Background: an optimization exercise with open tools, aiming at small area and a short achievable clock period. Do not read the settings as production practice.
In this exercise RTL edits were held to simulation tests only and were not proved equivalent to the original.
Not every run is shown, and edits may drop behaviour that the tests do not exercise.
Power figures rest on the tool's default switching activity, not on a simulated workload.

## flow/config.mk

```make
export PLATFORM = sky130hd
export DESIGN_NAME = DSP
export DESIGN_NICKNAME = DSP
export VERILOG_FILES = /design/flow/design.v
export SDC_FILE = /design/flow/constraint.sdc
export NUM_CORES = 4
export LEC_CHECK = 0
export CAP_MARGIN = 20
export CORE_MARGIN = 2
export CORE_UTILIZATION = 40
export SLEW_MARGIN = 20
```

## flow/constraint.sdc

```tcl
create_clock -name core_clock -period 7.0 [get_ports {clk}]
set_input_delay 1.4000 -clock core_clock [delete_from_list [all_inputs] [get_ports {clk}]]
set_output_delay 1.4000 -clock core_clock [all_outputs]
set_load 0.01 [all_outputs]
```

## flow/design.v

```verilog
module DSP(A, B, C, D, clk, rst_n, P);
input  [17:0] A, B, D;
input  [47:0] C;
input clk, rst_n;
output reg [47:0] P;
reg  [17:0] s1, s2, s3, a1;
reg  [8:0] ah;
reg  [26:0] y0;
reg  [47:0] z0;
reg  [26:0] y1;
reg  [47:0] z1;
wire pp1;
wire pp2;
wire pp3;
wire pp4;
wire pp5;
wire pp6;
wire pp7;
wire pp8;
wire pp9;
wire pp10;
wire pp11;
wire pp12;
wire pp13;
wire pp14;
wire pp15;
wire pp16;
wire pp17;
wire pp18;
wire pp19;
wire pp20;
wire pp21;
wire pp22;
wire pp23;
wire pp24;
wire pp25;
wire pp26;
wire pp27;
wire pp28;
wire pp29;
wire pp30;
wire pp31;
wire pp32;
wire pp33;
wire pp34;
wire pp35;
wire pp36;
wire pp37;
wire pp38;
wire pp39;
wire pp40;
wire pp41;
wire pp42;
wire pp43;
wire pp44;
wire pp45;
wire pp46;
wire pp47;
wire pp48;
wire pp49;
wire pp50;
wire pp51;
wire pp52;
wire pp53;
wire pp54;
wire pp55;
wire pp56;
wire pp57;
wire pp58;
wire pp59;
wire pp60;
wire pp61;
wire pp62;
wire pp63;
wire pp64;
wire pp65;
wire pp66;
wire pp67;
wire pp68;
wire pp69;
wire pp70;
wire pp71;
wire pp72;
wire pp73;
wire pp74;
wire pp75;
wire pp76;
wire pp77;
wire pp78;
wire pp79;
wire pp80;
wire pp81;
wire pp82;
wire pp83;
wire pp84;
wire pp85;
wire pp86;
wire pp87;
wire pp88;
wire pp89;
wire pp90;
wire pp91;
wire pp92;
wire pp93;
wire pp94;
wire pp95;
wire pp96;
wire pp97;
wire pp98;
wire pp99;
wire pp100;
wire pp101;
wire pp102;
wire pp103;
wire pp104;
wire pp105;
wire pp106;
wire pp107;
wire pp108;
wire pp109;
wire pp110;
wire pp111;
wire pp112;
wire pp113;
wire pp114;
wire pp115;
wire pp116;
wire pp117;
wire pp118;
wire pp119;
wire pp120;
wire pp121;
wire pp122;
wire pp123;
wire pp124;
wire pp125;
wire pp126;
wire pp127;
wire pp128;
wire pp129;
wire pp130;
wire pp131;
wire pp132;
wire pp133;
wire pp134;
wire pp135;
wire pp136;
wire pp137;
wire pp138;
wire pp139;
wire pp140;
wire pp141;
wire pp142;
wire pp143;
wire pp144;
wire pp145;
wire pp146;
wire pp147;
wire pp148;
wire pp149;
wire pp150;
wire pp151;
wire pp152;
wire pp153;
wire pp154;
wire pp155;
wire pp156;
wire pp157;
wire pp158;
wire pp159;
wire pp160;
wire pp161;
wire pp162;
wire yhs163;
wire yhc164;
wire yfs165;
wire yfc166;
wire yhs167;
wire yhc168;
wire yfs169;
wire yfc170;
wire yfs171;
wire yfc172;
wire yhs173;
wire yhc174;
wire yfs175;
wire yfc176;
wire yfs177;
wire yfc178;
wire yfs179;
wire yfc180;
wire yfs181;
wire yfc182;
wire yfs183;
wire yfc184;
wire yfs185;
wire yfc186;
wire yfs187;
wire yfc188;
wire yfs189;
wire yfc190;
wire yfs191;
wire yfc192;
wire yfs193;
wire yfc194;
wire yfs195;
wire yfc196;
wire yfs197;
wire yfc198;
wire yfs199;
wire yfc200;
wire yfs201;
wire yfc202;
wire yfs203;
wire yfc204;
wire yfs205;
wire yfc206;
wire yfs207;
wire yfc208;
wire yfs209;
wire yfc210;
wire yfs211;
wire yfc212;
wire yfs213;
wire yfc214;
wire yfs215;
wire yfc216;
wire yfs217;
wire yfc218;
wire yfs219;
wire yfc220;
wire yfs221;
wire yfc222;
wire yfs223;
wire yfc224;
wire yfs225;
wire yfc226;
wire yfs227;
wire yfc228;
wire yfs229;
wire yfc230;
wire yfs231;
wire yfc232;
wire yhs233;
wire yhc234;
wire yfs235;
wire yfc236;
wire yfs237;
wire yfc238;
wire yfs239;
wire yfc240;
wire yhs241;
wire yhc242;
wire yfs243;
wire yfc244;
wire yhs245;
wire yhc246;
wire yfs247;
wire yfc248;
wire yfs249;
wire yfc250;
wire yfs251;
wire yfc252;
wire yfs253;
wire yfc254;
wire yfs255;
wire yfc256;
wire yfs257;
wire yfc258;
wire yfs259;
wire yfc260;
wire yfs261;
wire yfc262;
wire yfs263;
wire yfc264;
wire yfs265;
wire yfc266;
wire yfs267;
wire yfc268;
wire yfs269;
wire yfc270;
wire yfs271;
wire yfc272;
wire yfs273;
wire yfc274;
wire yfs275;
wire yfc276;
wire yfs277;
wire yfc278;
wire yfs279;
wire yfc280;
wire yfs281;
wire yfc282;
wire yfs283;
wire yfc284;
wire yfs285;
wire yfc286;
wire yfs287;
wire yfc288;
wire yfs289;
wire yfc290;
wire yfs291;
wire yfc292;
wire yfs293;
wire yfc294;
wire yfs295;
wire yfc296;
wire yfs297;
wire yfc298;
wire yfs299;
wire yfc300;
wire yfs301;
wire yfc302;
wire yfs303;
wire yfc304;
wire yfs305;
wire yfc306;
wire yfs307;
wire yfc308;
wire yfs309;
wire yfc310;
wire yfs311;
wire yfc312;
wire yhs313;
wire yhc314;
wire yfs315;
wire yfc316;
wire yfs317;
wire yfc318;
wire yfs319;
wire yfc320;
wire yfs321;
wire yfc322;
wire yfs323;
wire yfc324;
wire yfs325;
wire yfc326;
wire yfs327;
wire yfc328;
wire yfs329;
wire yfc330;
wire yfs331;
wire yfc332;
wire yfs333;
wire yfc334;
wire yfs335;
wire yfc336;
wire yfs337;
wire yfc338;
wire yfs339;
wire yfc340;
wire yfs341;
wire yfc342;
wire yfs343;
wire yfc344;
wire yfs345;
wire yfc346;
wire yfs347;
wire yfc348;
wire yfs349;
wire yfc350;
wire yfs351;
wire yfc352;
wire yfs353;
wire yfc354;
wire yhs355;
wire yhc356;
wire yfs357;
wire yfc358;
wire yfs359;
wire yfc360;
wire yfs361;
wire yfc362;
wire yfs363;
wire yfc364;
wire yfs365;
wire yfc366;
wire yfs367;
wire yfc368;
wire yfs369;
wire yfc370;
wire yfs371;
wire yfc372;
wire yfs373;
wire yfc374;
wire yfs375;
wire yfc376;
wire yfs377;
wire yfc378;
wire yfs379;
wire yfc380;
wire yfs381;
wire yfc382;
wire yfs383;
wire yfc384;
wire yfs385;
wire yfc386;
wire yfs387;
wire yfc388;
wire yfs389;
wire yfc390;
wire yfs391;
wire yfc392;
wire yfs393;
wire yfc394;
wire yfs395;
wire yfc396;
wire yfs397;
wire yfc398;
wire yfs399;
wire yfc400;
wire pq401;
wire pq402;
wire pq403;
wire pq404;
wire pq405;
wire pq406;
wire pq407;
wire pq408;
wire pq409;
wire pq410;
wire pq411;
wire pq412;
wire pq413;
wire pq414;
wire pq415;
wire pq416;
wire pq417;
wire pq418;
wire pq419;
wire pq420;
wire pq421;
wire pq422;
wire pq423;
wire pq424;
wire pq425;
wire pq426;
wire pq427;
wire pq428;
wire pq429;
wire pq430;
wire pq431;
wire pq432;
wire pq433;
wire pq434;
wire pq435;
wire pq436;
wire pq437;
wire pq438;
wire pq439;
wire pq440;
wire pq441;
wire pq442;
wire pq443;
wire pq444;
wire pq445;
wire pq446;
wire pq447;
wire pq448;
wire pq449;
wire pq450;
wire pq451;
wire pq452;
wire pq453;
wire pq454;
wire pq455;
wire pq456;
wire pq457;
wire pq458;
wire pq459;
wire pq460;
wire pq461;
wire pq462;
wire pq463;
wire pq464;
wire pq465;
wire pq466;
wire pq467;
wire pq468;
wire pq469;
wire pq470;
wire pq471;
wire pq472;
wire pq473;
wire pq474;
wire pq475;
wire pq476;
wire pq477;
wire pq478;
wire pq479;
wire pq480;
wire pq481;
wire pq482;
wire pq483;
wire pq484;
wire pq485;
wire pq486;
wire pq487;
wire pq488;
wire pq489;
wire pq490;
wire pq491;
wire pq492;
wire pq493;
wire pq494;
wire pq495;
wire pq496;
wire pq497;
wire pq498;
wire pq499;
wire pq500;
wire pq501;
wire pq502;
wire pq503;
wire pq504;
wire pq505;
wire pq506;
wire pq507;
wire pq508;
wire pq509;
wire pq510;
wire pq511;
wire pq512;
wire pq513;
wire pq514;
wire pq515;
wire pq516;
wire pq517;
wire pq518;
wire pq519;
wire pq520;
wire pq521;
wire pq522;
wire pq523;
wire pq524;
wire pq525;
wire pq526;
wire pq527;
wire pq528;
wire pq529;
wire pq530;
wire pq531;
wire pq532;
wire pq533;
wire pq534;
wire pq535;
wire pq536;
wire pq537;
wire pq538;
wire pq539;
wire pq540;
wire pq541;
wire pq542;
wire pq543;
wire pq544;
wire pq545;
wire pq546;
wire pq547;
wire pq548;
wire pq549;
wire pq550;
wire pq551;
wire pq552;
wire pq553;
wire pq554;
wire pq555;
wire pq556;
wire pq557;
wire pq558;
wire pq559;
wire pq560;
wire pq561;
wire pq562;
wire zhs563;
wire zhc564;
wire zfs565;
wire zfc566;
wire zhs567;
wire zhc568;
wire zfs569;
wire zfc570;
wire zfs571;
wire zfc572;
wire zhs573;
wire zhc574;
wire zfs575;
wire zfc576;
wire zfs577;
wire zfc578;
wire zfs579;
wire zfc580;
wire zfs581;
wire zfc582;
wire zfs583;
wire zfc584;
wire zfs585;
wire zfc586;
wire zfs587;
wire zfc588;
wire zfs589;
wire zfc590;
wire zfs591;
wire zfc592;
wire zfs593;
wire zfc594;
wire zfs595;
wire zfc596;
wire zfs597;
wire zfc598;
wire zfs599;
wire zfc600;
wire zfs601;
wire zfc602;
wire zfs603;
wire zfc604;
wire zfs605;
wire zfc606;
wire zfs607;
wire zfc608;
wire zfs609;
wire zfc610;
wire zfs611;
wire zfc612;
wire zfs613;
wire zfc614;
wire zfs615;
wire zfc616;
wire zfs617;
wire zfc618;
wire zfs619;
wire zfc620;
wire zfs621;
wire zfc622;
wire zfs623;
wire zfc624;
wire zfs625;
wire zfc626;
wire zfs627;
wire zfc628;
wire zhs629;
wire zhc630;
wire zfs631;
wire zfc632;
wire zhs633;
wire zhc634;
wire zfs635;
wire zfc636;
wire zfs637;
wire zfc638;
wire zhs639;
wire zhc640;
wire zfs641;
wire zfc642;
wire zfs643;
wire zfc644;
wire zfs645;
wire zfc646;
wire zfs647;
wire zfc648;
wire zfs649;
wire zfc650;
wire zfs651;
wire zfc652;
wire zfs653;
wire zfc654;
wire zfs655;
wire zfc656;
wire zfs657;
wire zfc658;
wire zfs659;
wire zfc660;
wire zfs661;
wire zfc662;
wire zfs663;
wire zfc664;
wire zfs665;
wire zfc666;
wire zfs667;
wire zfc668;
wire zfs669;
wire zfc670;
wire zfs671;
wire zfc672;
wire zfs673;
wire zfc674;
wire zfs675;
wire zfc676;
wire zfs677;
wire zfc678;
wire zfs679;
wire zfc680;
wire zfs681;
wire zfc682;
wire zfs683;
wire zfc684;
wire zfs685;
wire zfc686;
wire zfs687;
wire zfc688;
wire zfs689;
wire zfc690;
wire zfs691;
wire zfc692;
wire zfs693;
wire zfc694;
wire zfs695;
wire zfc696;
wire zfs697;
wire zfc698;
wire zfs699;
wire zfc700;
wire zfs701;
wire zfc702;
wire zfs703;
wire zfc704;
wire zfs705;
wire zfc706;
wire zfs707;
wire zfc708;
wire zfs709;
wire zfc710;
wire zfs711;
wire zfc712;
wire zfs713;
wire zfc714;
wire zfs715;
wire zfc716;
wire zfs717;
wire zfc718;
wire zfs719;
wire zfc720;
wire zfs721;
wire zfc722;
wire zfs723;
wire zfc724;
wire zfs725;
wire zfc726;
wire zfs727;
wire zfc728;
wire zfs729;
wire zfc730;
wire zhs731;
wire zhc732;
wire zfs733;
wire zfc734;
wire zhs735;
wire zhc736;
wire zfs737;
wire zfc738;
wire zfs739;
wire zfc740;
wire zfs741;
wire zfc742;
wire zfs743;
wire zfc744;
wire zfs745;
wire zfc746;
wire zfs747;
wire zfc748;
wire zfs749;
wire zfc750;
wire zfs751;
wire zfc752;
wire zfs753;
wire zfc754;
wire zfs755;
wire zfc756;
wire zfs757;
wire zfc758;
wire zfs759;
wire zfc760;
wire zfs761;
wire zfc762;
wire zfs763;
wire zfc764;
wire zfs765;
wire zfc766;
wire zfs767;
wire zfc768;
wire zfs769;
wire zfc770;
wire zfs771;
wire zfc772;
wire zfs773;
wire zfc774;
wire zfs775;
wire zfc776;
wire zfs777;
wire zfc778;
wire zfs779;
wire zfc780;
wire zfs781;
wire zfc782;
wire zfs783;
wire zfc784;
wire zfs785;
wire zfc786;
wire zfs787;
wire zfc788;
wire zfs789;
wire zfc790;
wire zfs791;
wire zfc792;
wire zfs793;
wire zfc794;
wire zfs795;
wire zfc796;
wire zfs797;
wire zfc798;
wire zfs799;
wire zfc800;
wire zfs801;
wire zfc802;
wire zfs803;
wire zfc804;
wire zfs805;
wire zfc806;
wire zfs807;
wire zfc808;
wire zfs809;
wire zfc810;
wire zfs811;
wire zfc812;
wire zfs813;
wire zfc814;
wire zfs815;
wire zfc816;
wire zfs817;
wire zfc818;
wire zhs819;
wire zhc820;
wire zfs821;
wire zfc822;
wire zfs823;
wire zfc824;
wire zfs825;
wire zfc826;
wire zfs827;
wire zfc828;
wire zfs829;
wire zfc830;
wire zfs831;
wire zfc832;
wire zfs833;
wire zfc834;
wire zfs835;
wire zfc836;
wire zfs837;
wire zfc838;
wire zfs839;
wire zfc840;
wire zfs841;
wire zfc842;
wire zfs843;
wire zfc844;
wire zfs845;
wire zfc846;
wire zfs847;
wire zfc848;
wire zfs849;
wire zfc850;
wire zfs851;
wire zfc852;
wire zfs853;
wire zfc854;
wire zfs855;
wire zfc856;
wire zfs857;
wire zfc858;
wire zfs859;
wire zfc860;
wire zfs861;
wire zfc862;
wire zfs863;
wire zfc864;
wire zfs865;
wire zfc866;
wire zfs867;
wire zfc868;
wire zhs869;
wire zhc870;
wire zfs871;
wire zfc872;
wire zfs873;
wire zfc874;
wire zfs875;
wire zfc876;
wire zfs877;
wire zfc878;
wire zfs879;
wire zfc880;
wire zfs881;
wire zfc882;
wire zfs883;
wire zfc884;
wire zfs885;
wire zfc886;
wire zfs887;
wire zfc888;
wire zfs889;
wire zfc890;
wire zfs891;
wire zfc892;
wire zfs893;
wire zfc894;
wire zfs895;
wire zfc896;
wire zfs897;
wire zfc898;
wire zfs899;
wire zfc900;
wire zfs901;
wire zfc902;
wire zfs903;
wire zfc904;
wire zfs905;
wire zfc906;
wire zfs907;
wire zfc908;
wire zfs909;
wire zfc910;
wire zfs911;
wire zfc912;
wire zfs913;
wire zfc914;
wire zfs915;
wire zfc916;
wire zfs917;
wire zfc918;
wire zfs919;
wire zfc920;
wire zfs921;
wire zfc922;
wire zfs923;
wire zfc924;
wire zfs925;
wire zfc926;
wire zfs927;
wire zfc928;
wire zfs929;
wire zfc930;
wire zfs931;
wire zfc932;
wire zfs933;
wire zfc934;
wire zfs935;
wire zfc936;
assign pp1 = a1[0] & s2[0];
assign pp2 = a1[0] & s2[1];
assign pp3 = a1[0] & s2[2];
assign pp4 = a1[0] & s2[3];
assign pp5 = a1[0] & s2[4];
assign pp6 = a1[0] & s2[5];
assign pp7 = a1[0] & s2[6];
assign pp8 = a1[0] & s2[7];
assign pp9 = a1[0] & s2[8];
assign pp10 = a1[0] & s2[9];
assign pp11 = a1[0] & s2[10];
assign pp12 = a1[0] & s2[11];
assign pp13 = a1[0] & s2[12];
assign pp14 = a1[0] & s2[13];
assign pp15 = a1[0] & s2[14];
assign pp16 = a1[0] & s2[15];
assign pp17 = a1[0] & s2[16];
assign pp18 = a1[0] & s2[17];
assign pp19 = a1[1] & s2[0];
assign pp20 = a1[1] & s2[1];
assign pp21 = a1[1] & s2[2];
assign pp22 = a1[1] & s2[3];
assign pp23 = a1[1] & s2[4];
assign pp24 = a1[1] & s2[5];
assign pp25 = a1[1] & s2[6];
assign pp26 = a1[1] & s2[7];
assign pp27 = a1[1] & s2[8];
assign pp28 = a1[1] & s2[9];
assign pp29 = a1[1] & s2[10];
assign pp30 = a1[1] & s2[11];
assign pp31 = a1[1] & s2[12];
assign pp32 = a1[1] & s2[13];
assign pp33 = a1[1] & s2[14];
assign pp34 = a1[1] & s2[15];
assign pp35 = a1[1] & s2[16];
assign pp36 = a1[1] & s2[17];
assign pp37 = a1[2] & s2[0];
assign pp38 = a1[2] & s2[1];
assign pp39 = a1[2] & s2[2];
assign pp40 = a1[2] & s2[3];
assign pp41 = a1[2] & s2[4];
assign pp42 = a1[2] & s2[5];
assign pp43 = a1[2] & s2[6];
assign pp44 = a1[2] & s2[7];
assign pp45 = a1[2] & s2[8];
assign pp46 = a1[2] & s2[9];
assign pp47 = a1[2] & s2[10];
assign pp48 = a1[2] & s2[11];
assign pp49 = a1[2] & s2[12];
assign pp50 = a1[2] & s2[13];
assign pp51 = a1[2] & s2[14];
assign pp52 = a1[2] & s2[15];
assign pp53 = a1[2] & s2[16];
assign pp54 = a1[2] & s2[17];
assign pp55 = a1[3] & s2[0];
assign pp56 = a1[3] & s2[1];
assign pp57 = a1[3] & s2[2];
assign pp58 = a1[3] & s2[3];
assign pp59 = a1[3] & s2[4];
assign pp60 = a1[3] & s2[5];
assign pp61 = a1[3] & s2[6];
assign pp62 = a1[3] & s2[7];
assign pp63 = a1[3] & s2[8];
assign pp64 = a1[3] & s2[9];
assign pp65 = a1[3] & s2[10];
assign pp66 = a1[3] & s2[11];
assign pp67 = a1[3] & s2[12];
assign pp68 = a1[3] & s2[13];
assign pp69 = a1[3] & s2[14];
assign pp70 = a1[3] & s2[15];
assign pp71 = a1[3] & s2[16];
assign pp72 = a1[3] & s2[17];
assign pp73 = a1[4] & s2[0];
assign pp74 = a1[4] & s2[1];
assign pp75 = a1[4] & s2[2];
assign pp76 = a1[4] & s2[3];
assign pp77 = a1[4] & s2[4];
assign pp78 = a1[4] & s2[5];
assign pp79 = a1[4] & s2[6];
assign pp80 = a1[4] & s2[7];
assign pp81 = a1[4] & s2[8];
assign pp82 = a1[4] & s2[9];
assign pp83 = a1[4] & s2[10];
assign pp84 = a1[4] & s2[11];
assign pp85 = a1[4] & s2[12];
assign pp86 = a1[4] & s2[13];
assign pp87 = a1[4] & s2[14];
assign pp88 = a1[4] & s2[15];
assign pp89 = a1[4] & s2[16];
assign pp90 = a1[4] & s2[17];
assign pp91 = a1[5] & s2[0];
assign pp92 = a1[5] & s2[1];
assign pp93 = a1[5] & s2[2];
assign pp94 = a1[5] & s2[3];
assign pp95 = a1[5] & s2[4];
assign pp96 = a1[5] & s2[5];
assign pp97 = a1[5] & s2[6];
assign pp98 = a1[5] & s2[7];
assign pp99 = a1[5] & s2[8];
assign pp100 = a1[5] & s2[9];
assign pp101 = a1[5] & s2[10];
assign pp102 = a1[5] & s2[11];
assign pp103 = a1[5] & s2[12];
assign pp104 = a1[5] & s2[13];
assign pp105 = a1[5] & s2[14];
assign pp106 = a1[5] & s2[15];
assign pp107 = a1[5] & s2[16];
assign pp108 = a1[5] & s2[17];
assign pp109 = a1[6] & s2[0];
assign pp110 = a1[6] & s2[1];
assign pp111 = a1[6] & s2[2];
assign pp112 = a1[6] & s2[3];
assign pp113 = a1[6] & s2[4];
assign pp114 = a1[6] & s2[5];
assign pp115 = a1[6] & s2[6];
assign pp116 = a1[6] & s2[7];
assign pp117 = a1[6] & s2[8];
assign pp118 = a1[6] & s2[9];
assign pp119 = a1[6] & s2[10];
assign pp120 = a1[6] & s2[11];
assign pp121 = a1[6] & s2[12];
assign pp122 = a1[6] & s2[13];
assign pp123 = a1[6] & s2[14];
assign pp124 = a1[6] & s2[15];
assign pp125 = a1[6] & s2[16];
assign pp126 = a1[6] & s2[17];
assign pp127 = a1[7] & s2[0];
assign pp128 = a1[7] & s2[1];
assign pp129 = a1[7] & s2[2];
assign pp130 = a1[7] & s2[3];
assign pp131 = a1[7] & s2[4];
assign pp132 = a1[7] & s2[5];
assign pp133 = a1[7] & s2[6];
assign pp134 = a1[7] & s2[7];
assign pp135 = a1[7] & s2[8];
assign pp136 = a1[7] & s2[9];
assign pp137 = a1[7] & s2[10];
assign pp138 = a1[7] & s2[11];
assign pp139 = a1[7] & s2[12];
assign pp140 = a1[7] & s2[13];
assign pp141 = a1[7] & s2[14];
assign pp142 = a1[7] & s2[15];
assign pp143 = a1[7] & s2[16];
assign pp144 = a1[7] & s2[17];
assign pp145 = a1[8] & s2[0];
assign pp146 = a1[8] & s2[1];
assign pp147 = a1[8] & s2[2];
assign pp148 = a1[8] & s2[3];
assign pp149 = a1[8] & s2[4];
assign pp150 = a1[8] & s2[5];
assign pp151 = a1[8] & s2[6];
assign pp152 = a1[8] & s2[7];
assign pp153 = a1[8] & s2[8];
assign pp154 = a1[8] & s2[9];
assign pp155 = a1[8] & s2[10];
assign pp156 = a1[8] & s2[11];
assign pp157 = a1[8] & s2[12];
assign pp158 = a1[8] & s2[13];
assign pp159 = a1[8] & s2[14];
assign pp160 = a1[8] & s2[15];
assign pp161 = a1[8] & s2[16];
assign pp162 = a1[8] & s2[17];
assign yhs163 = pp109 ^ pp24;
assign yhc164 = pp109 & pp24;
assign yfs165 = pp110 ^ pp127 ^ pp25;
assign yfc166 = (pp110 & pp127) | (pp110 & pp25) | (pp127 & pp25);
assign yhs167 = pp42 ^ pp59;
assign yhc168 = pp42 & pp59;
assign yfs169 = pp111 ^ pp128 ^ pp145;
assign yfc170 = (pp111 & pp128) | (pp111 & pp145) | (pp128 & pp145);
assign yfs171 = pp26 ^ pp43 ^ pp60;
assign yfc172 = (pp26 & pp43) | (pp26 & pp60) | (pp43 & pp60);
assign yhs173 = pp77 ^ pp9;
assign yhc174 = pp77 & pp9;
assign yfs175 = pp10 ^ pp112 ^ pp129;
assign yfc176 = (pp10 & pp112) | (pp10 & pp129) | (pp112 & pp129);
assign yfs177 = pp146 ^ pp27 ^ pp44;
assign yfc178 = (pp146 & pp27) | (pp146 & pp44) | (pp27 & pp44);
assign yfs179 = pp61 ^ pp78 ^ pp95;
assign yfc180 = (pp61 & pp78) | (pp61 & pp95) | (pp78 & pp95);
assign yfs181 = pp11 ^ pp113 ^ pp130;
assign yfc182 = (pp11 & pp113) | (pp11 & pp130) | (pp113 & pp130);
assign yfs183 = pp147 ^ pp28 ^ pp45;
assign yfc184 = (pp147 & pp28) | (pp147 & pp45) | (pp28 & pp45);
assign yfs185 = pp62 ^ pp79 ^ pp96;
assign yfc186 = (pp62 & pp79) | (pp62 & pp96) | (pp79 & pp96);
assign yfs187 = pp114 ^ pp12 ^ pp131;
assign yfc188 = (pp114 & pp12) | (pp114 & pp131) | (pp12 & pp131);
assign yfs189 = pp148 ^ pp29 ^ pp46;
assign yfc190 = (pp148 & pp29) | (pp148 & pp46) | (pp29 & pp46);
assign yfs191 = pp63 ^ pp80 ^ pp97;
assign yfc192 = (pp63 & pp80) | (pp63 & pp97) | (pp80 & pp97);
assign yfs193 = pp115 ^ pp13 ^ pp132;
assign yfc194 = (pp115 & pp13) | (pp115 & pp132) | (pp13 & pp132);
assign yfs195 = pp149 ^ pp30 ^ pp47;
assign yfc196 = (pp149 & pp30) | (pp149 & pp47) | (pp30 & pp47);
assign yfs197 = pp64 ^ pp81 ^ pp98;
assign yfc198 = (pp64 & pp81) | (pp64 & pp98) | (pp81 & pp98);
assign yfs199 = pp116 ^ pp133 ^ pp14;
assign yfc200 = (pp116 & pp133) | (pp116 & pp14) | (pp133 & pp14);
assign yfs201 = pp150 ^ pp31 ^ pp48;
assign yfc202 = (pp150 & pp31) | (pp150 & pp48) | (pp31 & pp48);
assign yfs203 = pp65 ^ pp82 ^ pp99;
assign yfc204 = (pp65 & pp82) | (pp65 & pp99) | (pp82 & pp99);
assign yfs205 = pp100 ^ pp117 ^ pp134;
assign yfc206 = (pp100 & pp117) | (pp100 & pp134) | (pp117 & pp134);
assign yfs207 = pp15 ^ pp151 ^ pp32;
assign yfc208 = (pp15 & pp151) | (pp15 & pp32) | (pp151 & pp32);
assign yfs209 = pp49 ^ pp66 ^ pp83;
assign yfc210 = (pp49 & pp66) | (pp49 & pp83) | (pp66 & pp83);
assign yfs211 = pp101 ^ pp118 ^ pp135;
assign yfc212 = (pp101 & pp118) | (pp101 & pp135) | (pp118 & pp135);
assign yfs213 = pp152 ^ pp16 ^ pp33;
assign yfc214 = (pp152 & pp16) | (pp152 & pp33) | (pp16 & pp33);
assign yfs215 = pp50 ^ pp67 ^ pp84;
assign yfc216 = (pp50 & pp67) | (pp50 & pp84) | (pp67 & pp84);
assign yfs217 = pp102 ^ pp119 ^ pp136;
assign yfc218 = (pp102 & pp119) | (pp102 & pp136) | (pp119 & pp136);
assign yfs219 = pp153 ^ pp17 ^ pp34;
assign yfc220 = (pp153 & pp17) | (pp153 & pp34) | (pp17 & pp34);
assign yfs221 = pp51 ^ pp68 ^ pp85;
assign yfc222 = (pp51 & pp68) | (pp51 & pp85) | (pp68 & pp85);
assign yfs223 = pp103 ^ pp120 ^ pp137;
assign yfc224 = (pp103 & pp120) | (pp103 & pp137) | (pp120 & pp137);
assign yfs225 = pp154 ^ pp18 ^ pp35;
assign yfc226 = (pp154 & pp18) | (pp154 & pp35) | (pp18 & pp35);
assign yfs227 = pp52 ^ pp69 ^ pp86;
assign yfc228 = (pp52 & pp69) | (pp52 & pp86) | (pp69 & pp86);
assign yfs229 = pp104 ^ pp121 ^ pp138;
assign yfc230 = (pp104 & pp121) | (pp104 & pp138) | (pp121 & pp138);
assign yfs231 = pp155 ^ pp36 ^ pp53;
assign yfc232 = (pp155 & pp36) | (pp155 & pp53) | (pp36 & pp53);
assign yhs233 = pp70 ^ pp87;
assign yhc234 = pp70 & pp87;
assign yfs235 = pp105 ^ pp122 ^ pp139;
assign yfc236 = (pp105 & pp122) | (pp105 & pp139) | (pp122 & pp139);
assign yfs237 = pp156 ^ pp54 ^ pp71;
assign yfc238 = (pp156 & pp54) | (pp156 & pp71) | (pp54 & pp71);
assign yfs239 = pp106 ^ pp123 ^ pp140;
assign yfc240 = (pp106 & pp123) | (pp106 & pp140) | (pp123 & pp140);
assign yhs241 = pp22 ^ pp39;
assign yhc242 = pp22 & pp39;
assign yfs243 = pp23 ^ pp40 ^ pp57;
assign yfc244 = (pp23 & pp40) | (pp23 & pp57) | (pp40 & pp57);
assign yhs245 = pp6 ^ pp74;
assign yhc246 = pp6 & pp74;
assign yfs247 = pp41 ^ pp58 ^ pp7;
assign yfc248 = (pp41 & pp58) | (pp41 & pp7) | (pp58 & pp7);
assign yfs249 = pp75 ^ pp92 ^ yhc246;
assign yfc250 = (pp75 & pp92) | (pp75 & yhc246) | (pp92 & yhc246);
assign yfs251 = pp76 ^ pp8 ^ pp93;
assign yfc252 = (pp76 & pp8) | (pp76 & pp93) | (pp8 & pp93);
assign yfs253 = yhc164 ^ yhs167 ^ yfc248;
assign yfc254 = (yhc164 & yhs167) | (yhc164 & yfc248) | (yhs167 & yfc248);
assign yfs255 = pp94 ^ yhc168 ^ yhs173;
assign yfc256 = (pp94 & yhc168) | (pp94 & yhs173) | (yhc168 & yhs173);
assign yfs257 = yfc166 ^ yfc252 ^ yfs169;
assign yfc258 = (yfc166 & yfc252) | (yfc166 & yfs169) | (yfc252 & yfs169);
assign yfs259 = yhc174 ^ yfc170 ^ yfc172;
assign yfc260 = (yhc174 & yfc170) | (yhc174 & yfc172) | (yfc170 & yfc172);
assign yfs261 = yfs175 ^ yfs177 ^ yfs179;
assign yfc262 = (yfs175 & yfs177) | (yfs175 & yfs179) | (yfs177 & yfs179);
assign yfs263 = yfc176 ^ yfc178 ^ yfc180;
assign yfc264 = (yfc176 & yfc178) | (yfc176 & yfc180) | (yfc178 & yfc180);
assign yfs265 = yfs181 ^ yfs183 ^ yfs185;
assign yfc266 = (yfs181 & yfs183) | (yfs181 & yfs185) | (yfs183 & yfs185);
assign yfs267 = yfc182 ^ yfc184 ^ yfc186;
assign yfc268 = (yfc182 & yfc184) | (yfc182 & yfc186) | (yfc184 & yfc186);
assign yfs269 = yfs187 ^ yfs189 ^ yfs191;
assign yfc270 = (yfs187 & yfs189) | (yfs187 & yfs191) | (yfs189 & yfs191);
assign yfs271 = yfc188 ^ yfc190 ^ yfc192;
assign yfc272 = (yfc188 & yfc190) | (yfc188 & yfc192) | (yfc190 & yfc192);
assign yfs273 = yfs193 ^ yfs195 ^ yfs197;
assign yfc274 = (yfs193 & yfs195) | (yfs193 & yfs197) | (yfs195 & yfs197);
assign yfs275 = yfc194 ^ yfc196 ^ yfc198;
assign yfc276 = (yfc194 & yfc196) | (yfc194 & yfc198) | (yfc196 & yfc198);
assign yfs277 = yfs199 ^ yfs201 ^ yfs203;
assign yfc278 = (yfs199 & yfs201) | (yfs199 & yfs203) | (yfs201 & yfs203);
assign yfs279 = yfc200 ^ yfc202 ^ yfc204;
assign yfc280 = (yfc200 & yfc202) | (yfc200 & yfc204) | (yfc202 & yfc204);
assign yfs281 = yfs205 ^ yfs207 ^ yfs209;
assign yfc282 = (yfs205 & yfs207) | (yfs205 & yfs209) | (yfs207 & yfs209);
assign yfs283 = yfc206 ^ yfc208 ^ yfc210;
assign yfc284 = (yfc206 & yfc208) | (yfc206 & yfc210) | (yfc208 & yfc210);
assign yfs285 = yfs211 ^ yfs213 ^ yfs215;
assign yfc286 = (yfs211 & yfs213) | (yfs211 & yfs215) | (yfs213 & yfs215);
assign yfs287 = yfc212 ^ yfc214 ^ yfc216;
assign yfc288 = (yfc212 & yfc214) | (yfc212 & yfc216) | (yfc214 & yfc216);
assign yfs289 = yfs217 ^ yfs219 ^ yfs221;
assign yfc290 = (yfs217 & yfs219) | (yfs217 & yfs221) | (yfs219 & yfs221);
assign yfs291 = yfc218 ^ yfc220 ^ yfc222;
assign yfc292 = (yfc218 & yfc220) | (yfc218 & yfc222) | (yfc220 & yfc222);
assign yfs293 = yfs223 ^ yfs225 ^ yfs227;
assign yfc294 = (yfs223 & yfs225) | (yfs223 & yfs227) | (yfs225 & yfs227);
assign yfs295 = yhs233 ^ yfc224 ^ yfc226;
assign yfc296 = (yhs233 & yfc224) | (yhs233 & yfc226) | (yfc224 & yfc226);
assign yfs297 = yfc228 ^ yfs229 ^ yfs231;
assign yfc298 = (yfc228 & yfs229) | (yfc228 & yfs231) | (yfs229 & yfs231);
assign yfs299 = pp88 ^ yhc234 ^ yfc230;
assign yfc300 = (pp88 & yhc234) | (pp88 & yfc230) | (yhc234 & yfc230);
assign yfs301 = yfc232 ^ yfs235 ^ yfs237;
assign yfc302 = (yfc232 & yfs235) | (yfc232 & yfs237) | (yfs235 & yfs237);
assign yfs303 = pp157 ^ pp72 ^ pp89;
assign yfc304 = (pp157 & pp72) | (pp157 & pp89) | (pp72 & pp89);
assign yfs305 = yfc236 ^ yfc238 ^ yfs239;
assign yfc306 = (yfc236 & yfc238) | (yfc236 & yfs239) | (yfc238 & yfs239);
assign yfs307 = pp107 ^ pp124 ^ pp141;
assign yfc308 = (pp107 & pp124) | (pp107 & pp141) | (pp124 & pp141);
assign yfs309 = pp158 ^ pp90 ^ yfc240;
assign yfc310 = (pp158 & pp90) | (pp158 & yfc240) | (pp90 & yfc240);
assign yfs311 = pp108 ^ pp125 ^ pp142;
assign yfc312 = (pp108 & pp125) | (pp108 & pp142) | (pp125 & pp142);
assign yhs313 = pp21 ^ pp38;
assign yhc314 = pp21 & pp38;
assign yfs315 = pp5 ^ pp56 ^ pp73;
assign yfc316 = (pp5 & pp56) | (pp5 & pp73) | (pp56 & pp73);
assign yfs317 = pp91 ^ yhc242 ^ yhs245;
assign yfc318 = (pp91 & yhc242) | (pp91 & yhs245) | (yhc242 & yhs245);
assign yfs319 = yhs163 ^ yfc244 ^ yfs247;
assign yfc320 = (yhs163 & yfc244) | (yhs163 & yfs247) | (yfc244 & yfs247);
assign yfs321 = yfs165 ^ yfs251 ^ yfc250;
assign yfc322 = (yfs165 & yfs251) | (yfs165 & yfc250) | (yfs251 & yfc250);
assign yfs323 = yfs171 ^ yfc254 ^ yfs255;
assign yfc324 = (yfs171 & yfc254) | (yfs171 & yfs255) | (yfc254 & yfs255);
assign yfs325 = yfc256 ^ yfc258 ^ yfs259;
assign yfc326 = (yfc256 & yfc258) | (yfc256 & yfs259) | (yfc258 & yfs259);
assign yfs327 = yfc260 ^ yfc262 ^ yfs263;
assign yfc328 = (yfc260 & yfc262) | (yfc260 & yfs263) | (yfc262 & yfs263);
assign yfs329 = yfc264 ^ yfc266 ^ yfs267;
assign yfc330 = (yfc264 & yfc266) | (yfc264 & yfs267) | (yfc266 & yfs267);
assign yfs331 = yfc268 ^ yfc270 ^ yfs271;
assign yfc332 = (yfc268 & yfc270) | (yfc268 & yfs271) | (yfc270 & yfs271);
assign yfs333 = yfc272 ^ yfc274 ^ yfs275;
assign yfc334 = (yfc272 & yfc274) | (yfc272 & yfs275) | (yfc274 & yfs275);
assign yfs335 = yfc276 ^ yfc278 ^ yfs279;
assign yfc336 = (yfc276 & yfc278) | (yfc276 & yfs279) | (yfc278 & yfs279);
assign yfs337 = yfc280 ^ yfc282 ^ yfs283;
assign yfc338 = (yfc280 & yfc282) | (yfc280 & yfs283) | (yfc282 & yfs283);
assign yfs339 = yfc284 ^ yfc286 ^ yfs287;
assign yfc340 = (yfc284 & yfc286) | (yfc284 & yfs287) | (yfc286 & yfs287);
assign yfs341 = yfc288 ^ yfc290 ^ yfs291;
assign yfc342 = (yfc288 & yfc290) | (yfc288 & yfs291) | (yfc290 & yfs291);
assign yfs343 = yfc292 ^ yfc294 ^ yfs295;
assign yfc344 = (yfc292 & yfc294) | (yfc292 & yfs295) | (yfc294 & yfs295);
assign yfs345 = yfc296 ^ yfc298 ^ yfs299;
assign yfc346 = (yfc296 & yfc298) | (yfc296 & yfs299) | (yfc298 & yfs299);
assign yfs347 = yfs303 ^ yfc300 ^ yfc302;
assign yfc348 = (yfs303 & yfc300) | (yfs303 & yfc302) | (yfc300 & yfc302);
assign yfs349 = yfc304 ^ yfs307 ^ yfc306;
assign yfc350 = (yfc304 & yfs307) | (yfc304 & yfc306) | (yfs307 & yfc306);
assign yfs351 = pp159 ^ yfc308 ^ yfs311;
assign yfc352 = (pp159 & yfc308) | (pp159 & yfs311) | (yfc308 & yfs311);
assign yfs353 = pp126 ^ pp143 ^ pp160;
assign yfc354 = (pp126 & pp143) | (pp126 & pp160) | (pp143 & pp160);
assign yhs355 = pp20 ^ pp3;
assign yhc356 = pp20 & pp3;
assign yfs357 = pp4 ^ pp55 ^ yhc356;
assign yfc358 = (pp4 & pp55) | (pp4 & yhc356) | (pp55 & yhc356);
assign yfs359 = yhc314 ^ yhs241 ^ yfs315;
assign yfc360 = (yhc314 & yhs241) | (yhc314 & yfs315) | (yhs241 & yfs315);
assign yfs361 = yfc316 ^ yfs243 ^ yfs317;
assign yfc362 = (yfc316 & yfs243) | (yfc316 & yfs317) | (yfs243 & yfs317);
assign yfs363 = yfc318 ^ yfs249 ^ yfs319;
assign yfc364 = (yfc318 & yfs249) | (yfc318 & yfs319) | (yfs249 & yfs319);
assign yfs365 = yfc320 ^ yfs253 ^ yfs321;
assign yfc366 = (yfc320 & yfs253) | (yfc320 & yfs321) | (yfs253 & yfs321);
assign yfs367 = yfs257 ^ yfc322 ^ yfs323;
assign yfc368 = (yfs257 & yfc322) | (yfs257 & yfs323) | (yfc322 & yfs323);
assign yfs369 = yfs261 ^ yfc324 ^ yfs325;
assign yfc370 = (yfs261 & yfc324) | (yfs261 & yfs325) | (yfc324 & yfs325);
assign yfs371 = yfs265 ^ yfc326 ^ yfs327;
assign yfc372 = (yfs265 & yfc326) | (yfs265 & yfs327) | (yfc326 & yfs327);
assign yfs373 = yfs269 ^ yfc328 ^ yfs329;
assign yfc374 = (yfs269 & yfc328) | (yfs269 & yfs329) | (yfc328 & yfs329);
assign yfs375 = yfs273 ^ yfc330 ^ yfs331;
assign yfc376 = (yfs273 & yfc330) | (yfs273 & yfs331) | (yfc330 & yfs331);
assign yfs377 = yfs277 ^ yfc332 ^ yfs333;
assign yfc378 = (yfs277 & yfc332) | (yfs277 & yfs333) | (yfc332 & yfs333);
assign yfs379 = yfs281 ^ yfc334 ^ yfs335;
assign yfc380 = (yfs281 & yfc334) | (yfs281 & yfs335) | (yfc334 & yfs335);
assign yfs381 = yfs285 ^ yfc336 ^ yfs337;
assign yfc382 = (yfs285 & yfc336) | (yfs285 & yfs337) | (yfc336 & yfs337);
assign yfs383 = yfs289 ^ yfc338 ^ yfs339;
assign yfc384 = (yfs289 & yfc338) | (yfs289 & yfs339) | (yfc338 & yfs339);
assign yfs385 = yfs293 ^ yfc340 ^ yfs341;
assign yfc386 = (yfs293 & yfc340) | (yfs293 & yfs341) | (yfc340 & yfs341);
assign yfs387 = yfs297 ^ yfc342 ^ yfs343;
assign yfc388 = (yfs297 & yfc342) | (yfs297 & yfs343) | (yfc342 & yfs343);
assign yfs389 = yfs301 ^ yfc344 ^ yfs345;
assign yfc390 = (yfs301 & yfc344) | (yfs301 & yfs345) | (yfc344 & yfs345);
assign yfs391 = yfs305 ^ yfc346 ^ yfs347;
assign yfc392 = (yfs305 & yfc346) | (yfs305 & yfs347) | (yfc346 & yfs347);
assign yfs393 = yfs309 ^ yfc348 ^ yfs349;
assign yfc394 = (yfs309 & yfc348) | (yfs309 & yfs349) | (yfc348 & yfs349);
assign yfs395 = yfc310 ^ yfs351 ^ yfc350;
assign yfc396 = (yfc310 & yfs351) | (yfc310 & yfc350) | (yfs351 & yfc350);
assign yfs397 = yfc312 ^ yfs353 ^ yfc352;
assign yfc398 = (yfc312 & yfs353) | (yfc312 & yfc352) | (yfs353 & yfc352);
assign yfs399 = pp144 ^ pp161 ^ yfc354;
assign yfc400 = (pp144 & pp161) | (pp144 & yfc354) | (pp161 & yfc354);
assign pq401 = ah[0] & s3[0];
assign pq402 = ah[0] & s3[1];
assign pq403 = ah[0] & s3[2];
assign pq404 = ah[0] & s3[3];
assign pq405 = ah[0] & s3[4];
assign pq406 = ah[0] & s3[5];
assign pq407 = ah[0] & s3[6];
assign pq408 = ah[0] & s3[7];
assign pq409 = ah[0] & s3[8];
assign pq410 = ah[0] & s3[9];
assign pq411 = ah[0] & s3[10];
assign pq412 = ah[0] & s3[11];
assign pq413 = ah[0] & s3[12];
assign pq414 = ah[0] & s3[13];
assign pq415 = ah[0] & s3[14];
assign pq416 = ah[0] & s3[15];
assign pq417 = ah[0] & s3[16];
assign pq418 = ah[0] & s3[17];
assign pq419 = ah[1] & s3[0];
assign pq420 = ah[1] & s3[1];
assign pq421 = ah[1] & s3[2];
assign pq422 = ah[1] & s3[3];
assign pq423 = ah[1] & s3[4];
assign pq424 = ah[1] & s3[5];
assign pq425 = ah[1] & s3[6];
assign pq426 = ah[1] & s3[7];
assign pq427 = ah[1] & s3[8];
assign pq428 = ah[1] & s3[9];
assign pq429 = ah[1] & s3[10];
assign pq430 = ah[1] & s3[11];
assign pq431 = ah[1] & s3[12];
assign pq432 = ah[1] & s3[13];
assign pq433 = ah[1] & s3[14];
assign pq434 = ah[1] & s3[15];
assign pq435 = ah[1] & s3[16];
assign pq436 = ah[1] & s3[17];
assign pq437 = ah[2] & s3[0];
assign pq438 = ah[2] & s3[1];
assign pq439 = ah[2] & s3[2];
assign pq440 = ah[2] & s3[3];
assign pq441 = ah[2] & s3[4];
assign pq442 = ah[2] & s3[5];
assign pq443 = ah[2] & s3[6];
assign pq444 = ah[2] & s3[7];
assign pq445 = ah[2] & s3[8];
assign pq446 = ah[2] & s3[9];
assign pq447 = ah[2] & s3[10];
assign pq448 = ah[2] & s3[11];
assign pq449 = ah[2] & s3[12];
assign pq450 = ah[2] & s3[13];
assign pq451 = ah[2] & s3[14];
assign pq452 = ah[2] & s3[15];
assign pq453 = ah[2] & s3[16];
assign pq454 = ah[2] & s3[17];
assign pq455 = ah[3] & s3[0];
assign pq456 = ah[3] & s3[1];
assign pq457 = ah[3] & s3[2];
assign pq458 = ah[3] & s3[3];
assign pq459 = ah[3] & s3[4];
assign pq460 = ah[3] & s3[5];
assign pq461 = ah[3] & s3[6];
assign pq462 = ah[3] & s3[7];
assign pq463 = ah[3] & s3[8];
assign pq464 = ah[3] & s3[9];
assign pq465 = ah[3] & s3[10];
assign pq466 = ah[3] & s3[11];
assign pq467 = ah[3] & s3[12];
assign pq468 = ah[3] & s3[13];
assign pq469 = ah[3] & s3[14];
assign pq470 = ah[3] & s3[15];
assign pq471 = ah[3] & s3[16];
assign pq472 = ah[3] & s3[17];
assign pq473 = ah[4] & s3[0];
assign pq474 = ah[4] & s3[1];
assign pq475 = ah[4] & s3[2];
assign pq476 = ah[4] & s3[3];
assign pq477 = ah[4] & s3[4];
assign pq478 = ah[4] & s3[5];
assign pq479 = ah[4] & s3[6];
assign pq480 = ah[4] & s3[7];
assign pq481 = ah[4] & s3[8];
assign pq482 = ah[4] & s3[9];
assign pq483 = ah[4] & s3[10];
assign pq484 = ah[4] & s3[11];
assign pq485 = ah[4] & s3[12];
assign pq486 = ah[4] & s3[13];
assign pq487 = ah[4] & s3[14];
assign pq488 = ah[4] & s3[15];
assign pq489 = ah[4] & s3[16];
assign pq490 = ah[4] & s3[17];
assign pq491 = ah[5] & s3[0];
assign pq492 = ah[5] & s3[1];
assign pq493 = ah[5] & s3[2];
assign pq494 = ah[5] & s3[3];
assign pq495 = ah[5] & s3[4];
assign pq496 = ah[5] & s3[5];
assign pq497 = ah[5] & s3[6];
assign pq498 = ah[5] & s3[7];
assign pq499 = ah[5] & s3[8];
assign pq500 = ah[5] & s3[9];
assign pq501 = ah[5] & s3[10];
assign pq502 = ah[5] & s3[11];
assign pq503 = ah[5] & s3[12];
assign pq504 = ah[5] & s3[13];
assign pq505 = ah[5] & s3[14];
assign pq506 = ah[5] & s3[15];
assign pq507 = ah[5] & s3[16];
assign pq508 = ah[5] & s3[17];
assign pq509 = ah[6] & s3[0];
assign pq510 = ah[6] & s3[1];
assign pq511 = ah[6] & s3[2];
assign pq512 = ah[6] & s3[3];
assign pq513 = ah[6] & s3[4];
assign pq514 = ah[6] & s3[5];
assign pq515 = ah[6] & s3[6];
assign pq516 = ah[6] & s3[7];
assign pq517 = ah[6] & s3[8];
assign pq518 = ah[6] & s3[9];
assign pq519 = ah[6] & s3[10];
assign pq520 = ah[6] & s3[11];
assign pq521 = ah[6] & s3[12];
assign pq522 = ah[6] & s3[13];
assign pq523 = ah[6] & s3[14];
assign pq524 = ah[6] & s3[15];
assign pq525 = ah[6] & s3[16];
assign pq526 = ah[6] & s3[17];
assign pq527 = ah[7] & s3[0];
assign pq528 = ah[7] & s3[1];
assign pq529 = ah[7] & s3[2];
assign pq530 = ah[7] & s3[3];
assign pq531 = ah[7] & s3[4];
assign pq532 = ah[7] & s3[5];
assign pq533 = ah[7] & s3[6];
assign pq534 = ah[7] & s3[7];
assign pq535 = ah[7] & s3[8];
assign pq536 = ah[7] & s3[9];
assign pq537 = ah[7] & s3[10];
assign pq538 = ah[7] & s3[11];
assign pq539 = ah[7] & s3[12];
assign pq540 = ah[7] & s3[13];
assign pq541 = ah[7] & s3[14];
assign pq542 = ah[7] & s3[15];
assign pq543 = ah[7] & s3[16];
assign pq544 = ah[7] & s3[17];
assign pq545 = ah[8] & s3[0];
assign pq546 = ah[8] & s3[1];
assign pq547 = ah[8] & s3[2];
assign pq548 = ah[8] & s3[3];
assign pq549 = ah[8] & s3[4];
assign pq550 = ah[8] & s3[5];
assign pq551 = ah[8] & s3[6];
assign pq552 = ah[8] & s3[7];
assign pq553 = ah[8] & s3[8];
assign pq554 = ah[8] & s3[9];
assign pq555 = ah[8] & s3[10];
assign pq556 = ah[8] & s3[11];
assign pq557 = ah[8] & s3[12];
assign pq558 = ah[8] & s3[13];
assign pq559 = ah[8] & s3[14];
assign pq560 = ah[8] & s3[15];
assign pq561 = ah[8] & s3[16];
assign pq562 = ah[8] & s3[17];
assign zhs563 = y0[15] ^ y1[15];
assign zhc564 = y0[15] & y1[15];
assign zfs565 = y0[16] ^ y1[16] ^ pq408;
assign zfc566 = (y0[16] & y1[16]) | (y0[16] & pq408) | (y1[16] & pq408);
assign zhs567 = pq425 ^ pq442;
assign zhc568 = pq425 & pq442;
assign zfs569 = y0[17] ^ y1[17] ^ pq409;
assign zfc570 = (y0[17] & y1[17]) | (y0[17] & pq409) | (y1[17] & pq409);
assign zfs571 = pq426 ^ pq443 ^ pq460;
assign zfc572 = (pq426 & pq443) | (pq426 & pq460) | (pq443 & pq460);
assign zhs573 = pq477 ^ pq494;
assign zhc574 = pq477 & pq494;
assign zfs575 = y0[18] ^ y1[18] ^ pq410;
assign zfc576 = (y0[18] & y1[18]) | (y0[18] & pq410) | (y1[18] & pq410);
assign zfs577 = pq427 ^ pq444 ^ pq461;
assign zfc578 = (pq427 & pq444) | (pq427 & pq461) | (pq444 & pq461);
assign zfs579 = pq478 ^ pq495 ^ pq512;
assign zfc580 = (pq478 & pq495) | (pq478 & pq512) | (pq495 & pq512);
assign zfs581 = y0[19] ^ y1[19] ^ pq411;
assign zfc582 = (y0[19] & y1[19]) | (y0[19] & pq411) | (y1[19] & pq411);
assign zfs583 = pq428 ^ pq445 ^ pq462;
assign zfc584 = (pq428 & pq445) | (pq428 & pq462) | (pq445 & pq462);
assign zfs585 = pq479 ^ pq496 ^ pq513;
assign zfc586 = (pq479 & pq496) | (pq479 & pq513) | (pq496 & pq513);
assign zfs587 = y0[20] ^ y1[20] ^ pq412;
assign zfc588 = (y0[20] & y1[20]) | (y0[20] & pq412) | (y1[20] & pq412);
assign zfs589 = pq429 ^ pq446 ^ pq463;
assign zfc590 = (pq429 & pq446) | (pq429 & pq463) | (pq446 & pq463);
assign zfs591 = pq480 ^ pq497 ^ pq514;
assign zfc592 = (pq480 & pq497) | (pq480 & pq514) | (pq497 & pq514);
assign zfs593 = y0[21] ^ y1[21] ^ pq413;
assign zfc594 = (y0[21] & y1[21]) | (y0[21] & pq413) | (y1[21] & pq413);
assign zfs595 = pq430 ^ pq447 ^ pq464;
assign zfc596 = (pq430 & pq447) | (pq430 & pq464) | (pq447 & pq464);
assign zfs597 = pq481 ^ pq498 ^ pq515;
assign zfc598 = (pq481 & pq498) | (pq481 & pq515) | (pq498 & pq515);
assign zfs599 = y0[22] ^ y1[22] ^ pq414;
assign zfc600 = (y0[22] & y1[22]) | (y0[22] & pq414) | (y1[22] & pq414);
assign zfs601 = pq431 ^ pq448 ^ pq465;
assign zfc602 = (pq431 & pq448) | (pq431 & pq465) | (pq448 & pq465);
assign zfs603 = pq482 ^ pq499 ^ pq516;
assign zfc604 = (pq482 & pq499) | (pq482 & pq516) | (pq499 & pq516);
assign zfs605 = y0[23] ^ y1[23] ^ pq415;
assign zfc606 = (y0[23] & y1[23]) | (y0[23] & pq415) | (y1[23] & pq415);
assign zfs607 = pq432 ^ pq449 ^ pq466;
assign zfc608 = (pq432 & pq449) | (pq432 & pq466) | (pq449 & pq466);
assign zfs609 = pq483 ^ pq500 ^ pq517;
assign zfc610 = (pq483 & pq500) | (pq483 & pq517) | (pq500 & pq517);
assign zfs611 = y0[24] ^ y1[24] ^ pq416;
assign zfc612 = (y0[24] & y1[24]) | (y0[24] & pq416) | (y1[24] & pq416);
assign zfs613 = pq433 ^ pq450 ^ pq467;
assign zfc614 = (pq433 & pq450) | (pq433 & pq467) | (pq450 & pq467);
assign zfs615 = pq484 ^ pq501 ^ pq518;
assign zfc616 = (pq484 & pq501) | (pq484 & pq518) | (pq501 & pq518);
assign zfs617 = y0[25] ^ y1[25] ^ pq417;
assign zfc618 = (y0[25] & y1[25]) | (y0[25] & pq417) | (y1[25] & pq417);
assign zfs619 = pq434 ^ pq451 ^ pq468;
assign zfc620 = (pq434 & pq451) | (pq434 & pq468) | (pq451 & pq468);
assign zfs621 = pq485 ^ pq502 ^ pq519;
assign zfc622 = (pq485 & pq502) | (pq485 & pq519) | (pq502 & pq519);
assign zfs623 = pq418 ^ pq435 ^ pq452;
assign zfc624 = (pq418 & pq435) | (pq418 & pq452) | (pq435 & pq452);
assign zfs625 = pq469 ^ pq486 ^ pq503;
assign zfc626 = (pq469 & pq486) | (pq469 & pq503) | (pq486 & pq503);
assign zfs627 = pq436 ^ pq453 ^ pq470;
assign zfc628 = (pq436 & pq453) | (pq436 & pq470) | (pq453 & pq470);
assign zhs629 = y0[12] ^ y1[12];
assign zhc630 = y0[12] & y1[12];
assign zfs631 = y0[13] ^ y1[13] ^ pq405;
assign zfc632 = (y0[13] & y1[13]) | (y0[13] & pq405) | (y1[13] & pq405);
assign zhs633 = pq422 ^ pq439;
assign zhc634 = pq422 & pq439;
assign zfs635 = y0[14] ^ y1[14] ^ pq406;
assign zfc636 = (y0[14] & y1[14]) | (y0[14] & pq406) | (y1[14] & pq406);
assign zfs637 = pq423 ^ pq440 ^ pq457;
assign zfc638 = (pq423 & pq440) | (pq423 & pq457) | (pq440 & pq457);
assign zhs639 = pq474 ^ pq491;
assign zhc640 = pq474 & pq491;
assign zfs641 = pq407 ^ pq424 ^ pq441;
assign zfc642 = (pq407 & pq424) | (pq407 & pq441) | (pq424 & pq441);
assign zfs643 = pq458 ^ pq475 ^ pq492;
assign zfc644 = (pq458 & pq475) | (pq458 & pq492) | (pq475 & pq492);
assign zfs645 = pq509 ^ zhs563 ^ zhc640;
assign zfc646 = (pq509 & zhs563) | (pq509 & zhc640) | (zhs563 & zhc640);
assign zfs647 = pq459 ^ pq476 ^ pq493;
assign zfc648 = (pq459 & pq476) | (pq459 & pq493) | (pq476 & pq493);
assign zfs649 = pq510 ^ pq527 ^ zhc564;
assign zfc650 = (pq510 & pq527) | (pq510 & zhc564) | (pq527 & zhc564);
assign zfs651 = zhs567 ^ zfc642 ^ zfc644;
assign zfc652 = (zhs567 & zfc642) | (zhs567 & zfc644) | (zfc642 & zfc644);
assign zfs653 = pq511 ^ pq528 ^ pq545;
assign zfc654 = (pq511 & pq528) | (pq511 & pq545) | (pq528 & pq545);
assign zfs655 = zhc568 ^ zhs573 ^ zfc566;
assign zfc656 = (zhc568 & zhs573) | (zhc568 & zfc566) | (zhs573 & zfc566);
assign zfs657 = zfc648 ^ zfs569 ^ zfs571;
assign zfc658 = (zfc648 & zfs569) | (zfc648 & zfs571) | (zfs569 & zfs571);
assign zfs659 = pq529 ^ pq546 ^ zhc574;
assign zfc660 = (pq529 & pq546) | (pq529 & zhc574) | (pq546 & zhc574);
assign zfs661 = zfc570 ^ zfc572 ^ zfc654;
assign zfc662 = (zfc570 & zfc572) | (zfc570 & zfc654) | (zfc572 & zfc654);
assign zfs663 = zfs575 ^ zfs577 ^ zfs579;
assign zfc664 = (zfs575 & zfs577) | (zfs575 & zfs579) | (zfs577 & zfs579);
assign zfs665 = pq530 ^ pq547 ^ zfc576;
assign zfc666 = (pq530 & pq547) | (pq530 & zfc576) | (pq547 & zfc576);
assign zfs667 = zfc578 ^ zfc580 ^ zfs581;
assign zfc668 = (zfc578 & zfc580) | (zfc578 & zfs581) | (zfc580 & zfs581);
assign zfs669 = zfs583 ^ zfs585 ^ zfc660;
assign zfc670 = (zfs583 & zfs585) | (zfs583 & zfc660) | (zfs585 & zfc660);
assign zfs671 = pq531 ^ pq548 ^ zfc582;
assign zfc672 = (pq531 & pq548) | (pq531 & zfc582) | (pq548 & zfc582);
assign zfs673 = zfc584 ^ zfc586 ^ zfs587;
assign zfc674 = (zfc584 & zfc586) | (zfc584 & zfs587) | (zfc586 & zfs587);
assign zfs675 = zfs589 ^ zfs591 ^ zfc666;
assign zfc676 = (zfs589 & zfs591) | (zfs589 & zfc666) | (zfs591 & zfc666);
assign zfs677 = pq532 ^ pq549 ^ zfc588;
assign zfc678 = (pq532 & pq549) | (pq532 & zfc588) | (pq549 & zfc588);
assign zfs679 = zfc590 ^ zfc592 ^ zfs593;
assign zfc680 = (zfc590 & zfc592) | (zfc590 & zfs593) | (zfc592 & zfs593);
assign zfs681 = zfs595 ^ zfs597 ^ zfc672;
assign zfc682 = (zfs595 & zfs597) | (zfs595 & zfc672) | (zfs597 & zfc672);
assign zfs683 = pq533 ^ pq550 ^ zfc594;
assign zfc684 = (pq533 & pq550) | (pq533 & zfc594) | (pq550 & zfc594);
assign zfs685 = zfc596 ^ zfc598 ^ zfs599;
assign zfc686 = (zfc596 & zfc598) | (zfc596 & zfs599) | (zfc598 & zfs599);
assign zfs687 = zfs601 ^ zfs603 ^ zfc678;
assign zfc688 = (zfs601 & zfs603) | (zfs601 & zfc678) | (zfs603 & zfc678);
assign zfs689 = pq534 ^ pq551 ^ zfc600;
assign zfc690 = (pq534 & pq551) | (pq534 & zfc600) | (pq551 & zfc600);
assign zfs691 = zfc602 ^ zfc604 ^ zfs605;
assign zfc692 = (zfc602 & zfc604) | (zfc602 & zfs605) | (zfc604 & zfs605);
assign zfs693 = zfs607 ^ zfs609 ^ zfc684;
assign zfc694 = (zfs607 & zfs609) | (zfs607 & zfc684) | (zfs609 & zfc684);
assign zfs695 = pq535 ^ pq552 ^ zfc606;
assign zfc696 = (pq535 & pq552) | (pq535 & zfc606) | (pq552 & zfc606);
assign zfs697 = zfc608 ^ zfc610 ^ zfs611;
assign zfc698 = (zfc608 & zfc610) | (zfc608 & zfs611) | (zfc610 & zfs611);
assign zfs699 = zfs613 ^ zfs615 ^ zfc690;
assign zfc700 = (zfs613 & zfs615) | (zfs613 & zfc690) | (zfs615 & zfc690);
assign zfs701 = pq536 ^ pq553 ^ zfc612;
assign zfc702 = (pq536 & pq553) | (pq536 & zfc612) | (pq553 & zfc612);
assign zfs703 = zfc614 ^ zfc616 ^ zfs617;
assign zfc704 = (zfc614 & zfc616) | (zfc614 & zfs617) | (zfc616 & zfs617);
assign zfs705 = zfs619 ^ zfs621 ^ zfc696;
assign zfc706 = (zfs619 & zfs621) | (zfs619 & zfc696) | (zfs621 & zfc696);
assign zfs707 = pq520 ^ pq537 ^ pq554;
assign zfc708 = (pq520 & pq537) | (pq520 & pq554) | (pq537 & pq554);
assign zfs709 = zfc618 ^ zfc620 ^ zfc622;
assign zfc710 = (zfc618 & zfc620) | (zfc618 & zfc622) | (zfc620 & zfc622);
assign zfs711 = zfs623 ^ zfs625 ^ zfs707;
assign zfc712 = (zfs623 & zfs625) | (zfs623 & zfs707) | (zfs625 & zfs707);
assign zfs713 = pq487 ^ pq504 ^ pq521;
assign zfc714 = (pq487 & pq504) | (pq487 & pq521) | (pq504 & pq521);
assign zfs715 = pq538 ^ pq555 ^ zfc624;
assign zfc716 = (pq538 & pq555) | (pq538 & zfc624) | (pq555 & zfc624);
assign zfs717 = zfc626 ^ zfc708 ^ zfs627;
assign zfc718 = (zfc626 & zfc708) | (zfc626 & zfs627) | (zfc708 & zfs627);
assign zfs719 = pq454 ^ pq471 ^ pq488;
assign zfc720 = (pq454 & pq471) | (pq454 & pq488) | (pq471 & pq488);
assign zfs721 = pq505 ^ pq522 ^ pq539;
assign zfc722 = (pq505 & pq522) | (pq505 & pq539) | (pq522 & pq539);
assign zfs723 = pq556 ^ zfc628 ^ zfc714;
assign zfc724 = (pq556 & zfc628) | (pq556 & zfc714) | (zfc628 & zfc714);
assign zfs725 = pq472 ^ pq489 ^ pq506;
assign zfc726 = (pq472 & pq489) | (pq472 & pq506) | (pq489 & pq506);
assign zfs727 = pq523 ^ pq540 ^ pq557;
assign zfc728 = (pq523 & pq540) | (pq523 & pq557) | (pq540 & pq557);
assign zfs729 = pq490 ^ pq507 ^ pq524;
assign zfc730 = (pq490 & pq507) | (pq490 & pq524) | (pq507 & pq524);
assign zhs731 = y0[10] ^ y1[10];
assign zhc732 = y0[10] & y1[10];
assign zfs733 = y0[11] ^ y1[11] ^ pq403;
assign zfc734 = (y0[11] & y1[11]) | (y0[11] & pq403) | (y1[11] & pq403);
assign zhs735 = pq420 ^ pq437;
assign zhc736 = pq420 & pq437;
assign zfs737 = pq404 ^ pq421 ^ pq438;
assign zfc738 = (pq404 & pq421) | (pq404 & pq438) | (pq421 & pq438);
assign zfs739 = pq455 ^ zhs629 ^ zhc736;
assign zfc740 = (pq455 & zhs629) | (pq455 & zhc736) | (zhs629 & zhc736);
assign zfs741 = pq456 ^ pq473 ^ zhc630;
assign zfc742 = (pq456 & pq473) | (pq456 & zhc630) | (pq473 & zhc630);
assign zfs743 = zhs633 ^ zfc738 ^ zfs631;
assign zfc744 = (zhs633 & zfc738) | (zhs633 & zfs631) | (zfc738 & zfs631);
assign zfs745 = zhc634 ^ zhs639 ^ zfc632;
assign zfc746 = (zhc634 & zhs639) | (zhc634 & zfc632) | (zhs639 & zfc632);
assign zfs747 = zfs635 ^ zfs637 ^ zfc742;
assign zfc748 = (zfs635 & zfs637) | (zfs635 & zfc742) | (zfs637 & zfc742);
assign zfs749 = zfc636 ^ zfc638 ^ zfs641;
assign zfc750 = (zfc636 & zfc638) | (zfc636 & zfs641) | (zfc638 & zfs641);
assign zfs751 = zfs643 ^ zfs645 ^ zfc746;
assign zfc752 = (zfs643 & zfs645) | (zfs643 & zfc746) | (zfs645 & zfc746);
assign zfs753 = zfs565 ^ zfs647 ^ zfs649;
assign zfc754 = (zfs565 & zfs647) | (zfs565 & zfs649) | (zfs647 & zfs649);
assign zfs755 = zfc646 ^ zfc750 ^ zfs651;
assign zfc756 = (zfc646 & zfc750) | (zfc646 & zfs651) | (zfc750 & zfs651);
assign zfs757 = zfs653 ^ zfc650 ^ zfc652;
assign zfc758 = (zfs653 & zfc650) | (zfs653 & zfc652) | (zfc650 & zfc652);
assign zfs759 = zfs655 ^ C[17] ^ zfs657;
assign zfc760 = (zfs655 & C[17]) | (zfs655 & zfs657) | (C[17] & zfs657);
assign zfs761 = zfs659 ^ zfc656 ^ zfc658;
assign zfc762 = (zfs659 & zfc656) | (zfs659 & zfc658) | (zfc656 & zfc658);
assign zfs763 = zfs661 ^ C[18] ^ zfs663;
assign zfc764 = (zfs661 & C[18]) | (zfs661 & zfs663) | (C[18] & zfs663);
assign zfs765 = zfc662 ^ zfc664 ^ zfs665;
assign zfc766 = (zfc662 & zfc664) | (zfc662 & zfs665) | (zfc664 & zfs665);
assign zfs767 = C[19] ^ zfs667 ^ zfs669;
assign zfc768 = (C[19] & zfs667) | (C[19] & zfs669) | (zfs667 & zfs669);
assign zfs769 = zfc668 ^ zfs671 ^ C[20];
assign zfc770 = (zfc668 & zfs671) | (zfc668 & C[20]) | (zfs671 & C[20]);
assign zfs771 = zfs673 ^ zfc670 ^ zfc766;
assign zfc772 = (zfs673 & zfc670) | (zfs673 & zfc766) | (zfc670 & zfc766);
assign zfs773 = zfc674 ^ zfs677 ^ C[21];
assign zfc774 = (zfc674 & zfs677) | (zfc674 & C[21]) | (zfs677 & C[21]);
assign zfs775 = zfs679 ^ zfc676 ^ zfs681;
assign zfc776 = (zfs679 & zfc676) | (zfs679 & zfs681) | (zfc676 & zfs681);
assign zfs777 = zfc680 ^ zfs683 ^ C[22];
assign zfc778 = (zfc680 & zfs683) | (zfc680 & C[22]) | (zfs683 & C[22]);
assign zfs779 = zfs685 ^ zfc682 ^ zfs687;
assign zfc780 = (zfs685 & zfc682) | (zfs685 & zfs687) | (zfc682 & zfs687);
assign zfs781 = zfc686 ^ zfs689 ^ C[23];
assign zfc782 = (zfc686 & zfs689) | (zfc686 & C[23]) | (zfs689 & C[23]);
assign zfs783 = zfs691 ^ zfc688 ^ zfs693;
assign zfc784 = (zfs691 & zfc688) | (zfs691 & zfs693) | (zfc688 & zfs693);
assign zfs785 = zfc692 ^ zfs695 ^ C[24];
assign zfc786 = (zfc692 & zfs695) | (zfc692 & C[24]) | (zfs695 & C[24]);
assign zfs787 = zfs697 ^ zfc694 ^ zfs699;
assign zfc788 = (zfs697 & zfc694) | (zfs697 & zfs699) | (zfc694 & zfs699);
assign zfs789 = zfc698 ^ zfs701 ^ C[25];
assign zfc790 = (zfc698 & zfs701) | (zfc698 & C[25]) | (zfs701 & C[25]);
assign zfs791 = zfs703 ^ zfc700 ^ zfs705;
assign zfc792 = (zfs703 & zfc700) | (zfs703 & zfs705) | (zfc700 & zfs705);
assign zfs793 = zfc702 ^ zfc704 ^ zfs709;
assign zfc794 = (zfc702 & zfc704) | (zfc702 & zfs709) | (zfc704 & zfs709);
assign zfs795 = C[26] ^ zfs711 ^ zfc706;
assign zfc796 = (C[26] & zfs711) | (C[26] & zfc706) | (zfs711 & zfc706);
assign zfs797 = zfs713 ^ zfc710 ^ zfc712;
assign zfc798 = (zfs713 & zfc710) | (zfs713 & zfc712) | (zfc710 & zfc712);
assign zfs799 = zfs715 ^ C[27] ^ zfs717;
assign zfc800 = (zfs715 & C[27]) | (zfs715 & zfs717) | (C[27] & zfs717);
assign zfs801 = zfs719 ^ zfs721 ^ zfc716;
assign zfc802 = (zfs719 & zfs721) | (zfs719 & zfc716) | (zfs721 & zfc716);
assign zfs803 = zfc718 ^ zfs723 ^ C[28];
assign zfc804 = (zfc718 & zfs723) | (zfc718 & C[28]) | (zfs723 & C[28]);
assign zfs805 = zfc720 ^ zfc722 ^ zfs725;
assign zfc806 = (zfc720 & zfc722) | (zfc720 & zfs725) | (zfc722 & zfs725);
assign zfs807 = zfs727 ^ zfc724 ^ C[29];
assign zfc808 = (zfs727 & zfc724) | (zfs727 & C[29]) | (zfc724 & C[29]);
assign zfs809 = pq541 ^ pq558 ^ zfc726;
assign zfc810 = (pq541 & pq558) | (pq541 & zfc726) | (pq558 & zfc726);
assign zfs811 = zfc728 ^ zfs729 ^ zfc806;
assign zfc812 = (zfc728 & zfs729) | (zfc728 & zfc806) | (zfs729 & zfc806);
assign zfs813 = pq508 ^ pq525 ^ pq542;
assign zfc814 = (pq508 & pq525) | (pq508 & pq542) | (pq525 & pq542);
assign zfs815 = pq559 ^ zfc730 ^ zfs813;
assign zfc816 = (pq559 & zfc730) | (pq559 & zfs813) | (zfc730 & zfs813);
assign zfs817 = pq526 ^ pq543 ^ pq560;
assign zfc818 = (pq526 & pq543) | (pq526 & pq560) | (pq543 & pq560);
assign zhs819 = y0[9] ^ y1[9];
assign zhc820 = y0[9] & y1[9];
assign zfs821 = pq402 ^ pq419 ^ zhc820;
assign zfc822 = (pq402 & pq419) | (pq402 & zhc820) | (pq419 & zhc820);
assign zfs823 = zhc732 ^ zhs735 ^ zfs733;
assign zfc824 = (zhc732 & zhs735) | (zhc732 & zfs733) | (zhs735 & zfs733);
assign zfs825 = zfc734 ^ zfs737 ^ zfs739;
assign zfc826 = (zfc734 & zfs737) | (zfc734 & zfs739) | (zfs737 & zfs739);
assign zfs827 = zfs741 ^ zfc740 ^ C[13];
assign zfc828 = (zfs741 & zfc740) | (zfs741 & C[13]) | (zfc740 & C[13]);
assign zfs829 = zfc744 ^ zfs745 ^ C[14];
assign zfc830 = (zfc744 & zfs745) | (zfc744 & C[14]) | (zfs745 & C[14]);
assign zfs831 = C[15] ^ zfc748 ^ zfs749;
assign zfc832 = (C[15] & zfc748) | (C[15] & zfs749) | (zfc748 & zfs749);
assign zfs833 = C[16] ^ zfs753 ^ zfc752;
assign zfc834 = (C[16] & zfs753) | (C[16] & zfc752) | (zfs753 & zfc752);
assign zfs835 = zfc754 ^ zfc756 ^ zfs757;
assign zfc836 = (zfc754 & zfc756) | (zfc754 & zfs757) | (zfc756 & zfs757);
assign zfs837 = zfc758 ^ zfc760 ^ zfs761;
assign zfc838 = (zfc758 & zfc760) | (zfc758 & zfs761) | (zfc760 & zfs761);
assign zfs839 = zfc762 ^ zfc764 ^ zfs765;
assign zfc840 = (zfc762 & zfc764) | (zfc762 & zfs765) | (zfc764 & zfs765);
assign zfs841 = zfs675 ^ zfs769 ^ zfc768;
assign zfc842 = (zfs675 & zfs769) | (zfs675 & zfc768) | (zfs769 & zfc768);
assign zfs843 = zfc770 ^ zfs773 ^ zfc772;
assign zfc844 = (zfc770 & zfs773) | (zfc770 & zfc772) | (zfs773 & zfc772);
assign zfs845 = zfc774 ^ zfs777 ^ zfc776;
assign zfc846 = (zfc774 & zfs777) | (zfc774 & zfc776) | (zfs777 & zfc776);
assign zfs847 = zfc778 ^ zfs781 ^ zfc780;
assign zfc848 = (zfc778 & zfs781) | (zfc778 & zfc780) | (zfs781 & zfc780);
assign zfs849 = zfc782 ^ zfs785 ^ zfc784;
assign zfc850 = (zfc782 & zfs785) | (zfc782 & zfc784) | (zfs785 & zfc784);
assign zfs851 = zfc786 ^ zfs789 ^ zfc788;
assign zfc852 = (zfc786 & zfs789) | (zfc786 & zfc788) | (zfs789 & zfc788);
assign zfs853 = zfc790 ^ zfs793 ^ zfc792;
assign zfc854 = (zfc790 & zfs793) | (zfc790 & zfc792) | (zfs793 & zfc792);
assign zfs855 = zfc794 ^ zfs797 ^ zfs799;
assign zfc856 = (zfc794 & zfs797) | (zfc794 & zfs799) | (zfs797 & zfs799);
assign zfs857 = zfc798 ^ zfs801 ^ zfc800;
assign zfc858 = (zfc798 & zfs801) | (zfc798 & zfc800) | (zfs801 & zfc800);
assign zfs859 = zfs805 ^ zfc802 ^ zfc804;
assign zfc860 = (zfs805 & zfc802) | (zfs805 & zfc804) | (zfc802 & zfc804);
assign zfs861 = zfs809 ^ C[30] ^ zfc808;
assign zfc862 = (zfs809 & C[30]) | (zfs809 & zfc808) | (C[30] & zfc808);
assign zfs863 = zfc810 ^ C[31] ^ zfs815;
assign zfc864 = (zfc810 & C[31]) | (zfc810 & zfs815) | (C[31] & zfs815);
assign zfs865 = zfc814 ^ zfs817 ^ zfc816;
assign zfc866 = (zfc814 & zfs817) | (zfc814 & zfc816) | (zfs817 & zfc816);
assign zfs867 = pq544 ^ pq561 ^ zfc818;
assign zfc868 = (pq544 & pq561) | (pq544 & zfc818) | (pq561 & zfc818);
assign zhs869 = y0[1] ^ y1[1];
assign zhc870 = y0[1] & y1[1];
assign zfs871 = y0[2] ^ y1[2] ^ zhc870;
assign zfc872 = (y0[2] & y1[2]) | (y0[2] & zhc870) | (y1[2] & zhc870);
assign zfs873 = y0[3] ^ y1[3] ^ zfc872;
assign zfc874 = (y0[3] & y1[3]) | (y0[3] & zfc872) | (y1[3] & zfc872);
assign zfs875 = y0[4] ^ y1[4] ^ C[4];
assign zfc876 = (y0[4] & y1[4]) | (y0[4] & C[4]) | (y1[4] & C[4]);
assign zfs877 = y0[5] ^ y1[5] ^ C[5];
assign zfc878 = (y0[5] & y1[5]) | (y0[5] & C[5]) | (y1[5] & C[5]);
assign zfs879 = y0[6] ^ y1[6] ^ C[6];
assign zfc880 = (y0[6] & y1[6]) | (y0[6] & C[6]) | (y1[6] & C[6]);
assign zfs881 = y0[7] ^ y1[7] ^ C[7];
assign zfc882 = (y0[7] & y1[7]) | (y0[7] & C[7]) | (y1[7] & C[7]);
assign zfs883 = y0[8] ^ y1[8] ^ C[8];
assign zfc884 = (y0[8] & y1[8]) | (y0[8] & C[8]) | (y1[8] & C[8]);
assign zfs885 = pq401 ^ zhs819 ^ C[9];
assign zfc886 = (pq401 & zhs819) | (pq401 & C[9]) | (zhs819 & C[9]);
assign zfs887 = zhs731 ^ zfs821 ^ C[10];
assign zfc888 = (zhs731 & zfs821) | (zhs731 & C[10]) | (zfs821 & C[10]);
assign zfs889 = zfc822 ^ C[11] ^ zfs823;
assign zfc890 = (zfc822 & C[11]) | (zfc822 & zfs823) | (C[11] & zfs823);
assign zfs891 = zfc824 ^ C[12] ^ zfs825;
assign zfc892 = (zfc824 & C[12]) | (zfc824 & zfs825) | (C[12] & zfs825);
assign zfs893 = zfs743 ^ zfc826 ^ zfs827;
assign zfc894 = (zfs743 & zfc826) | (zfs743 & zfs827) | (zfc826 & zfs827);
assign zfs895 = zfs747 ^ zfc828 ^ zfs829;
assign zfc896 = (zfs747 & zfc828) | (zfs747 & zfs829) | (zfc828 & zfs829);
assign zfs897 = zfs751 ^ zfc830 ^ zfs831;
assign zfc898 = (zfs751 & zfc830) | (zfs751 & zfs831) | (zfc830 & zfs831);
assign zfs899 = zfc832 ^ zfs755 ^ zfs833;
assign zfc900 = (zfc832 & zfs755) | (zfc832 & zfs833) | (zfs755 & zfs833);
assign zfs901 = zfs759 ^ zfc834 ^ zfs835;
assign zfc902 = (zfs759 & zfc834) | (zfs759 & zfs835) | (zfc834 & zfs835);
assign zfs903 = zfs763 ^ zfc836 ^ zfs837;
assign zfc904 = (zfs763 & zfc836) | (zfs763 & zfs837) | (zfc836 & zfs837);
assign zfs905 = zfs767 ^ zfc838 ^ zfs839;
assign zfc906 = (zfs767 & zfc838) | (zfs767 & zfs839) | (zfc838 & zfs839);
assign zfs907 = zfc840 ^ zfs771 ^ zfs841;
assign zfc908 = (zfc840 & zfs771) | (zfc840 & zfs841) | (zfs771 & zfs841);
assign zfs909 = zfs775 ^ zfc842 ^ zfs843;
assign zfc910 = (zfs775 & zfc842) | (zfs775 & zfs843) | (zfc842 & zfs843);
assign zfs911 = zfs779 ^ zfc844 ^ zfs845;
assign zfc912 = (zfs779 & zfc844) | (zfs779 & zfs845) | (zfc844 & zfs845);
assign zfs913 = zfs783 ^ zfc846 ^ zfs847;
assign zfc914 = (zfs783 & zfc846) | (zfs783 & zfs847) | (zfc846 & zfs847);
assign zfs915 = zfs787 ^ zfc848 ^ zfs849;
assign zfc916 = (zfs787 & zfc848) | (zfs787 & zfs849) | (zfc848 & zfs849);
assign zfs917 = zfs791 ^ zfc850 ^ zfs851;
assign zfc918 = (zfs791 & zfc850) | (zfs791 & zfs851) | (zfc850 & zfs851);
assign zfs919 = zfs795 ^ zfc852 ^ zfs853;
assign zfc920 = (zfs795 & zfc852) | (zfs795 & zfs853) | (zfc852 & zfs853);
assign zfs921 = zfc796 ^ zfs855 ^ zfc854;
assign zfc922 = (zfc796 & zfs855) | (zfc796 & zfc854) | (zfs855 & zfc854);
assign zfs923 = zfs803 ^ zfc856 ^ zfs857;
assign zfc924 = (zfs803 & zfc856) | (zfs803 & zfs857) | (zfc856 & zfs857);
assign zfs925 = zfs807 ^ zfc858 ^ zfs859;
assign zfc926 = (zfs807 & zfc858) | (zfs807 & zfs859) | (zfc858 & zfs859);
assign zfs927 = zfs811 ^ zfc860 ^ zfs861;
assign zfc928 = (zfs811 & zfc860) | (zfs811 & zfs861) | (zfc860 & zfs861);
assign zfs929 = zfc812 ^ zfs863 ^ zfc862;
assign zfc930 = (zfc812 & zfs863) | (zfc812 & zfc862) | (zfs863 & zfc862);
assign zfs931 = C[32] ^ zfc864 ^ zfs865;
assign zfc932 = (C[32] & zfc864) | (C[32] & zfs865) | (zfc864 & zfs865);
assign zfs933 = zfs867 ^ C[33] ^ zfc866;
assign zfc934 = (zfs867 & C[33]) | (zfs867 & zfc866) | (C[33] & zfc866);
assign zfs935 = pq562 ^ zfc868 ^ C[34];
assign zfc936 = (pq562 & zfc868) | (pq562 & C[34]) | (zfc868 & C[34]);
always @(posedge clk or negedge rst_n) begin
  if (!rst_n) begin
    s1 <= 0;
    a1 <= 0;
    ah <= 0;
    P <= 0;
    y0 <= 0;
    y1 <= 0;
    z0 <= 0;
    z1 <= 0;
  end else begin
    s1 <= B + D;
    a1 <= A;
    ah <= a1[17:9];
    y0[0] <= pp1;
    y0[1] <= pp19;
    y0[2] <= pp37;
    y0[3] <= yhs313;
    y0[4] <= yfc358;
    y0[5] <= yfc360;
    y0[6] <= yfc362;
    y0[7] <= yfc364;
    y0[8] <= yfc366;
    y0[9] <= yfc368;
    y0[10] <= yfc370;
    y0[11] <= yfc372;
    y0[12] <= yfc374;
    y0[13] <= yfc376;
    y0[14] <= yfc378;
    y0[15] <= yfc380;
    y0[16] <= yfc382;
    y0[17] <= yfc384;
    y0[18] <= yfc386;
    y0[19] <= yfc388;
    y0[20] <= yfc390;
    y0[21] <= yfc392;
    y0[22] <= yfc394;
    y0[23] <= yfs397;
    y0[24] <= yfs399;
    y0[25] <= pp162;
    y1[1] <= pp2;
    y1[2] <= yhs355;
    y1[3] <= yfs357;
    y1[4] <= yfs359;
    y1[5] <= yfs361;
    y1[6] <= yfs363;
    y1[7] <= yfs365;
    y1[8] <= yfs367;
    y1[9] <= yfs369;
    y1[10] <= yfs371;
    y1[11] <= yfs373;
    y1[12] <= yfs375;
    y1[13] <= yfs377;
    y1[14] <= yfs379;
    y1[15] <= yfs381;
    y1[16] <= yfs383;
    y1[17] <= yfs385;
    y1[18] <= yfs387;
    y1[19] <= yfs389;
    y1[20] <= yfs391;
    y1[21] <= yfs393;
    y1[22] <= yfs395;
    y1[23] <= yfc396;
    y1[24] <= yfc398;
    y1[25] <= yfc400;
    z0[0] <= y0[0];
    z0[1] <= zhs869;
    z0[2] <= zfs871;
    z0[3] <= C[3];
    z0[4] <= zfc874;
    z0[5] <= zfc876;
    z0[6] <= zfc878;
    z0[7] <= zfc880;
    z0[8] <= zfc882;
    z0[9] <= zfc884;
    z0[10] <= zfc886;
    z0[11] <= zfc888;
    z0[12] <= zfc890;
    z0[13] <= zfc892;
    z0[14] <= zfc894;
    z0[15] <= zfc896;
    z0[16] <= zfc898;
    z0[17] <= zfc900;
    z0[18] <= zfc902;
    z0[19] <= zfc904;
    z0[20] <= zfc906;
    z0[21] <= zfc908;
    z0[22] <= zfc910;
    z0[23] <= zfc912;
    z0[24] <= zfc914;
    z0[25] <= zfc916;
    z0[26] <= zfc918;
    z0[27] <= zfc920;
    z0[28] <= zfs923;
    z0[29] <= zfc924;
    z0[30] <= zfc926;
    z0[31] <= zfc928;
    z0[32] <= zfs931;
    z0[33] <= zfc932;
    z0[34] <= zfs935;
    z0[35] <= C[35];
    z0[36] <= C[36];
    z0[37] <= C[37];
    z0[38] <= C[38];
    z0[39] <= C[39];
    z0[40] <= C[40];
    z0[41] <= C[41];
    z0[42] <= C[42];
    z0[43] <= C[43];
    z0[44] <= C[44];
    z0[45] <= C[45];
    z0[46] <= C[46];
    z0[47] <= C[47];
    z1[0] <= C[0];
    z1[1] <= C[1];
    z1[2] <= C[2];
    z1[3] <= zfs873;
    z1[4] <= zfs875;
    z1[5] <= zfs877;
    z1[6] <= zfs879;
    z1[7] <= zfs881;
    z1[8] <= zfs883;
    z1[9] <= zfs885;
    z1[10] <= zfs887;
    z1[11] <= zfs889;
    z1[12] <= zfs891;
    z1[13] <= zfs893;
    z1[14] <= zfs895;
    z1[15] <= zfs897;
    z1[16] <= zfs899;
    z1[17] <= zfs901;
    z1[18] <= zfs903;
    z1[19] <= zfs905;
    z1[20] <= zfs907;
    z1[21] <= zfs909;
    z1[22] <= zfs911;
    z1[23] <= zfs913;
    z1[24] <= zfs915;
    z1[25] <= zfs917;
    z1[26] <= zfs919;
    z1[27] <= zfs921;
    z1[28] <= zfc922;
    z1[29] <= zfs925;
    z1[30] <= zfs927;
    z1[31] <= zfs929;
    z1[32] <= zfc930;
    z1[33] <= zfs933;
    z1[34] <= zfc934;
    z1[35] <= zfc936;
    P <= z0 + z1;
    y0[26] <= 1'b0;
    y1[0] <= 1'b0;
    y1[26] <= 1'b0;
    z1[36] <= 1'b0;
    z1[37] <= 1'b0;
    z1[38] <= 1'b0;
    z1[39] <= 1'b0;
    z1[40] <= 1'b0;
    z1[41] <= 1'b0;
    z1[42] <= 1'b0;
    z1[43] <= 1'b0;
    z1[44] <= 1'b0;
    z1[45] <= 1'b0;
    z1[46] <= 1'b0;
    z1[47] <= 1'b0;
  end
end
always @(posedge clk) begin
  s2 <= s1;
  s3 <= s2;
end
endmodule
```

## flow/run.sh

```bash
#!/bin/bash
# synth_recipe.tcl (not shown) runs the flow's synth.tcl, then flattens the netlist and writes it again
# the make line also repeats each setting of config.mk as NAME=value (left out here)
make -C /OpenROAD-flow-scripts/flow DESIGN_CONFIG=/design/flow/config.mk WORK_HOME=/design/flow/orfs CLKGATE_MAP_FILE= SYNTH_SCRIPT=/design/flow/synth_recipe.tcl finish
```

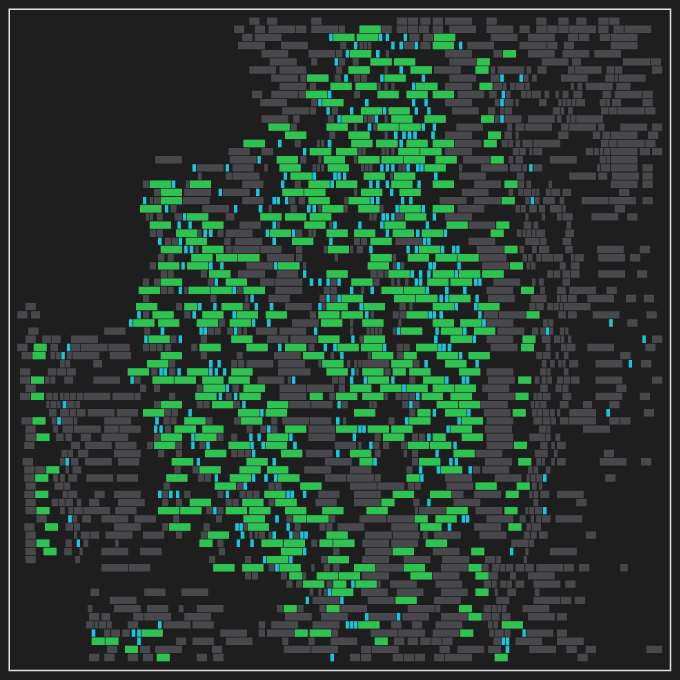
**Above:** run 1 (gate families picked out).
Scale: 3 px per µm.
color	family	cells
green	fa/ha/maj cells	361
cyan	inv cells	330

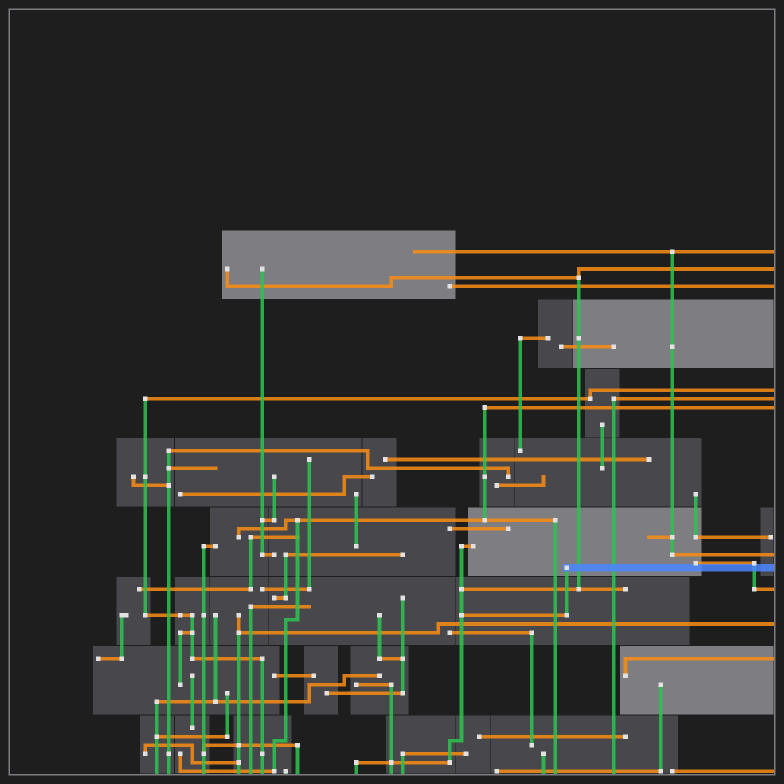
**Above:** run 1 (a small window of the routed layout).
Window x 40 to 70, y 150 to 180 µm. Cells in gray, sequential cells in the stronger gray; small squares are vias.
color	layer
green	M2
blue	M3
orange	M1
cells with their middle in the window	27
sequential cells in the window	4
most frequent	fa_1 (6)
netlist names of flops here include	`y1` (3), `y0` (1)

==> metrics.cfg, run 1 <==
[run_status]
status = complete, no violations

[floorplan]
num_io_pins = 152
dieHeight_um = 220
coreArea_um2 = 46300
taps = 607
dieArea_um2 = 48400
dieWidth_um = 220
row_count = 79

[logic_synthesis]
synth.yosys.seq_area_share_pct = 34.5
synthArstFlopShare_pct = 86.4
synth_top_cell_by_area = fa_1
synth_top_family_by_area = adder cells
ys_top_cells_by_area = fa_1, dfrtp_1, and2_1, inv_1, ha_1
synth_area_um2 = 18600
synth-compound-area-share_pct = 5.96
synth_mux_area_share_pct = 0.181
ys_seq_elements = 264
synthXorXnorAreaFrac_pct = 2.44
synthCells = 1686
synth_fa_ha_area_share_pct = 35.9
yosys_warnings = 1
yosysUniqueCellTypes = 65

[cells_and_area]
multiInputGateArea_um2 = 10800
signal_buffers = 153
fillers = 4280
fin_cells = 2456
mostFrequentLayoutCell = inv_1
regArea_um2 = 6430
n_all_inverters = 330
nClkBuffers = 39
seq_cell_count = 264
area_dominant_class = multi-input gates
multi_input_gates = 1049
syn2layout_area_growth_pct = 16.5
drive_gt1_share_pct = 3.89
fin_area_um2 = 21700
seq_share_pct = 29.6

[power_and_ir_drop]
internal_power_mw = 5.64
top_power_group = combinational cells
p_switching_mw = 4.20
comb_power_mw = 5.83
leakage_nw = 10.1
p_clk_share_pct = 15.4
seqPwrFrac_pct = 25.4
p_clk_mw = 1.52

[clocking]
postCtsSetupBuffers = 0
cts_buffers = 29
clock_sinks = 264
cts-hold-fix-buffers = 0
clk_latency_ns = 0.57
cts_htree_levels = 1
clockBufferDepth = 3

[job]
maxCapViolations = 0

[placed_design]
place_area_um2 = 20800
hpwlAfterDp_um = 29600
placedCellCount = 2403
place_congestion = 0.864

[global_route]
grt_use_met2_pct = 28.3
antenna_found_initial = 0
busiest_layer = met2
grt_pass1_wl_um = 65300
grt_use_total_pct = 17.0
gr-usage-met3_pct = 2.25
grt_remaining_overflow = 0
grt_max_degree = 113

[sta]
finalSetupTns_ns = 0
finalSetupViolCount = 0
slew_viol_final = 0
hold_slack_ns = 0.338
fin_skew_ns = 0.0155
max_freq_mhz = 264
worst_slew_margin_rel_pct = 42.1
period_needed_ns = 3.79

[worst_setup_path]
cp-startpoint = ah[0]
timing.rr.end = z1[26]
rrSetupSlack_ns = 3.21
worst_setup_path_end_kind = flip-flop
start_kind = flip-flop
path_max_fanout = 18
cp.arrival_ns = 4.21
crit_slowest_cell = dfrtp_1

[worst_hold_path]
whs_path_depth = 0
hp-start = s1[12]
whs_endpoint = s2[12]

[detailed_routing]
final_antenna_net_count = 0
via_per_inst = 4.67
vias = 11500
dr_wl_met2_um = 18400
route.met3.wl_um = 1860
drt_iter0_markers = 565
drc = 0
wl_met1_um = 17500

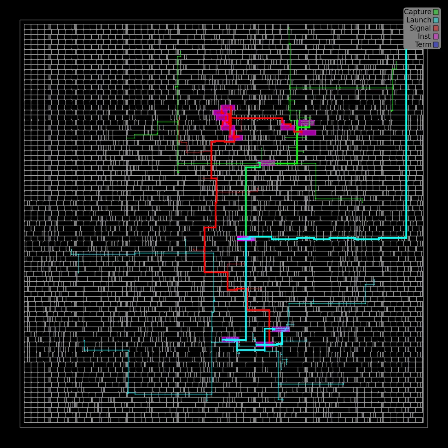
**Above:** run 1 (critical path on the layout).
final worst slack: 3.21 ns
fin util: 47.0%

**Run 1: port wiring**

Scale: 2 px per µm.
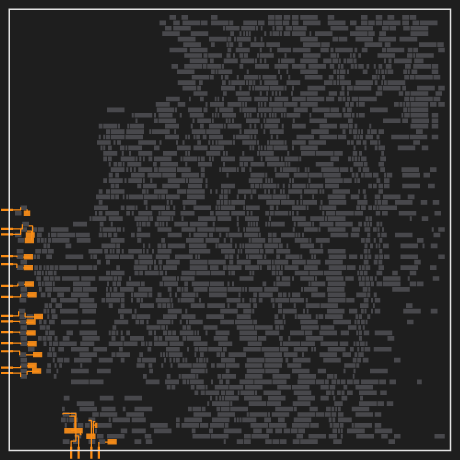

--- run 2 (diff from run 1) ---
--- a/flow/config.mk
+++ b/flow/config.mk
@@ -8,4 +8,5 @@
 export CAP_MARGIN = 20
 export CORE_MARGIN = 2
 export CORE_UTILIZATION = 40
+export SETUP_SLACK_MARGIN = 4.0
 export SLEW_MARGIN = 20
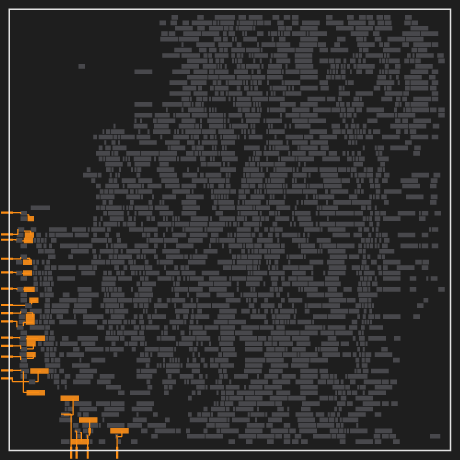
**Above:** run 2 (port wiring).
Scale: 2 px per µm.
color	port	direction	edge	end cells	buffers	wire
orange	`B`	input	14 west, 4 south	19	18	236 µm

==> metrics.cfg, run 2 <==
[clocking]
cts_htree_levels = 1  ; unchanged
cts-hold-fix-buffers = 0  ; unchanged
clock_sinks = 264  ; unchanged
cts_resized = 146  ; was 0
cts_buffers = 28  ; was 29
postCtsSetupBuffers = 56  ; was 0
clockBufferDepth = 3  ; unchanged
clk_latency_ns = 0.57  ; about the same

[cells_and_area]
mostFrequentLayoutCell = inv_1  ; unchanged
regArea_um2 = 6510  ; was 6430 µm²
syn2layout_area_growth_pct = 24.4  ; was 16.5%
signal_buffers = 226  ; was 153
seq_share_pct = 28.0  ; was 29.6%
largestRegisters = P: 48 flops, z0: 48 flops, z1: 36 flops  ; unchanged
fin_cells = 2528  ; was 2456
final_cell_mix = inv_1, dfrtp_1, fa_1  ; was inv_1, fa_1, dfrtp_1
final_util_pct = 50.1  ; was 47.0%
seq_cell_count = 264  ; unchanged
fin_area_um2 = 23200  ; was 21700 µm²
nClkBuffers = 42  ; was 39
nonClkBufAreaFrac_pct = 9.77  ; was 7.05%
area_dominant_class = multi-input gates  ; unchanged
nets = 2364  ; was 2292
n_all_inverters = 330  ; unchanged
drive_gt1_share_pct = 20.6  ; was 3.89%
fillers = 4120  ; was 4280
multi_input_area_share_pct = 49.6  ; was 49.7%
multi_input_gates = 1049  ; unchanged
multiInputGateArea_um2 = 11500  ; was 10800 µm²

[power_and_ir_drop]
internal_power_mw = 5.92  ; was 5.64 mW
p_clk_share_pct = 13.9  ; was 15.4%
leakage_nw = 10.5  ; was 10.1 nW
powerSeq_mw = 2.50  ; about the same
p_clk_mw = 1.44  ; was 1.52 mW
pwr-share-comb_pct = 62.0  ; was 59.2%
top_power_group = combinational cells  ; unchanged
seqPwrFrac_pct = 24.1  ; was 25.4%
p_switching_mw = 4.46  ; was 4.20 mW
comb_power_mw = 6.43  ; was 5.83 mW
p_per_area_nw_per_um2 = 447  ; was 453 nW/µm²

[worst_setup_path]
worstSetupEndpoint = z1[23]  ; was z1[26]
crit_family = adder cells  ; unchanged
path_buf_inv = 3  ; unchanged
rr_worst_depth = 9  ; was 10
crit_slowest_cell = fa_2  ; was dfrtp_1
cp.depth = 9  ; was 10
crit_type = flip-flop to flip-flop  ; unchanged
timing.rr.end = z1[23]  ; was z1[26]
path_max_fanout = 6  ; was 18
worst_setup_path_end_kind = flip-flop  ; unchanged
start_kind = flip-flop  ; unchanged
regToRegStartpoint = ah[6]  ; was ah[0]
rrSetupSlack_ns = 3.70  ; was 3.21 ns
cp.arrival_ns = 3.72  ; was 4.21 ns
cp-startpoint = ah[6]  ; was ah[0]

[logic_synthesis]
synth_mux_area_share_pct = 0.181  ; unchanged
synthCells = 1686  ; unchanged
synth_top_area_share_pct = 31.1  ; unchanged
synth_top_family_by_area = adder cells  ; unchanged
synth.yosys.seq_area_share_pct = 34.5  ; unchanged
ys_top_cells_by_area = fa_1, dfrtp_1, and2_1, inv_1, ha_1  ; unchanged
yosysUniqueCellTypes = 65  ; unchanged
synthXorXnorAreaFrac_pct = 2.44  ; unchanged
ys_seq_elements = 264  ; unchanged
synth_commonest_cells = inv_1, fa_1, dfrtp_1, and2_1, nand2_1  ; unchanged
synth_fa_ha_area_share_pct = 35.9  ; unchanged
synth_top_cell_by_area = fa_1  ; unchanged
synthSimpleGateAreaFrac_pct = 13.4  ; unchanged
yosys_warnings = 1  ; unchanged
synth-compound-area-share_pct = 5.96  ; unchanged
synth_area_um2 = 18600  ; unchanged
synth_flop_cell = dfrtp_1  ; unchanged
synth-edff-count = 0  ; unchanged
synthArstFlopShare_pct = 86.4  ; unchanged

[detailed_routing]
wl_um = 41600  ; was 38800 µm
dr_wl_met2_um = 20200  ; was 18400 µm
firstDrtPassIters = 4  ; unchanged
drc = 0  ; unchanged
wl_met1_um = 18100  ; was 17500 µm
route.met3.wl_um = 2050  ; was 1860 µm
final_antenna_net_count = 0  ; unchanged
vias = 12000  ; was 11500
drt_iter0_markers = 610  ; was 565
via_per_inst = 4.74  ; was 4.67

[global_route]
grt_pass1_wl_um = 67800  ; was 65300 µm
gr-usage-met3_pct = 2.18  ; was 2.25%
grt_pass1_vias = 13100  ; was 12500
grt_use_met2_pct = 30.2  ; was 28.3%
grt_remaining_overflow = 0  ; unchanged
grt_max_degree = 111  ; was 113
grt_use_total_pct = 17.7  ; was 17.0%
antenna_found_initial = 0  ; unchanged
busiest_layer = met2  ; unchanged

[sta]
period_needed_ns = 3.30  ; was 3.79 ns
rsz0062_at_grt = yes  ; was no
slew_viol_final = 0  ; unchanged
max_freq_mhz = 303  ; was 264 MHz
fin_skew_ns = 0.0253  ; was 0.0155 ns
hold_slack_ns = 0.340  ; was 0.338 ns
finalSetupViolCount = 0  ; unchanged
finalSetupTns_ns = 0  ; unchanged
worst_slew_margin_rel_pct = 45.3  ; was 42.1%
layout_setup_ws_ns = 3.70  ; was 3.21 ns
period_share_pct = 47.1  ; was 54.1%

[placed_design]
place_area_um2 = 20900  ; was 20800 µm²
port_buffers = 151  ; unchanged
placedCellCount = 2403  ; unchanged
place_congestion = 0.862  ; was 0.864
hpwlAfterDp_um = 30300  ; was 29600 µm

[worst_hold_path]
hold_path_class = flip-flop to flip-flop  ; unchanged
whs_path_depth = 0  ; unchanged
hp-start = s1[16]  ; was s1[12]
whs_endpoint = s2[16]  ; was s2[12]

[floorplan]
coreArea_um2 = 46300  ; unchanged
taps = 607  ; unchanged
num_io_pins = 152  ; unchanged
initial_core_util_pct = 40.3  ; unchanged
dieWidth_um = 220  ; unchanged
row_count = 79  ; unchanged
dieHeight_um = 220  ; unchanged
dieArea_um2 = 48400  ; unchanged

[job]
maxCapViolations = 0  ; unchanged

[run_status]
status = complete, no violations  ; unchanged

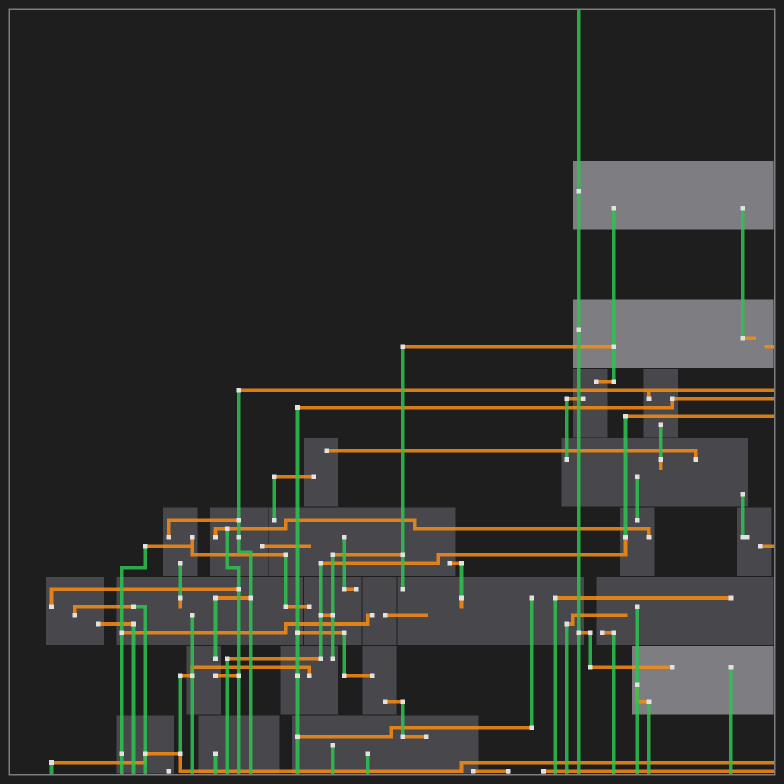
**Above:** run 2 (a small window of the routed layout).
Window x 40 to 70, y 150 to 180 µm. Cells in gray, sequential cells in the stronger gray; small squares are vias.
color	layer
green	M2
orange	M1
cells with their middle in the window	24
sequential cells in the window	3
netlist names of flops here include	`y1` (2), `y0` (1)
most frequent	fa_1 (6), and2_1 (5), inv_1 (5)

**Run 2: critical path on the layout**

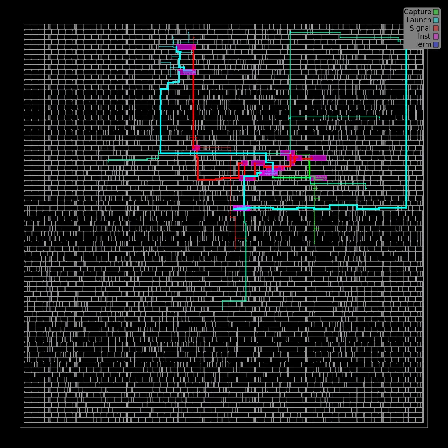

## Run 3: files that changed since run 2, shown whole
==> flow/design.v <==
module DSP(A, B, C, D, clk, rst_n, P);
input  [17:0] A, B, D;
input  [47:0] C;
input clk, rst_n;
output reg [47:0] P;
reg  [17:0] s1, s2, s3, a1;
reg  [8:0] ah;
reg  [26:0] y0;
reg  [47:0] z0;
reg  [26:0] y1;
reg  [47:0] z1;
wire pp1;
wire pp2;
wire pp3;
wire pp4;
wire pp5;
wire pp6;
wire pp7;
wire pp8;
wire pp9;
wire pp10;
wire pp11;
wire pp12;
wire pp13;
wire pp14;
wire pp15;
wire pp16;
wire pp17;
wire pp18;
wire pp19;
wire pp20;
wire pp21;
wire pp22;
wire pp23;
wire pp24;
wire pp25;
wire pp26;
wire pp27;
wire pp28;
wire pp29;
wire pp30;
wire pp31;
wire pp32;
wire pp33;
wire pp34;
wire pp35;
wire pp36;
wire pp37;
wire pp38;
wire pp39;
wire pp40;
wire pp41;
wire pp42;
wire pp43;
wire pp44;
wire pp45;
wire pp46;
wire pp47;
wire pp48;
wire pp49;
wire pp50;
wire pp51;
wire pp52;
wire pp53;
wire pp54;
wire pp55;
wire pp56;
wire pp57;
wire pp58;
wire pp59;
wire pp60;
wire pp61;
wire pp62;
wire pp63;
wire pp64;
wire pp65;
wire pp66;
wire pp67;
wire pp68;
wire pp69;
wire pp70;
wire pp71;
wire pp72;
wire pp73;
wire pp74;
wire pp75;
wire pp76;
wire pp77;
wire pp78;
wire pp79;
wire pp80;
wire pp81;
wire pp82;
wire pp83;
wire pp84;
wire pp85;
wire pp86;
wire pp87;
wire pp88;
wire pp89;
wire pp90;
wire pp91;
wire pp92;
wire pp93;
wire pp94;
wire pp95;
wire pp96;
wire pp97;
wire pp98;
wire pp99;
wire pp100;
wire pp101;
wire pp102;
wire pp103;
wire pp104;
wire pp105;
wire pp106;
wire pp107;
wire pp108;
wire pp109;
wire pp110;
wire pp111;
wire pp112;
wire pp113;
wire pp114;
wire pp115;
wire pp116;
wire pp117;
wire pp118;
wire pp119;
wire pp120;
wire pp121;
wire pp122;
wire pp123;
wire pp124;
wire pp125;
wire pp126;
wire pp127;
wire pp128;
wire pp129;
wire pp130;
wire pp131;
wire pp132;
wire pp133;
wire pp134;
wire pp135;
wire pp136;
wire pp137;
wire pp138;
wire pp139;
wire pp140;
wire pp141;
wire pp142;
wire pp143;
wire pp144;
wire pp145;
wire pp146;
wire pp147;
wire pp148;
wire pp149;
wire pp150;
wire pp151;
wire pp152;
wire pp153;
wire pp154;
wire pp155;
wire pp156;
wire pp157;
wire pp158;
wire pp159;
wire pp160;
wire pp161;
wire pp162;
wire yhs163;
wire yhc163;
wire yfs164;
wire yfc164;
wire yhs165;
wire yhc165;
wire yfs166;
wire yfc166;
wire yfs167;
wire yfc167;
wire yhs168;
wire yhc168;
wire yfs169;
wire yfc169;
wire yfs170;
wire yfc170;
wire yfs171;
wire yfc171;
wire yfs172;
wire yfc172;
wire yfs173;
wire yfc173;
wire yfs174;
wire yfc174;
wire yfs175;
wire yfc175;
wire yfs176;
wire yfc176;
wire yfs177;
wire yfc177;
wire yfs178;
wire yfc178;
wire yfs179;
wire yfc179;
wire yfs180;
wire yfc180;
wire yfs181;
wire yfc181;
wire yfs182;
wire yfc182;
wire yfs183;
wire yfc183;
wire yfs184;
wire yfc184;
wire yfs185;
wire yfc185;
wire yfs186;
wire yfc186;
wire yfs187;
wire yfc187;
wire yfs188;
wire yfc188;
wire yfs189;
wire yfc189;
wire yfs190;
wire yfc190;
wire yfs191;
wire yfc191;
wire yfs192;
wire yfc192;
wire yfs193;
wire yfc193;
wire yfs194;
wire yfc194;
wire yfs195;
wire yfc195;
wire yfs196;
wire yfc196;
wire yfs197;
wire yfc197;
wire yhs198;
wire yhc198;
wire yfs199;
wire yfc199;
wire yfs200;
wire yfc200;
wire yfs201;
wire yfc201;
wire yhs202;
wire yhc202;
wire yfs203;
wire yfc203;
wire yhs204;
wire yhc204;
wire yfs205;
wire yfc205;
wire yfs206;
wire yfc206;
wire yfs207;
wire yfc207;
wire yfs208;
wire yfc208;
wire yfs209;
wire yfc209;
wire yfs210;
wire yfc210;
wire yfs211;
wire yfc211;
wire yfs212;
wire yfc212;
wire yfs213;
wire yfc213;
wire yfs214;
wire yfc214;
wire yfs215;
wire yfc215;
wire yfs216;
wire yfc216;
wire yfs217;
wire yfc217;
wire yfs218;
wire yfc218;
wire yfs219;
wire yfc219;
wire yfs220;
wire yfc220;
wire yfs221;
wire yfc221;
wire yfs222;
wire yfc222;
wire yfs223;
wire yfc223;
wire yfs224;
wire yfc224;
wire yfs225;
wire yfc225;
wire yfs226;
wire yfc226;
wire yfs227;
wire yfc227;
wire yfs228;
wire yfc228;
wire yfs229;
wire yfc229;
wire yfs230;
wire yfc230;
wire yfs231;
wire yfc231;
wire yfs232;
wire yfc232;
wire yfs233;
wire yfc233;
wire yfs234;
wire yfc234;
wire yfs235;
wire yfc235;
wire yfs236;
wire yfc236;
wire yfs237;
wire yfc237;
wire yhs238;
wire yhc238;
wire yfs239;
wire yfc239;
wire yfs240;
wire yfc240;
wire yfs241;
wire yfc241;
wire yfs242;
wire yfc242;
wire yfs243;
wire yfc243;
wire yfs244;
wire yfc244;
wire yfs245;
wire yfc245;
wire yfs246;
wire yfc246;
wire yfs247;
wire yfc247;
wire yfs248;
wire yfc248;
wire yfs249;
wire yfc249;
wire yfs250;
wire yfc250;
wire yfs251;
wire yfc251;
wire yfs252;
wire yfc252;
wire yfs253;
wire yfc253;
wire yfs254;
wire yfc254;
wire yfs255;
wire yfc255;
wire yfs256;
wire yfc256;
wire yfs257;
wire yfc257;
wire yfs258;
wire yfc258;
wire yhs259;
wire yhc259;
wire yfs260;
wire yfc260;
wire yfs261;
wire yfc261;
wire yfs262;
wire yfc262;
wire yfs263;
wire yfc263;
wire yfs264;
wire yfc264;
wire yfs265;
wire yfc265;
wire yfs266;
wire yfc266;
wire yfs267;
wire yfc267;
wire yfs268;
wire yfc268;
wire yfs269;
wire yfc269;
wire yfs270;
wire yfc270;
wire yfs271;
wire yfc271;
wire yfs272;
wire yfc272;
wire yfs273;
wire yfc273;
wire yfs274;
wire yfc274;
wire yfs275;
wire yfc275;
wire yfs276;
wire yfc276;
wire yfs277;
wire yfc277;
wire yfs278;
wire yfc278;
wire yfs279;
wire yfc279;
wire yfs280;
wire yfc280;
wire yfs281;
wire yfc281;
wire pq282;
wire pq283;
wire pq284;
wire pq285;
wire pq286;
wire pq287;
wire pq288;
wire pq289;
wire pq290;
wire pq291;
wire pq292;
wire pq293;
wire pq294;
wire pq295;
wire pq296;
wire pq297;
wire pq298;
wire pq299;
wire pq300;
wire pq301;
wire pq302;
wire pq303;
wire pq304;
wire pq305;
wire pq306;
wire pq307;
wire pq308;
wire pq309;
wire pq310;
wire pq311;
wire pq312;
wire pq313;
wire pq314;
wire pq315;
wire pq316;
wire pq317;
wire pq318;
wire pq319;
wire pq320;
wire pq321;
wire pq322;
wire pq323;
wire pq324;
wire pq325;
wire pq326;
wire pq327;
wire pq328;
wire pq329;
wire pq330;
wire pq331;
wire pq332;
wire pq333;
wire pq334;
wire pq335;
wire pq336;
wire pq337;
wire pq338;
wire pq339;
wire pq340;
wire pq341;
wire pq342;
wire pq343;
wire pq344;
wire pq345;
wire pq346;
wire pq347;
wire pq348;
wire pq349;
wire pq350;
wire pq351;
wire pq352;
wire pq353;
wire pq354;
wire pq355;
wire pq356;
wire pq357;
wire pq358;
wire pq359;
wire pq360;
wire pq361;
wire pq362;
wire pq363;
wire pq364;
wire pq365;
wire pq366;
wire pq367;
wire pq368;
wire pq369;
wire pq370;
wire pq371;
wire pq372;
wire pq373;
wire pq374;
wire pq375;
wire pq376;
wire pq377;
wire pq378;
wire pq379;
wire pq380;
wire pq381;
wire pq382;
wire pq383;
wire pq384;
wire pq385;
wire pq386;
wire pq387;
wire pq388;
wire pq389;
wire pq390;
wire pq391;
wire pq392;
wire pq393;
wire pq394;
wire pq395;
wire pq396;
wire pq397;
wire pq398;
wire pq399;
wire pq400;
wire pq401;
wire pq402;
wire pq403;
wire pq404;
wire pq405;
wire pq406;
wire pq407;
wire pq408;
wire pq409;
wire pq410;
wire pq411;
wire pq412;
wire pq413;
wire pq414;
wire pq415;
wire pq416;
wire pq417;
wire pq418;
wire pq419;
wire pq420;
wire pq421;
wire pq422;
wire pq423;
wire pq424;
wire pq425;
wire pq426;
wire pq427;
wire pq428;
wire pq429;
wire pq430;
wire pq431;
wire pq432;
wire pq433;
wire pq434;
wire pq435;
wire pq436;
wire pq437;
wire pq438;
wire pq439;
wire pq440;
wire pq441;
wire pq442;
wire pq443;
wire zhs444;
wire zhc444;
wire zfs445;
wire zfc445;
wire zhs446;
wire zhc446;
wire zfs447;
wire zfc447;
wire zfs448;
wire zfc448;
wire zhs449;
wire zhc449;
wire zfs450;
wire zfc450;
wire zfs451;
wire zfc451;
wire zfs452;
wire zfc452;
wire zfs453;
wire zfc453;
wire zfs454;
wire zfc454;
wire zfs455;
wire zfc455;
wire zfs456;
wire zfc456;
wire zfs457;
wire zfc457;
wire zfs458;
wire zfc458;
wire zfs459;
wire zfc459;
wire zfs460;
wire zfc460;
wire zfs461;
wire zfc461;
wire zfs462;
wire zfc462;
wire zfs463;
wire zfc463;
wire zfs464;
wire zfc464;
wire zfs465;
wire zfc465;
wire zfs466;
wire zfc466;
wire zfs467;
wire zfc467;
wire zfs468;
wire zfc468;
wire zfs469;
wire zfc469;
wire zfs470;
wire zfc470;
wire zfs471;
wire zfc471;
wire zfs472;
wire zfc472;
wire zfs473;
wire zfc473;
wire zfs474;
wire zfc474;
wire zfs475;
wire zfc475;
wire zfs476;
wire zfc476;
wire zhs477;
wire zhc477;
wire zfs478;
wire zfc478;
wire zhs479;
wire zhc479;
wire zfs480;
wire zfc480;
wire zfs481;
wire zfc481;
wire zhs482;
wire zhc482;
wire zfs483;
wire zfc483;
wire zfs484;
wire zfc484;
wire zfs485;
wire zfc485;
wire zfs486;
wire zfc486;
wire zfs487;
wire zfc487;
wire zfs488;
wire zfc488;
wire zfs489;
wire zfc489;
wire zfs490;
wire zfc490;
wire zfs491;
wire zfc491;
wire zfs492;
wire zfc492;
wire zfs493;
wire zfc493;
wire zfs494;
wire zfc494;
wire zfs495;
wire zfc495;
wire zfs496;
wire zfc496;
wire zfs497;
wire zfc497;
wire zfs498;
wire zfc498;
wire zfs499;
wire zfc499;
wire zfs500;
wire zfc500;
wire zfs501;
wire zfc501;
wire zfs502;
wire zfc502;
wire zfs503;
wire zfc503;
wire zfs504;
wire zfc504;
wire zfs505;
wire zfc505;
wire zfs506;
wire zfc506;
wire zfs507;
wire zfc507;
wire zfs508;
wire zfc508;
wire zfs509;
wire zfc509;
wire zfs510;
wire zfc510;
wire zfs511;
wire zfc511;
wire zfs512;
wire zfc512;
wire zfs513;
wire zfc513;
wire zfs514;
wire zfc514;
wire zfs515;
wire zfc515;
wire zfs516;
wire zfc516;
wire zfs517;
wire zfc517;
wire zfs518;
wire zfc518;
wire zfs519;
wire zfc519;
wire zfs520;
wire zfc520;
wire zfs521;
wire zfc521;
wire zfs522;
wire zfc522;
wire zfs523;
wire zfc523;
wire zfs524;
wire zfc524;
wire zfs525;
wire zfc525;
wire zfs526;
wire zfc526;
wire zfs527;
wire zfc527;
wire zhs528;
wire zhc528;
wire zfs529;
wire zfc529;
wire zhs530;
wire zhc530;
wire zfs531;
wire zfc531;
wire zfs532;
wire zfc532;
wire zfs533;
wire zfc533;
wire zfs534;
wire zfc534;
wire zfs535;
wire zfc535;
wire zfs536;
wire zfc536;
wire zfs537;
wire zfc537;
wire zfs538;
wire zfc538;
wire zfs539;
wire zfc539;
wire zfs540;
wire zfc540;
wire zfs541;
wire zfc541;
wire zfs542;
wire zfc542;
wire zfs543;
wire zfc543;
wire zfs544;
wire zfc544;
wire zfs545;
wire zfc545;
wire zfs546;
wire zfc546;
wire zfs547;
wire zfc547;
wire zfs548;
wire zfc548;
wire zfs549;
wire zfc549;
wire zfs550;
wire zfc550;
wire zfs551;
wire zfc551;
wire zfs552;
wire zfc552;
wire zfs553;
wire zfc553;
wire zfs554;
wire zfc554;
wire zfs555;
wire zfc555;
wire zfs556;
wire zfc556;
wire zfs557;
wire zfc557;
wire zfs558;
wire zfc558;
wire zfs559;
wire zfc559;
wire zfs560;
wire zfc560;
wire zfs561;
wire zfc561;
wire zfs562;
wire zfc562;
wire zfs563;
wire zfc563;
wire zfs564;
wire zfc564;
wire zfs565;
wire zfc565;
wire zfs566;
wire zfc566;
wire zfs567;
wire zfc567;
wire zfs568;
wire zfc568;
wire zfs569;
wire zfc569;
wire zfs570;
wire zfc570;
wire zfs571;
wire zfc571;
wire zhs572;
wire zhc572;
wire zfs573;
wire zfc573;
wire zfs574;
wire zfc574;
wire zfs575;
wire zfc575;
wire zfs576;
wire zfc576;
wire zfs577;
wire zfc577;
wire zfs578;
wire zfc578;
wire zfs579;
wire zfc579;
wire zfs580;
wire zfc580;
wire zfs581;
wire zfc581;
wire zfs582;
wire zfc582;
wire zfs583;
wire zfc583;
wire zfs584;
wire zfc584;
wire zfs585;
wire zfc585;
wire zfs586;
wire zfc586;
wire zfs587;
wire zfc587;
wire zfs588;
wire zfc588;
wire zfs589;
wire zfc589;
wire zfs590;
wire zfc590;
wire zfs591;
wire zfc591;
wire zfs592;
wire zfc592;
wire zfs593;
wire zfc593;
wire zfs594;
wire zfc594;
wire zfs595;
wire zfc595;
wire zfs596;
wire zfc596;
wire zhs597;
wire zhc597;
wire zfs598;
wire zfc598;
wire zfs599;
wire zfc599;
wire zfs600;
wire zfc600;
wire zfs601;
wire zfc601;
wire zfs602;
wire zfc602;
wire zfs603;
wire zfc603;
wire zfs604;
wire zfc604;
wire zfs605;
wire zfc605;
wire zfs606;
wire zfc606;
wire zfs607;
wire zfc607;
wire zfs608;
wire zfc608;
wire zfs609;
wire zfc609;
wire zfs610;
wire zfc610;
wire zfs611;
wire zfc611;
wire zfs612;
wire zfc612;
wire zfs613;
wire zfc613;
wire zfs614;
wire zfc614;
wire zfs615;
wire zfc615;
wire zfs616;
wire zfc616;
wire zfs617;
wire zfc617;
wire zfs618;
wire zfc618;
wire zfs619;
wire zfc619;
wire zfs620;
wire zfc620;
wire zfs621;
wire zfc621;
wire zfs622;
wire zfc622;
wire zfs623;
wire zfc623;
wire zfs624;
wire zfc624;
wire zfs625;
wire zfc625;
wire zfs626;
wire zfc626;
wire zfs627;
wire zfc627;
wire zfs628;
wire zfc628;
wire zfs629;
wire zfc629;
wire zfs630;
wire zfc630;
assign pp1 = a1[0] & s2[0];
assign pp2 = a1[0] & s2[1];
assign pp3 = a1[0] & s2[2];
assign pp4 = a1[0] & s2[3];
assign pp5 = a1[0] & s2[4];
assign pp6 = a1[0] & s2[5];
assign pp7 = a1[0] & s2[6];
assign pp8 = a1[0] & s2[7];
assign pp9 = a1[0] & s2[8];
assign pp10 = a1[0] & s2[9];
assign pp11 = a1[0] & s2[10];
assign pp12 = a1[0] & s2[11];
assign pp13 = a1[0] & s2[12];
assign pp14 = a1[0] & s2[13];
assign pp15 = a1[0] & s2[14];
assign pp16 = a1[0] & s2[15];
assign pp17 = a1[0] & s2[16];
assign pp18 = a1[0] & s2[17];
assign pp19 = a1[1] & s2[0];
assign pp20 = a1[1] & s2[1];
assign pp21 = a1[1] & s2[2];
assign pp22 = a1[1] & s2[3];
assign pp23 = a1[1] & s2[4];
assign pp24 = a1[1] & s2[5];
assign pp25 = a1[1] & s2[6];
assign pp26 = a1[1] & s2[7];
assign pp27 = a1[1] & s2[8];
assign pp28 = a1[1] & s2[9];
assign pp29 = a1[1] & s2[10];
assign pp30 = a1[1] & s2[11];
assign pp31 = a1[1] & s2[12];
assign pp32 = a1[1] & s2[13];
assign pp33 = a1[1] & s2[14];
assign pp34 = a1[1] & s2[15];
assign pp35 = a1[1] & s2[16];
assign pp36 = a1[1] & s2[17];
assign pp37 = a1[2] & s2[0];
assign pp38 = a1[2] & s2[1];
assign pp39 = a1[2] & s2[2];
assign pp40 = a1[2] & s2[3];
assign pp41 = a1[2] & s2[4];
assign pp42 = a1[2] & s2[5];
assign pp43 = a1[2] & s2[6];
assign pp44 = a1[2] & s2[7];
assign pp45 = a1[2] & s2[8];
assign pp46 = a1[2] & s2[9];
assign pp47 = a1[2] & s2[10];
assign pp48 = a1[2] & s2[11];
assign pp49 = a1[2] & s2[12];
assign pp50 = a1[2] & s2[13];
assign pp51 = a1[2] & s2[14];
assign pp52 = a1[2] & s2[15];
assign pp53 = a1[2] & s2[16];
assign pp54 = a1[2] & s2[17];
assign pp55 = a1[3] & s2[0];
assign pp56 = a1[3] & s2[1];
assign pp57 = a1[3] & s2[2];
assign pp58 = a1[3] & s2[3];
assign pp59 = a1[3] & s2[4];
assign pp60 = a1[3] & s2[5];
assign pp61 = a1[3] & s2[6];
assign pp62 = a1[3] & s2[7];
assign pp63 = a1[3] & s2[8];
assign pp64 = a1[3] & s2[9];
assign pp65 = a1[3] & s2[10];
assign pp66 = a1[3] & s2[11];
assign pp67 = a1[3] & s2[12];
assign pp68 = a1[3] & s2[13];
assign pp69 = a1[3] & s2[14];
assign pp70 = a1[3] & s2[15];
assign pp71 = a1[3] & s2[16];
assign pp72 = a1[3] & s2[17];
assign pp73 = a1[4] & s2[0];
assign pp74 = a1[4] & s2[1];
assign pp75 = a1[4] & s2[2];
assign pp76 = a1[4] & s2[3];
assign pp77 = a1[4] & s2[4];
assign pp78 = a1[4] & s2[5];
assign pp79 = a1[4] & s2[6];
assign pp80 = a1[4] & s2[7];
assign pp81 = a1[4] & s2[8];
assign pp82 = a1[4] & s2[9];
assign pp83 = a1[4] & s2[10];
assign pp84 = a1[4] & s2[11];
assign pp85 = a1[4] & s2[12];
assign pp86 = a1[4] & s2[13];
assign pp87 = a1[4] & s2[14];
assign pp88 = a1[4] & s2[15];
assign pp89 = a1[4] & s2[16];
assign pp90 = a1[4] & s2[17];
assign pp91 = a1[5] & s2[0];
assign pp92 = a1[5] & s2[1];
assign pp93 = a1[5] & s2[2];
assign pp94 = a1[5] & s2[3];
assign pp95 = a1[5] & s2[4];
assign pp96 = a1[5] & s2[5];
assign pp97 = a1[5] & s2[6];
assign pp98 = a1[5] & s2[7];
assign pp99 = a1[5] & s2[8];
assign pp100 = a1[5] & s2[9];
assign pp101 = a1[5] & s2[10];
assign pp102 = a1[5] & s2[11];
assign pp103 = a1[5] & s2[12];
assign pp104 = a1[5] & s2[13];
assign pp105 = a1[5] & s2[14];
assign pp106 = a1[5] & s2[15];
assign pp107 = a1[5] & s2[16];
assign pp108 = a1[5] & s2[17];
assign pp109 = a1[6] & s2[0];
assign pp110 = a1[6] & s2[1];
assign pp111 = a1[6] & s2[2];
assign pp112 = a1[6] & s2[3];
assign pp113 = a1[6] & s2[4];
assign pp114 = a1[6] & s2[5];
assign pp115 = a1[6] & s2[6];
assign pp116 = a1[6] & s2[7];
assign pp117 = a1[6] & s2[8];
assign pp118 = a1[6] & s2[9];
assign pp119 = a1[6] & s2[10];
assign pp120 = a1[6] & s2[11];
assign pp121 = a1[6] & s2[12];
assign pp122 = a1[6] & s2[13];
assign pp123 = a1[6] & s2[14];
assign pp124 = a1[6] & s2[15];
assign pp125 = a1[6] & s2[16];
assign pp126 = a1[6] & s2[17];
assign pp127 = a1[7] & s2[0];
assign pp128 = a1[7] & s2[1];
assign pp129 = a1[7] & s2[2];
assign pp130 = a1[7] & s2[3];
assign pp131 = a1[7] & s2[4];
assign pp132 = a1[7] & s2[5];
assign pp133 = a1[7] & s2[6];
assign pp134 = a1[7] & s2[7];
assign pp135 = a1[7] & s2[8];
assign pp136 = a1[7] & s2[9];
assign pp137 = a1[7] & s2[10];
assign pp138 = a1[7] & s2[11];
assign pp139 = a1[7] & s2[12];
assign pp140 = a1[7] & s2[13];
assign pp141 = a1[7] & s2[14];
assign pp142 = a1[7] & s2[15];
assign pp143 = a1[7] & s2[16];
assign pp144 = a1[7] & s2[17];
assign pp145 = a1[8] & s2[0];
assign pp146 = a1[8] & s2[1];
assign pp147 = a1[8] & s2[2];
assign pp148 = a1[8] & s2[3];
assign pp149 = a1[8] & s2[4];
assign pp150 = a1[8] & s2[5];
assign pp151 = a1[8] & s2[6];
assign pp152 = a1[8] & s2[7];
assign pp153 = a1[8] & s2[8];
assign pp154 = a1[8] & s2[9];
assign pp155 = a1[8] & s2[10];
assign pp156 = a1[8] & s2[11];
assign pp157 = a1[8] & s2[12];
assign pp158 = a1[8] & s2[13];
assign pp159 = a1[8] & s2[14];
assign pp160 = a1[8] & s2[15];
assign pp161 = a1[8] & s2[16];
assign pp162 = a1[8] & s2[17];
assign pq282 = ah[0] & s3[0];
assign pq283 = ah[0] & s3[1];
assign pq284 = ah[0] & s3[2];
assign pq285 = ah[0] & s3[3];
assign pq286 = ah[0] & s3[4];
assign pq287 = ah[0] & s3[5];
assign pq288 = ah[0] & s3[6];
assign pq289 = ah[0] & s3[7];
assign pq290 = ah[0] & s3[8];
assign pq291 = ah[0] & s3[9];
assign pq292 = ah[0] & s3[10];
assign pq293 = ah[0] & s3[11];
assign pq294 = ah[0] & s3[12];
assign pq295 = ah[0] & s3[13];
assign pq296 = ah[0] & s3[14];
assign pq297 = ah[0] & s3[15];
assign pq298 = ah[0] & s3[16];
assign pq299 = ah[0] & s3[17];
assign pq300 = ah[1] & s3[0];
assign pq301 = ah[1] & s3[1];
assign pq302 = ah[1] & s3[2];
assign pq303 = ah[1] & s3[3];
assign pq304 = ah[1] & s3[4];
assign pq305 = ah[1] & s3[5];
assign pq306 = ah[1] & s3[6];
assign pq307 = ah[1] & s3[7];
assign pq308 = ah[1] & s3[8];
assign pq309 = ah[1] & s3[9];
assign pq310 = ah[1] & s3[10];
assign pq311 = ah[1] & s3[11];
assign pq312 = ah[1] & s3[12];
assign pq313 = ah[1] & s3[13];
assign pq314 = ah[1] & s3[14];
assign pq315 = ah[1] & s3[15];
assign pq316 = ah[1] & s3[16];
assign pq317 = ah[1] & s3[17];
assign pq318 = ah[2] & s3[0];
assign pq319 = ah[2] & s3[1];
assign pq320 = ah[2] & s3[2];
assign pq321 = ah[2] & s3[3];
assign pq322 = ah[2] & s3[4];
assign pq323 = ah[2] & s3[5];
assign pq324 = ah[2] & s3[6];
assign pq325 = ah[2] & s3[7];
assign pq326 = ah[2] & s3[8];
assign pq327 = ah[2] & s3[9];
assign pq328 = ah[2] & s3[10];
assign pq329 = ah[2] & s3[11];
assign pq330 = ah[2] & s3[12];
assign pq331 = ah[2] & s3[13];
assign pq332 = ah[2] & s3[14];
assign pq333 = ah[2] & s3[15];
assign pq334 = ah[2] & s3[16];
assign pq335 = ah[2] & s3[17];
assign pq336 = ah[3] & s3[0];
assign pq337 = ah[3] & s3[1];
assign pq338 = ah[3] & s3[2];
assign pq339 = ah[3] & s3[3];
assign pq340 = ah[3] & s3[4];
assign pq341 = ah[3] & s3[5];
assign pq342 = ah[3] & s3[6];
assign pq343 = ah[3] & s3[7];
assign pq344 = ah[3] & s3[8];
assign pq345 = ah[3] & s3[9];
assign pq346 = ah[3] & s3[10];
assign pq347 = ah[3] & s3[11];
assign pq348 = ah[3] & s3[12];
assign pq349 = ah[3] & s3[13];
assign pq350 = ah[3] & s3[14];
assign pq351 = ah[3] & s3[15];
assign pq352 = ah[3] & s3[16];
assign pq353 = ah[3] & s3[17];
assign pq354 = ah[4] & s3[0];
assign pq355 = ah[4] & s3[1];
assign pq356 = ah[4] & s3[2];
assign pq357 = ah[4] & s3[3];
assign pq358 = ah[4] & s3[4];
assign pq359 = ah[4] & s3[5];
assign pq360 = ah[4] & s3[6];
assign pq361 = ah[4] & s3[7];
assign pq362 = ah[4] & s3[8];
assign pq363 = ah[4] & s3[9];
assign pq364 = ah[4] & s3[10];
assign pq365 = ah[4] & s3[11];
assign pq366 = ah[4] & s3[12];
assign pq367 = ah[4] & s3[13];
assign pq368 = ah[4] & s3[14];
assign pq369 = ah[4] & s3[15];
assign pq370 = ah[4] & s3[16];
assign pq371 = ah[4] & s3[17];
assign pq372 = ah[5] & s3[0];
assign pq373 = ah[5] & s3[1];
assign pq374 = ah[5] & s3[2];
assign pq375 = ah[5] & s3[3];
assign pq376 = ah[5] & s3[4];
assign pq377 = ah[5] & s3[5];
assign pq378 = ah[5] & s3[6];
assign pq379 = ah[5] & s3[7];
assign pq380 = ah[5] & s3[8];
assign pq381 = ah[5] & s3[9];
assign pq382 = ah[5] & s3[10];
assign pq383 = ah[5] & s3[11];
assign pq384 = ah[5] & s3[12];
assign pq385 = ah[5] & s3[13];
assign pq386 = ah[5] & s3[14];
assign pq387 = ah[5] & s3[15];
assign pq388 = ah[5] & s3[16];
assign pq389 = ah[5] & s3[17];
assign pq390 = ah[6] & s3[0];
assign pq391 = ah[6] & s3[1];
assign pq392 = ah[6] & s3[2];
assign pq393 = ah[6] & s3[3];
assign pq394 = ah[6] & s3[4];
assign pq395 = ah[6] & s3[5];
assign pq396 = ah[6] & s3[6];
assign pq397 = ah[6] & s3[7];
assign pq398 = ah[6] & s3[8];
assign pq399 = ah[6] & s3[9];
assign pq400 = ah[6] & s3[10];
assign pq401 = ah[6] & s3[11];
assign pq402 = ah[6] & s3[12];
assign pq403 = ah[6] & s3[13];
assign pq404 = ah[6] & s3[14];
assign pq405 = ah[6] & s3[15];
assign pq406 = ah[6] & s3[16];
assign pq407 = ah[6] & s3[17];
assign pq408 = ah[7] & s3[0];
assign pq409 = ah[7] & s3[1];
assign pq410 = ah[7] & s3[2];
assign pq411 = ah[7] & s3[3];
assign pq412 = ah[7] & s3[4];
assign pq413 = ah[7] & s3[5];
assign pq414 = ah[7] & s3[6];
assign pq415 = ah[7] & s3[7];
assign pq416 = ah[7] & s3[8];
assign pq417 = ah[7] & s3[9];
assign pq418 = ah[7] & s3[10];
assign pq419 = ah[7] & s3[11];
assign pq420 = ah[7] & s3[12];
assign pq421 = ah[7] & s3[13];
assign pq422 = ah[7] & s3[14];
assign pq423 = ah[7] & s3[15];
assign pq424 = ah[7] & s3[16];
assign pq425 = ah[7] & s3[17];
assign pq426 = ah[8] & s3[0];
assign pq427 = ah[8] & s3[1];
assign pq428 = ah[8] & s3[2];
assign pq429 = ah[8] & s3[3];
assign pq430 = ah[8] & s3[4];
assign pq431 = ah[8] & s3[5];
assign pq432 = ah[8] & s3[6];
assign pq433 = ah[8] & s3[7];
assign pq434 = ah[8] & s3[8];
assign pq435 = ah[8] & s3[9];
assign pq436 = ah[8] & s3[10];
assign pq437 = ah[8] & s3[11];
assign pq438 = ah[8] & s3[12];
assign pq439 = ah[8] & s3[13];
assign pq440 = ah[8] & s3[14];
assign pq441 = ah[8] & s3[15];
assign pq442 = ah[8] & s3[16];
assign pq443 = ah[8] & s3[17];
dsp_ha u_yha163 (.a(pp109), .b(pp24), .s(yhs163), .co(yhc163));
dsp_fa u_yfa164 (.a(pp110), .b(pp127), .c(pp25), .s(yfs164), .co(yfc164));
dsp_ha u_yha165 (.a(pp42), .b(pp59), .s(yhs165), .co(yhc165));
dsp_fa u_yfa166 (.a(pp111), .b(pp128), .c(pp145), .s(yfs166), .co(yfc166));
dsp_fa u_yfa167 (.a(pp26), .b(pp43), .c(pp60), .s(yfs167), .co(yfc167));
dsp_ha u_yha168 (.a(pp77), .b(pp9), .s(yhs168), .co(yhc168));
dsp_fa u_yfa169 (.a(pp10), .b(pp112), .c(pp129), .s(yfs169), .co(yfc169));
dsp_fa u_yfa170 (.a(pp146), .b(pp27), .c(pp44), .s(yfs170), .co(yfc170));
dsp_fa u_yfa171 (.a(pp61), .b(pp78), .c(pp95), .s(yfs171), .co(yfc171));
dsp_fa u_yfa172 (.a(pp11), .b(pp113), .c(pp130), .s(yfs172), .co(yfc172));
dsp_fa u_yfa173 (.a(pp147), .b(pp28), .c(pp45), .s(yfs173), .co(yfc173));
dsp_fa u_yfa174 (.a(pp62), .b(pp79), .c(pp96), .s(yfs174), .co(yfc174));
dsp_fa u_yfa175 (.a(pp114), .b(pp12), .c(pp131), .s(yfs175), .co(yfc175));
dsp_fa u_yfa176 (.a(pp148), .b(pp29), .c(pp46), .s(yfs176), .co(yfc176));
dsp_fa u_yfa177 (.a(pp63), .b(pp80), .c(pp97), .s(yfs177), .co(yfc177));
dsp_fa u_yfa178 (.a(pp115), .b(pp13), .c(pp132), .s(yfs178), .co(yfc178));
dsp_fa u_yfa179 (.a(pp149), .b(pp30), .c(pp47), .s(yfs179), .co(yfc179));
dsp_fa u_yfa180 (.a(pp64), .b(pp81), .c(pp98), .s(yfs180), .co(yfc180));
dsp_fa u_yfa181 (.a(pp116), .b(pp133), .c(pp14), .s(yfs181), .co(yfc181));
dsp_fa u_yfa182 (.a(pp150), .b(pp31), .c(pp48), .s(yfs182), .co(yfc182));
dsp_fa u_yfa183 (.a(pp65), .b(pp82), .c(pp99), .s(yfs183), .co(yfc183));
dsp_fa u_yfa184 (.a(pp100), .b(pp117), .c(pp134), .s(yfs184), .co(yfc184));
dsp_fa u_yfa185 (.a(pp15), .b(pp151), .c(pp32), .s(yfs185), .co(yfc185));
dsp_fa u_yfa186 (.a(pp49), .b(pp66), .c(pp83), .s(yfs186), .co(yfc186));
dsp_fa u_yfa187 (.a(pp101), .b(pp118), .c(pp135), .s(yfs187), .co(yfc187));
dsp_fa u_yfa188 (.a(pp152), .b(pp16), .c(pp33), .s(yfs188), .co(yfc188));
dsp_fa u_yfa189 (.a(pp50), .b(pp67), .c(pp84), .s(yfs189), .co(yfc189));
dsp_fa u_yfa190 (.a(pp102), .b(pp119), .c(pp136), .s(yfs190), .co(yfc190));
dsp_fa u_yfa191 (.a(pp153), .b(pp17), .c(pp34), .s(yfs191), .co(yfc191));
dsp_fa u_yfa192 (.a(pp51), .b(pp68), .c(pp85), .s(yfs192), .co(yfc192));
dsp_fa u_yfa193 (.a(pp103), .b(pp120), .c(pp137), .s(yfs193), .co(yfc193));
dsp_fa u_yfa194 (.a(pp154), .b(pp18), .c(pp35), .s(yfs194), .co(yfc194));
dsp_fa u_yfa195 (.a(pp52), .b(pp69), .c(pp86), .s(yfs195), .co(yfc195));
dsp_fa u_yfa196 (.a(pp104), .b(pp121), .c(pp138), .s(yfs196), .co(yfc196));
dsp_fa u_yfa197 (.a(pp155), .b(pp36), .c(pp53), .s(yfs197), .co(yfc197));
dsp_ha u_yha198 (.a(pp70), .b(pp87), .s(yhs198), .co(yhc198));
dsp_fa u_yfa199 (.a(pp105), .b(pp122), .c(pp139), .s(yfs199), .co(yfc199));
dsp_fa u_yfa200 (.a(pp156), .b(pp54), .c(pp71), .s(yfs200), .co(yfc200));
dsp_fa u_yfa201 (.a(pp106), .b(pp123), .c(pp140), .s(yfs201), .co(yfc201));
dsp_ha u_yha202 (.a(pp22), .b(pp39), .s(yhs202), .co(yhc202));
dsp_fa u_yfa203 (.a(pp23), .b(pp40), .c(pp57), .s(yfs203), .co(yfc203));
dsp_ha u_yha204 (.a(pp6), .b(pp74), .s(yhs204), .co(yhc204));
dsp_fa u_yfa205 (.a(pp41), .b(pp58), .c(pp7), .s(yfs205), .co(yfc205));
dsp_fa u_yfa206 (.a(pp75), .b(pp92), .c(yhc204), .s(yfs206), .co(yfc206));
dsp_fa u_yfa207 (.a(pp76), .b(pp8), .c(pp93), .s(yfs207), .co(yfc207));
dsp_fa u_yfa208 (.a(yhc163), .b(yhs165), .c(yfc205), .s(yfs208), .co(yfc208));
dsp_fa u_yfa209 (.a(pp94), .b(yhc165), .c(yhs168), .s(yfs209), .co(yfc209));
dsp_fa u_yfa210 (.a(yfc164), .b(yfc207), .c(yfs166), .s(yfs210), .co(yfc210));
dsp_fa u_yfa211 (.a(yhc168), .b(yfc166), .c(yfc167), .s(yfs211), .co(yfc211));
dsp_fa u_yfa212 (.a(yfs169), .b(yfs170), .c(yfs171), .s(yfs212), .co(yfc212));
dsp_fa u_yfa213 (.a(yfc169), .b(yfc170), .c(yfc171), .s(yfs213), .co(yfc213));
dsp_fa u_yfa214 (.a(yfs172), .b(yfs173), .c(yfs174), .s(yfs214), .co(yfc214));
dsp_fa u_yfa215 (.a(yfc172), .b(yfc173), .c(yfc174), .s(yfs215), .co(yfc215));
dsp_fa u_yfa216 (.a(yfs175), .b(yfs176), .c(yfs177), .s(yfs216), .co(yfc216));
dsp_fa u_yfa217 (.a(yfc175), .b(yfc176), .c(yfc177), .s(yfs217), .co(yfc217));
dsp_fa u_yfa218 (.a(yfs178), .b(yfs179), .c(yfs180), .s(yfs218), .co(yfc218));
dsp_fa u_yfa219 (.a(yfc178), .b(yfc179), .c(yfc180), .s(yfs219), .co(yfc219));
dsp_fa u_yfa220 (.a(yfs181), .b(yfs182), .c(yfs183), .s(yfs220), .co(yfc220));
dsp_fa u_yfa221 (.a(yfc181), .b(yfc182), .c(yfc183), .s(yfs221), .co(yfc221));
dsp_fa u_yfa222 (.a(yfs184), .b(yfs185), .c(yfs186), .s(yfs222), .co(yfc222));
dsp_fa u_yfa223 (.a(yfc184), .b(yfc185), .c(yfc186), .s(yfs223), .co(yfc223));
dsp_fa u_yfa224 (.a(yfs187), .b(yfs188), .c(yfs189), .s(yfs224), .co(yfc224));
dsp_fa u_yfa225 (.a(yfc187), .b(yfc188), .c(yfc189), .s(yfs225), .co(yfc225));
dsp_fa u_yfa226 (.a(yfs190), .b(yfs191), .c(yfs192), .s(yfs226), .co(yfc226));
dsp_fa u_yfa227 (.a(yfc190), .b(yfc191), .c(yfc192), .s(yfs227), .co(yfc227));
dsp_fa u_yfa228 (.a(yfs193), .b(yfs194), .c(yfs195), .s(yfs228), .co(yfc228));
dsp_fa u_yfa229 (.a(yhs198), .b(yfc193), .c(yfc194), .s(yfs229), .co(yfc229));
dsp_fa u_yfa230 (.a(yfc195), .b(yfs196), .c(yfs197), .s(yfs230), .co(yfc230));
dsp_fa u_yfa231 (.a(pp88), .b(yhc198), .c(yfc196), .s(yfs231), .co(yfc231));
dsp_fa u_yfa232 (.a(yfc197), .b(yfs199), .c(yfs200), .s(yfs232), .co(yfc232));
dsp_fa u_yfa233 (.a(pp157), .b(pp72), .c(pp89), .s(yfs233), .co(yfc233));
dsp_fa u_yfa234 (.a(yfc199), .b(yfc200), .c(yfs201), .s(yfs234), .co(yfc234));
dsp_fa u_yfa235 (.a(pp107), .b(pp124), .c(pp141), .s(yfs235), .co(yfc235));
dsp_fa u_yfa236 (.a(pp158), .b(pp90), .c(yfc201), .s(yfs236), .co(yfc236));
dsp_fa u_yfa237 (.a(pp108), .b(pp125), .c(pp142), .s(yfs237), .co(yfc237));
dsp_ha u_yha238 (.a(pp21), .b(pp38), .s(yhs238), .co(yhc238));
dsp_fa u_yfa239 (.a(pp5), .b(pp56), .c(pp73), .s(yfs239), .co(yfc239));
dsp_fa u_yfa240 (.a(pp91), .b(yhc202), .c(yhs204), .s(yfs240), .co(yfc240));
dsp_fa u_yfa241 (.a(yhs163), .b(yfc203), .c(yfs205), .s(yfs241), .co(yfc241));
dsp_fa u_yfa242 (.a(yfs164), .b(yfs207), .c(yfc206), .s(yfs242), .co(yfc242));
dsp_fa u_yfa243 (.a(yfs167), .b(yfc208), .c(yfs209), .s(yfs243), .co(yfc243));
dsp_fa u_yfa244 (.a(yfc209), .b(yfc210), .c(yfs211), .s(yfs244), .co(yfc244));
dsp_fa u_yfa245 (.a(yfc211), .b(yfc212), .c(yfs213), .s(yfs245), .co(yfc245));
dsp_fa u_yfa246 (.a(yfc213), .b(yfc214), .c(yfs215), .s(yfs246), .co(yfc246));
dsp_fa u_yfa247 (.a(yfc215), .b(yfc216), .c(yfs217), .s(yfs247), .co(yfc247));
dsp_fa u_yfa248 (.a(yfc217), .b(yfc218), .c(yfs219), .s(yfs248), .co(yfc248));
dsp_fa u_yfa249 (.a(yfc219), .b(yfc220), .c(yfs221), .s(yfs249), .co(yfc249));
dsp_fa u_yfa250 (.a(yfc221), .b(yfc222), .c(yfs223), .s(yfs250), .co(yfc250));
dsp_fa u_yfa251 (.a(yfc223), .b(yfc224), .c(yfs225), .s(yfs251), .co(yfc251));
dsp_fa u_yfa252 (.a(yfc225), .b(yfc226), .c(yfs227), .s(yfs252), .co(yfc252));
dsp_fa u_yfa253 (.a(yfc227), .b(yfc228), .c(yfs229), .s(yfs253), .co(yfc253));
dsp_fa u_yfa254 (.a(yfc229), .b(yfc230), .c(yfs231), .s(yfs254), .co(yfc254));
dsp_fa u_yfa255 (.a(yfs233), .b(yfc231), .c(yfc232), .s(yfs255), .co(yfc255));
dsp_fa u_yfa256 (.a(yfc233), .b(yfs235), .c(yfc234), .s(yfs256), .co(yfc256));
dsp_fa u_yfa257 (.a(pp159), .b(yfc235), .c(yfs237), .s(yfs257), .co(yfc257));
dsp_fa u_yfa258 (.a(pp126), .b(pp143), .c(pp160), .s(yfs258), .co(yfc258));
dsp_ha u_yha259 (.a(pp20), .b(pp3), .s(yhs259), .co(yhc259));
dsp_fa u_yfa260 (.a(pp4), .b(pp55), .c(yhc259), .s(yfs260), .co(yfc260));
dsp_fa u_yfa261 (.a(yhc238), .b(yhs202), .c(yfs239), .s(yfs261), .co(yfc261));
dsp_fa u_yfa262 (.a(yfc239), .b(yfs203), .c(yfs240), .s(yfs262), .co(yfc262));
dsp_fa u_yfa263 (.a(yfc240), .b(yfs206), .c(yfs241), .s(yfs263), .co(yfc263));
dsp_fa u_yfa264 (.a(yfc241), .b(yfs208), .c(yfs242), .s(yfs264), .co(yfc264));
dsp_fa u_yfa265 (.a(yfs210), .b(yfc242), .c(yfs243), .s(yfs265), .co(yfc265));
dsp_fa u_yfa266 (.a(yfs212), .b(yfc243), .c(yfs244), .s(yfs266), .co(yfc266));
dsp_fa u_yfa267 (.a(yfs214), .b(yfc244), .c(yfs245), .s(yfs267), .co(yfc267));
dsp_fa u_yfa268 (.a(yfs216), .b(yfc245), .c(yfs246), .s(yfs268), .co(yfc268));
dsp_fa u_yfa269 (.a(yfs218), .b(yfc246), .c(yfs247), .s(yfs269), .co(yfc269));
dsp_fa u_yfa270 (.a(yfs220), .b(yfc247), .c(yfs248), .s(yfs270), .co(yfc270));
dsp_fa u_yfa271 (.a(yfs222), .b(yfc248), .c(yfs249), .s(yfs271), .co(yfc271));
dsp_fa u_yfa272 (.a(yfs224), .b(yfc249), .c(yfs250), .s(yfs272), .co(yfc272));
dsp_fa u_yfa273 (.a(yfs226), .b(yfc250), .c(yfs251), .s(yfs273), .co(yfc273));
dsp_fa u_yfa274 (.a(yfs228), .b(yfc251), .c(yfs252), .s(yfs274), .co(yfc274));
dsp_fa u_yfa275 (.a(yfs230), .b(yfc252), .c(yfs253), .s(yfs275), .co(yfc275));
dsp_fa u_yfa276 (.a(yfs232), .b(yfc253), .c(yfs254), .s(yfs276), .co(yfc276));
dsp_fa u_yfa277 (.a(yfs234), .b(yfc254), .c(yfs255), .s(yfs277), .co(yfc277));
dsp_fa u_yfa278 (.a(yfs236), .b(yfc255), .c(yfs256), .s(yfs278), .co(yfc278));
dsp_fa u_yfa279 (.a(yfc236), .b(yfs257), .c(yfc256), .s(yfs279), .co(yfc279));
dsp_fa u_yfa280 (.a(yfc237), .b(yfs258), .c(yfc257), .s(yfs280), .co(yfc280));
dsp_fa u_yfa281 (.a(pp144), .b(pp161), .c(yfc258), .s(yfs281), .co(yfc281));
dsp_ha u_zha444 (.a(y0[15]), .b(y1[15]), .s(zhs444), .co(zhc444));
dsp_fa u_zfa445 (.a(y0[16]), .b(y1[16]), .c(pq289), .s(zfs445), .co(zfc445));
dsp_ha u_zha446 (.a(pq306), .b(pq323), .s(zhs446), .co(zhc446));
dsp_fa u_zfa447 (.a(y0[17]), .b(y1[17]), .c(pq290), .s(zfs447), .co(zfc447));
dsp_fa u_zfa448 (.a(pq307), .b(pq324), .c(pq341), .s(zfs448), .co(zfc448));
dsp_ha u_zha449 (.a(pq358), .b(pq375), .s(zhs449), .co(zhc449));
dsp_fa u_zfa450 (.a(y0[18]), .b(y1[18]), .c(pq291), .s(zfs450), .co(zfc450));
dsp_fa u_zfa451 (.a(pq308), .b(pq325), .c(pq342), .s(zfs451), .co(zfc451));
dsp_fa u_zfa452 (.a(pq359), .b(pq376), .c(pq393), .s(zfs452), .co(zfc452));
dsp_fa u_zfa453 (.a(y0[19]), .b(y1[19]), .c(pq292), .s(zfs453), .co(zfc453));
dsp_fa u_zfa454 (.a(pq309), .b(pq326), .c(pq343), .s(zfs454), .co(zfc454));
dsp_fa u_zfa455 (.a(pq360), .b(pq377), .c(pq394), .s(zfs455), .co(zfc455));
dsp_fa u_zfa456 (.a(y0[20]), .b(y1[20]), .c(pq293), .s(zfs456), .co(zfc456));
dsp_fa u_zfa457 (.a(pq310), .b(pq327), .c(pq344), .s(zfs457), .co(zfc457));
dsp_fa u_zfa458 (.a(pq361), .b(pq378), .c(pq395), .s(zfs458), .co(zfc458));
dsp_fa u_zfa459 (.a(y0[21]), .b(y1[21]), .c(pq294), .s(zfs459), .co(zfc459));
dsp_fa u_zfa460 (.a(pq311), .b(pq328), .c(pq345), .s(zfs460), .co(zfc460));
dsp_fa u_zfa461 (.a(pq362), .b(pq379), .c(pq396), .s(zfs461), .co(zfc461));
dsp_fa u_zfa462 (.a(y0[22]), .b(y1[22]), .c(pq295), .s(zfs462), .co(zfc462));
dsp_fa u_zfa463 (.a(pq312), .b(pq329), .c(pq346), .s(zfs463), .co(zfc463));
dsp_fa u_zfa464 (.a(pq363), .b(pq380), .c(pq397), .s(zfs464), .co(zfc464));
dsp_fa u_zfa465 (.a(y0[23]), .b(y1[23]), .c(pq296), .s(zfs465), .co(zfc465));
dsp_fa u_zfa466 (.a(pq313), .b(pq330), .c(pq347), .s(zfs466), .co(zfc466));
dsp_fa u_zfa467 (.a(pq364), .b(pq381), .c(pq398), .s(zfs467), .co(zfc467));
dsp_fa u_zfa468 (.a(y0[24]), .b(y1[24]), .c(pq297), .s(zfs468), .co(zfc468));
dsp_fa u_zfa469 (.a(pq314), .b(pq331), .c(pq348), .s(zfs469), .co(zfc469));
dsp_fa u_zfa470 (.a(pq365), .b(pq382), .c(pq399), .s(zfs470), .co(zfc470));
dsp_fa u_zfa471 (.a(y0[25]), .b(y1[25]), .c(pq298), .s(zfs471), .co(zfc471));
dsp_fa u_zfa472 (.a(pq315), .b(pq332), .c(pq349), .s(zfs472), .co(zfc472));
dsp_fa u_zfa473 (.a(pq366), .b(pq383), .c(pq400), .s(zfs473), .co(zfc473));
dsp_fa u_zfa474 (.a(pq299), .b(pq316), .c(pq333), .s(zfs474), .co(zfc474));
dsp_fa u_zfa475 (.a(pq350), .b(pq367), .c(pq384), .s(zfs475), .co(zfc475));
dsp_fa u_zfa476 (.a(pq317), .b(pq334), .c(pq351), .s(zfs476), .co(zfc476));
dsp_ha u_zha477 (.a(y0[12]), .b(y1[12]), .s(zhs477), .co(zhc477));
dsp_fa u_zfa478 (.a(y0[13]), .b(y1[13]), .c(pq286), .s(zfs478), .co(zfc478));
dsp_ha u_zha479 (.a(pq303), .b(pq320), .s(zhs479), .co(zhc479));
dsp_fa u_zfa480 (.a(y0[14]), .b(y1[14]), .c(pq287), .s(zfs480), .co(zfc480));
dsp_fa u_zfa481 (.a(pq304), .b(pq321), .c(pq338), .s(zfs481), .co(zfc481));
dsp_ha u_zha482 (.a(pq355), .b(pq372), .s(zhs482), .co(zhc482));
dsp_fa u_zfa483 (.a(pq288), .b(pq305), .c(pq322), .s(zfs483), .co(zfc483));
dsp_fa u_zfa484 (.a(pq339), .b(pq356), .c(pq373), .s(zfs484), .co(zfc484));
dsp_fa u_zfa485 (.a(pq390), .b(zhs444), .c(zhc482), .s(zfs485), .co(zfc485));
dsp_fa u_zfa486 (.a(pq340), .b(pq357), .c(pq374), .s(zfs486), .co(zfc486));
dsp_fa u_zfa487 (.a(pq391), .b(pq408), .c(zhc444), .s(zfs487), .co(zfc487));
dsp_fa u_zfa488 (.a(zhs446), .b(zfc483), .c(zfc484), .s(zfs488), .co(zfc488));
dsp_fa u_zfa489 (.a(pq392), .b(pq409), .c(pq426), .s(zfs489), .co(zfc489));
dsp_fa u_zfa490 (.a(zhc446), .b(zhs449), .c(zfc445), .s(zfs490), .co(zfc490));
dsp_fa u_zfa491 (.a(zfc486), .b(zfs447), .c(zfs448), .s(zfs491), .co(zfc491));
dsp_fa u_zfa492 (.a(pq410), .b(pq427), .c(zhc449), .s(zfs492), .co(zfc492));
dsp_fa u_zfa493 (.a(zfc447), .b(zfc448), .c(zfc489), .s(zfs493), .co(zfc493));
dsp_fa u_zfa494 (.a(zfs450), .b(zfs451), .c(zfs452), .s(zfs494), .co(zfc494));
dsp_fa u_zfa495 (.a(pq411), .b(pq428), .c(zfc450), .s(zfs495), .co(zfc495));
dsp_fa u_zfa496 (.a(zfc451), .b(zfc452), .c(zfs453), .s(zfs496), .co(zfc496));
dsp_fa u_zfa497 (.a(zfs454), .b(zfs455), .c(zfc492), .s(zfs497), .co(zfc497));
dsp_fa u_zfa498 (.a(pq412), .b(pq429), .c(zfc453), .s(zfs498), .co(zfc498));
dsp_fa u_zfa499 (.a(zfc454), .b(zfc455), .c(zfs456), .s(zfs499), .co(zfc499));
dsp_fa u_zfa500 (.a(zfs457), .b(zfs458), .c(zfc495), .s(zfs500), .co(zfc500));
dsp_fa u_zfa501 (.a(pq413), .b(pq430), .c(zfc456), .s(zfs501), .co(zfc501));
dsp_fa u_zfa502 (.a(zfc457), .b(zfc458), .c(zfs459), .s(zfs502), .co(zfc502));
dsp_fa u_zfa503 (.a(zfs460), .b(zfs461), .c(zfc498), .s(zfs503), .co(zfc503));
dsp_fa u_zfa504 (.a(pq414), .b(pq431), .c(zfc459), .s(zfs504), .co(zfc504));
dsp_fa u_zfa505 (.a(zfc460), .b(zfc461), .c(zfs462), .s(zfs505), .co(zfc505));
dsp_fa u_zfa506 (.a(zfs463), .b(zfs464), .c(zfc501), .s(zfs506), .co(zfc506));
dsp_fa u_zfa507 (.a(pq415), .b(pq432), .c(zfc462), .s(zfs507), .co(zfc507));
dsp_fa u_zfa508 (.a(zfc463), .b(zfc464), .c(zfs465), .s(zfs508), .co(zfc508));
dsp_fa u_zfa509 (.a(zfs466), .b(zfs467), .c(zfc504), .s(zfs509), .co(zfc509));
dsp_fa u_zfa510 (.a(pq416), .b(pq433), .c(zfc465), .s(zfs510), .co(zfc510));
dsp_fa u_zfa511 (.a(zfc466), .b(zfc467), .c(zfs468), .s(zfs511), .co(zfc511));
dsp_fa u_zfa512 (.a(zfs469), .b(zfs470), .c(zfc507), .s(zfs512), .co(zfc512));
dsp_fa u_zfa513 (.a(pq417), .b(pq434), .c(zfc468), .s(zfs513), .co(zfc513));
dsp_fa u_zfa514 (.a(zfc469), .b(zfc470), .c(zfs471), .s(zfs514), .co(zfc514));
dsp_fa u_zfa515 (.a(zfs472), .b(zfs473), .c(zfc510), .s(zfs515), .co(zfc515));
dsp_fa u_zfa516 (.a(pq401), .b(pq418), .c(pq435), .s(zfs516), .co(zfc516));
dsp_fa u_zfa517 (.a(zfc471), .b(zfc472), .c(zfc473), .s(zfs517), .co(zfc517));
dsp_fa u_zfa518 (.a(zfs474), .b(zfs475), .c(zfs516), .s(zfs518), .co(zfc518));
dsp_fa u_zfa519 (.a(pq368), .b(pq385), .c(pq402), .s(zfs519), .co(zfc519));
dsp_fa u_zfa520 (.a(pq419), .b(pq436), .c(zfc474), .s(zfs520), .co(zfc520));
dsp_fa u_zfa521 (.a(zfc475), .b(zfc516), .c(zfs476), .s(zfs521), .co(zfc521));
dsp_fa u_zfa522 (.a(pq335), .b(pq352), .c(pq369), .s(zfs522), .co(zfc522));
dsp_fa u_zfa523 (.a(pq386), .b(pq403), .c(pq420), .s(zfs523), .co(zfc523));
dsp_fa u_zfa524 (.a(pq437), .b(zfc476), .c(zfc519), .s(zfs524), .co(zfc524));
dsp_fa u_zfa525 (.a(pq353), .b(pq370), .c(pq387), .s(zfs525), .co(zfc525));
dsp_fa u_zfa526 (.a(pq404), .b(pq421), .c(pq438), .s(zfs526), .co(zfc526));
dsp_fa u_zfa527 (.a(pq371), .b(pq388), .c(pq405), .s(zfs527), .co(zfc527));
dsp_ha u_zha528 (.a(y0[10]), .b(y1[10]), .s(zhs528), .co(zhc528));
dsp_fa u_zfa529 (.a(y0[11]), .b(y1[11]), .c(pq284), .s(zfs529), .co(zfc529));
dsp_ha u_zha530 (.a(pq301), .b(pq318), .s(zhs530), .co(zhc530));
dsp_fa u_zfa531 (.a(pq285), .b(pq302), .c(pq319), .s(zfs531), .co(zfc531));
dsp_fa u_zfa532 (.a(pq336), .b(zhs477), .c(zhc530), .s(zfs532), .co(zfc532));
dsp_fa u_zfa533 (.a(pq337), .b(pq354), .c(zhc477), .s(zfs533), .co(zfc533));
dsp_fa u_zfa534 (.a(zhs479), .b(zfc531), .c(zfs478), .s(zfs534), .co(zfc534));
dsp_fa u_zfa535 (.a(zhc479), .b(zhs482), .c(zfc478), .s(zfs535), .co(zfc535));
dsp_fa u_zfa536 (.a(zfs480), .b(zfs481), .c(zfc533), .s(zfs536), .co(zfc536));
dsp_fa u_zfa537 (.a(zfc480), .b(zfc481), .c(zfs483), .s(zfs537), .co(zfc537));
dsp_fa u_zfa538 (.a(zfs484), .b(zfs485), .c(zfc535), .s(zfs538), .co(zfc538));
dsp_fa u_zfa539 (.a(zfs445), .b(zfs486), .c(zfs487), .s(zfs539), .co(zfc539));
dsp_fa u_zfa540 (.a(zfc485), .b(zfc537), .c(zfs488), .s(zfs540), .co(zfc540));
dsp_fa u_zfa541 (.a(zfs489), .b(zfc487), .c(zfc488), .s(zfs541), .co(zfc541));
dsp_fa u_zfa542 (.a(zfs490), .b(C[17]), .c(zfs491), .s(zfs542), .co(zfc542));
dsp_fa u_zfa543 (.a(zfs492), .b(zfc490), .c(zfc491), .s(zfs543), .co(zfc543));
dsp_fa u_zfa544 (.a(zfs493), .b(C[18]), .c(zfs494), .s(zfs544), .co(zfc544));
dsp_fa u_zfa545 (.a(zfc493), .b(zfc494), .c(zfs495), .s(zfs545), .co(zfc545));
dsp_fa u_zfa546 (.a(C[19]), .b(zfs496), .c(zfs497), .s(zfs546), .co(zfc546));
dsp_fa u_zfa547 (.a(zfc496), .b(zfs498), .c(C[20]), .s(zfs547), .co(zfc547));
dsp_fa u_zfa548 (.a(zfs499), .b(zfc497), .c(zfc545), .s(zfs548), .co(zfc548));
dsp_fa u_zfa549 (.a(zfc499), .b(zfs501), .c(C[21]), .s(zfs549), .co(zfc549));
dsp_fa u_zfa550 (.a(zfs502), .b(zfc500), .c(zfs503), .s(zfs550), .co(zfc550));
dsp_fa u_zfa551 (.a(zfc502), .b(zfs504), .c(C[22]), .s(zfs551), .co(zfc551));
dsp_fa u_zfa552 (.a(zfs505), .b(zfc503), .c(zfs506), .s(zfs552), .co(zfc552));
dsp_fa u_zfa553 (.a(zfc505), .b(zfs507), .c(C[23]), .s(zfs553), .co(zfc553));
dsp_fa u_zfa554 (.a(zfs508), .b(zfc506), .c(zfs509), .s(zfs554), .co(zfc554));
dsp_fa u_zfa555 (.a(zfc508), .b(zfs510), .c(C[24]), .s(zfs555), .co(zfc555));
dsp_fa u_zfa556 (.a(zfs511), .b(zfc509), .c(zfs512), .s(zfs556), .co(zfc556));
dsp_fa u_zfa557 (.a(zfc511), .b(zfs513), .c(C[25]), .s(zfs557), .co(zfc557));
dsp_fa u_zfa558 (.a(zfs514), .b(zfc512), .c(zfs515), .s(zfs558), .co(zfc558));
dsp_fa u_zfa559 (.a(zfc513), .b(zfc514), .c(zfs517), .s(zfs559), .co(zfc559));
dsp_fa u_zfa560 (.a(C[26]), .b(zfs518), .c(zfc515), .s(zfs560), .co(zfc560));
dsp_fa u_zfa561 (.a(zfs519), .b(zfc517), .c(zfc518), .s(zfs561), .co(zfc561));
dsp_fa u_zfa562 (.a(zfs520), .b(C[27]), .c(zfs521), .s(zfs562), .co(zfc562));
dsp_fa u_zfa563 (.a(zfs522), .b(zfs523), .c(zfc520), .s(zfs563), .co(zfc563));
dsp_fa u_zfa564 (.a(zfc521), .b(zfs524), .c(C[28]), .s(zfs564), .co(zfc564));
dsp_fa u_zfa565 (.a(zfc522), .b(zfc523), .c(zfs525), .s(zfs565), .co(zfc565));
dsp_fa u_zfa566 (.a(zfs526), .b(zfc524), .c(C[29]), .s(zfs566), .co(zfc566));
dsp_fa u_zfa567 (.a(pq422), .b(pq439), .c(zfc525), .s(zfs567), .co(zfc567));
dsp_fa u_zfa568 (.a(zfc526), .b(zfs527), .c(zfc565), .s(zfs568), .co(zfc568));
dsp_fa u_zfa569 (.a(pq389), .b(pq406), .c(pq423), .s(zfs569), .co(zfc569));
dsp_fa u_zfa570 (.a(pq440), .b(zfc527), .c(zfs569), .s(zfs570), .co(zfc570));
dsp_fa u_zfa571 (.a(pq407), .b(pq424), .c(pq441), .s(zfs571), .co(zfc571));
dsp_ha u_zha572 (.a(y0[9]), .b(y1[9]), .s(zhs572), .co(zhc572));
dsp_fa u_zfa573 (.a(pq283), .b(pq300), .c(zhc572), .s(zfs573), .co(zfc573));
dsp_fa u_zfa574 (.a(zhc528), .b(zhs530), .c(zfs529), .s(zfs574), .co(zfc574));
dsp_fa u_zfa575 (.a(zfc529), .b(zfs531), .c(zfs532), .s(zfs575), .co(zfc575));
dsp_fa u_zfa576 (.a(zfs533), .b(zfc532), .c(C[13]), .s(zfs576), .co(zfc576));
dsp_fa u_zfa577 (.a(zfc534), .b(zfs535), .c(C[14]), .s(zfs577), .co(zfc577));
dsp_fa u_zfa578 (.a(C[15]), .b(zfc536), .c(zfs537), .s(zfs578), .co(zfc578));
dsp_fa u_zfa579 (.a(C[16]), .b(zfs539), .c(zfc538), .s(zfs579), .co(zfc579));
dsp_fa u_zfa580 (.a(zfc539), .b(zfc540), .c(zfs541), .s(zfs580), .co(zfc580));
dsp_fa u_zfa581 (.a(zfc541), .b(zfc542), .c(zfs543), .s(zfs581), .co(zfc581));
dsp_fa u_zfa582 (.a(zfc543), .b(zfc544), .c(zfs545), .s(zfs582), .co(zfc582));
dsp_fa u_zfa583 (.a(zfs500), .b(zfs547), .c(zfc546), .s(zfs583), .co(zfc583));
dsp_fa u_zfa584 (.a(zfc547), .b(zfs549), .c(zfc548), .s(zfs584), .co(zfc584));
dsp_fa u_zfa585 (.a(zfc549), .b(zfs551), .c(zfc550), .s(zfs585), .co(zfc585));
dsp_fa u_zfa586 (.a(zfc551), .b(zfs553), .c(zfc552), .s(zfs586), .co(zfc586));
dsp_fa u_zfa587 (.a(zfc553), .b(zfs555), .c(zfc554), .s(zfs587), .co(zfc587));
dsp_fa u_zfa588 (.a(zfc555), .b(zfs557), .c(zfc556), .s(zfs588), .co(zfc588));
dsp_fa u_zfa589 (.a(zfc557), .b(zfs559), .c(zfc558), .s(zfs589), .co(zfc589));
dsp_fa u_zfa590 (.a(zfc559), .b(zfs561), .c(zfs562), .s(zfs590), .co(zfc590));
dsp_fa u_zfa591 (.a(zfc561), .b(zfs563), .c(zfc562), .s(zfs591), .co(zfc591));
dsp_fa u_zfa592 (.a(zfs565), .b(zfc563), .c(zfc564), .s(zfs592), .co(zfc592));
dsp_fa u_zfa593 (.a(zfs567), .b(C[30]), .c(zfc566), .s(zfs593), .co(zfc593));
dsp_fa u_zfa594 (.a(zfc567), .b(C[31]), .c(zfs570), .s(zfs594), .co(zfc594));
dsp_fa u_zfa595 (.a(zfc569), .b(zfs571), .c(zfc570), .s(zfs595), .co(zfc595));
dsp_fa u_zfa596 (.a(pq425), .b(pq442), .c(zfc571), .s(zfs596), .co(zfc596));
dsp_ha u_zha597 (.a(y0[1]), .b(y1[1]), .s(zhs597), .co(zhc597));
dsp_fa u_zfa598 (.a(y0[2]), .b(y1[2]), .c(zhc597), .s(zfs598), .co(zfc598));
dsp_fa u_zfa599 (.a(y0[3]), .b(y1[3]), .c(zfc598), .s(zfs599), .co(zfc599));
dsp_fa u_zfa600 (.a(y0[4]), .b(y1[4]), .c(C[4]), .s(zfs600), .co(zfc600));
dsp_fa u_zfa601 (.a(y0[5]), .b(y1[5]), .c(C[5]), .s(zfs601), .co(zfc601));
dsp_fa u_zfa602 (.a(y0[6]), .b(y1[6]), .c(C[6]), .s(zfs602), .co(zfc602));
dsp_fa u_zfa603 (.a(y0[7]), .b(y1[7]), .c(C[7]), .s(zfs603), .co(zfc603));
dsp_fa u_zfa604 (.a(y0[8]), .b(y1[8]), .c(C[8]), .s(zfs604), .co(zfc604));
dsp_fa u_zfa605 (.a(pq282), .b(zhs572), .c(C[9]), .s(zfs605), .co(zfc605));
dsp_fa u_zfa606 (.a(zhs528), .b(zfs573), .c(C[10]), .s(zfs606), .co(zfc606));
dsp_fa u_zfa607 (.a(zfc573), .b(C[11]), .c(zfs574), .s(zfs607), .co(zfc607));
dsp_fa u_zfa608 (.a(zfc574), .b(C[12]), .c(zfs575), .s(zfs608), .co(zfc608));
dsp_fa u_zfa609 (.a(zfs534), .b(zfc575), .c(zfs576), .s(zfs609), .co(zfc609));
dsp_fa u_zfa610 (.a(zfs536), .b(zfc576), .c(zfs577), .s(zfs610), .co(zfc610));
dsp_fa u_zfa611 (.a(zfs538), .b(zfc577), .c(zfs578), .s(zfs611), .co(zfc611));
dsp_fa u_zfa612 (.a(zfc578), .b(zfs540), .c(zfs579), .s(zfs612), .co(zfc612));
dsp_fa u_zfa613 (.a(zfs542), .b(zfc579), .c(zfs580), .s(zfs613), .co(zfc613));
dsp_fa u_zfa614 (.a(zfs544), .b(zfc580), .c(zfs581), .s(zfs614), .co(zfc614));
dsp_fa u_zfa615 (.a(zfs546), .b(zfc581), .c(zfs582), .s(zfs615), .co(zfc615));
dsp_fa u_zfa616 (.a(zfc582), .b(zfs548), .c(zfs583), .s(zfs616), .co(zfc616));
dsp_fa u_zfa617 (.a(zfs550), .b(zfc583), .c(zfs584), .s(zfs617), .co(zfc617));
dsp_fa u_zfa618 (.a(zfs552), .b(zfc584), .c(zfs585), .s(zfs618), .co(zfc618));
dsp_fa u_zfa619 (.a(zfs554), .b(zfc585), .c(zfs586), .s(zfs619), .co(zfc619));
dsp_fa u_zfa620 (.a(zfs556), .b(zfc586), .c(zfs587), .s(zfs620), .co(zfc620));
dsp_fa u_zfa621 (.a(zfs558), .b(zfc587), .c(zfs588), .s(zfs621), .co(zfc621));
dsp_fa u_zfa622 (.a(zfs560), .b(zfc588), .c(zfs589), .s(zfs622), .co(zfc622));
dsp_fa u_zfa623 (.a(zfc560), .b(zfs590), .c(zfc589), .s(zfs623), .co(zfc623));
dsp_fa u_zfa624 (.a(zfs564), .b(zfc590), .c(zfs591), .s(zfs624), .co(zfc624));
dsp_fa u_zfa625 (.a(zfs566), .b(zfc591), .c(zfs592), .s(zfs625), .co(zfc625));
dsp_fa u_zfa626 (.a(zfs568), .b(zfc592), .c(zfs593), .s(zfs626), .co(zfc626));
dsp_fa u_zfa627 (.a(zfc568), .b(zfs594), .c(zfc593), .s(zfs627), .co(zfc627));
dsp_fa u_zfa628 (.a(C[32]), .b(zfc594), .c(zfs595), .s(zfs628), .co(zfc628));
dsp_fa u_zfa629 (.a(zfs596), .b(C[33]), .c(zfc595), .s(zfs629), .co(zfc629));
dsp_fa u_zfa630 (.a(pq443), .b(zfc596), .c(C[34]), .s(zfs630), .co(zfc630));
always @(posedge clk or negedge rst_n) begin
  if (!rst_n) begin
    s1 <= 0;
    a1 <= 0;
    ah <= 0;
    P <= 0;
    y0 <= 0;
    y1 <= 0;
    z0 <= 0;
    z1 <= 0;
  end else begin
    s1 <= B + D;
    a1 <= A;
    ah <= a1[17:9];
    y0[0] <= pp1;
    y0[1] <= pp19;
    y0[2] <= pp37;
    y0[3] <= yhs238;
    y0[4] <= yfc260;
    y0[5] <= yfc261;
    y0[6] <= yfc262;
    y0[7] <= yfc263;
    y0[8] <= yfc264;
    y0[9] <= yfc265;
    y0[10] <= yfc266;
    y0[11] <= yfc267;
    y0[12] <= yfc268;
    y0[13] <= yfc269;
    y0[14] <= yfc270;
    y0[15] <= yfc271;
    y0[16] <= yfc272;
    y0[17] <= yfc273;
    y0[18] <= yfc274;
    y0[19] <= yfc275;
    y0[20] <= yfc276;
    y0[21] <= yfc277;
    y0[22] <= yfc278;
    y0[23] <= yfs280;
    y0[24] <= yfs281;
    y0[25] <= pp162;
    y1[1] <= pp2;
    y1[2] <= yhs259;
    y1[3] <= yfs260;
    y1[4] <= yfs261;
    y1[5] <= yfs262;
    y1[6] <= yfs263;
    y1[7] <= yfs264;
    y1[8] <= yfs265;
    y1[9] <= yfs266;
    y1[10] <= yfs267;
    y1[11] <= yfs268;
    y1[12] <= yfs269;
    y1[13] <= yfs270;
    y1[14] <= yfs271;
    y1[15] <= yfs272;
    y1[16] <= yfs273;
    y1[17] <= yfs274;
    y1[18] <= yfs275;
    y1[19] <= yfs276;
    y1[20] <= yfs277;
    y1[21] <= yfs278;
    y1[22] <= yfs279;
    y1[23] <= yfc279;
    y1[24] <= yfc280;
    y1[25] <= yfc281;
    z0[0] <= y0[0];
    z0[1] <= zhs597;
    z0[2] <= zfs598;
    z0[3] <= C[3];
    z0[4] <= zfc599;
    z0[5] <= zfc600;
    z0[6] <= zfc601;
    z0[7] <= zfc602;
    z0[8] <= zfc603;
    z0[9] <= zfc604;
    z0[10] <= zfc605;
    z0[11] <= zfc606;
    z0[12] <= zfc607;
    z0[13] <= zfc608;
    z0[14] <= zfc609;
    z0[15] <= zfc610;
    z0[16] <= zfc611;
    z0[17] <= zfc612;
    z0[18] <= zfc613;
    z0[19] <= zfc614;
    z0[20] <= zfc615;
    z0[21] <= zfc616;
    z0[22] <= zfc617;
    z0[23] <= zfc618;
    z0[24] <= zfc619;
    z0[25] <= zfc620;
    z0[26] <= zfc621;
    z0[27] <= zfc622;
    z0[28] <= zfs624;
    z0[29] <= zfc624;
    z0[30] <= zfc625;
    z0[31] <= zfc626;
    z0[32] <= zfs628;
    z0[33] <= zfc628;
    z0[34] <= zfs630;
    z0[35] <= C[35];
    z0[36] <= C[36];
    z0[37] <= C[37];
    z0[38] <= C[38];
    z0[39] <= C[39];
    z0[40] <= C[40];
    z0[41] <= C[41];
    z0[42] <= C[42];
    z0[43] <= C[43];
    z0[44] <= C[44];
    z0[45] <= C[45];
    z0[46] <= C[46];
    z0[47] <= C[47];
    z1[0] <= C[0];
    z1[1] <= C[1];
    z1[2] <= C[2];
    z1[3] <= zfs599;
    z1[4] <= zfs600;
    z1[5] <= zfs601;
    z1[6] <= zfs602;
    z1[7] <= zfs603;
    z1[8] <= zfs604;
    z1[9] <= zfs605;
    z1[10] <= zfs606;
    z1[11] <= zfs607;
    z1[12] <= zfs608;
    z1[13] <= zfs609;
    z1[14] <= zfs610;
    z1[15] <= zfs611;
    z1[16] <= zfs612;
    z1[17] <= zfs613;
    z1[18] <= zfs614;
    z1[19] <= zfs615;
    z1[20] <= zfs616;
    z1[21] <= zfs617;
    z1[22] <= zfs618;
    z1[23] <= zfs619;
    z1[24] <= zfs620;
    z1[25] <= zfs621;
    z1[26] <= zfs622;
    z1[27] <= zfs623;
    z1[28] <= zfc623;
    z1[29] <= zfs625;
    z1[30] <= zfs626;
    z1[31] <= zfs627;
    z1[32] <= zfc627;
    z1[33] <= zfs629;
    z1[34] <= zfc629;
    z1[35] <= zfc630;
    P <= z0 + z1;
    y0[26] <= 1'b0;
    y1[0] <= 1'b0;
    y1[26] <= 1'b0;
    z1[36] <= 1'b0;
    z1[37] <= 1'b0;
    z1[38] <= 1'b0;
    z1[39] <= 1'b0;
    z1[40] <= 1'b0;
    z1[41] <= 1'b0;
    z1[42] <= 1'b0;
    z1[43] <= 1'b0;
    z1[44] <= 1'b0;
    z1[45] <= 1'b0;
    z1[46] <= 1'b0;
    z1[47] <= 1'b0;
  end
end
always @(posedge clk) begin
  s2 <= s1;
  s3 <= s2;
end
endmodule
module dsp_fa(input a, input b, input c, output s, output co);
assign s = a ^ b ^ c;
assign co = (a & b) | (a & c) | (b & c);
endmodule
module dsp_ha(input a, input b, output s, output co);
assign s = a ^ b;
assign co = a & b;
endmodule
==> flow/config.mk <==
export PLATFORM = sky130hd
export DESIGN_NAME = DSP
export DESIGN_NICKNAME = DSP
export VERILOG_FILES = /design/flow/design.v
export SDC_FILE = /design/flow/constraint.sdc
export NUM_CORES = 4
export LEC_CHECK = 0
export CAP_MARGIN = 20
export CORE_MARGIN = 2
export CORE_UTILIZATION = 40
export SETUP_SLACK_MARGIN = 4.0
export SLEW_MARGIN = 20
export SYNTH_HIERARCHICAL = 1
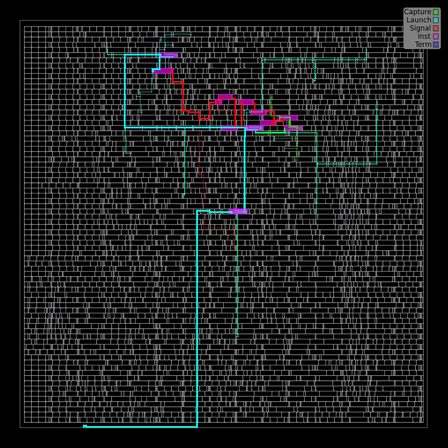
**Above:** run 3 (critical path on the layout).
fin util: 49.9%
non-filler cells, final: 2111
final worst path period need: 3.37 ns
final worst slack: 3.63 ns

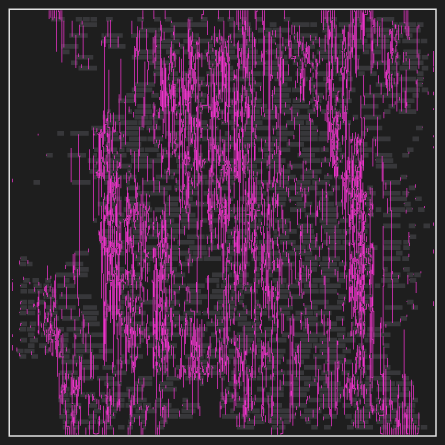
**Above:** run 3 (signal wires on met2).
Scale: 2 px per µm.
nets with wire on the layer	1675
share of all routed wire	48%

==> metrics.cfg, run 3 <==
[worst_setup_path]
start_kind = flip-flop  ; unchanged
regToRegStartpoint = ah[3]  ; was ah[6]
timing.rr.end = z1[27]  ; was z1[23]
max_stage_delay_ns = 0.57  ; about the same
worstSetupEndpoint = z1[27]  ; was z1[23]
rr_worst_depth = 6  ; was 9
cp-startpoint = ah[3]  ; was ah[6]
rrSetupSlack_ns = 3.63  ; was 3.70 ns
path_buf_inv = 0  ; was 3
worst_setup_path_end_kind = flip-flop  ; unchanged
crit_type = flip-flop to flip-flop  ; unchanged
cp.arrival_ns = 3.80  ; was 3.72 ns
crit_slowest_cell = fa_1  ; was fa_2
path_max_fanout = 8  ; was 6
cp.depth = 6  ; was 9
crit_family = adder cells  ; unchanged

[detailed_routing]
drt_iter0_markers = 456  ; was 610
top_layer = met4  ; unchanged
drc = 0  ; unchanged
wl_met1_um = 17100  ; was 18100 µm
vias = 10300  ; was 12000
final_antenna_net_count = 0  ; unchanged
via_per_inst = 4.87  ; was 4.74
wl_um = 38200  ; was 41600 µm
dr_wl_met2_um = 18400  ; was 20200 µm
firstDrtPassIters = 4  ; unchanged
route.met3.wl_um = 1680  ; was 2050 µm

[cells_and_area]
multi_input_gates = 1017  ; was 1049
regArea_um2 = 6460  ; was 6510 µm²
syn2layout_area_growth_pct = 23.3  ; was 24.4%
nClkBuffers = 32  ; was 42
fin_area_um2 = 21500  ; was 23200 µm²
seq_cell_count = 264  ; unchanged
multi_input_area_share_pct = 52.7  ; was 49.6%
largestRegisters = P: 48 flops, z0: 48 flops, z1: 36 flops  ; unchanged
multiInputGateArea_um2 = 11300  ; was 11500 µm²
seq_share_pct = 30.1  ; was 28.0%
final_cell_mix = and2_1, dfrtp_1, fa_1  ; was inv_1, dfrtp_1, fa_1
drive_gt1_share_pct = 17.8  ; was 20.6%
nonClkBufAreaFrac_pct = 8.54  ; was 9.77%
mostFrequentLayoutCell = and2_1  ; was inv_1
fillers = 3727  ; was 4120
n_all_inverters = 4  ; was 330
signal_buffers = 187  ; was 226
nets = 1968  ; was 2364

[power_and_ir_drop]
leakage_nw = 9.18  ; was 10.5 nW
powerSeq_mw = 2.51  ; was 2.50 mW
p_clk_share_pct = 17.4  ; was 13.9%
pwr-share-comb_pct = 57.6  ; was 62.0%
p_switching_mw = 3.91  ; was 4.46 mW
internal_power_mw = 6.13  ; was 5.92 mW
p_clk_mw = 1.75  ; was 1.44 mW
seqPwrFrac_pct = 24.9  ; was 24.1%
top_power_group = combinational cells  ; unchanged
comb_power_mw = 5.79  ; was 6.43 mW
p_per_area_nw_per_um2 = 468  ; was 447 nW/µm²

[global_route]
busiest_layer = met2  ; unchanged
gr-usage-met3_pct = 2.24  ; was 2.18%
grt_pass1_vias = 11700  ; was 13100
grt_use_total_pct = 17.8  ; was 17.7%
grt_pass1_wl_um = 62600  ; was 67800 µm
grt_remaining_overflow = 0  ; unchanged
antenna_found_initial = 0  ; unchanged
grt_use_met2_pct = 29.2  ; was 30.2%
grt_max_degree = 81  ; was 111

[clocking]
clock_sinks = 264  ; unchanged
cts_buffers = 29  ; was 28
clockBufferDepth = 3  ; unchanged
cts_htree_levels = 1  ; unchanged
cts_resized = 75  ; was 146
cts-hold-fix-buffers = 0  ; unchanged
postCtsSetupBuffers = 23  ; was 56
clk_latency_ns = 0.57  ; about the same

[logic_synthesis]
synth_top_area_share_pct = 33.3  ; was 31.1%
synth-compound-area-share_pct = 5.72  ; was 5.96%
synth.yosys.seq_area_share_pct = 36.9  ; was 34.5%
ys_top_cells_by_area = fa_1, dfrtp_1, and2_1, ha_1, dfxtp_1  ; was fa_1, dfrtp_1, and2_1, inv_1, ha_1
synthCells = 1312  ; was 1686
yosysUniqueCellTypes = 58  ; was 65
synthXorXnorAreaFrac_pct = 3.17  ; was 2.44%
synth_mux_area_share_pct = 0  ; was 0.181%
synth_top_family_by_area = adder cells  ; unchanged
synth-edff-count = 0  ; unchanged
synth_fa_ha_area_share_pct = 38.4  ; was 35.9%
synthSimpleGateAreaFrac_pct = 15.1  ; was 13.4%
synth_flop_cell = dfrtp_1  ; unchanged
synthArstFlopShare_pct = 86.4  ; unchanged
yosys_warnings = 7  ; was 1
synth_top_cell_by_area = fa_1  ; unchanged
synth_area_um2 = 17400  ; was 18600 µm²
ys_seq_elements = 264  ; unchanged
synth_commonest_cells = and2_1, fa_1, dfrtp_1, ha_1, a21oi_1  ; was inv_1, fa_1, dfrtp_1, and2_1, nand2_1

[sta]
period_share_pct = 48.2  ; was 47.1%
max_freq_mhz = 297  ; was 303 MHz
fin_skew_ns = 0.0121  ; was 0.0253 ns
hold_slack_ns = 0.340  ; about the same
finalSetupTns_ns = 0  ; unchanged
final-hold-violation-count = 0  ; unchanged
worst_slew_margin_rel_pct = 38.0  ; was 45.3%
finalSetupViolCount = 0  ; unchanged
slew_viol_final = 0  ; unchanged
rsz0062_at_grt = yes  ; unchanged

[worst_hold_path]
whs_endpoint = s2[0]  ; was s2[16]
hp-start = s1[0]  ; was s1[16]
hold_path_class = flip-flop to flip-flop  ; unchanged
whs_path_depth = 0  ; unchanged

[floorplan]
row_count = 76  ; was 79
dieWidth_um = 213  ; was 220 µm
initial_core_util_pct = 40.4  ; was 40.3%
coreArea_um2 = 43100  ; was 46300 µm²
num_io_pins = 152  ; unchanged
dieArea_um2 = 45200  ; was 48400 µm²
taps = 585  ; was 607
dieHeight_um = 213  ; was 220 µm

[placed_design]
port_buffers = 151  ; unchanged
hpwlAfterDp_um = 28400  ; was 30300 µm
placedCellCount = 2023  ; was 2403
place_area_um2 = 19800  ; was 20900 µm²

[run_status]
status = complete, no violations  ; unchanged

[job]
maxCapViolations = 0  ; unchanged

**Run 3: a small window of the routed layout**

Window x 38 to 68, y 145 to 175 µm. Cells in gray, sequential cells in the stronger gray; small squares are vias.
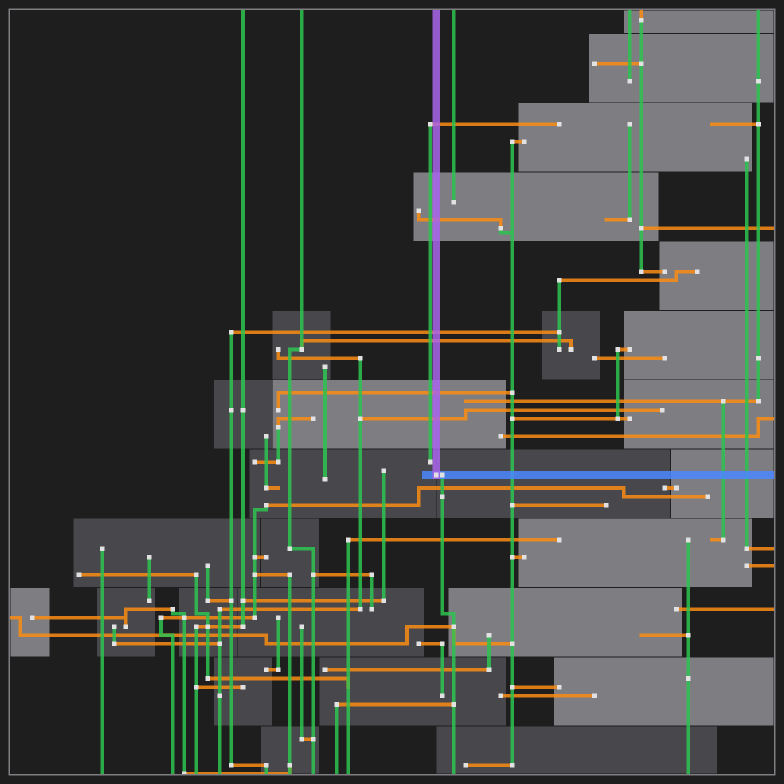

==> run 4: too many edits to list; what changed since run 3 <==
flow/design.v: 1757 -> 1757 lines; modules unchanged: 2
  DSP: edited, 1749 -> 1749 lines
--- a/flow/config.mk
+++ b/flow/config.mk
@@ -8,6 +8,6 @@
 export CAP_MARGIN = 20
 export CORE_MARGIN = 2
-export CORE_UTILIZATION = 40
-export SETUP_SLACK_MARGIN = 4.0
+export CORE_UTILIZATION = 65
+export SETUP_SLACK_MARGIN = 4.2
 export SLEW_MARGIN = 20
 export SYNTH_HIERARCHICAL = 1
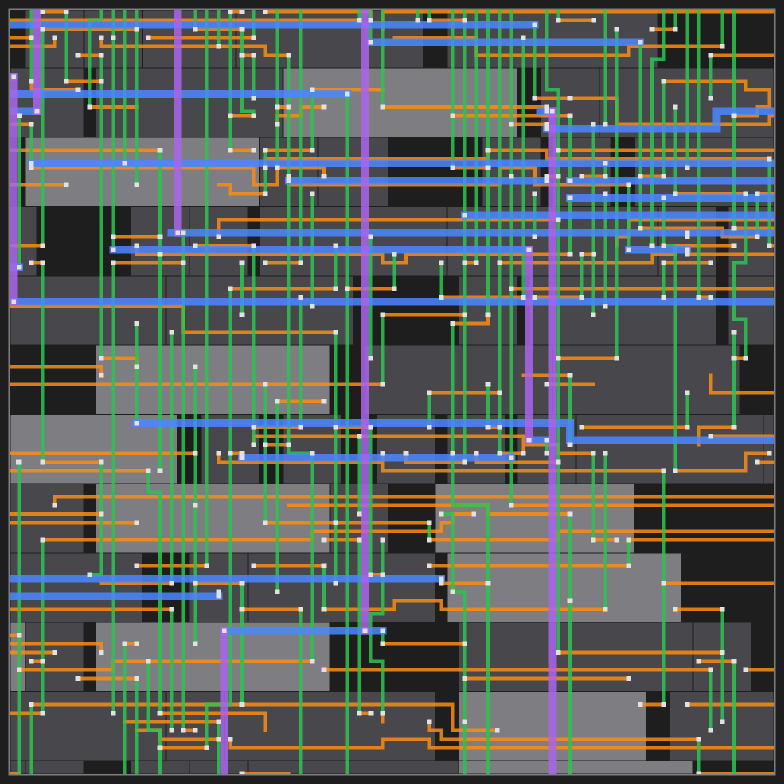
**Above:** run 4 (a small window of the routed layout).
Window x 27 to 57, y 111 to 141 µm. Cells in gray, sequential cells in the stronger gray; small squares are vias.
color	layer
purple	M4
green	M2
orange	M1
blue	M3
cells with their middle in the window	50
most frequent	and2_1 (21), fa_1 (12), dfrtp_1 (6)
netlist names of flops here include	`s3` (3), `y0` (2), `y1` (2)
sequential cells in the window	9

==> metrics.cfg, run 4 <==
[placed_design]
place_congestion = 0.886  ; was 0.840
port_buffers = 151  ; unchanged
placedCellCount = 1773  ; was 2023
place_area_um2 = 19400  ; was 19800 µm²
hpwlAfterDp_um = 27200  ; was 28400 µm

[clocking]
clock_sinks = 264  ; unchanged
postCtsSetupBuffers = 49  ; was 23
root_buffer = clkbuf_16  ; unchanged
cts_htree_levels = 1  ; unchanged
cts_buffers = 28  ; was 29
clk_latency_ns = 0.56  ; was 0.57 ns
cts-hold-fix-buffers = 0  ; unchanged

[cells_and_area]
multiInputGateArea_um2 = 11500  ; was 11300 µm²
n_all_inverters = 4  ; unchanged
area_dominant_class = multi-input gates  ; unchanged
fillers = 1451  ; was 3727
final_util_pct = 81.8  ; was 49.9%
fin_cells = 1892  ; was 2111
syn2layout_area_growth_pct = 23.0  ; was 23.3%
regArea_um2 = 6470  ; was 6460 µm²
multi_input_area_share_pct = 53.5  ; was 52.7%
multi_input_gates = 1017  ; unchanged
nonClkBufAreaFrac_pct = 9.86  ; was 8.54%
mostFrequentLayoutCell = and2_1  ; unchanged
fin_area_um2 = 21400  ; was 21500 µm²
clk_share_pct = 4.40  ; was 5.23%
seq_cell_count = 264  ; unchanged
final_cell_mix = and2_1, dfrtp_1, fa_1  ; unchanged
drive_gt1_share_pct = 20.4  ; was 17.8%
signal_buffers = 220  ; was 187
largestRegisters = P: 48 flops, z0: 48 flops, z1: 36 flops  ; unchanged

[power_and_ir_drop]
p_per_area_nw_per_um2 = 453  ; was 468 nW/µm²
seqPwrFrac_pct = 26.0  ; was 24.9%
leakage_nw = 9.40  ; was 9.18 nW
powerSeq_mw = 2.52  ; was 2.51 mW
p_clk_share_pct = 15.2  ; was 17.4%
top_power_group = combinational cells  ; unchanged
pwr-share-comb_pct = 58.8  ; was 57.6%
comb_power_mw = 5.71  ; was 5.79 mW
p_clk_mw = 1.48  ; was 1.75 mW
p_switching_mw = 3.91  ; about the same
internal_power_mw = 5.79  ; was 6.13 mW

[detailed_routing]
wl_um = 39400  ; was 38200 µm
route.met3.wl_um = 2830  ; was 1680 µm
wl_met1_um = 16500  ; was 17100 µm
dr_wl_met2_um = 19200  ; was 18400 µm
top_layer = met4  ; unchanged
drc = 0  ; unchanged
final_antenna_net_count = 0  ; unchanged
vias = 10900  ; was 10300
via_per_inst = 5.75  ; was 4.87
drt_iter0_markers = 858  ; was 456
firstDrtPassIters = 5  ; was 4

[sta]
period_share_pct = 46.7  ; was 48.2%
layout_setup_ws_ns = 3.73  ; was 3.63 ns
finalSetupTns_ns = 0  ; unchanged
max_freq_mhz = 306  ; was 297 MHz
slew_viol_final = 0  ; unchanged
hold_slack_ns = 0.339  ; was 0.340 ns
finalSetupViolCount = 0  ; unchanged
worst_slew_margin_rel_pct = 44.3  ; was 38.0%
final-hold-violation-count = 0  ; unchanged
fin_skew_ns = 0.0270  ; was 0.0121 ns

[floorplan]
dieWidth_um = 168  ; was 213 µm
initial_core_util_pct = 66.5  ; was 40.4%
num_io_pins = 152  ; unchanged
taps = 335  ; was 585
row_count = 59  ; was 76
coreArea_um2 = 26200  ; was 43100 µm²
dieArea_um2 = 28100  ; was 45200 µm²
dieHeight_um = 168  ; was 213 µm

[logic_synthesis]
synthArstFlopShare_pct = 86.4  ; unchanged
synth_mux_area_share_pct = 0  ; unchanged
synthSimpleGateAreaFrac_pct = 15.1  ; unchanged
ys_seq_elements = 264  ; unchanged
synth_flop_cell = dfrtp_1  ; unchanged
yosys_warnings = 7  ; unchanged
synth_top_cell_by_area = fa_1  ; unchanged
ys_top_cells_by_area = fa_1, dfrtp_1, and2_1, ha_1, dfxtp_1  ; unchanged
synth_top_area_share_pct = 33.3  ; unchanged
yosysUniqueCellTypes = 58  ; unchanged
synth_top_family_by_area = adder cells  ; unchanged
synthXorXnorAreaFrac_pct = 3.17  ; unchanged
synth_fa_ha_area_share_pct = 38.4  ; unchanged
synth-edff-count = 0  ; unchanged
synth_area_um2 = 17400  ; unchanged
synth-compound-area-share_pct = 5.72  ; unchanged
synth.yosys.seq_area_share_pct = 36.9  ; unchanged

[worst_setup_path]
worstSetupEndpoint = z1[26]  ; was z1[27]
crit_type = flip-flop to flip-flop  ; unchanged
start_kind = flip-flop  ; unchanged
worst_setup_path_end_kind = flip-flop  ; unchanged
rrSetupSlack_ns = 3.73  ; was 3.63 ns
path_buf_inv = 1  ; was 0
path_max_fanout = 5  ; was 8
timing.rr.end = z1[26]  ; was z1[27]
regToRegStartpoint = ah[0]  ; was ah[3]
cp.arrival_ns = 3.69  ; was 3.80 ns
cp.depth = 7  ; was 6
cp-startpoint = ah[0]  ; was ah[3]
crit_family = adder cells  ; unchanged
rr_worst_depth = 7  ; was 6

[global_route]
grt_pass1_vias = 11900  ; was 11700
grt_use_total_pct = 28.5  ; was 17.8%
grt_remaining_overflow = 0  ; unchanged
grt_pass1_wl_um = 62500  ; was 62600 µm
gr-usage-met3_pct = 6.10  ; was 2.24%
grt_use_met2_pct = 46.7  ; was 29.2%
antenna_found_initial = 0  ; unchanged
grt_max_degree = 109  ; was 81

[job]
maxCapViolations = 0  ; unchanged

[worst_hold_path]
whs_endpoint = s2[6]  ; was s2[0]
hp-start = s1[6]  ; was s1[0]
hold_path_class = flip-flop to flip-flop  ; unchanged
whs_path_depth = 0  ; unchanged

[run_status]
status = complete, no violations  ; unchanged

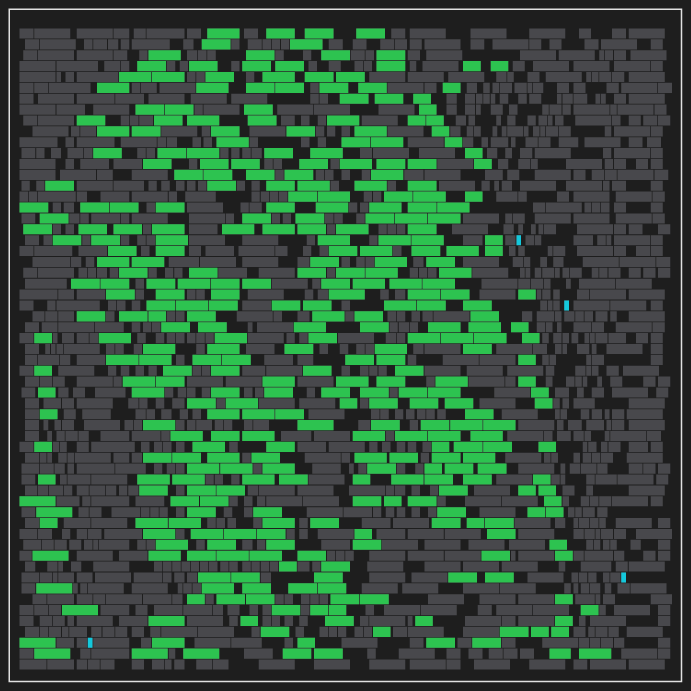
**Above:** run 4 (gate families picked out).
Scale: 4 px per µm.
color	family	cells
cyan	inv cells	4
green	fa/ha/maj cells	361

**Run 4: port wiring**

Scale: 3 px per µm.
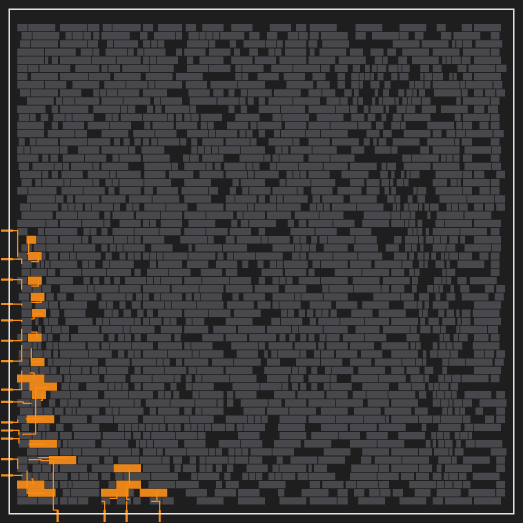

--- run 5 (diff from run 4) ---
--- a/flow/config.mk
+++ b/flow/config.mk
@@ -7,7 +7,7 @@
 export LEC_CHECK = 0
 export CAP_MARGIN = 20
 export CORE_MARGIN = 2
-export CORE_UTILIZATION = 65
+export CORE_UTILIZATION = 40
 export SETUP_SLACK_MARGIN = 4.2
 export SLEW_MARGIN = 20
 export SYNTH_HIERARCHICAL = 1
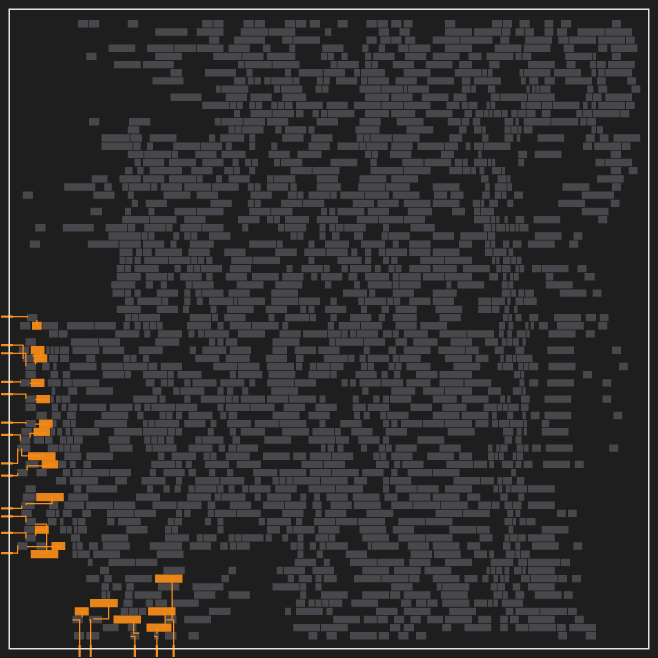
**Above:** run 5 (port wiring).
Scale: 3 px per µm.
color	port	direction	edge	end cells	buffers	wire
orange	`B`	input	13 west, 5 south	19	18	246 µm

==> metrics.cfg, run 5 <==
[run_status]
status = complete, no violations  ; unchanged

[floorplan]
row_count = 76  ; was 59
dieArea_um2 = 45200  ; was 28100 µm²
num_io_pins = 152  ; unchanged
dieWidth_um = 213  ; was 168 µm
taps = 585  ; was 335
dieHeight_um = 213  ; was 168 µm
initial_core_util_pct = 40.4  ; was 66.5%

[logic_synthesis]
synth_top_area_share_pct = 33.3  ; unchanged
synth_fa_ha_area_share_pct = 38.4  ; unchanged
synthSimpleGateAreaFrac_pct = 15.1  ; unchanged
synth_mux_area_share_pct = 0  ; unchanged
synth_area_um2 = 17400  ; unchanged
synth.yosys.seq_area_share_pct = 36.9  ; unchanged
synth_flop_cell = dfrtp_1  ; unchanged
yosys_warnings = 7  ; unchanged
synthCells = 1312  ; unchanged
synthXorXnorAreaFrac_pct = 3.17  ; unchanged
ys_top_cells_by_area = fa_1, dfrtp_1, and2_1, ha_1, dfxtp_1  ; unchanged
ys_seq_elements = 264  ; unchanged
synth_commonest_cells = and2_1, fa_1, dfrtp_1, ha_1, a21oi_1  ; unchanged
synth_top_cell_by_area = fa_1  ; unchanged
yosysUniqueCellTypes = 58  ; unchanged
synth_top_family_by_area = adder cells  ; unchanged
synthArstFlopShare_pct = 86.4  ; unchanged
synth-edff-count = 0  ; unchanged

[worst_hold_path]
whs_path_depth = 0  ; unchanged
hold_path_class = flip-flop to flip-flop  ; unchanged

[cells_and_area]
area_dominant_class = multi-input gates  ; unchanged
n_all_inverters = 4  ; unchanged
seq_share_pct = 29.7  ; was 30.2%
drive_gt1_share_pct = 19.2  ; was 20.4%
nonClkBufAreaFrac_pct = 9.40  ; was 9.86%
fillers = 3725  ; was 1451
final_util_pct = 50.7  ; was 81.8%
seq_cell_count = 264  ; unchanged
final_cell_mix = and2_1, dfrtp_1, fa_1  ; unchanged
largestRegisters = P: 48 flops, z0: 48 flops, z1: 36 flops  ; unchanged
multi_input_gates = 1017  ; unchanged
syn2layout_area_growth_pct = 25.3  ; was 23.0%
mostFrequentLayoutCell = and2_1  ; unchanged
nClkBuffers = 36  ; was 41
fin_area_um2 = 21800  ; was 21400 µm²
multiInputGateArea_um2 = 11400  ; was 11500 µm²
regArea_um2 = 6480  ; was 6470 µm²
clk_share_pct = 5.46  ; was 4.40%
multi_input_area_share_pct = 52.0  ; was 53.5%

[placed_design]
port_buffers = 151  ; unchanged
place_area_um2 = 19700  ; was 19400 µm²
placedCellCount = 2022  ; was 1773
hpwlAfterDp_um = 28400  ; was 27200 µm

[detailed_routing]
dr_wl_met2_um = 19400  ; was 19200 µm
vias = 10400  ; was 10900
top_layer = met4  ; unchanged
wl_um = 39700  ; was 39400 µm
via_per_inst = 4.86  ; was 5.75
final_antenna_net_count = 0  ; unchanged
route.met3.wl_um = 1620  ; was 2830 µm
drt_iter0_markers = 560  ; was 858
firstDrtPassIters = 4  ; was 5
drc = 0  ; unchanged

[power_and_ir_drop]
p_switching_mw = 3.90  ; was 3.91 mW
seqPwrFrac_pct = 25.0  ; was 26.0%
comb_power_mw = 5.64  ; was 5.71 mW
pwr-share-comb_pct = 56.5  ; was 58.8%
internal_power_mw = 6.08  ; was 5.79 mW
p_per_area_nw_per_um2 = 457  ; was 453 nW/µm²
p_clk_share_pct = 18.5  ; was 15.2%
p_clk_mw = 1.84  ; was 1.48 mW
leakage_nw = 9.46  ; was 9.40 nW
top_power_group = combinational cells  ; unchanged

[sta]
final-hold-violation-count = 0  ; unchanged
finalSetupTns_ns = 0  ; unchanged
period_needed_ns = 3.29  ; was 3.27 ns
rsz0062_at_grt = yes  ; unchanged
slew_viol_final = 0  ; unchanged
period_share_pct = 47.0  ; was 46.7%
worst_slew_margin_rel_pct = 44.3  ; about the same
layout_setup_ws_ns = 3.71  ; was 3.73 ns
max_freq_mhz = 304  ; was 306 MHz
finalSetupViolCount = 0  ; unchanged
fin_skew_ns = 0.0105  ; was 0.0270 ns
hold_slack_ns = 0.339  ; about the same

[worst_setup_path]
crit_family = adder cells  ; unchanged
path_max_fanout = 1  ; was 5
cp-startpoint = C[23]  ; was ah[0]
worst_setup_path_end_kind = flip-flop  ; unchanged
timing.rr.end = z1[18]  ; was z1[26]
path_buf_inv = 1  ; unchanged
worstSetupEndpoint = z1[24]  ; was z1[26]
crit_type = input pin to flip-flop  ; was flip-flop to flip-flop
regToRegStartpoint = ah[1]  ; was ah[0]
max_stage_delay_ns = 0.53  ; was 0.57 ns
crit_slowest_cell = clkdlybuf4s50_1  ; was fa_1
cp.depth = 5  ; was 7
cp.arrival_ns = 3.73  ; was 3.69 ns
rrSetupSlack_ns = 3.73  ; about the same

[clocking]
clk_latency_ns = 0.56  ; about the same
cts-hold-fix-buffers = 0  ; unchanged
root_buffer = clkbuf_16  ; unchanged
clock_sinks = 264  ; unchanged
cts_buffers = 31  ; was 28
cts_resized = 169  ; was 162

[global_route]
grt_pass1_wl_um = 62400  ; was 62500 µm
grt_use_met2_pct = 29.6  ; was 46.7%
grt_remaining_overflow = 0  ; unchanged
grt_max_degree = 127  ; was 109
grt_pass1_vias = 11500  ; was 11900
antenna_found_initial = 0  ; unchanged
grt_use_total_pct = 17.8  ; was 28.5%

[job]
maxCapViolations = 0  ; unchanged

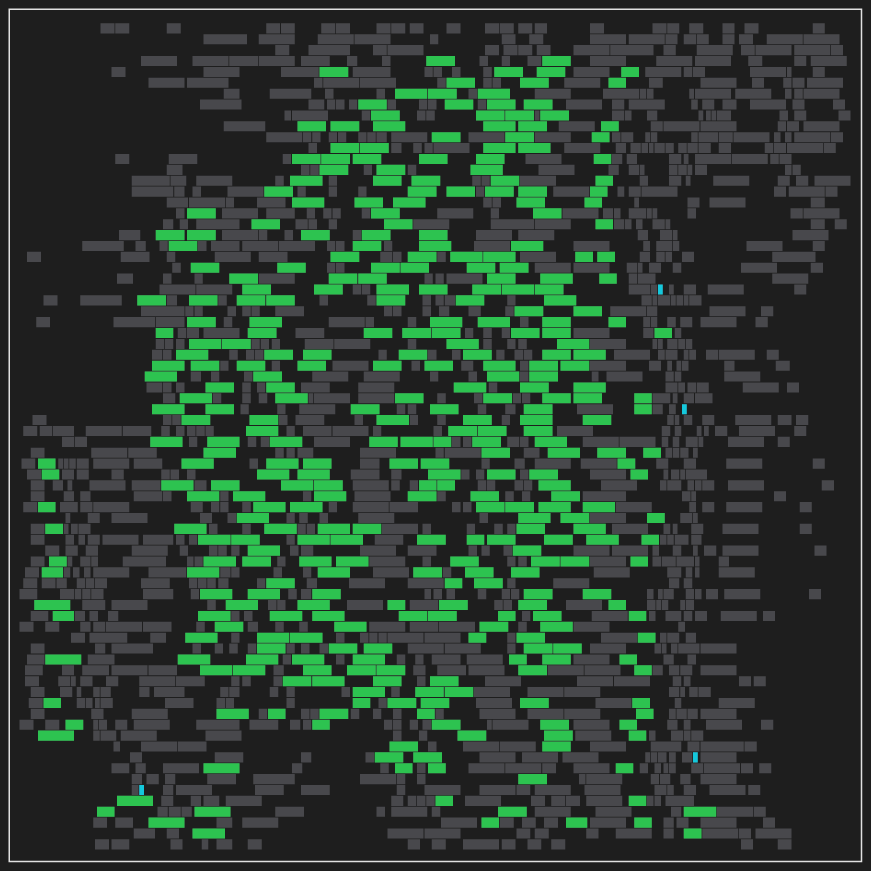
**Above:** run 5 (gate families picked out).
Scale: 4 px per µm.
color	family	cells
green	fa/ha/maj cells	361
cyan	inv cells	4

**Run 5: signal wires on met2**

Scale: 2 px per µm.
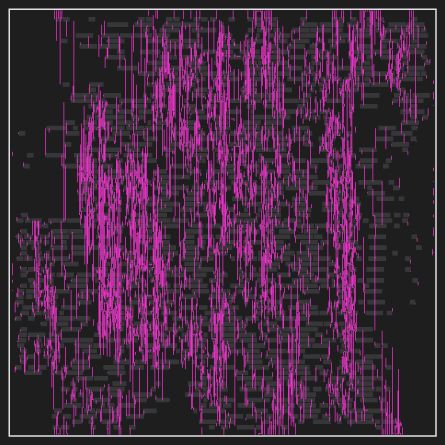

--- run 6 (diff from run 5) ---
==> flow/flow/run.sh (new file) <==
#!/bin/bash
# The standard layout, with two changes to how it is made:
#  - the port buffers are plain sky130 buf_1 cells (the default pick is a slow delay cell),
#  - timing repair may swap cells across footprints (so it can resize those buffers).
set -euo pipefail
bash standard.sh "BUFFER_PORTS_ARGS=-buffer_cell sky130_fd_sc_hd__buf_1" MATCH_CELL_FOOTPRINT=0 finish > standard.log 2>&1
==> flow/standard.sh (new file) <==
#!/bin/bash
# synth_recipe.tcl (not shown) runs the flow's synth.tcl, then flattens the netlist and writes it again
# the make line also repeats each setting of config.mk as NAME=value (left out here)
make -C /OpenROAD-flow-scripts/flow DESIGN_CONFIG=/design/flow/config.mk WORK_HOME=/design/flow/orfs CLKGATE_MAP_FILE= SYNTH_SCRIPT=/design/flow/synth_recipe.tcl "${@:-finish}"
removed: flow/run.sh
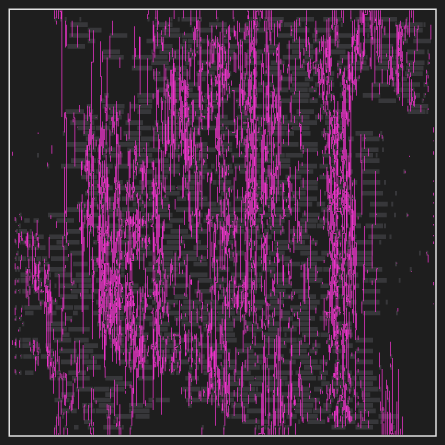
**Above:** run 6 (signal wires on met2).
Scale: 2 px per µm.
longest straight run	76.3 µm
main direction	vertical

==> metrics.cfg, run 6 <==
[logic_synthesis]
synthXorXnorAreaFrac_pct = 3.17  ; unchanged
yosysUniqueCellTypes = 58  ; unchanged
ys_seq_elements = 264  ; unchanged
synth_top_cell_by_area = fa_1  ; unchanged
yosys_warnings = 7  ; unchanged
synth-edff-count = 0  ; unchanged
ys_top_cells_by_area = fa_1, dfrtp_1, and2_1, ha_1, dfxtp_1  ; unchanged
synthCells = 1312  ; unchanged
synth-compound-area-share_pct = 5.72  ; unchanged
synth.most_common_cell = and2_1  ; unchanged
synth_mux_area_share_pct = 0  ; unchanged
synth_area_um2 = 17400  ; unchanged
synth.yosys.seq_area_share_pct = 36.9  ; unchanged
synthSimpleGateAreaFrac_pct = 15.1  ; unchanged
syn_area_per_cell_um2 = 13.3  ; unchanged
synthArstFlopShare_pct = 86.4  ; unchanged
synth_commonest_cells = and2_1, fa_1, dfrtp_1, ha_1, a21oi_1  ; unchanged
postSynthNetCount = 1777  ; unchanged
synth_top_family_by_area = adder cells  ; unchanged
synth_top_area_share_pct = 33.3  ; unchanged
synth_fa_ha_area_share_pct = 38.4  ; unchanged
synth_flop_cell = dfrtp_1  ; unchanged

[global_route]
grt_max_degree = 119  ; was 127
grt_use_met2_pct = 29.8  ; was 29.6%
grt_pass1_vias = 11600  ; was 11500
antenna_found_initial = 0  ; unchanged
gr-usage-met3_pct = 2.59  ; was 2.37%
grt_use_total_pct = 17.7  ; was 17.8%
busiest_layer = met2  ; unchanged
grt_pass1_wl_um = 62200  ; was 62400 µm
grt_remaining_overflow = 0  ; unchanged

[worst_setup_path]
start_kind = flip-flop  ; was input pin
worstSetupEndpoint = z1[27]  ; was z1[24]
worst_setup_path_end_kind = flip-flop  ; unchanged
cp-startpoint = ah[2]  ; was C[23]
rr_worst_depth = 7  ; unchanged
cp.arrival_ns = 3.74  ; was 3.73 ns
timing.rr.end = z1[27]  ; was z1[18]
crit_slowest_cell = fa_2  ; was clkdlybuf4s50_1
regToRegStartpoint = ah[2]  ; was ah[1]
max_stage_delay_ns = 0.57  ; was 0.53 ns
crit_family = adder cells  ; unchanged
cp.depth = 7  ; was 5
crit_type = flip-flop to flip-flop  ; was input pin to flip-flop
path_max_fanout = 7  ; was 1
path_buf_inv = 1  ; unchanged
rrSetupSlack_ns = 3.69  ; was 3.73 ns

[floorplan]
initial_core_util_pct = 40.4  ; unchanged
taps = 585  ; unchanged
dieArea_um2 = 45200  ; unchanged
dieWidth_um = 213  ; unchanged
coreArea_um2 = 43100  ; unchanged
dieHeight_um = 213  ; unchanged
row_count = 76  ; unchanged
num_io_pins = 152  ; unchanged

[sta]
finalSetupTns_ns = 0  ; unchanged
final-hold-violation-count = 0  ; unchanged
fin_skew_ns = 0.0109  ; was 0.0105 ns
period_needed_ns = 3.31  ; was 3.29 ns
layout_setup_ws_ns = 3.69  ; was 3.71 ns
worst_slew_margin_rel_pct = 42.0  ; was 44.3%
finalSetupViolCount = 0  ; unchanged
period_share_pct = 47.3  ; was 47.0%
max_freq_mhz = 302  ; was 304 MHz
rsz0062_at_grt = yes  ; unchanged
tightest_slew_ns = 0.870  ; was 0.836 ns
hold_slack_ns = 0.331  ; was 0.339 ns
slew_viol_final = 0  ; unchanged

[worst_hold_path]
whs_endpoint = s2[14]  ; was s2[8]
hp-start = s1[14]  ; was s1[8]
whs_path_depth = 0  ; unchanged
hold_path_class = flip-flop to flip-flop  ; unchanged

[placed_design]
placedCellCount = 2023  ; was 2022
port_buffers = 151  ; unchanged
hpwlAfterDp_um = 28100  ; was 28400 µm
place_area_um2 = 18800  ; was 19700 µm²
place_congestion = 0.828  ; was 0.825

[clocking]
cts_resized = 126  ; was 169
cts-hold-fix-buffers = 0  ; unchanged
clk_pin_slew_ns = 0.06  ; about the same
root_buffer = clkbuf_16  ; unchanged
clock_sinks = 264  ; unchanged
cts_buffers = 30  ; was 31
postCtsSetupBuffers = 29  ; was 28
clk_latency_ns = 0.56  ; about the same
clockBufferDepth = 3  ; unchanged
cts_htree_levels = 1  ; unchanged
tritoncts = done  ; unchanged

[cells_and_area]
final_cell_mix = and2_1, dfrtp_1, fa_1  ; unchanged
nets = 1984  ; was 1990
multi_input_gates = 1017  ; unchanged
signal_buffers = 202  ; was 207
fin_area_um2 = 20800  ; was 21800 µm²
multiInputGateArea_um2 = 11400  ; about the same
nonClkBufAreaFrac_pct = 5.35  ; was 9.40%
nClkBuffers = 42  ; was 36
fin_cells = 2127  ; was 2134
antennaDiodeCount = 0  ; unchanged
drive_gt1_share_pct = 20.0  ; was 19.2%
seq_cell_count = 264  ; unchanged
n_all_inverters = 4  ; unchanged
final_util_pct = 48.4  ; was 50.7%
clk_share_pct = 5.33  ; was 5.46%
area_dominant_class = multi-input gates  ; unchanged
seq_share_pct = 31.1  ; was 29.7%
multi_input_area_share_pct = 54.6  ; was 52.0%
mostFrequentLayoutCell = and2_1  ; unchanged
syn2layout_area_growth_pct = 19.6  ; was 25.3%
fillers = 3770  ; was 3725
largestRegisters = P: 48 flops, z0: 48 flops, z1: 36 flops  ; unchanged
regArea_um2 = 6480  ; about the same

[power_and_ir_drop]
peakVddDrop_mv = 0.277  ; was 0.278 mV
powerSeq_mw = 2.50  ; about the same
p_clk_mw = 1.73  ; was 1.84 mW
p_switching_mw = 3.94  ; was 3.90 mW
pwr-share-comb_pct = 57.4  ; was 56.5%
leakage_nw = 8.81  ; was 9.46 nW
p_clk_share_pct = 17.4  ; was 18.5%
switching_share_pct = 39.7  ; was 39.1%
top_power_group = combinational cells  ; unchanged
seqPwrFrac_pct = 25.2  ; was 25.0%
internal_power_mw = 5.98  ; was 6.08 mW
total_power_mw = 9.92  ; was 9.98 mW
comb_power_mw = 5.70  ; was 5.64 mW
p_per_area_nw_per_um2 = 476  ; was 457 nW/µm²

[detailed_routing]
route.met3.wl_um = 1790  ; was 1620 µm
vias = 10400  ; about the same
final_antenna_net_count = 0  ; unchanged
wl_met1_um = 17100  ; was 17600 µm
dr_wl_met2_um = 18900  ; was 19400 µm
drc = 0  ; unchanged
via_per_inst = 4.89  ; was 4.86
top_layer = met4  ; unchanged
drt_iter0_markers = 426  ; was 560
wl_um = 38900  ; was 39700 µm
firstDrtPassIters = 4  ; unchanged

[run_status]
status = complete, no violations  ; unchanged

[job]
maxCapViolations = 0  ; unchanged

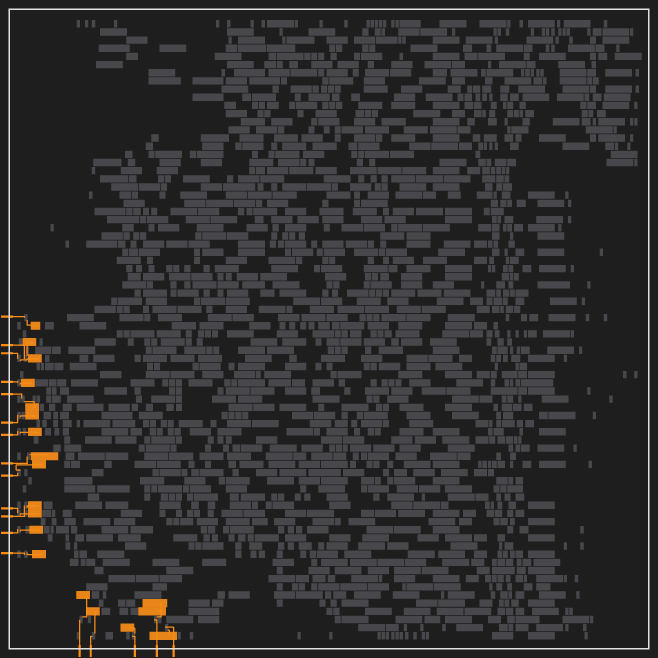
**Above:** run 6 (port wiring).
Scale: 3 px per µm.
color	port	direction	edge	end cells	buffers	wire
orange	`B`	input	13 west, 5 south	19	18	206 µm

**Run 6: critical path on the layout**

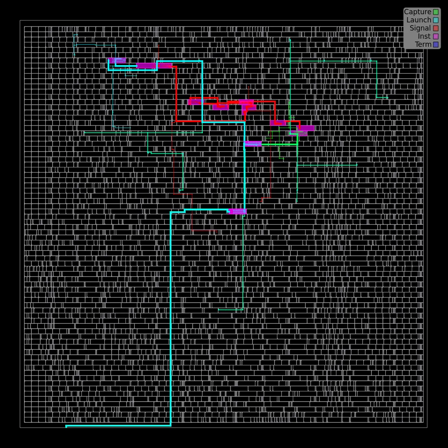

## Run 7: large edit since run 6, in outline
flow/design.v: 1757 -> 1933 lines; modules unchanged: 2
  DSP: edited, 1749 -> 1797 lines
  dsp_add18: new, 128 lines
==> module dsp_add18 as of run 7 <==
module dsp_add18(input [17:0] a, input [17:0] b, output [17:0] s);
wire [17:0] p0 = a ^ b;
wire [17:0] g0 = a & b;
wire G1;
wire G2;
wire P2;
wire G3;
wire P3;
wire G4;
wire P4;
wire G5;
wire P5;
wire G6;
wire P6;
wire G7;
wire P7;
wire G8;
wire P8;
wire G9;
wire P9;
wire G10;
wire G11;
wire G12;
wire P12;
wire G13;
wire P13;
wire G14;
wire P14;
wire G15;
wire P15;
wire G16;
wire P16;
wire G17;
wire P17;
wire G18;
wire G19;
wire G20;
wire G21;
wire G22;
wire P22;
wire G23;
wire P23;
wire G24;
wire P24;
wire G25;
wire P25;
wire G26;
wire G27;
wire G28;
wire G29;
wire G30;
wire G31;
wire G32;
wire G33;
wire G34;
wire G35;
assign G1 = g0[1] | (p0[1] & g0[0]);
assign G2 = g0[3] | (p0[3] & g0[2]);
assign P2 = p0[3] & p0[2];
assign G3 = g0[5] | (p0[5] & g0[4]);
assign P3 = p0[5] & p0[4];
assign G4 = g0[7] | (p0[7] & g0[6]);
assign P4 = p0[7] & p0[6];
assign G5 = g0[9] | (p0[9] & g0[8]);
assign P5 = p0[9] & p0[8];
assign G6 = g0[11] | (p0[11] & g0[10]);
assign P6 = p0[11] & p0[10];
assign G7 = g0[13] | (p0[13] & g0[12]);
assign P7 = p0[13] & p0[12];
assign G8 = g0[15] | (p0[15] & g0[14]);
assign P8 = p0[15] & p0[14];
assign G9 = g0[17] | (p0[17] & g0[16]);
assign P9 = p0[17] & p0[16];
assign G10 = g0[2] | (p0[2] & G1);
assign G11 = G2 | (P2 & G1);
assign G12 = g0[6] | (p0[6] & G3);
assign P12 = p0[6] & P3;
assign G13 = G4 | (P4 & G3);
assign P13 = P4 & P3;
assign G14 = g0[10] | (p0[10] & G5);
assign P14 = p0[10] & P5;
assign G15 = G6 | (P6 & G5);
assign P15 = P6 & P5;
assign G16 = g0[14] | (p0[14] & G7);
assign P16 = p0[14] & P7;
assign G17 = G8 | (P8 & G7);
assign P17 = P8 & P7;
assign G18 = g0[4] | (p0[4] & G11);
assign G19 = G3 | (P3 & G11);
assign G20 = G12 | (P12 & G11);
assign G21 = G13 | (P13 & G11);
assign G22 = g0[12] | (p0[12] & G15);
assign P22 = p0[12] & P15;
assign G23 = G7 | (P7 & G15);
assign P23 = P7 & P15;
assign G24 = G16 | (P16 & G15);
assign P24 = P16 & P15;
assign G25 = G17 | (P17 & G15);
assign P25 = P17 & P15;
assign G26 = g0[8] | (p0[8] & G21);
assign G27 = G5 | (P5 & G21);
assign G28 = G14 | (P14 & G21);
assign G29 = G15 | (P15 & G21);
assign G30 = G22 | (P22 & G21);
assign G31 = G23 | (P23 & G21);
assign G32 = G24 | (P24 & G21);
assign G33 = G25 | (P25 & G21);
assign G34 = g0[16] | (p0[16] & G33);
assign G35 = G9 | (P9 & G33);
assign s[0] = p0[0];
assign s[1] = p0[1] ^ g0[0];
assign s[2] = p0[2] ^ G1;
assign s[3] = p0[3] ^ G10;
assign s[4] = p0[4] ^ G11;
assign s[5] = p0[5] ^ G18;
assign s[6] = p0[6] ^ G19;
assign s[7] = p0[7] ^ G20;
assign s[8] = p0[8] ^ G21;
assign s[9] = p0[9] ^ G26;
assign s[10] = p0[10] ^ G27;
assign s[11] = p0[11] ^ G28;
assign s[12] = p0[12] ^ G29;
assign s[13] = p0[13] ^ G30;
assign s[14] = p0[14] ^ G31;
assign s[15] = p0[15] ^ G32;
assign s[16] = p0[16] ^ G33;
assign s[17] = p0[17] ^ G34;
endmodule
--- a/flow/config.mk
+++ b/flow/config.mk
@@ -9,5 +9,7 @@
 export CORE_MARGIN = 2
 export CORE_UTILIZATION = 40
-export SETUP_SLACK_MARGIN = 4.2
+export CTS_BUF_LIST = sky130_fd_sc_hd__clkbuf_8
+export CTS_CLUSTER_SIZE = 20
+export SETUP_SLACK_MARGIN = 4.3
 export SLEW_MARGIN = 20
 export SYNTH_HIERARCHICAL = 1
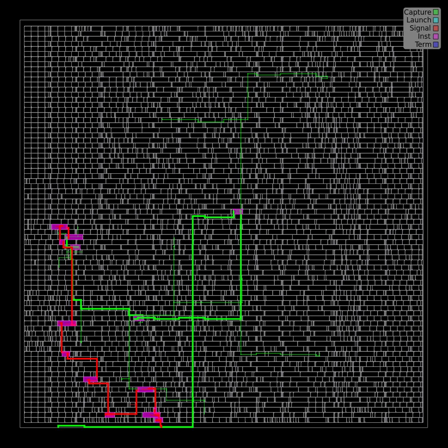
**Above:** run 7 (critical path on the layout).
fin util: 49.2%
final worst slack: 4.11 ns

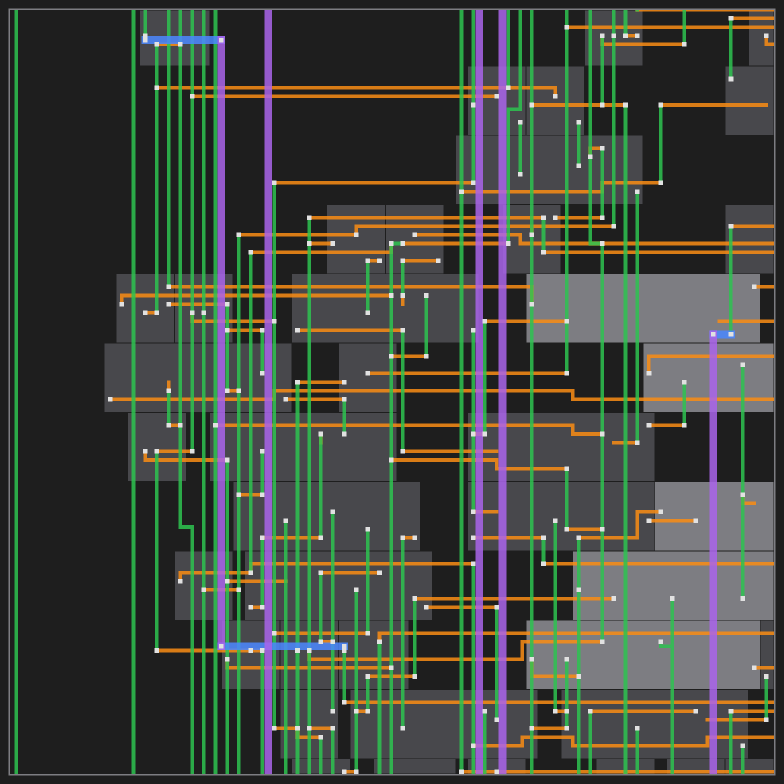
**Above:** run 7 (a small window of the routed layout).
Window x 40 to 70, y 149 to 179 µm. Cells in gray, sequential cells in the stronger gray; small squares are vias.
color	layer
orange	M1
purple	M4
blue	M3
green	M2
sequential cells in the window	5
cells with their middle in the window	31
most frequent	and2_1 (14), fa_1 (10), dfrtp_1 (5)
netlist names of flops here include	`y0` (2), `y2` (2)

==> metrics.cfg, run 7 <==
[worst_setup_path]
cp.depth = 10  ; was 7
path_cells = buf_6 > ha_4 > inv_2 > fa_2 > nand2b_4 > a211oi_4 > nor2_4 > o311ai_4 > a21o_1 > fa_2  ; was buf_12 > and2_1 > fa_1 > fa_1 > fa_2 > fa_2 > fa_2
crit_type = input pin to flip-flop  ; was flip-flop to flip-flop
cp-startpoint = B[0]  ; was ah[2]
cp.required_ns = 7.51  ; was 7.43 ns
worstSetupEndpoint = s1[16]  ; was z1[27]
path_max_fanout = 3  ; was 7
rrSetupSlack_ns = 4.11  ; was 3.69 ns
rr_worst_depth = 11  ; was 7
crit_slowest_cell = fa_2  ; unchanged
path_buf_inv = 2  ; was 1
cp.arrival_ns = 3.40  ; was 3.74 ns
worst_setup_path_end_kind = flip-flop  ; unchanged
regToRegStartpoint = z0[0]  ; was ah[2]
crit_family = adder cells  ; unchanged
cpMostUsedCell = fa_2  ; unchanged
max_stage_delay_ns = 0.42  ; was 0.57 ns
start_kind = input pin  ; was flip-flop
timing.rr.end = P[44]  ; was z1[27]

[logic_synthesis]
synthCells = 1375  ; was 1312
yosys_warnings = 7  ; unchanged
synth_mux_area_share_pct = 0  ; unchanged
ys_top_cells_by_area = dfrtp_1, fa_1, and2_1, ha_1, dfxtp_1  ; was fa_1, dfrtp_1, and2_1, ha_1, dfxtp_1
synth.most_common_cell = and2_1  ; unchanged
synth_top_cell_by_area = dfrtp_1  ; was fa_1
postSynthNetCount = 1842  ; was 1777
yosysUniqueCellTypes = 64  ; was 58
synth.yosys.seq_area_share_pct = 39.1  ; was 36.9%
synth_flop_cell = dfrtp_1  ; unchanged
synthArstFlopShare_pct = 87.8  ; was 86.4%
ys_seq_elements = 294  ; was 264
synth_area_um2 = 18300  ; was 17400 µm²
synth-compound-area-share_pct = 5.33  ; was 5.72%
synth_top_family_by_area = adder cells  ; unchanged
synth_commonest_cells = and2_1, fa_1, dfrtp_1, ha_1, a21oi_1  ; unchanged
synth_top_area_share_pct = 35.2  ; was 33.3%
synthSimpleGateAreaFrac_pct = 14.3  ; was 15.1%
synthXorXnorAreaFrac_pct = 2.76  ; was 3.17%
syn_area_per_cell_um2 = 13.3  ; about the same
synth_fa_ha_area_share_pct = 36.8  ; was 38.4%
synth-edff-count = 0  ; unchanged

[power_and_ir_drop]
p_clk_mw = 1.69  ; was 1.73 mW
comb_power_mw = 5.79  ; was 5.70 mW
internal_power_mw = 6.12  ; was 5.98 mW
total_power_mw = 10.3  ; was 9.92 mW
seqPwrFrac_pct = 27.1  ; was 25.2%
p_switching_mw = 4.13  ; was 3.94 mW
p_per_area_nw_per_um2 = 460  ; was 476 nW/µm²
powerSeq_mw = 2.78  ; was 2.50 mW
top_power_group = combinational cells  ; unchanged
peakVddDrop_mv = 0.176  ; was 0.277 mV
pwr-share-comb_pct = 56.5  ; was 57.4%
p_clk_share_pct = 16.4  ; was 17.4%
leakage_nw = 9.70  ; was 8.81 nW
switching_share_pct = 40.3  ; was 39.7%

[detailed_routing]
wl_met1_um = 18400  ; was 17100 µm
wl_per_cell_um = 18.9  ; was 18.3 µm
via_per_inst = 4.86  ; was 4.89
top_layer = met5  ; was met4
vias = 11000  ; was 10400
dr_wl_met2_um = 20800  ; was 18900 µm
wl_um = 42900  ; was 38900 µm
drt_iter0_markers = 492  ; was 426
drc = 0  ; unchanged
firstDrtPassIters = 4  ; unchanged
final_antenna_net_count = 0  ; unchanged
route.met3.wl_um = 1970  ; was 1790 µm

[cells_and_area]
fin_area_um2 = 22300  ; was 20800 µm²
signal_buffers = 246  ; was 202
multi_input_area_share_pct = 51.6  ; was 54.6%
fin_cells = 2267  ; was 2127
multi_input_gates = 1002  ; was 1017
clk_share_pct = 5.03  ; was 5.33%
fillers = 3952  ; was 3770
regArea_um2 = 7250  ; was 6480 µm²
nonClkBufAreaFrac_pct = 6.89  ; was 5.35%
final_cell_mix = and2_1, dfrtp_1, fa_1  ; unchanged
multiInputGateArea_um2 = 11500  ; was 11400 µm²
antennaDiodeCount = 1  ; was 0
largestRegisters = P: 48 flops, z0: 48 flops, z1: 36 flops  ; unchanged
seq_cell_count = 294  ; was 264
syn2layout_area_growth_pct = 21.5  ; was 19.6%
seq_share_pct = 32.5  ; was 31.1%
drive_gt1_share_pct = 24.6  ; was 20.0%
n_all_inverters = 33  ; was 4
nets = 2093  ; was 1984
area_dominant_class = multi-input gates  ; unchanged
mostFrequentLayoutCell = and2_1  ; unchanged
nClkBuffers = 64  ; was 42

[clocking]
clk_pin_slew_ns = 0.06  ; about the same
clk_latency_ns = 0.64  ; was 0.56 ns
postCtsSetupBuffers = 63  ; was 29
cts-hold-fix-buffers = 0  ; unchanged
cts_resized = 163  ; was 126
cts_buffers = 49  ; was 30
cts_htree_levels = 2  ; was 1
root_buffer = clkbuf_8  ; was clkbuf_16
clock_sinks = 294  ; was 264
clockBufferDepth = 3  ; unchanged
tritoncts = done  ; unchanged

[placed_design]
place_congestion = 0.845  ; was 0.828
port_buffers = 151  ; unchanged
place_area_um2 = 19600  ; was 18800 µm²
dp_slack_ns = 3.26  ; was 3.45 ns
placedCellCount = 2082  ; was 2023
hpwlAfterDp_um = 29100  ; was 28100 µm

[worst_hold_path]
whs_endpoint = s2[11]  ; was s2[14]
whs_path_depth = 0  ; unchanged
hold_path_class = flip-flop to flip-flop  ; unchanged
hp-start = s1[11]  ; was s1[14]

[global_route]
grt_max_degree = 139  ; was 119
grt_pass1_wl_um = 68300  ; was 62200 µm
grt_use_met2_pct = 31.1  ; was 29.8%
grtUsageMet1_pct = 24.2  ; was 23.7%
antenna_found_initial = 2  ; was 0
gr-usage-met3_pct = 3.74  ; was 2.59%
grt_remaining_overflow = 0  ; unchanged
grt_use_total_pct = 18.8  ; was 17.7%
busiest_layer = met2  ; unchanged
grt_pass1_vias = 12400  ; was 11600

[sta]
period_share_pct = 41.3  ; was 47.3%
finalSetupTns_ns = 0  ; unchanged
finalSetupViolCount = 0  ; unchanged
max_freq_mhz = 346  ; was 302 MHz
period_needed_ns = 2.89  ; was 3.31 ns
fin_skew_ns = 0.0246  ; was 0.0109 ns
tightest_slew_ns = 0.897  ; was 0.870 ns
final-hold-violation-count = 0  ; unchanged
hold_slack_ns = 0.334  ; was 0.331 ns
slew_viol_final = 0  ; unchanged
rsz0062_at_grt = yes  ; unchanged
worst_slew_margin_rel_pct = 40.2  ; was 42.0%

[floorplan]
dieArea_um2 = 47600  ; was 45200 µm²
row_count = 78  ; was 76
num_io_pins = 152  ; unchanged
coreArea_um2 = 45300  ; was 43100 µm²
dieHeight_um = 218  ; was 213 µm
initial_core_util_pct = 40.5  ; was 40.4%
taps = 600  ; was 585
dieWidth_um = 218  ; was 213 µm

[job]
maxCapViolations = 0  ; unchanged

[run_status]
status = complete, no violations  ; unchanged

**Run 7: gate families picked out**

Scale: 4 px per µm.
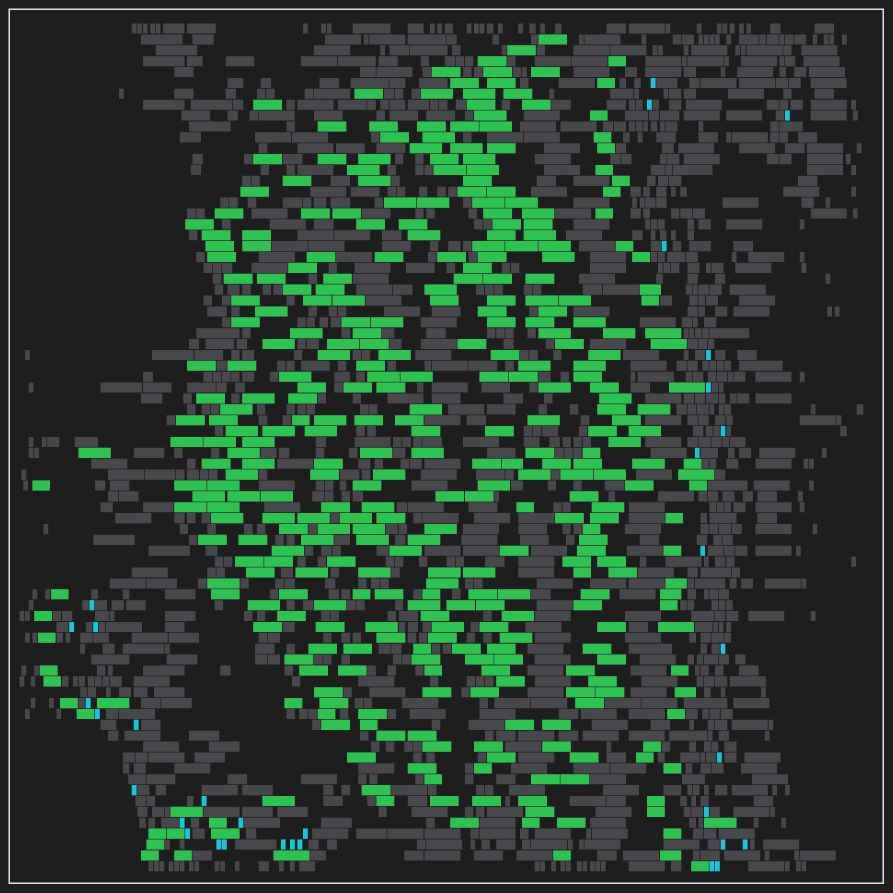

--- run 8 (diff from run 7) ---
--- a/flow/config.mk
+++ b/flow/config.mk
@@ -10,6 +10,6 @@
 export CORE_UTILIZATION = 40
 export CTS_BUF_LIST = sky130_fd_sc_hd__clkbuf_8
 export CTS_CLUSTER_SIZE = 20
-export SETUP_SLACK_MARGIN = 4.3
+export SETUP_SLACK_MARGIN = 4.6
 export SLEW_MARGIN = 20
 export SYNTH_HIERARCHICAL = 1
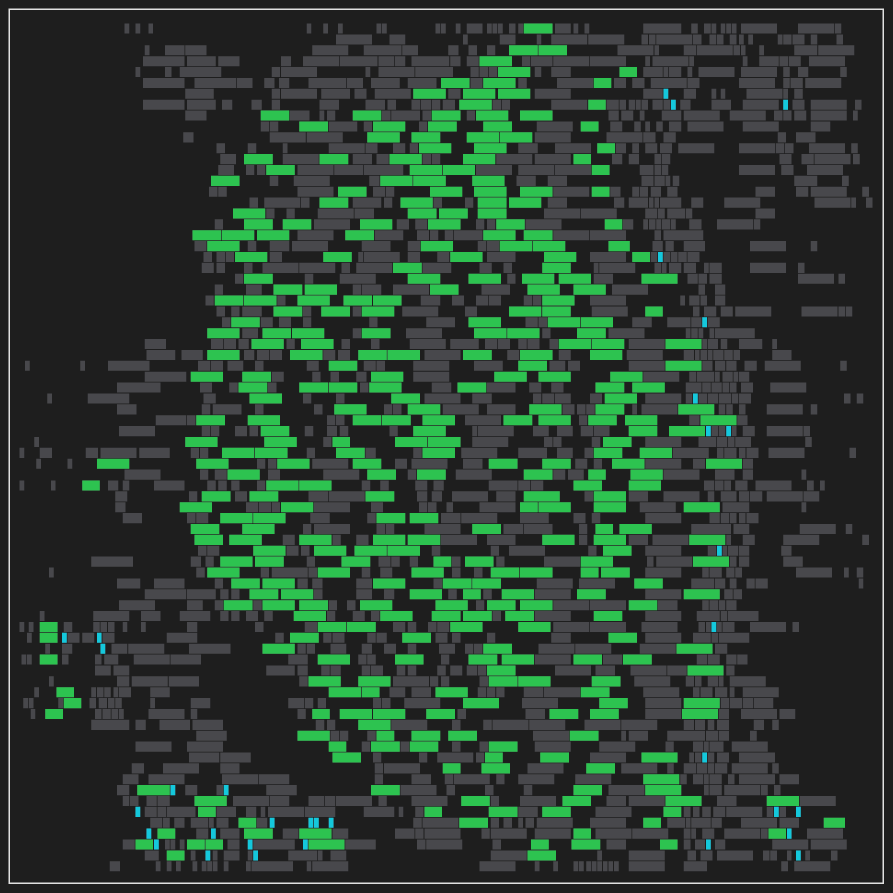
**Above:** run 8 (gate families picked out).
Scale: 4 px per µm.
color	family	cells
green	fa/ha/maj cells	363
cyan	inv cells	33

==> metrics.cfg, run 8 <==
[cells_and_area]
final_util_pct = 51.0  ; was 49.2%
final_cell_mix = and2_1, dfrtp_1, fa_2  ; was and2_1, dfrtp_1, fa_1
seq_cell_count = 294  ; unchanged
nets = 2108  ; was 2093
drive_gt1_share_pct = 36.0  ; was 24.6%
nonClkBufAreaFrac_pct = 7.93  ; was 6.89%
multi_input_area_share_pct = 52.2  ; was 51.6%
fin_area_um2 = 23100  ; was 22300 µm²
syn2layout_area_growth_pct = 25.9  ; was 21.5%
signal_buffers = 259  ; was 246
fin_cells = 2284  ; was 2267
clk_share_pct = 4.63  ; was 5.03%
multiInputGateArea_um2 = 12100  ; was 11500 µm²
n_all_inverters = 33  ; unchanged
mostFrequentLayoutCell = and2_1  ; unchanged
area_dominant_class = multi-input gates  ; unchanged
regArea_um2 = 7250  ; unchanged
seq_share_pct = 31.4  ; was 32.5%

[logic_synthesis]
synth.yosys.seq_area_share_pct = 39.1  ; unchanged
synth_area_um2 = 18300  ; unchanged
synth-compound-area-share_pct = 5.33  ; unchanged
postSynthNetCount = 1842  ; unchanged
syn_area_per_cell_um2 = 13.3  ; unchanged
synth_fa_ha_area_share_pct = 36.8  ; unchanged
synth_flop_cell = dfrtp_1  ; unchanged
ys_seq_elements = 294  ; unchanged
yosysUniqueCellTypes = 64  ; unchanged
ys_top_cells_by_area = dfrtp_1, fa_1, and2_1, ha_1, dfxtp_1  ; unchanged
yosys_warnings = 7  ; unchanged
synthArstFlopShare_pct = 87.8  ; unchanged
synth_top_area_share_pct = 35.2  ; unchanged
synthCells = 1375  ; unchanged

[detailed_routing]
via_per_inst = 4.87  ; was 4.86
wl_um = 44000  ; was 42900 µm
wl_met1_um = 18700  ; was 18400 µm
final_antenna_net_count = 0  ; unchanged
firstDrtPassIters = 4  ; unchanged
wl_per_cell_um = 19.2  ; was 18.9 µm
drt_iter0_markers = 432  ; was 492
dr_wl_met2_um = 21800  ; was 20800 µm

[worst_setup_path]
cp-startpoint = z0[0]  ; was B[0]
path_max_fanout = 5  ; was 3
rr_worst_depth = 11  ; unchanged
path_buf_inv = 1  ; was 2
worstSetupEndpoint = P[44]  ; was s1[16]
crit_type = flip-flop to flip-flop  ; was input pin to flip-flop
crit_slowest_cell = a2111oi_4  ; was fa_2
start_kind = flip-flop  ; was input pin
cpMostUsedCell = nand2b_4  ; was fa_2
timing.rr.end = P[44]  ; unchanged
rrSetupSlack_ns = 4.05  ; was 4.11 ns
worst_setup_path_end_kind = flip-flop  ; unchanged
cp.required_ns = 7.50  ; was 7.51 ns
path_cells = ha_2 > inv_2 > fa_2 > nand2b_4 > a21oi_4 > o2111ai_4 > a2111oi_4 > o2111ai_2 > o31a_1 > nand2b_4 > xnor2_2  ; was buf_6 > ha_4 > inv_2 > fa_2 > nand2b_4 > a211oi_4 > nor2_4 > o311ai_4 > a21o_1 > fa_2

[clocking]
clk_pin_slew_ns = 0.06  ; about the same
postCtsSetupBuffers = 81  ; was 63
cts_resized = 294  ; was 163
root_buffer = clkbuf_8  ; unchanged
clk_latency_ns = 0.64  ; about the same
clockBufferDepth = 3  ; unchanged

[global_route]
grt_pass1_wl_um = 70100  ; was 68300 µm
grtUsageMet1_pct = 24.9  ; was 24.2%
grt_use_met2_pct = 32.6  ; was 31.1%
busiest_layer = met2  ; unchanged
grt_remaining_overflow = 0  ; unchanged
gr-usage-met3_pct = 3.31  ; was 3.74%
grt_max_degree = 141  ; was 139
antenna_found_initial = 0  ; was 2

[power_and_ir_drop]
total_power_mw = 10.6  ; was 10.3 mW
p_switching_mw = 4.28  ; was 4.13 mW
leakage_nw = 10.0  ; was 9.70 nW
internal_power_mw = 6.33  ; was 6.12 mW
comb_power_mw = 6.20  ; was 5.79 mW
pwr-share-comb_pct = 58.4  ; was 56.5%
switching_share_pct = 40.4  ; was 40.3%
p_clk_share_pct = 15.0  ; was 16.4%
p_per_area_nw_per_um2 = 460  ; about the same
peakVddDrop_mv = 0.181  ; was 0.176 mV
powerSeq_mw = 2.82  ; was 2.78 mW

[sta]
finalSetupTns_ns = 0  ; unchanged
max_freq_mhz = 339  ; was 346 MHz
finalSetupViolCount = 0  ; unchanged
rsz0062_at_grt = yes  ; unchanged
fin_skew_ns = 0.0256  ; was 0.0246 ns
hold_slack_ns = 0.328  ; was 0.334 ns
period_share_pct = 42.2  ; was 41.3%
layout_setup_ws_ns = 4.05  ; was 4.11 ns
worst_slew_margin_rel_pct = 49.1  ; was 40.2%
tightest_slew_ns = 0.763  ; was 0.897 ns
slew_viol_final = 0  ; unchanged
period_needed_ns = 2.95  ; was 2.89 ns

[floorplan]
taps = 600  ; unchanged
coreArea_um2 = 45300  ; unchanged
initial_core_util_pct = 40.5  ; unchanged
num_io_pins = 152  ; unchanged
dieHeight_um = 218  ; unchanged
row_count = 78  ; unchanged
dieWidth_um = 218  ; unchanged

[worst_hold_path]
hold_path_class = flip-flop to flip-flop  ; unchanged
whs_path_depth = 0  ; unchanged
whs_endpoint = s2[16]  ; was s2[11]

[run_status]
status = complete, no violations  ; unchanged

[placed_design]
placedCellCount = 2082  ; unchanged
place_area_um2 = 19800  ; was 19600 µm²
hpwlAfterDp_um = 29800  ; was 29100 µm
place_congestion = 0.827  ; was 0.845

[job]
maxCapViolations = 0  ; unchanged

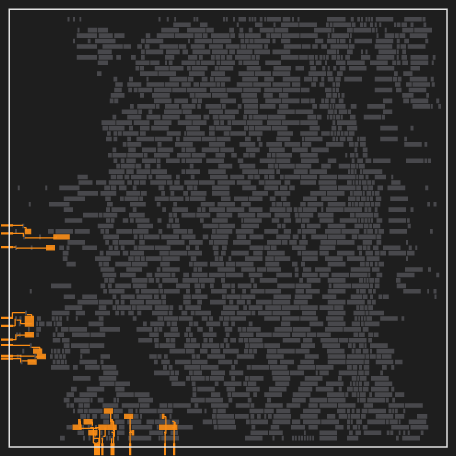
**Above:** run 8 (port wiring).
Scale: 2 px per µm.
color	port	direction	edge	end cells	buffers	wire
orange	`B`	input	9 south, 9 west	21	18	274 µm

**Run 8: signal wires on met2**

Scale: 2 px per µm.
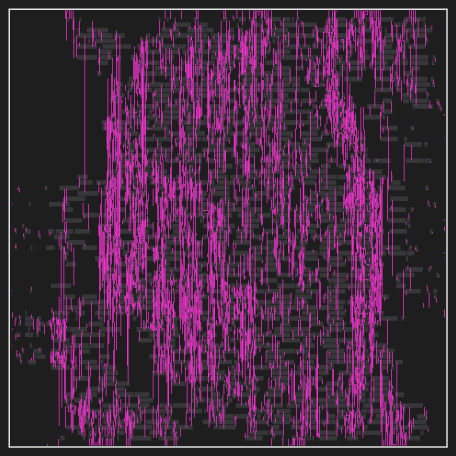

--- run 9 (diff from run 8) ---
--- a/flow/config.mk
+++ b/flow/config.mk
@@ -10,6 +10,6 @@
 export CORE_UTILIZATION = 40
 export CTS_BUF_LIST = sky130_fd_sc_hd__clkbuf_8
 export CTS_CLUSTER_SIZE = 20
-export SETUP_SLACK_MARGIN = 4.6
+export SETUP_SLACK_MARGIN = 3.9
 export SLEW_MARGIN = 20
 export SYNTH_HIERARCHICAL = 1
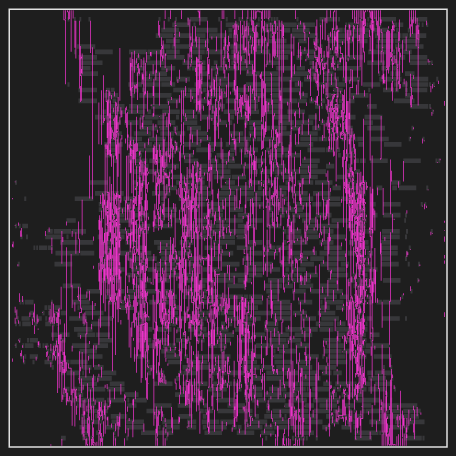
**Above:** run 9 (signal wires on met2).
Scale: 2 px per µm.
wire length on this layer	18900 µm
nets with wire on the layer	1669
longest straight run	81.6 µm
main direction	vertical
share of all routed wire	48%

==> metrics.cfg, run 9 <==
[run_status]
status = complete, no violations  ; unchanged

[detailed_routing]
via_per_inst = 4.82  ; was 4.87
vias = 10500  ; was 11100
drt_iter0_markers = 451  ; was 432
drc = 0  ; unchanged
wl_per_cell_um = 18.0  ; was 19.2 µm
firstDrtPassIters = 7  ; was 4

[worst_setup_path]
start_kind = flip-flop  ; unchanged
rrSetupSlack_ns = 3.97  ; was 4.05 ns
regToRegStartpoint = s2[4]  ; was z0[0]
worstSetupEndpoint = y2[15]  ; was P[44]
path_max_fanout = 14  ; was 5
crit_slowest_cell = dfxtp_1  ; was a2111oi_4
cp.depth = 5  ; was 11
timing.rr.end = y2[15]  ; was P[44]

[placed_design]
placedCellCount = 2084  ; was 2082
dp_slack_ns = 3.26  ; was 3.27 ns

[cells_and_area]
clk_share_pct = 4.75  ; was 4.63%
fin_cells = 2176  ; was 2284
final_cell_mix = and2_1, fa_1, dfrtp_1  ; was and2_1, dfrtp_1, fa_2
antennaDiodeCount = 0  ; unchanged
regArea_um2 = 7200  ; was 7250 µm²
seq_share_pct = 34.8  ; was 31.4%
syn2layout_area_growth_pct = 12.6  ; was 25.9%
drive_gt1_share_pct = 9.14  ; was 36.0%
nClkBuffers = 55  ; was 64
signal_buffers = 159  ; was 259
fin_area_um2 = 20700  ; was 23100 µm²
largestRegisters = P: 48 flops, z0: 48 flops, z1: 36 flops  ; unchanged
area_dominant_class = multi-input gates  ; unchanged
fillers = 4172  ; was 3913

[logic_synthesis]
synth_top_area_share_pct = 35.2  ; unchanged
synth.yosys.seq_area_share_pct = 39.1  ; unchanged
synth_top_family_by_area = adder cells  ; unchanged
yosys_warnings = 7  ; unchanged
synth-edff-count = 0  ; unchanged
synth_top_cell_by_area = dfrtp_1  ; unchanged
synth_commonest_cells = and2_1, fa_1, dfrtp_1, ha_1, a21oi_1  ; unchanged
ys_top_cells_by_area = dfrtp_1, fa_1, and2_1, ha_1, dfxtp_1  ; unchanged
synthSimpleGateAreaFrac_pct = 14.3  ; unchanged
yosysUniqueCellTypes = 64  ; unchanged

[power_and_ir_drop]
leakage_nw = 9.13  ; was 10.0 nW
peakVddDrop_mv = 0.150  ; was 0.181 mV
total_power_mw = 9.39  ; was 10.6 mW
internal_power_mw = 5.53  ; was 6.33 mW
p_clk_share_pct = 16.0  ; was 15.0%
seqPwrFrac_pct = 29.5  ; was 26.6%
p_switching_mw = 3.85  ; was 4.28 mW
comb_power_mw = 5.12  ; was 6.20 mW

[sta]
slew_viol_final = 0  ; unchanged
finalSetupTns_ns = 0  ; unchanged
tightest_slew_ns = 0.807  ; was 0.763 ns
rsz0062_at_grt = yes  ; unchanged
finalSetupViolCount = 0  ; unchanged

[global_route]
grt_max_degree = 69  ; was 141
grt_use_met2_pct = 29.0  ; was 32.6%
grt_use_total_pct = 17.6  ; was 19.2%

[worst_hold_path]
hold_path_class = flip-flop to flip-flop  ; unchanged
whs_path_depth = 0  ; unchanged

[clocking]
clk_pin_slew_ns = 0.06  ; about the same
cts_buffers = 48  ; was 51
cts_resized = 5  ; was 294
postCtsSetupBuffers = 2  ; was 81
clockBufferDepth = 3  ; unchanged
clk_latency_ns = 0.63  ; was 0.64 ns

[floorplan]
dieHeight_um = 218  ; unchanged
row_count = 78  ; unchanged
coreArea_um2 = 45300  ; unchanged
taps = 600  ; unchanged

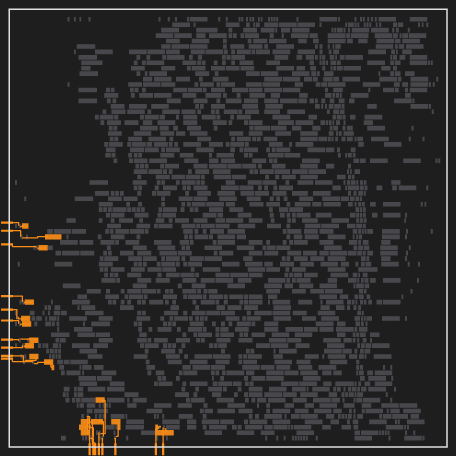
**Above:** run 9 (port wiring).
Scale: 2 px per µm.
color	port	direction	edge	end cells	buffers	wire
orange	`B`	input	10 west, 8 south	21	18	279 µm

**Run 9: gate families picked out**

Scale: 4 px per µm.
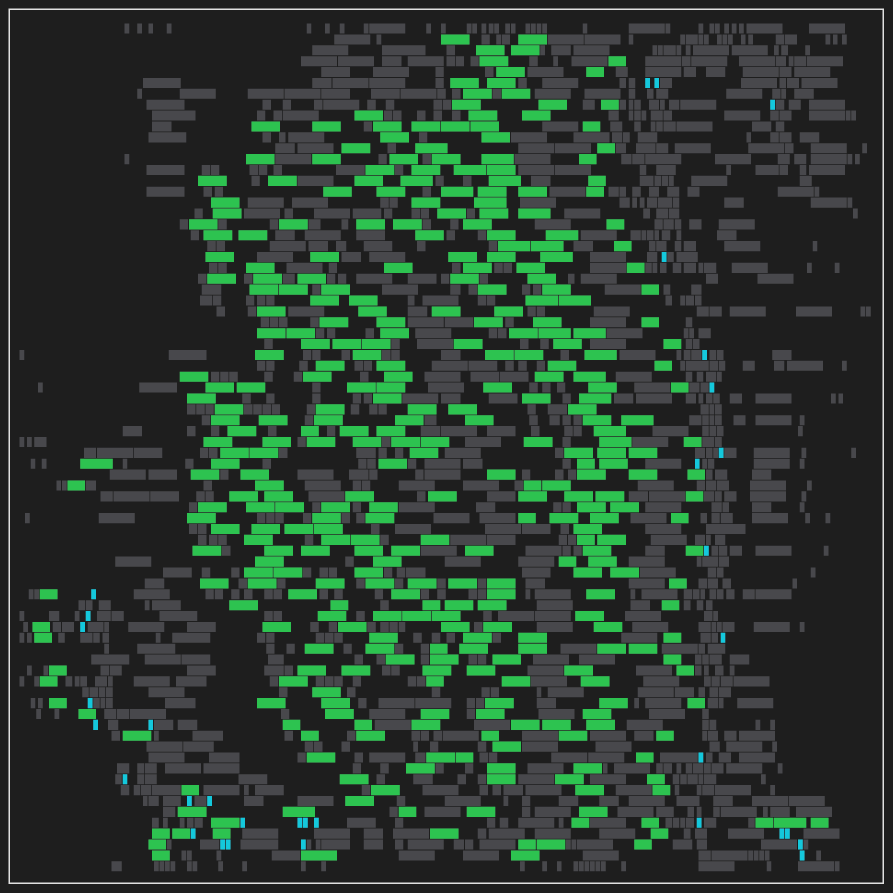

--- run 10 (diff from run 9) ---
--- a/flow/config.mk
+++ b/flow/config.mk
@@ -10,6 +10,6 @@
 export CORE_UTILIZATION = 40
 export CTS_BUF_LIST = sky130_fd_sc_hd__clkbuf_8
 export CTS_CLUSTER_SIZE = 20
-export SETUP_SLACK_MARGIN = 3.9
+export SETUP_SLACK_MARGIN = 3.5
 export SLEW_MARGIN = 20
 export SYNTH_HIERARCHICAL = 1
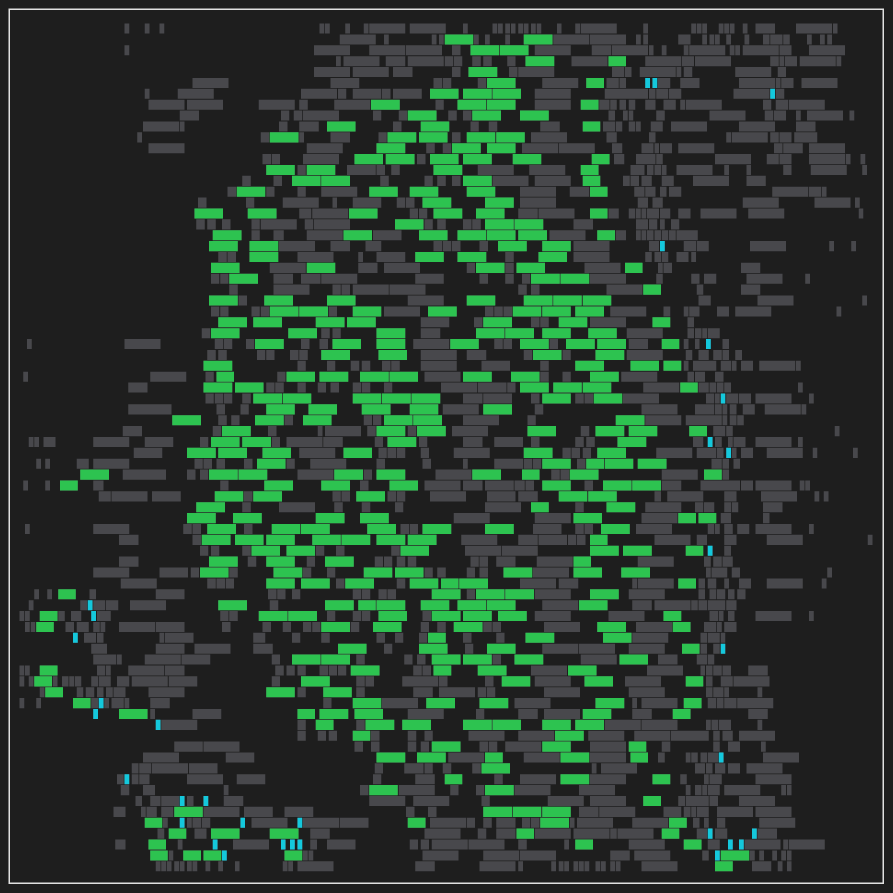
**Above:** run 10 (gate families picked out).
Scale: 4 px per µm.
color	family	cells
cyan	inv cells	33
green	fa/ha/maj cells	363

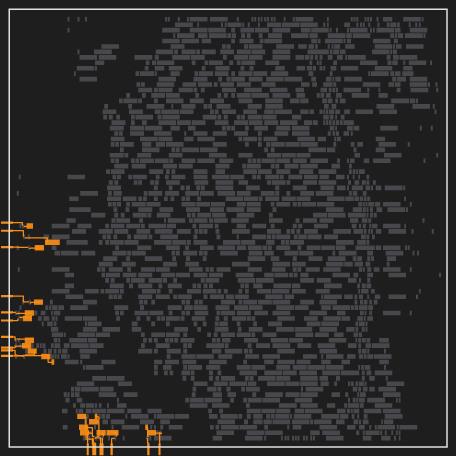
**Above:** run 10 (port wiring).
Scale: 2 px per µm.
color	port	direction	edge	end cells	buffers	wire
orange	`B`	input	10 west, 8 south	21	18	243 µm

==> metrics.cfg, run 10 <==
[global_route]
grtUsageMet1_pct = 23.5  ; about the same
busiest_layer = met2  ; unchanged
grt_use_total_pct = 17.7  ; was 17.6%
grt_pass1_wl_um = 65300  ; was 64800 µm

[floorplan]
num_io_pins = 152  ; unchanged

[sta]
max_freq_mhz = 310  ; was 330 MHz
tightest_slew_ns = 0.831  ; was 0.807 ns
period_needed_ns = 3.22  ; was 3.03 ns
slew_viol_final = 0  ; unchanged
final-hold-violation-count = 0  ; unchanged
finalSetupViolCount = 0  ; unchanged
finalSetupTns_ns = 0  ; unchanged
fin_skew_ns = 0.0358  ; was 0.0302 ns
worst_slew_margin_rel_pct = 43.2  ; was 46.2%

[power_and_ir_drop]
p_clk_mw = 1.59  ; was 1.50 mW
p_switching_mw = 3.84  ; was 3.85 mW
internal_power_mw = 5.57  ; was 5.53 mW
pwr-share-comb_pct = 53.7  ; was 54.5%
total_power_mw = 9.41  ; was 9.39 mW
powerSeq_mw = 2.77  ; about the same
switching_share_pct = 40.8  ; was 41.1%
p_clk_share_pct = 16.9  ; was 16.0%
comb_power_mw = 5.05  ; was 5.12 mW

[cells_and_area]
clk_share_pct = 5.09  ; was 4.75%
area_dominant_class = multi-input gates  ; unchanged
antennaDiodeCount = 0  ; unchanged
regArea_um2 = 7180  ; was 7200 µm²
final_util_pct = 45.4  ; was 45.6%
nonClkBufAreaFrac_pct = 2.93  ; was 3.05%
drive_gt1_share_pct = 5.86  ; was 9.14%
signal_buffers = 153  ; was 159
final_cell_mix = and2_1, fa_1, dfrtp_1  ; unchanged

[worst_setup_path]
start_kind = input pin  ; was flip-flop
crit_type = input pin to flip-flop  ; was flip-flop to flip-flop
crit_family = adder cells  ; unchanged
path_cells = buf_1 > ha_1 > inv_1 > fa_1 > nand2b_1 > a211oi_1 > nor2_1 > o311ai_2 > a21o_1 > fa_1  ; was and2_1 > fa_1 > fa_1 > fa_1 > fa_1
worstSetupEndpoint = s1[16]  ; was y2[15]
worst_setup_path_end_kind = flip-flop  ; unchanged
cp.depth = 10  ; was 5
timing.rr.end = y2[15]  ; unchanged

[run_status]
status = complete, no violations  ; unchanged

[logic_synthesis]
synth_fa_ha_area_share_pct = 36.8  ; unchanged
yosysUniqueCellTypes = 64  ; unchanged
synth.yosys.seq_area_share_pct = 39.1  ; unchanged
synthArstFlopShare_pct = 87.8  ; unchanged
synthCells = 1375  ; unchanged
yosys_warnings = 7  ; unchanged
synth_area_um2 = 18300  ; unchanged
ys_top_cells_by_area = dfrtp_1, fa_1, and2_1, ha_1, dfxtp_1  ; unchanged
synth_top_cell_by_area = dfrtp_1  ; unchanged
synth_top_area_share_pct = 35.2  ; unchanged

[job]
maxCapViolations = 0  ; unchanged

[detailed_routing]
final_antenna_net_count = 0  ; unchanged
firstDrtPassIters = 5  ; was 7
drc = 0  ; unchanged
wl_um = 39700  ; was 39300 µm
dr_wl_met2_um = 19100  ; was 18900 µm
wl_per_cell_um = 18.3  ; was 18.0 µm
route.met3.wl_um = 2030  ; was 1760 µm
drt_iter0_markers = 388  ; was 451

[clocking]
clk_latency_ns = 0.64  ; was 0.63 ns
root_buffer = clkbuf_8  ; unchanged
tritoncts = done  ; unchanged
postCtsSetupBuffers = 0  ; was 2
cts_resized = 0  ; was 5

[placed_design]
placedCellCount = 2082  ; was 2084
port_buffers = 151  ; unchanged
place_congestion = 0.845  ; was 0.872

[worst_hold_path]
hp-start = s1[1]  ; was s1[4]
hold_path_class = flip-flop to flip-flop  ; unchanged

**Run 10: critical path on the layout**

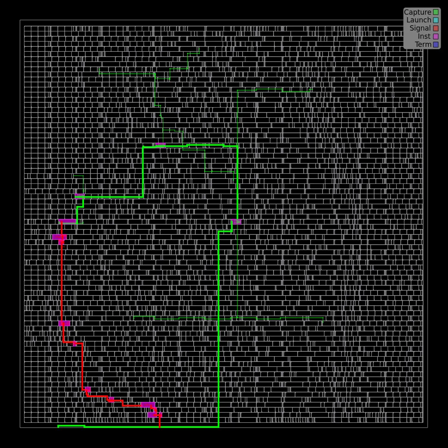

--- run 11 (diff from run 10) ---
--- a/flow/config.mk
+++ b/flow/config.mk
@@ -10,6 +10,6 @@
 export CORE_UTILIZATION = 40
 export CTS_BUF_LIST = sky130_fd_sc_hd__clkbuf_8
 export CTS_CLUSTER_SIZE = 20
-export SETUP_SLACK_MARGIN = 3.5
+export SETUP_SLACK_MARGIN = 3.7
 export SLEW_MARGIN = 20
 export SYNTH_HIERARCHICAL = 1
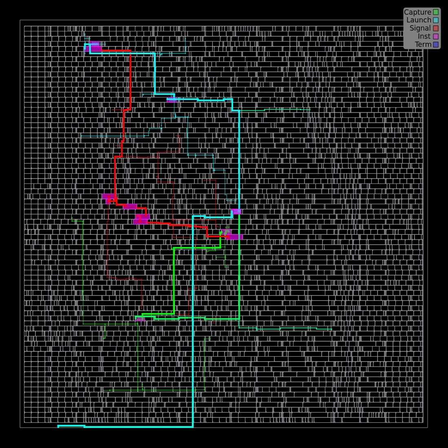
**Above:** run 11 (critical path on the layout).
fin util: 45.6%
final worst path period need: 3.15 ns
non-filler cells, final: 2175
final worst slack: 3.85 ns

==> metrics.cfg, run 11 <==
[cells_and_area]
fin_area_um2 = 20700  ; was 20600 µm²
area_dominant_class = multi-input gates  ; unchanged
final_cell_mix = and2_1, fa_1, dfrtp_1  ; unchanged
signal_buffers = 153  ; unchanged
syn2layout_area_growth_pct = 12.7  ; was 12.1%
multiInputGateArea_um2 = 10900  ; about the same
clk_share_pct = 5.50  ; was 5.09%
multi_input_area_share_pct = 52.6  ; was 52.8%
fillers = 4126  ; was 4142
antennaDiodeCount = 1  ; was 0
multi_input_gates = 1002  ; unchanged
nClkBuffers = 61  ; unchanged
nets = 2000  ; unchanged
regArea_um2 = 7180  ; unchanged

[worst_hold_path]
hp-start = s1[10]  ; was s1[1]
whs_path_depth = 0  ; unchanged
hold_path_class = flip-flop to flip-flop  ; unchanged

[floorplan]
dieArea_um2 = 47600  ; unchanged
dieWidth_um = 218  ; unchanged
coreArea_um2 = 45300  ; unchanged
taps = 600  ; unchanged
dieHeight_um = 218  ; unchanged
initial_core_util_pct = 40.5  ; unchanged

[logic_synthesis]
synth_fa_ha_area_share_pct = 36.8  ; unchanged
synthSimpleGateAreaFrac_pct = 14.3  ; unchanged
synth-compound-area-share_pct = 5.33  ; unchanged
synthCells = 1375  ; unchanged
ys_top_cells_by_area = dfrtp_1, fa_1, and2_1, ha_1, dfxtp_1  ; unchanged
synth_mux_area_share_pct = 0  ; unchanged
synth_top_area_share_pct = 35.2  ; unchanged
synthXorXnorAreaFrac_pct = 2.76  ; unchanged
synth.most_common_cell = and2_1  ; unchanged
synth.yosys.seq_area_share_pct = 39.1  ; unchanged
ys_seq_elements = 294  ; unchanged
postSynthNetCount = 1842  ; unchanged
synth_area_um2 = 18300  ; unchanged
yosys_warnings = 7  ; unchanged
yosysUniqueCellTypes = 64  ; unchanged
synth_top_family_by_area = adder cells  ; unchanged
synthArstFlopShare_pct = 87.8  ; unchanged

[global_route]
grt_pass1_wl_um = 65500  ; was 65300 µm
grtUsageMet1_pct = 23.2  ; was 23.5%
grt_pass1_vias = 12100  ; about the same
grt_remaining_overflow = 0  ; unchanged
grt_max_degree = 153  ; was 142
gr-usage-met3_pct = 3.74  ; was 3.31%
busiest_layer = met2  ; unchanged
grt_use_total_pct = 17.8  ; was 17.7%

[clocking]
cts_buffers = 49  ; unchanged
cts_resized = 0  ; unchanged
root_buffer = clkbuf_8  ; unchanged
cts_htree_levels = 2  ; unchanged
tritoncts = done  ; unchanged
clockBufferDepth = 3  ; unchanged
cts-hold-fix-buffers = 0  ; unchanged
postCtsSetupBuffers = 0  ; unchanged
clk_latency_ns = 0.62  ; was 0.64 ns

[worst_setup_path]
crit_slowest_cell = dfrtp_1  ; was fa_1
rrSetupSlack_ns = 3.85  ; was 3.83 ns
worst_setup_path_end_kind = flip-flop  ; unchanged
max_stage_delay_ns = 0.87  ; was 0.41 ns
worstSetupEndpoint = y2[18]  ; was s1[16]
start_kind = flip-flop  ; was input pin
path_buf_inv = 0  ; was 2
cp-startpoint = a1[9]  ; was B[0]
cp.depth = 5  ; was 10
timing.rr.end = y2[18]  ; was y2[15]
regToRegStartpoint = a1[9]  ; was s2[6]
crit_type = flip-flop to flip-flop  ; was input pin to flip-flop
path_cells = and2_1 > fa_1 > fa_1 > fa_1 > fa_1  ; was buf_1 > ha_1 > inv_1 > fa_1 > nand2b_1 > a211oi_1 > nor2_1 > o311ai_2 > a21o_1 > fa_1
cp.required_ns = 7.47  ; was 7.48 ns
crit_family = adder cells  ; unchanged
rr_worst_depth = 5  ; unchanged
cp.arrival_ns = 3.62  ; was 3.71 ns

[sta]
rsz0062_at_grt = no  ; unchanged
fin_skew_ns = 0.0321  ; was 0.0358 ns
finalSetupTns_ns = 0  ; unchanged
final-hold-violation-count = 0  ; unchanged
finalSetupViolCount = 0  ; unchanged
worst_slew_margin_rel_pct = 41.1  ; was 43.2%
period_share_pct = 45.0  ; was 46.1%
tightest_slew_ns = 0.883  ; was 0.831 ns
hold_slack_ns = 0.339  ; was 0.340 ns
max_freq_mhz = 318  ; was 310 MHz

[detailed_routing]
drt_iter0_markers = 412  ; was 388
top_layer = met4  ; unchanged
wl_um = 39700  ; about the same
via_per_inst = 4.87  ; was 4.89
firstDrtPassIters = 4  ; was 5
wl_per_cell_um = 18.2  ; was 18.3 µm
drc = 0  ; unchanged
route.met3.wl_um = 1810  ; was 2030 µm
final_antenna_net_count = 0  ; unchanged
wl_met1_um = 17600  ; was 17300 µm

[power_and_ir_drop]
pwr-share-comb_pct = 53.0  ; was 53.7%
p_per_area_nw_per_um2 = 460  ; was 457 nW/µm²
comb_power_mw = 5.04  ; was 5.05 mW
p_clk_mw = 1.70  ; was 1.59 mW
powerSeq_mw = 2.77  ; about the same
peakVddDrop_mv = 0.179  ; was 0.170 mV
internal_power_mw = 5.69  ; was 5.57 mW
seqPwrFrac_pct = 29.1  ; was 29.4%
p_switching_mw = 3.83  ; was 3.84 mW

[job]
maxCapViolations = 0  ; unchanged

[placed_design]
place_congestion = 0.854  ; was 0.845
port_buffers = 151  ; unchanged
placedCellCount = 2082  ; unchanged

[run_status]
status = complete, no violations  ; unchanged

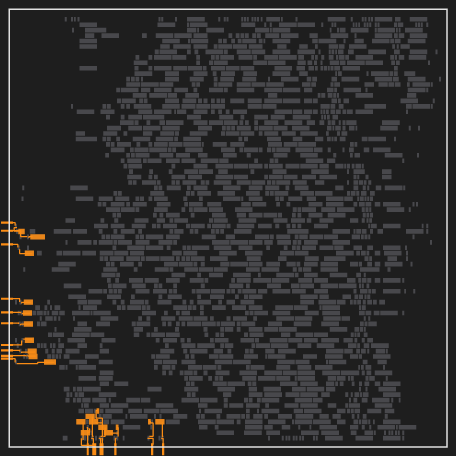
**Above:** run 11 (port wiring).
Scale: 2 px per µm.
color	port	direction	edge	end cells	buffers	wire
orange	`B`	input	10 west, 8 south	21	18	250 µm

**Run 11: a small window of the routed layout**

Window x 40 to 70, y 149 to 179 µm. Cells in gray, sequential cells in the stronger gray; small squares are vias.
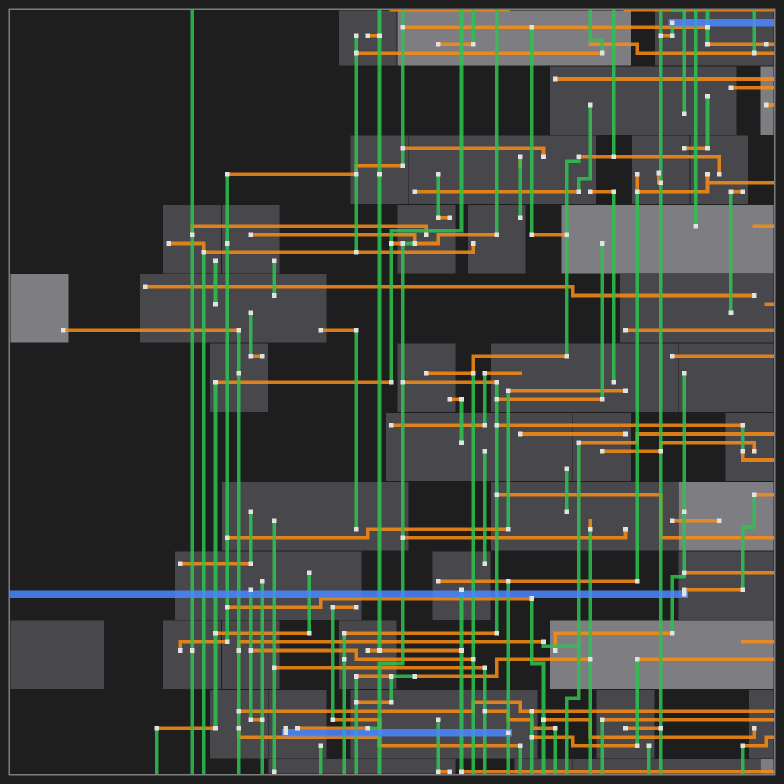

--- run 12 (diff from run 11) ---
--- a/flow/config.mk
+++ b/flow/config.mk
@@ -8,8 +8,6 @@
 export CAP_MARGIN = 20
 export CORE_MARGIN = 2
 export CORE_UTILIZATION = 40
-export CTS_BUF_LIST = sky130_fd_sc_hd__clkbuf_8
-export CTS_CLUSTER_SIZE = 20
-export SETUP_SLACK_MARGIN = 3.7
+export SETUP_SLACK_MARGIN = 4.3
 export SLEW_MARGIN = 20
 export SYNTH_HIERARCHICAL = 1
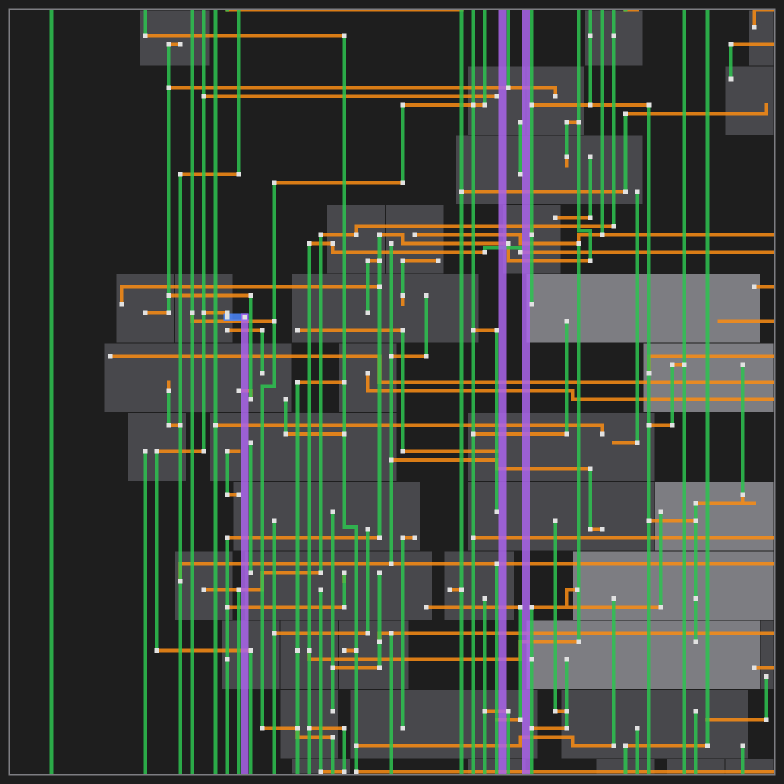
**Above:** run 12 (a small window of the routed layout).
Window x 40 to 70, y 149 to 179 µm. Cells in gray, sequential cells in the stronger gray; small squares are vias.
color	layer
blue	M3
purple	M4
green	M2
orange	M1
netlist names of flops here include	`y0` (2), `y2` (2)
cells with their middle in the window	32
most frequent	and2_1 (14), fa_1 (10), dfrtp_1 (5)
sequential cells in the window	5

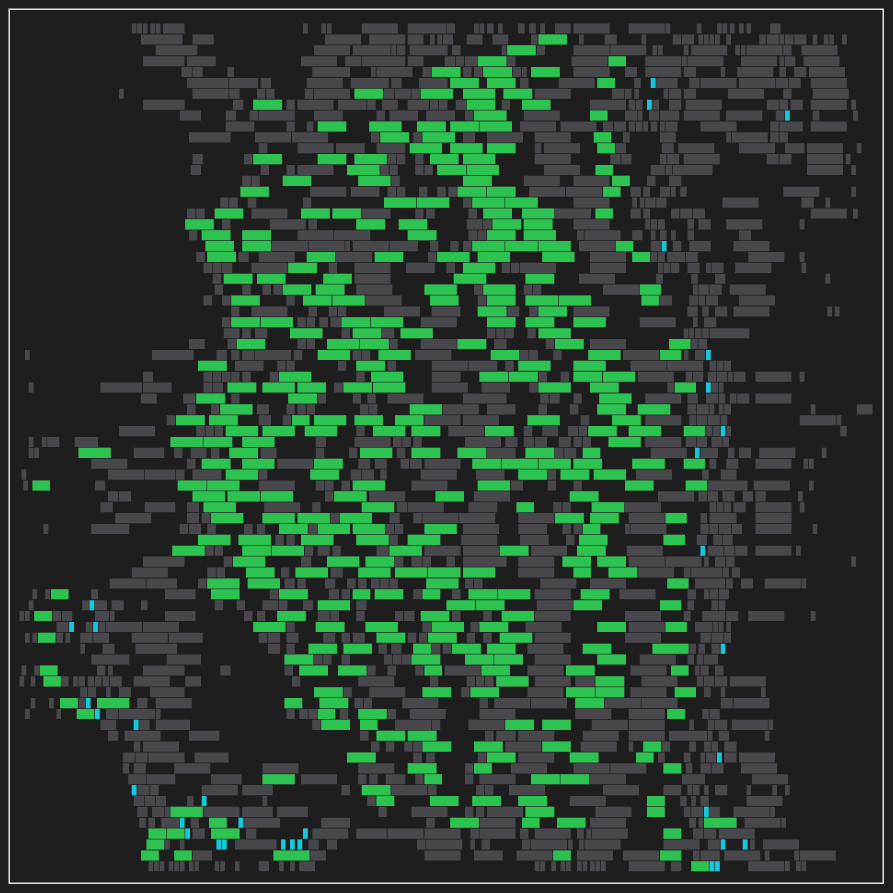
**Above:** run 12 (gate families picked out).
Scale: 4 px per µm.
color	family	cells
green	fa/ha/maj cells	363
cyan	inv cells	33

==> metrics.cfg, run 12 <==
[run_status]
status = complete, no violations  ; unchanged

[clocking]
cts_resized = 170  ; was 0
cts_buffers = 31  ; was 49
clock_sinks = 294  ; unchanged
root_buffer = clkbuf_16  ; was clkbuf_8
tritoncts = done  ; unchanged
cts-hold-fix-buffers = 0  ; unchanged
clk_latency_ns = 0.58  ; was 0.62 ns
postCtsSetupBuffers = 69  ; was 0
clockBufferDepth = 3  ; unchanged
cts_htree_levels = 1  ; was 2
clk_pin_slew_ns = 0.05  ; was 0.06 ns

[cells_and_area]
nonClkBufAreaFrac_pct = 6.84  ; was 2.89%
n_all_inverters = 33  ; unchanged
syn2layout_area_growth_pct = 20.9  ; was 12.7%
final_cell_mix = and2_1, dfrtp_1, fa_1  ; was and2_1, fa_1, dfrtp_1
clk_share_pct = 4.64  ; was 5.50%
largestRegisters = P: 48 flops, z0: 48 flops, z1: 36 flops  ; unchanged
multiInputGateArea_um2 = 11500  ; was 10900 µm²
area_dominant_class = multi-input gates  ; unchanged
seq_cell_count = 294  ; unchanged
signal_buffers = 240  ; was 153
fin_cells = 2227  ; was 2175
nets = 2069  ; was 2000
regArea_um2 = 7260  ; was 7180 µm²
drive_gt1_share_pct = 24.2  ; was 6.23%
multi_input_area_share_pct = 51.8  ; was 52.6%
mostFrequentLayoutCell = and2_1  ; unchanged
multi_input_gates = 1002  ; unchanged
fin_area_um2 = 22200  ; was 20700 µm²
nClkBuffers = 40  ; was 61
final_util_pct = 49.0  ; was 45.6%
antennaDiodeCount = 0  ; was 1
seq_share_pct = 32.7  ; was 34.7%
fillers = 3974  ; was 4126

[logic_synthesis]
synth.most_common_cell = and2_1  ; unchanged
ys_top_cells_by_area = dfrtp_1, fa_1, and2_1, ha_1, dfxtp_1  ; unchanged
synth_top_area_share_pct = 35.2  ; unchanged
synth_top_family_by_area = adder cells  ; unchanged
synth-compound-area-share_pct = 5.33  ; unchanged
synthCells = 1375  ; unchanged
synth_top_cell_by_area = dfrtp_1  ; unchanged
synth_fa_ha_area_share_pct = 36.8  ; unchanged
syn_area_per_cell_um2 = 13.3  ; unchanged
synth_mux_area_share_pct = 0  ; unchanged
ys_seq_elements = 294  ; unchanged
synthSimpleGateAreaFrac_pct = 14.3  ; unchanged
synth.yosys.seq_area_share_pct = 39.1  ; unchanged
postSynthNetCount = 1842  ; unchanged
yosys_warnings = 7  ; unchanged
synth_commonest_cells = and2_1, fa_1, dfrtp_1, ha_1, a21oi_1  ; unchanged
yosysUniqueCellTypes = 64  ; unchanged
synth_area_um2 = 18300  ; unchanged
synth_flop_cell = dfrtp_1  ; unchanged
synthArstFlopShare_pct = 87.8  ; unchanged
synth-edff-count = 0  ; unchanged
synthXorXnorAreaFrac_pct = 2.76  ; unchanged

[sta]
max_freq_mhz = 337  ; was 318 MHz
layout_setup_ws_ns = 4.03  ; was 3.85 ns
rsz0062_at_grt = yes  ; was no
period_share_pct = 42.4  ; was 45.0%
final-hold-violation-count = 0  ; unchanged
fin_skew_ns = 0.0131  ; was 0.0321 ns
finalSetupTns_ns = 0  ; unchanged
tightest_slew_ns = 0.902  ; was 0.883 ns
hold_slack_ns = 0.339  ; about the same
period_needed_ns = 2.97  ; was 3.15 ns
slew_viol_final = 0  ; unchanged
worst_slew_margin_rel_pct = 39.9  ; was 41.1%
finalSetupViolCount = 0  ; unchanged

[global_route]
grt_remaining_overflow = 0  ; unchanged
grt_max_degree = 139  ; was 153
busiest_layer = met2  ; unchanged
grt_pass1_vias = 12200  ; was 12100
grt_pass1_wl_um = 67600  ; was 65500 µm
grtUsageMet1_pct = 24.5  ; was 23.2%
grt_use_total_pct = 18.3  ; was 17.8%
gr-usage-met3_pct = 2.37  ; was 3.74%
grt_use_met2_pct = 31.4  ; was 29.4%
antenna_found_initial = 0  ; was 1

[worst_setup_path]
cp.depth = 10  ; was 5
path_buf_inv = 2  ; was 0
crit_type = input pin to flip-flop  ; was flip-flop to flip-flop
cpMostUsedCell = fa_2  ; was fa_1
cp.arrival_ns = 3.41  ; was 3.62 ns
worstSetupEndpoint = s1[16]  ; was y2[18]
max_stage_delay_ns = 0.42  ; was 0.87 ns
crit_slowest_cell = fa_2  ; was dfrtp_1
rr_worst_depth = 11  ; was 5
start_kind = input pin  ; was flip-flop
path_max_fanout = 3  ; was 18
cp-startpoint = B[0]  ; was a1[9]
crit_family = adder cells  ; unchanged
regToRegStartpoint = z0[0]  ; was a1[9]
cp.required_ns = 7.45  ; was 7.47 ns
worst_setup_path_end_kind = flip-flop  ; unchanged
path_cells = buf_6 > ha_4 > inv_2 > fa_2 > nand2b_4 > a211oi_4 > nor2_4 > o311ai_4 > a21o_1 > fa_2  ; was and2_1 > fa_1 > fa_1 > fa_1 > fa_1
rrSetupSlack_ns = 4.12  ; was 3.85 ns
timing.rr.end = P[44]  ; was y2[18]

[power_and_ir_drop]
powerSeq_mw = 2.77  ; about the same
p_clk_mw = 1.64  ; was 1.70 mW
leakage_nw = 9.57  ; was 9.20 nW
internal_power_mw = 6.03  ; was 5.69 mW
pwr-share-comb_pct = 56.3  ; was 53.0%
p_switching_mw = 4.04  ; was 3.83 mW
seqPwrFrac_pct = 27.5  ; was 29.1%
peakVddDrop_mv = 0.196  ; was 0.179 mV
switching_share_pct = 40.1  ; was 40.2%
total_power_mw = 10.1  ; was 9.51 mW
top_power_group = combinational cells  ; unchanged
p_per_area_nw_per_um2 = 454  ; was 460 nW/µm²
comb_power_mw = 5.67  ; was 5.04 mW
p_clk_share_pct = 16.2  ; was 17.9%

[detailed_routing]
via_per_inst = 4.87  ; about the same
final_antenna_net_count = 0  ; unchanged
dr_wl_met2_um = 20800  ; was 19200 µm
drc = 0  ; unchanged
top_layer = met4  ; unchanged
wl_per_cell_um = 18.9  ; was 18.2 µm
vias = 10900  ; was 10600
wl_met1_um = 18500  ; was 17600 µm
drt_iter0_markers = 482  ; was 412
route.met3.wl_um = 1770  ; was 1810 µm
firstDrtPassIters = 4  ; unchanged
wl_um = 42100  ; was 39700 µm

[worst_hold_path]
whs_path_depth = 0  ; unchanged
hp-start = s1[15]  ; was s1[10]
hold_path_class = flip-flop to flip-flop  ; unchanged
whs_endpoint = s2[15]  ; was s2[10]

[placed_design]
dp_slack_ns = 3.26  ; was 3.30 ns
placedCellCount = 2082  ; unchanged
port_buffers = 151  ; unchanged
place_area_um2 = 19600  ; was 19500 µm²
hpwlAfterDp_um = 29100  ; was 29200 µm
place_congestion = 0.845  ; was 0.854

[floorplan]
dieArea_um2 = 47600  ; unchanged
coreArea_um2 = 45300  ; unchanged
num_io_pins = 152  ; unchanged
dieHeight_um = 218  ; unchanged
row_count = 78  ; unchanged
taps = 600  ; unchanged
initial_core_util_pct = 40.5  ; unchanged
dieWidth_um = 218  ; unchanged

[job]
maxCapViolations = 0  ; unchanged

==> afterwards: timing with drivers on the ports <==
How much do the figures lean on ideal ports? The routed layouts below were timed once more, with nothing changed but the port constraints. Step 1: set_driving_cell puts a clkbuf_16 on clk and a buf_2 on each other input, an assumption about the parent block. Step 2 adds t to the input delays and takes it off the output delays; t is the mean of the earliest and latest rising clock arrival at the registers after step 1. Input paths then give back, and output paths get back, about the clock's delay inside the block. Three values: no drivers, after step 1, after step 2; two values: the first two.
run	t, ns	setup WS [ns]	latest minus earliest clock arrival (ns)	worst register clock-pin slew, ns	cell pins on the clock port's net
run 1	0.615	3.215 / 3.215 / 2.816	0.017 / 0.017	0.07 / 0.07	1
run 2	0.608	3.701 / 3.701 / 3.345	0.026 / 0.026	0.06 / 0.06	1
run 3	0.613	3.628 / 3.628 / 3.459	0.012 / 0.013	0.07 / 0.07	1
run 4	0.599	3.734 / 3.734 / 3.171	0.027 / 0.027	0.07 / 0.07	1
run 5	0.610	3.712 / 3.730 / 3.128	0.012 / 0.012	0.07 / 0.07	1
run 6	0.609	3.691 / 3.691 / 3.401	0.012 / 0.011	0.06 / 0.06	1
run 7	0.678	4.109 / 4.111 / 3.445	0.029 / 0.029	0.07 / 0.07	1
run 8	0.676	4.048 / 4.048 / 3.446	0.025 / 0.026	0.06 / 0.06	1
run 9	0.661	3.974 / 3.974 / 3.362	0.031 / 0.031	0.07 / 0.07	1
run 10	0.669	3.775 / 3.799 / 3.130	0.040 / 0.040	0.07 / 0.07	1
run 11	0.658	3.851 / 3.851 / 3.327	0.032 / 0.032	0.06 / 0.06	1
run 12	0.629	4.034 / 4.054 / 3.424	0.014 / 0.013	0.07 / 0.07	1
After both steps setup and hold are still met in every run listed. For run 7, which loses most, drivers alone change the setup slack by +0.002 ns; drivers and shift together by -0.664 ns.
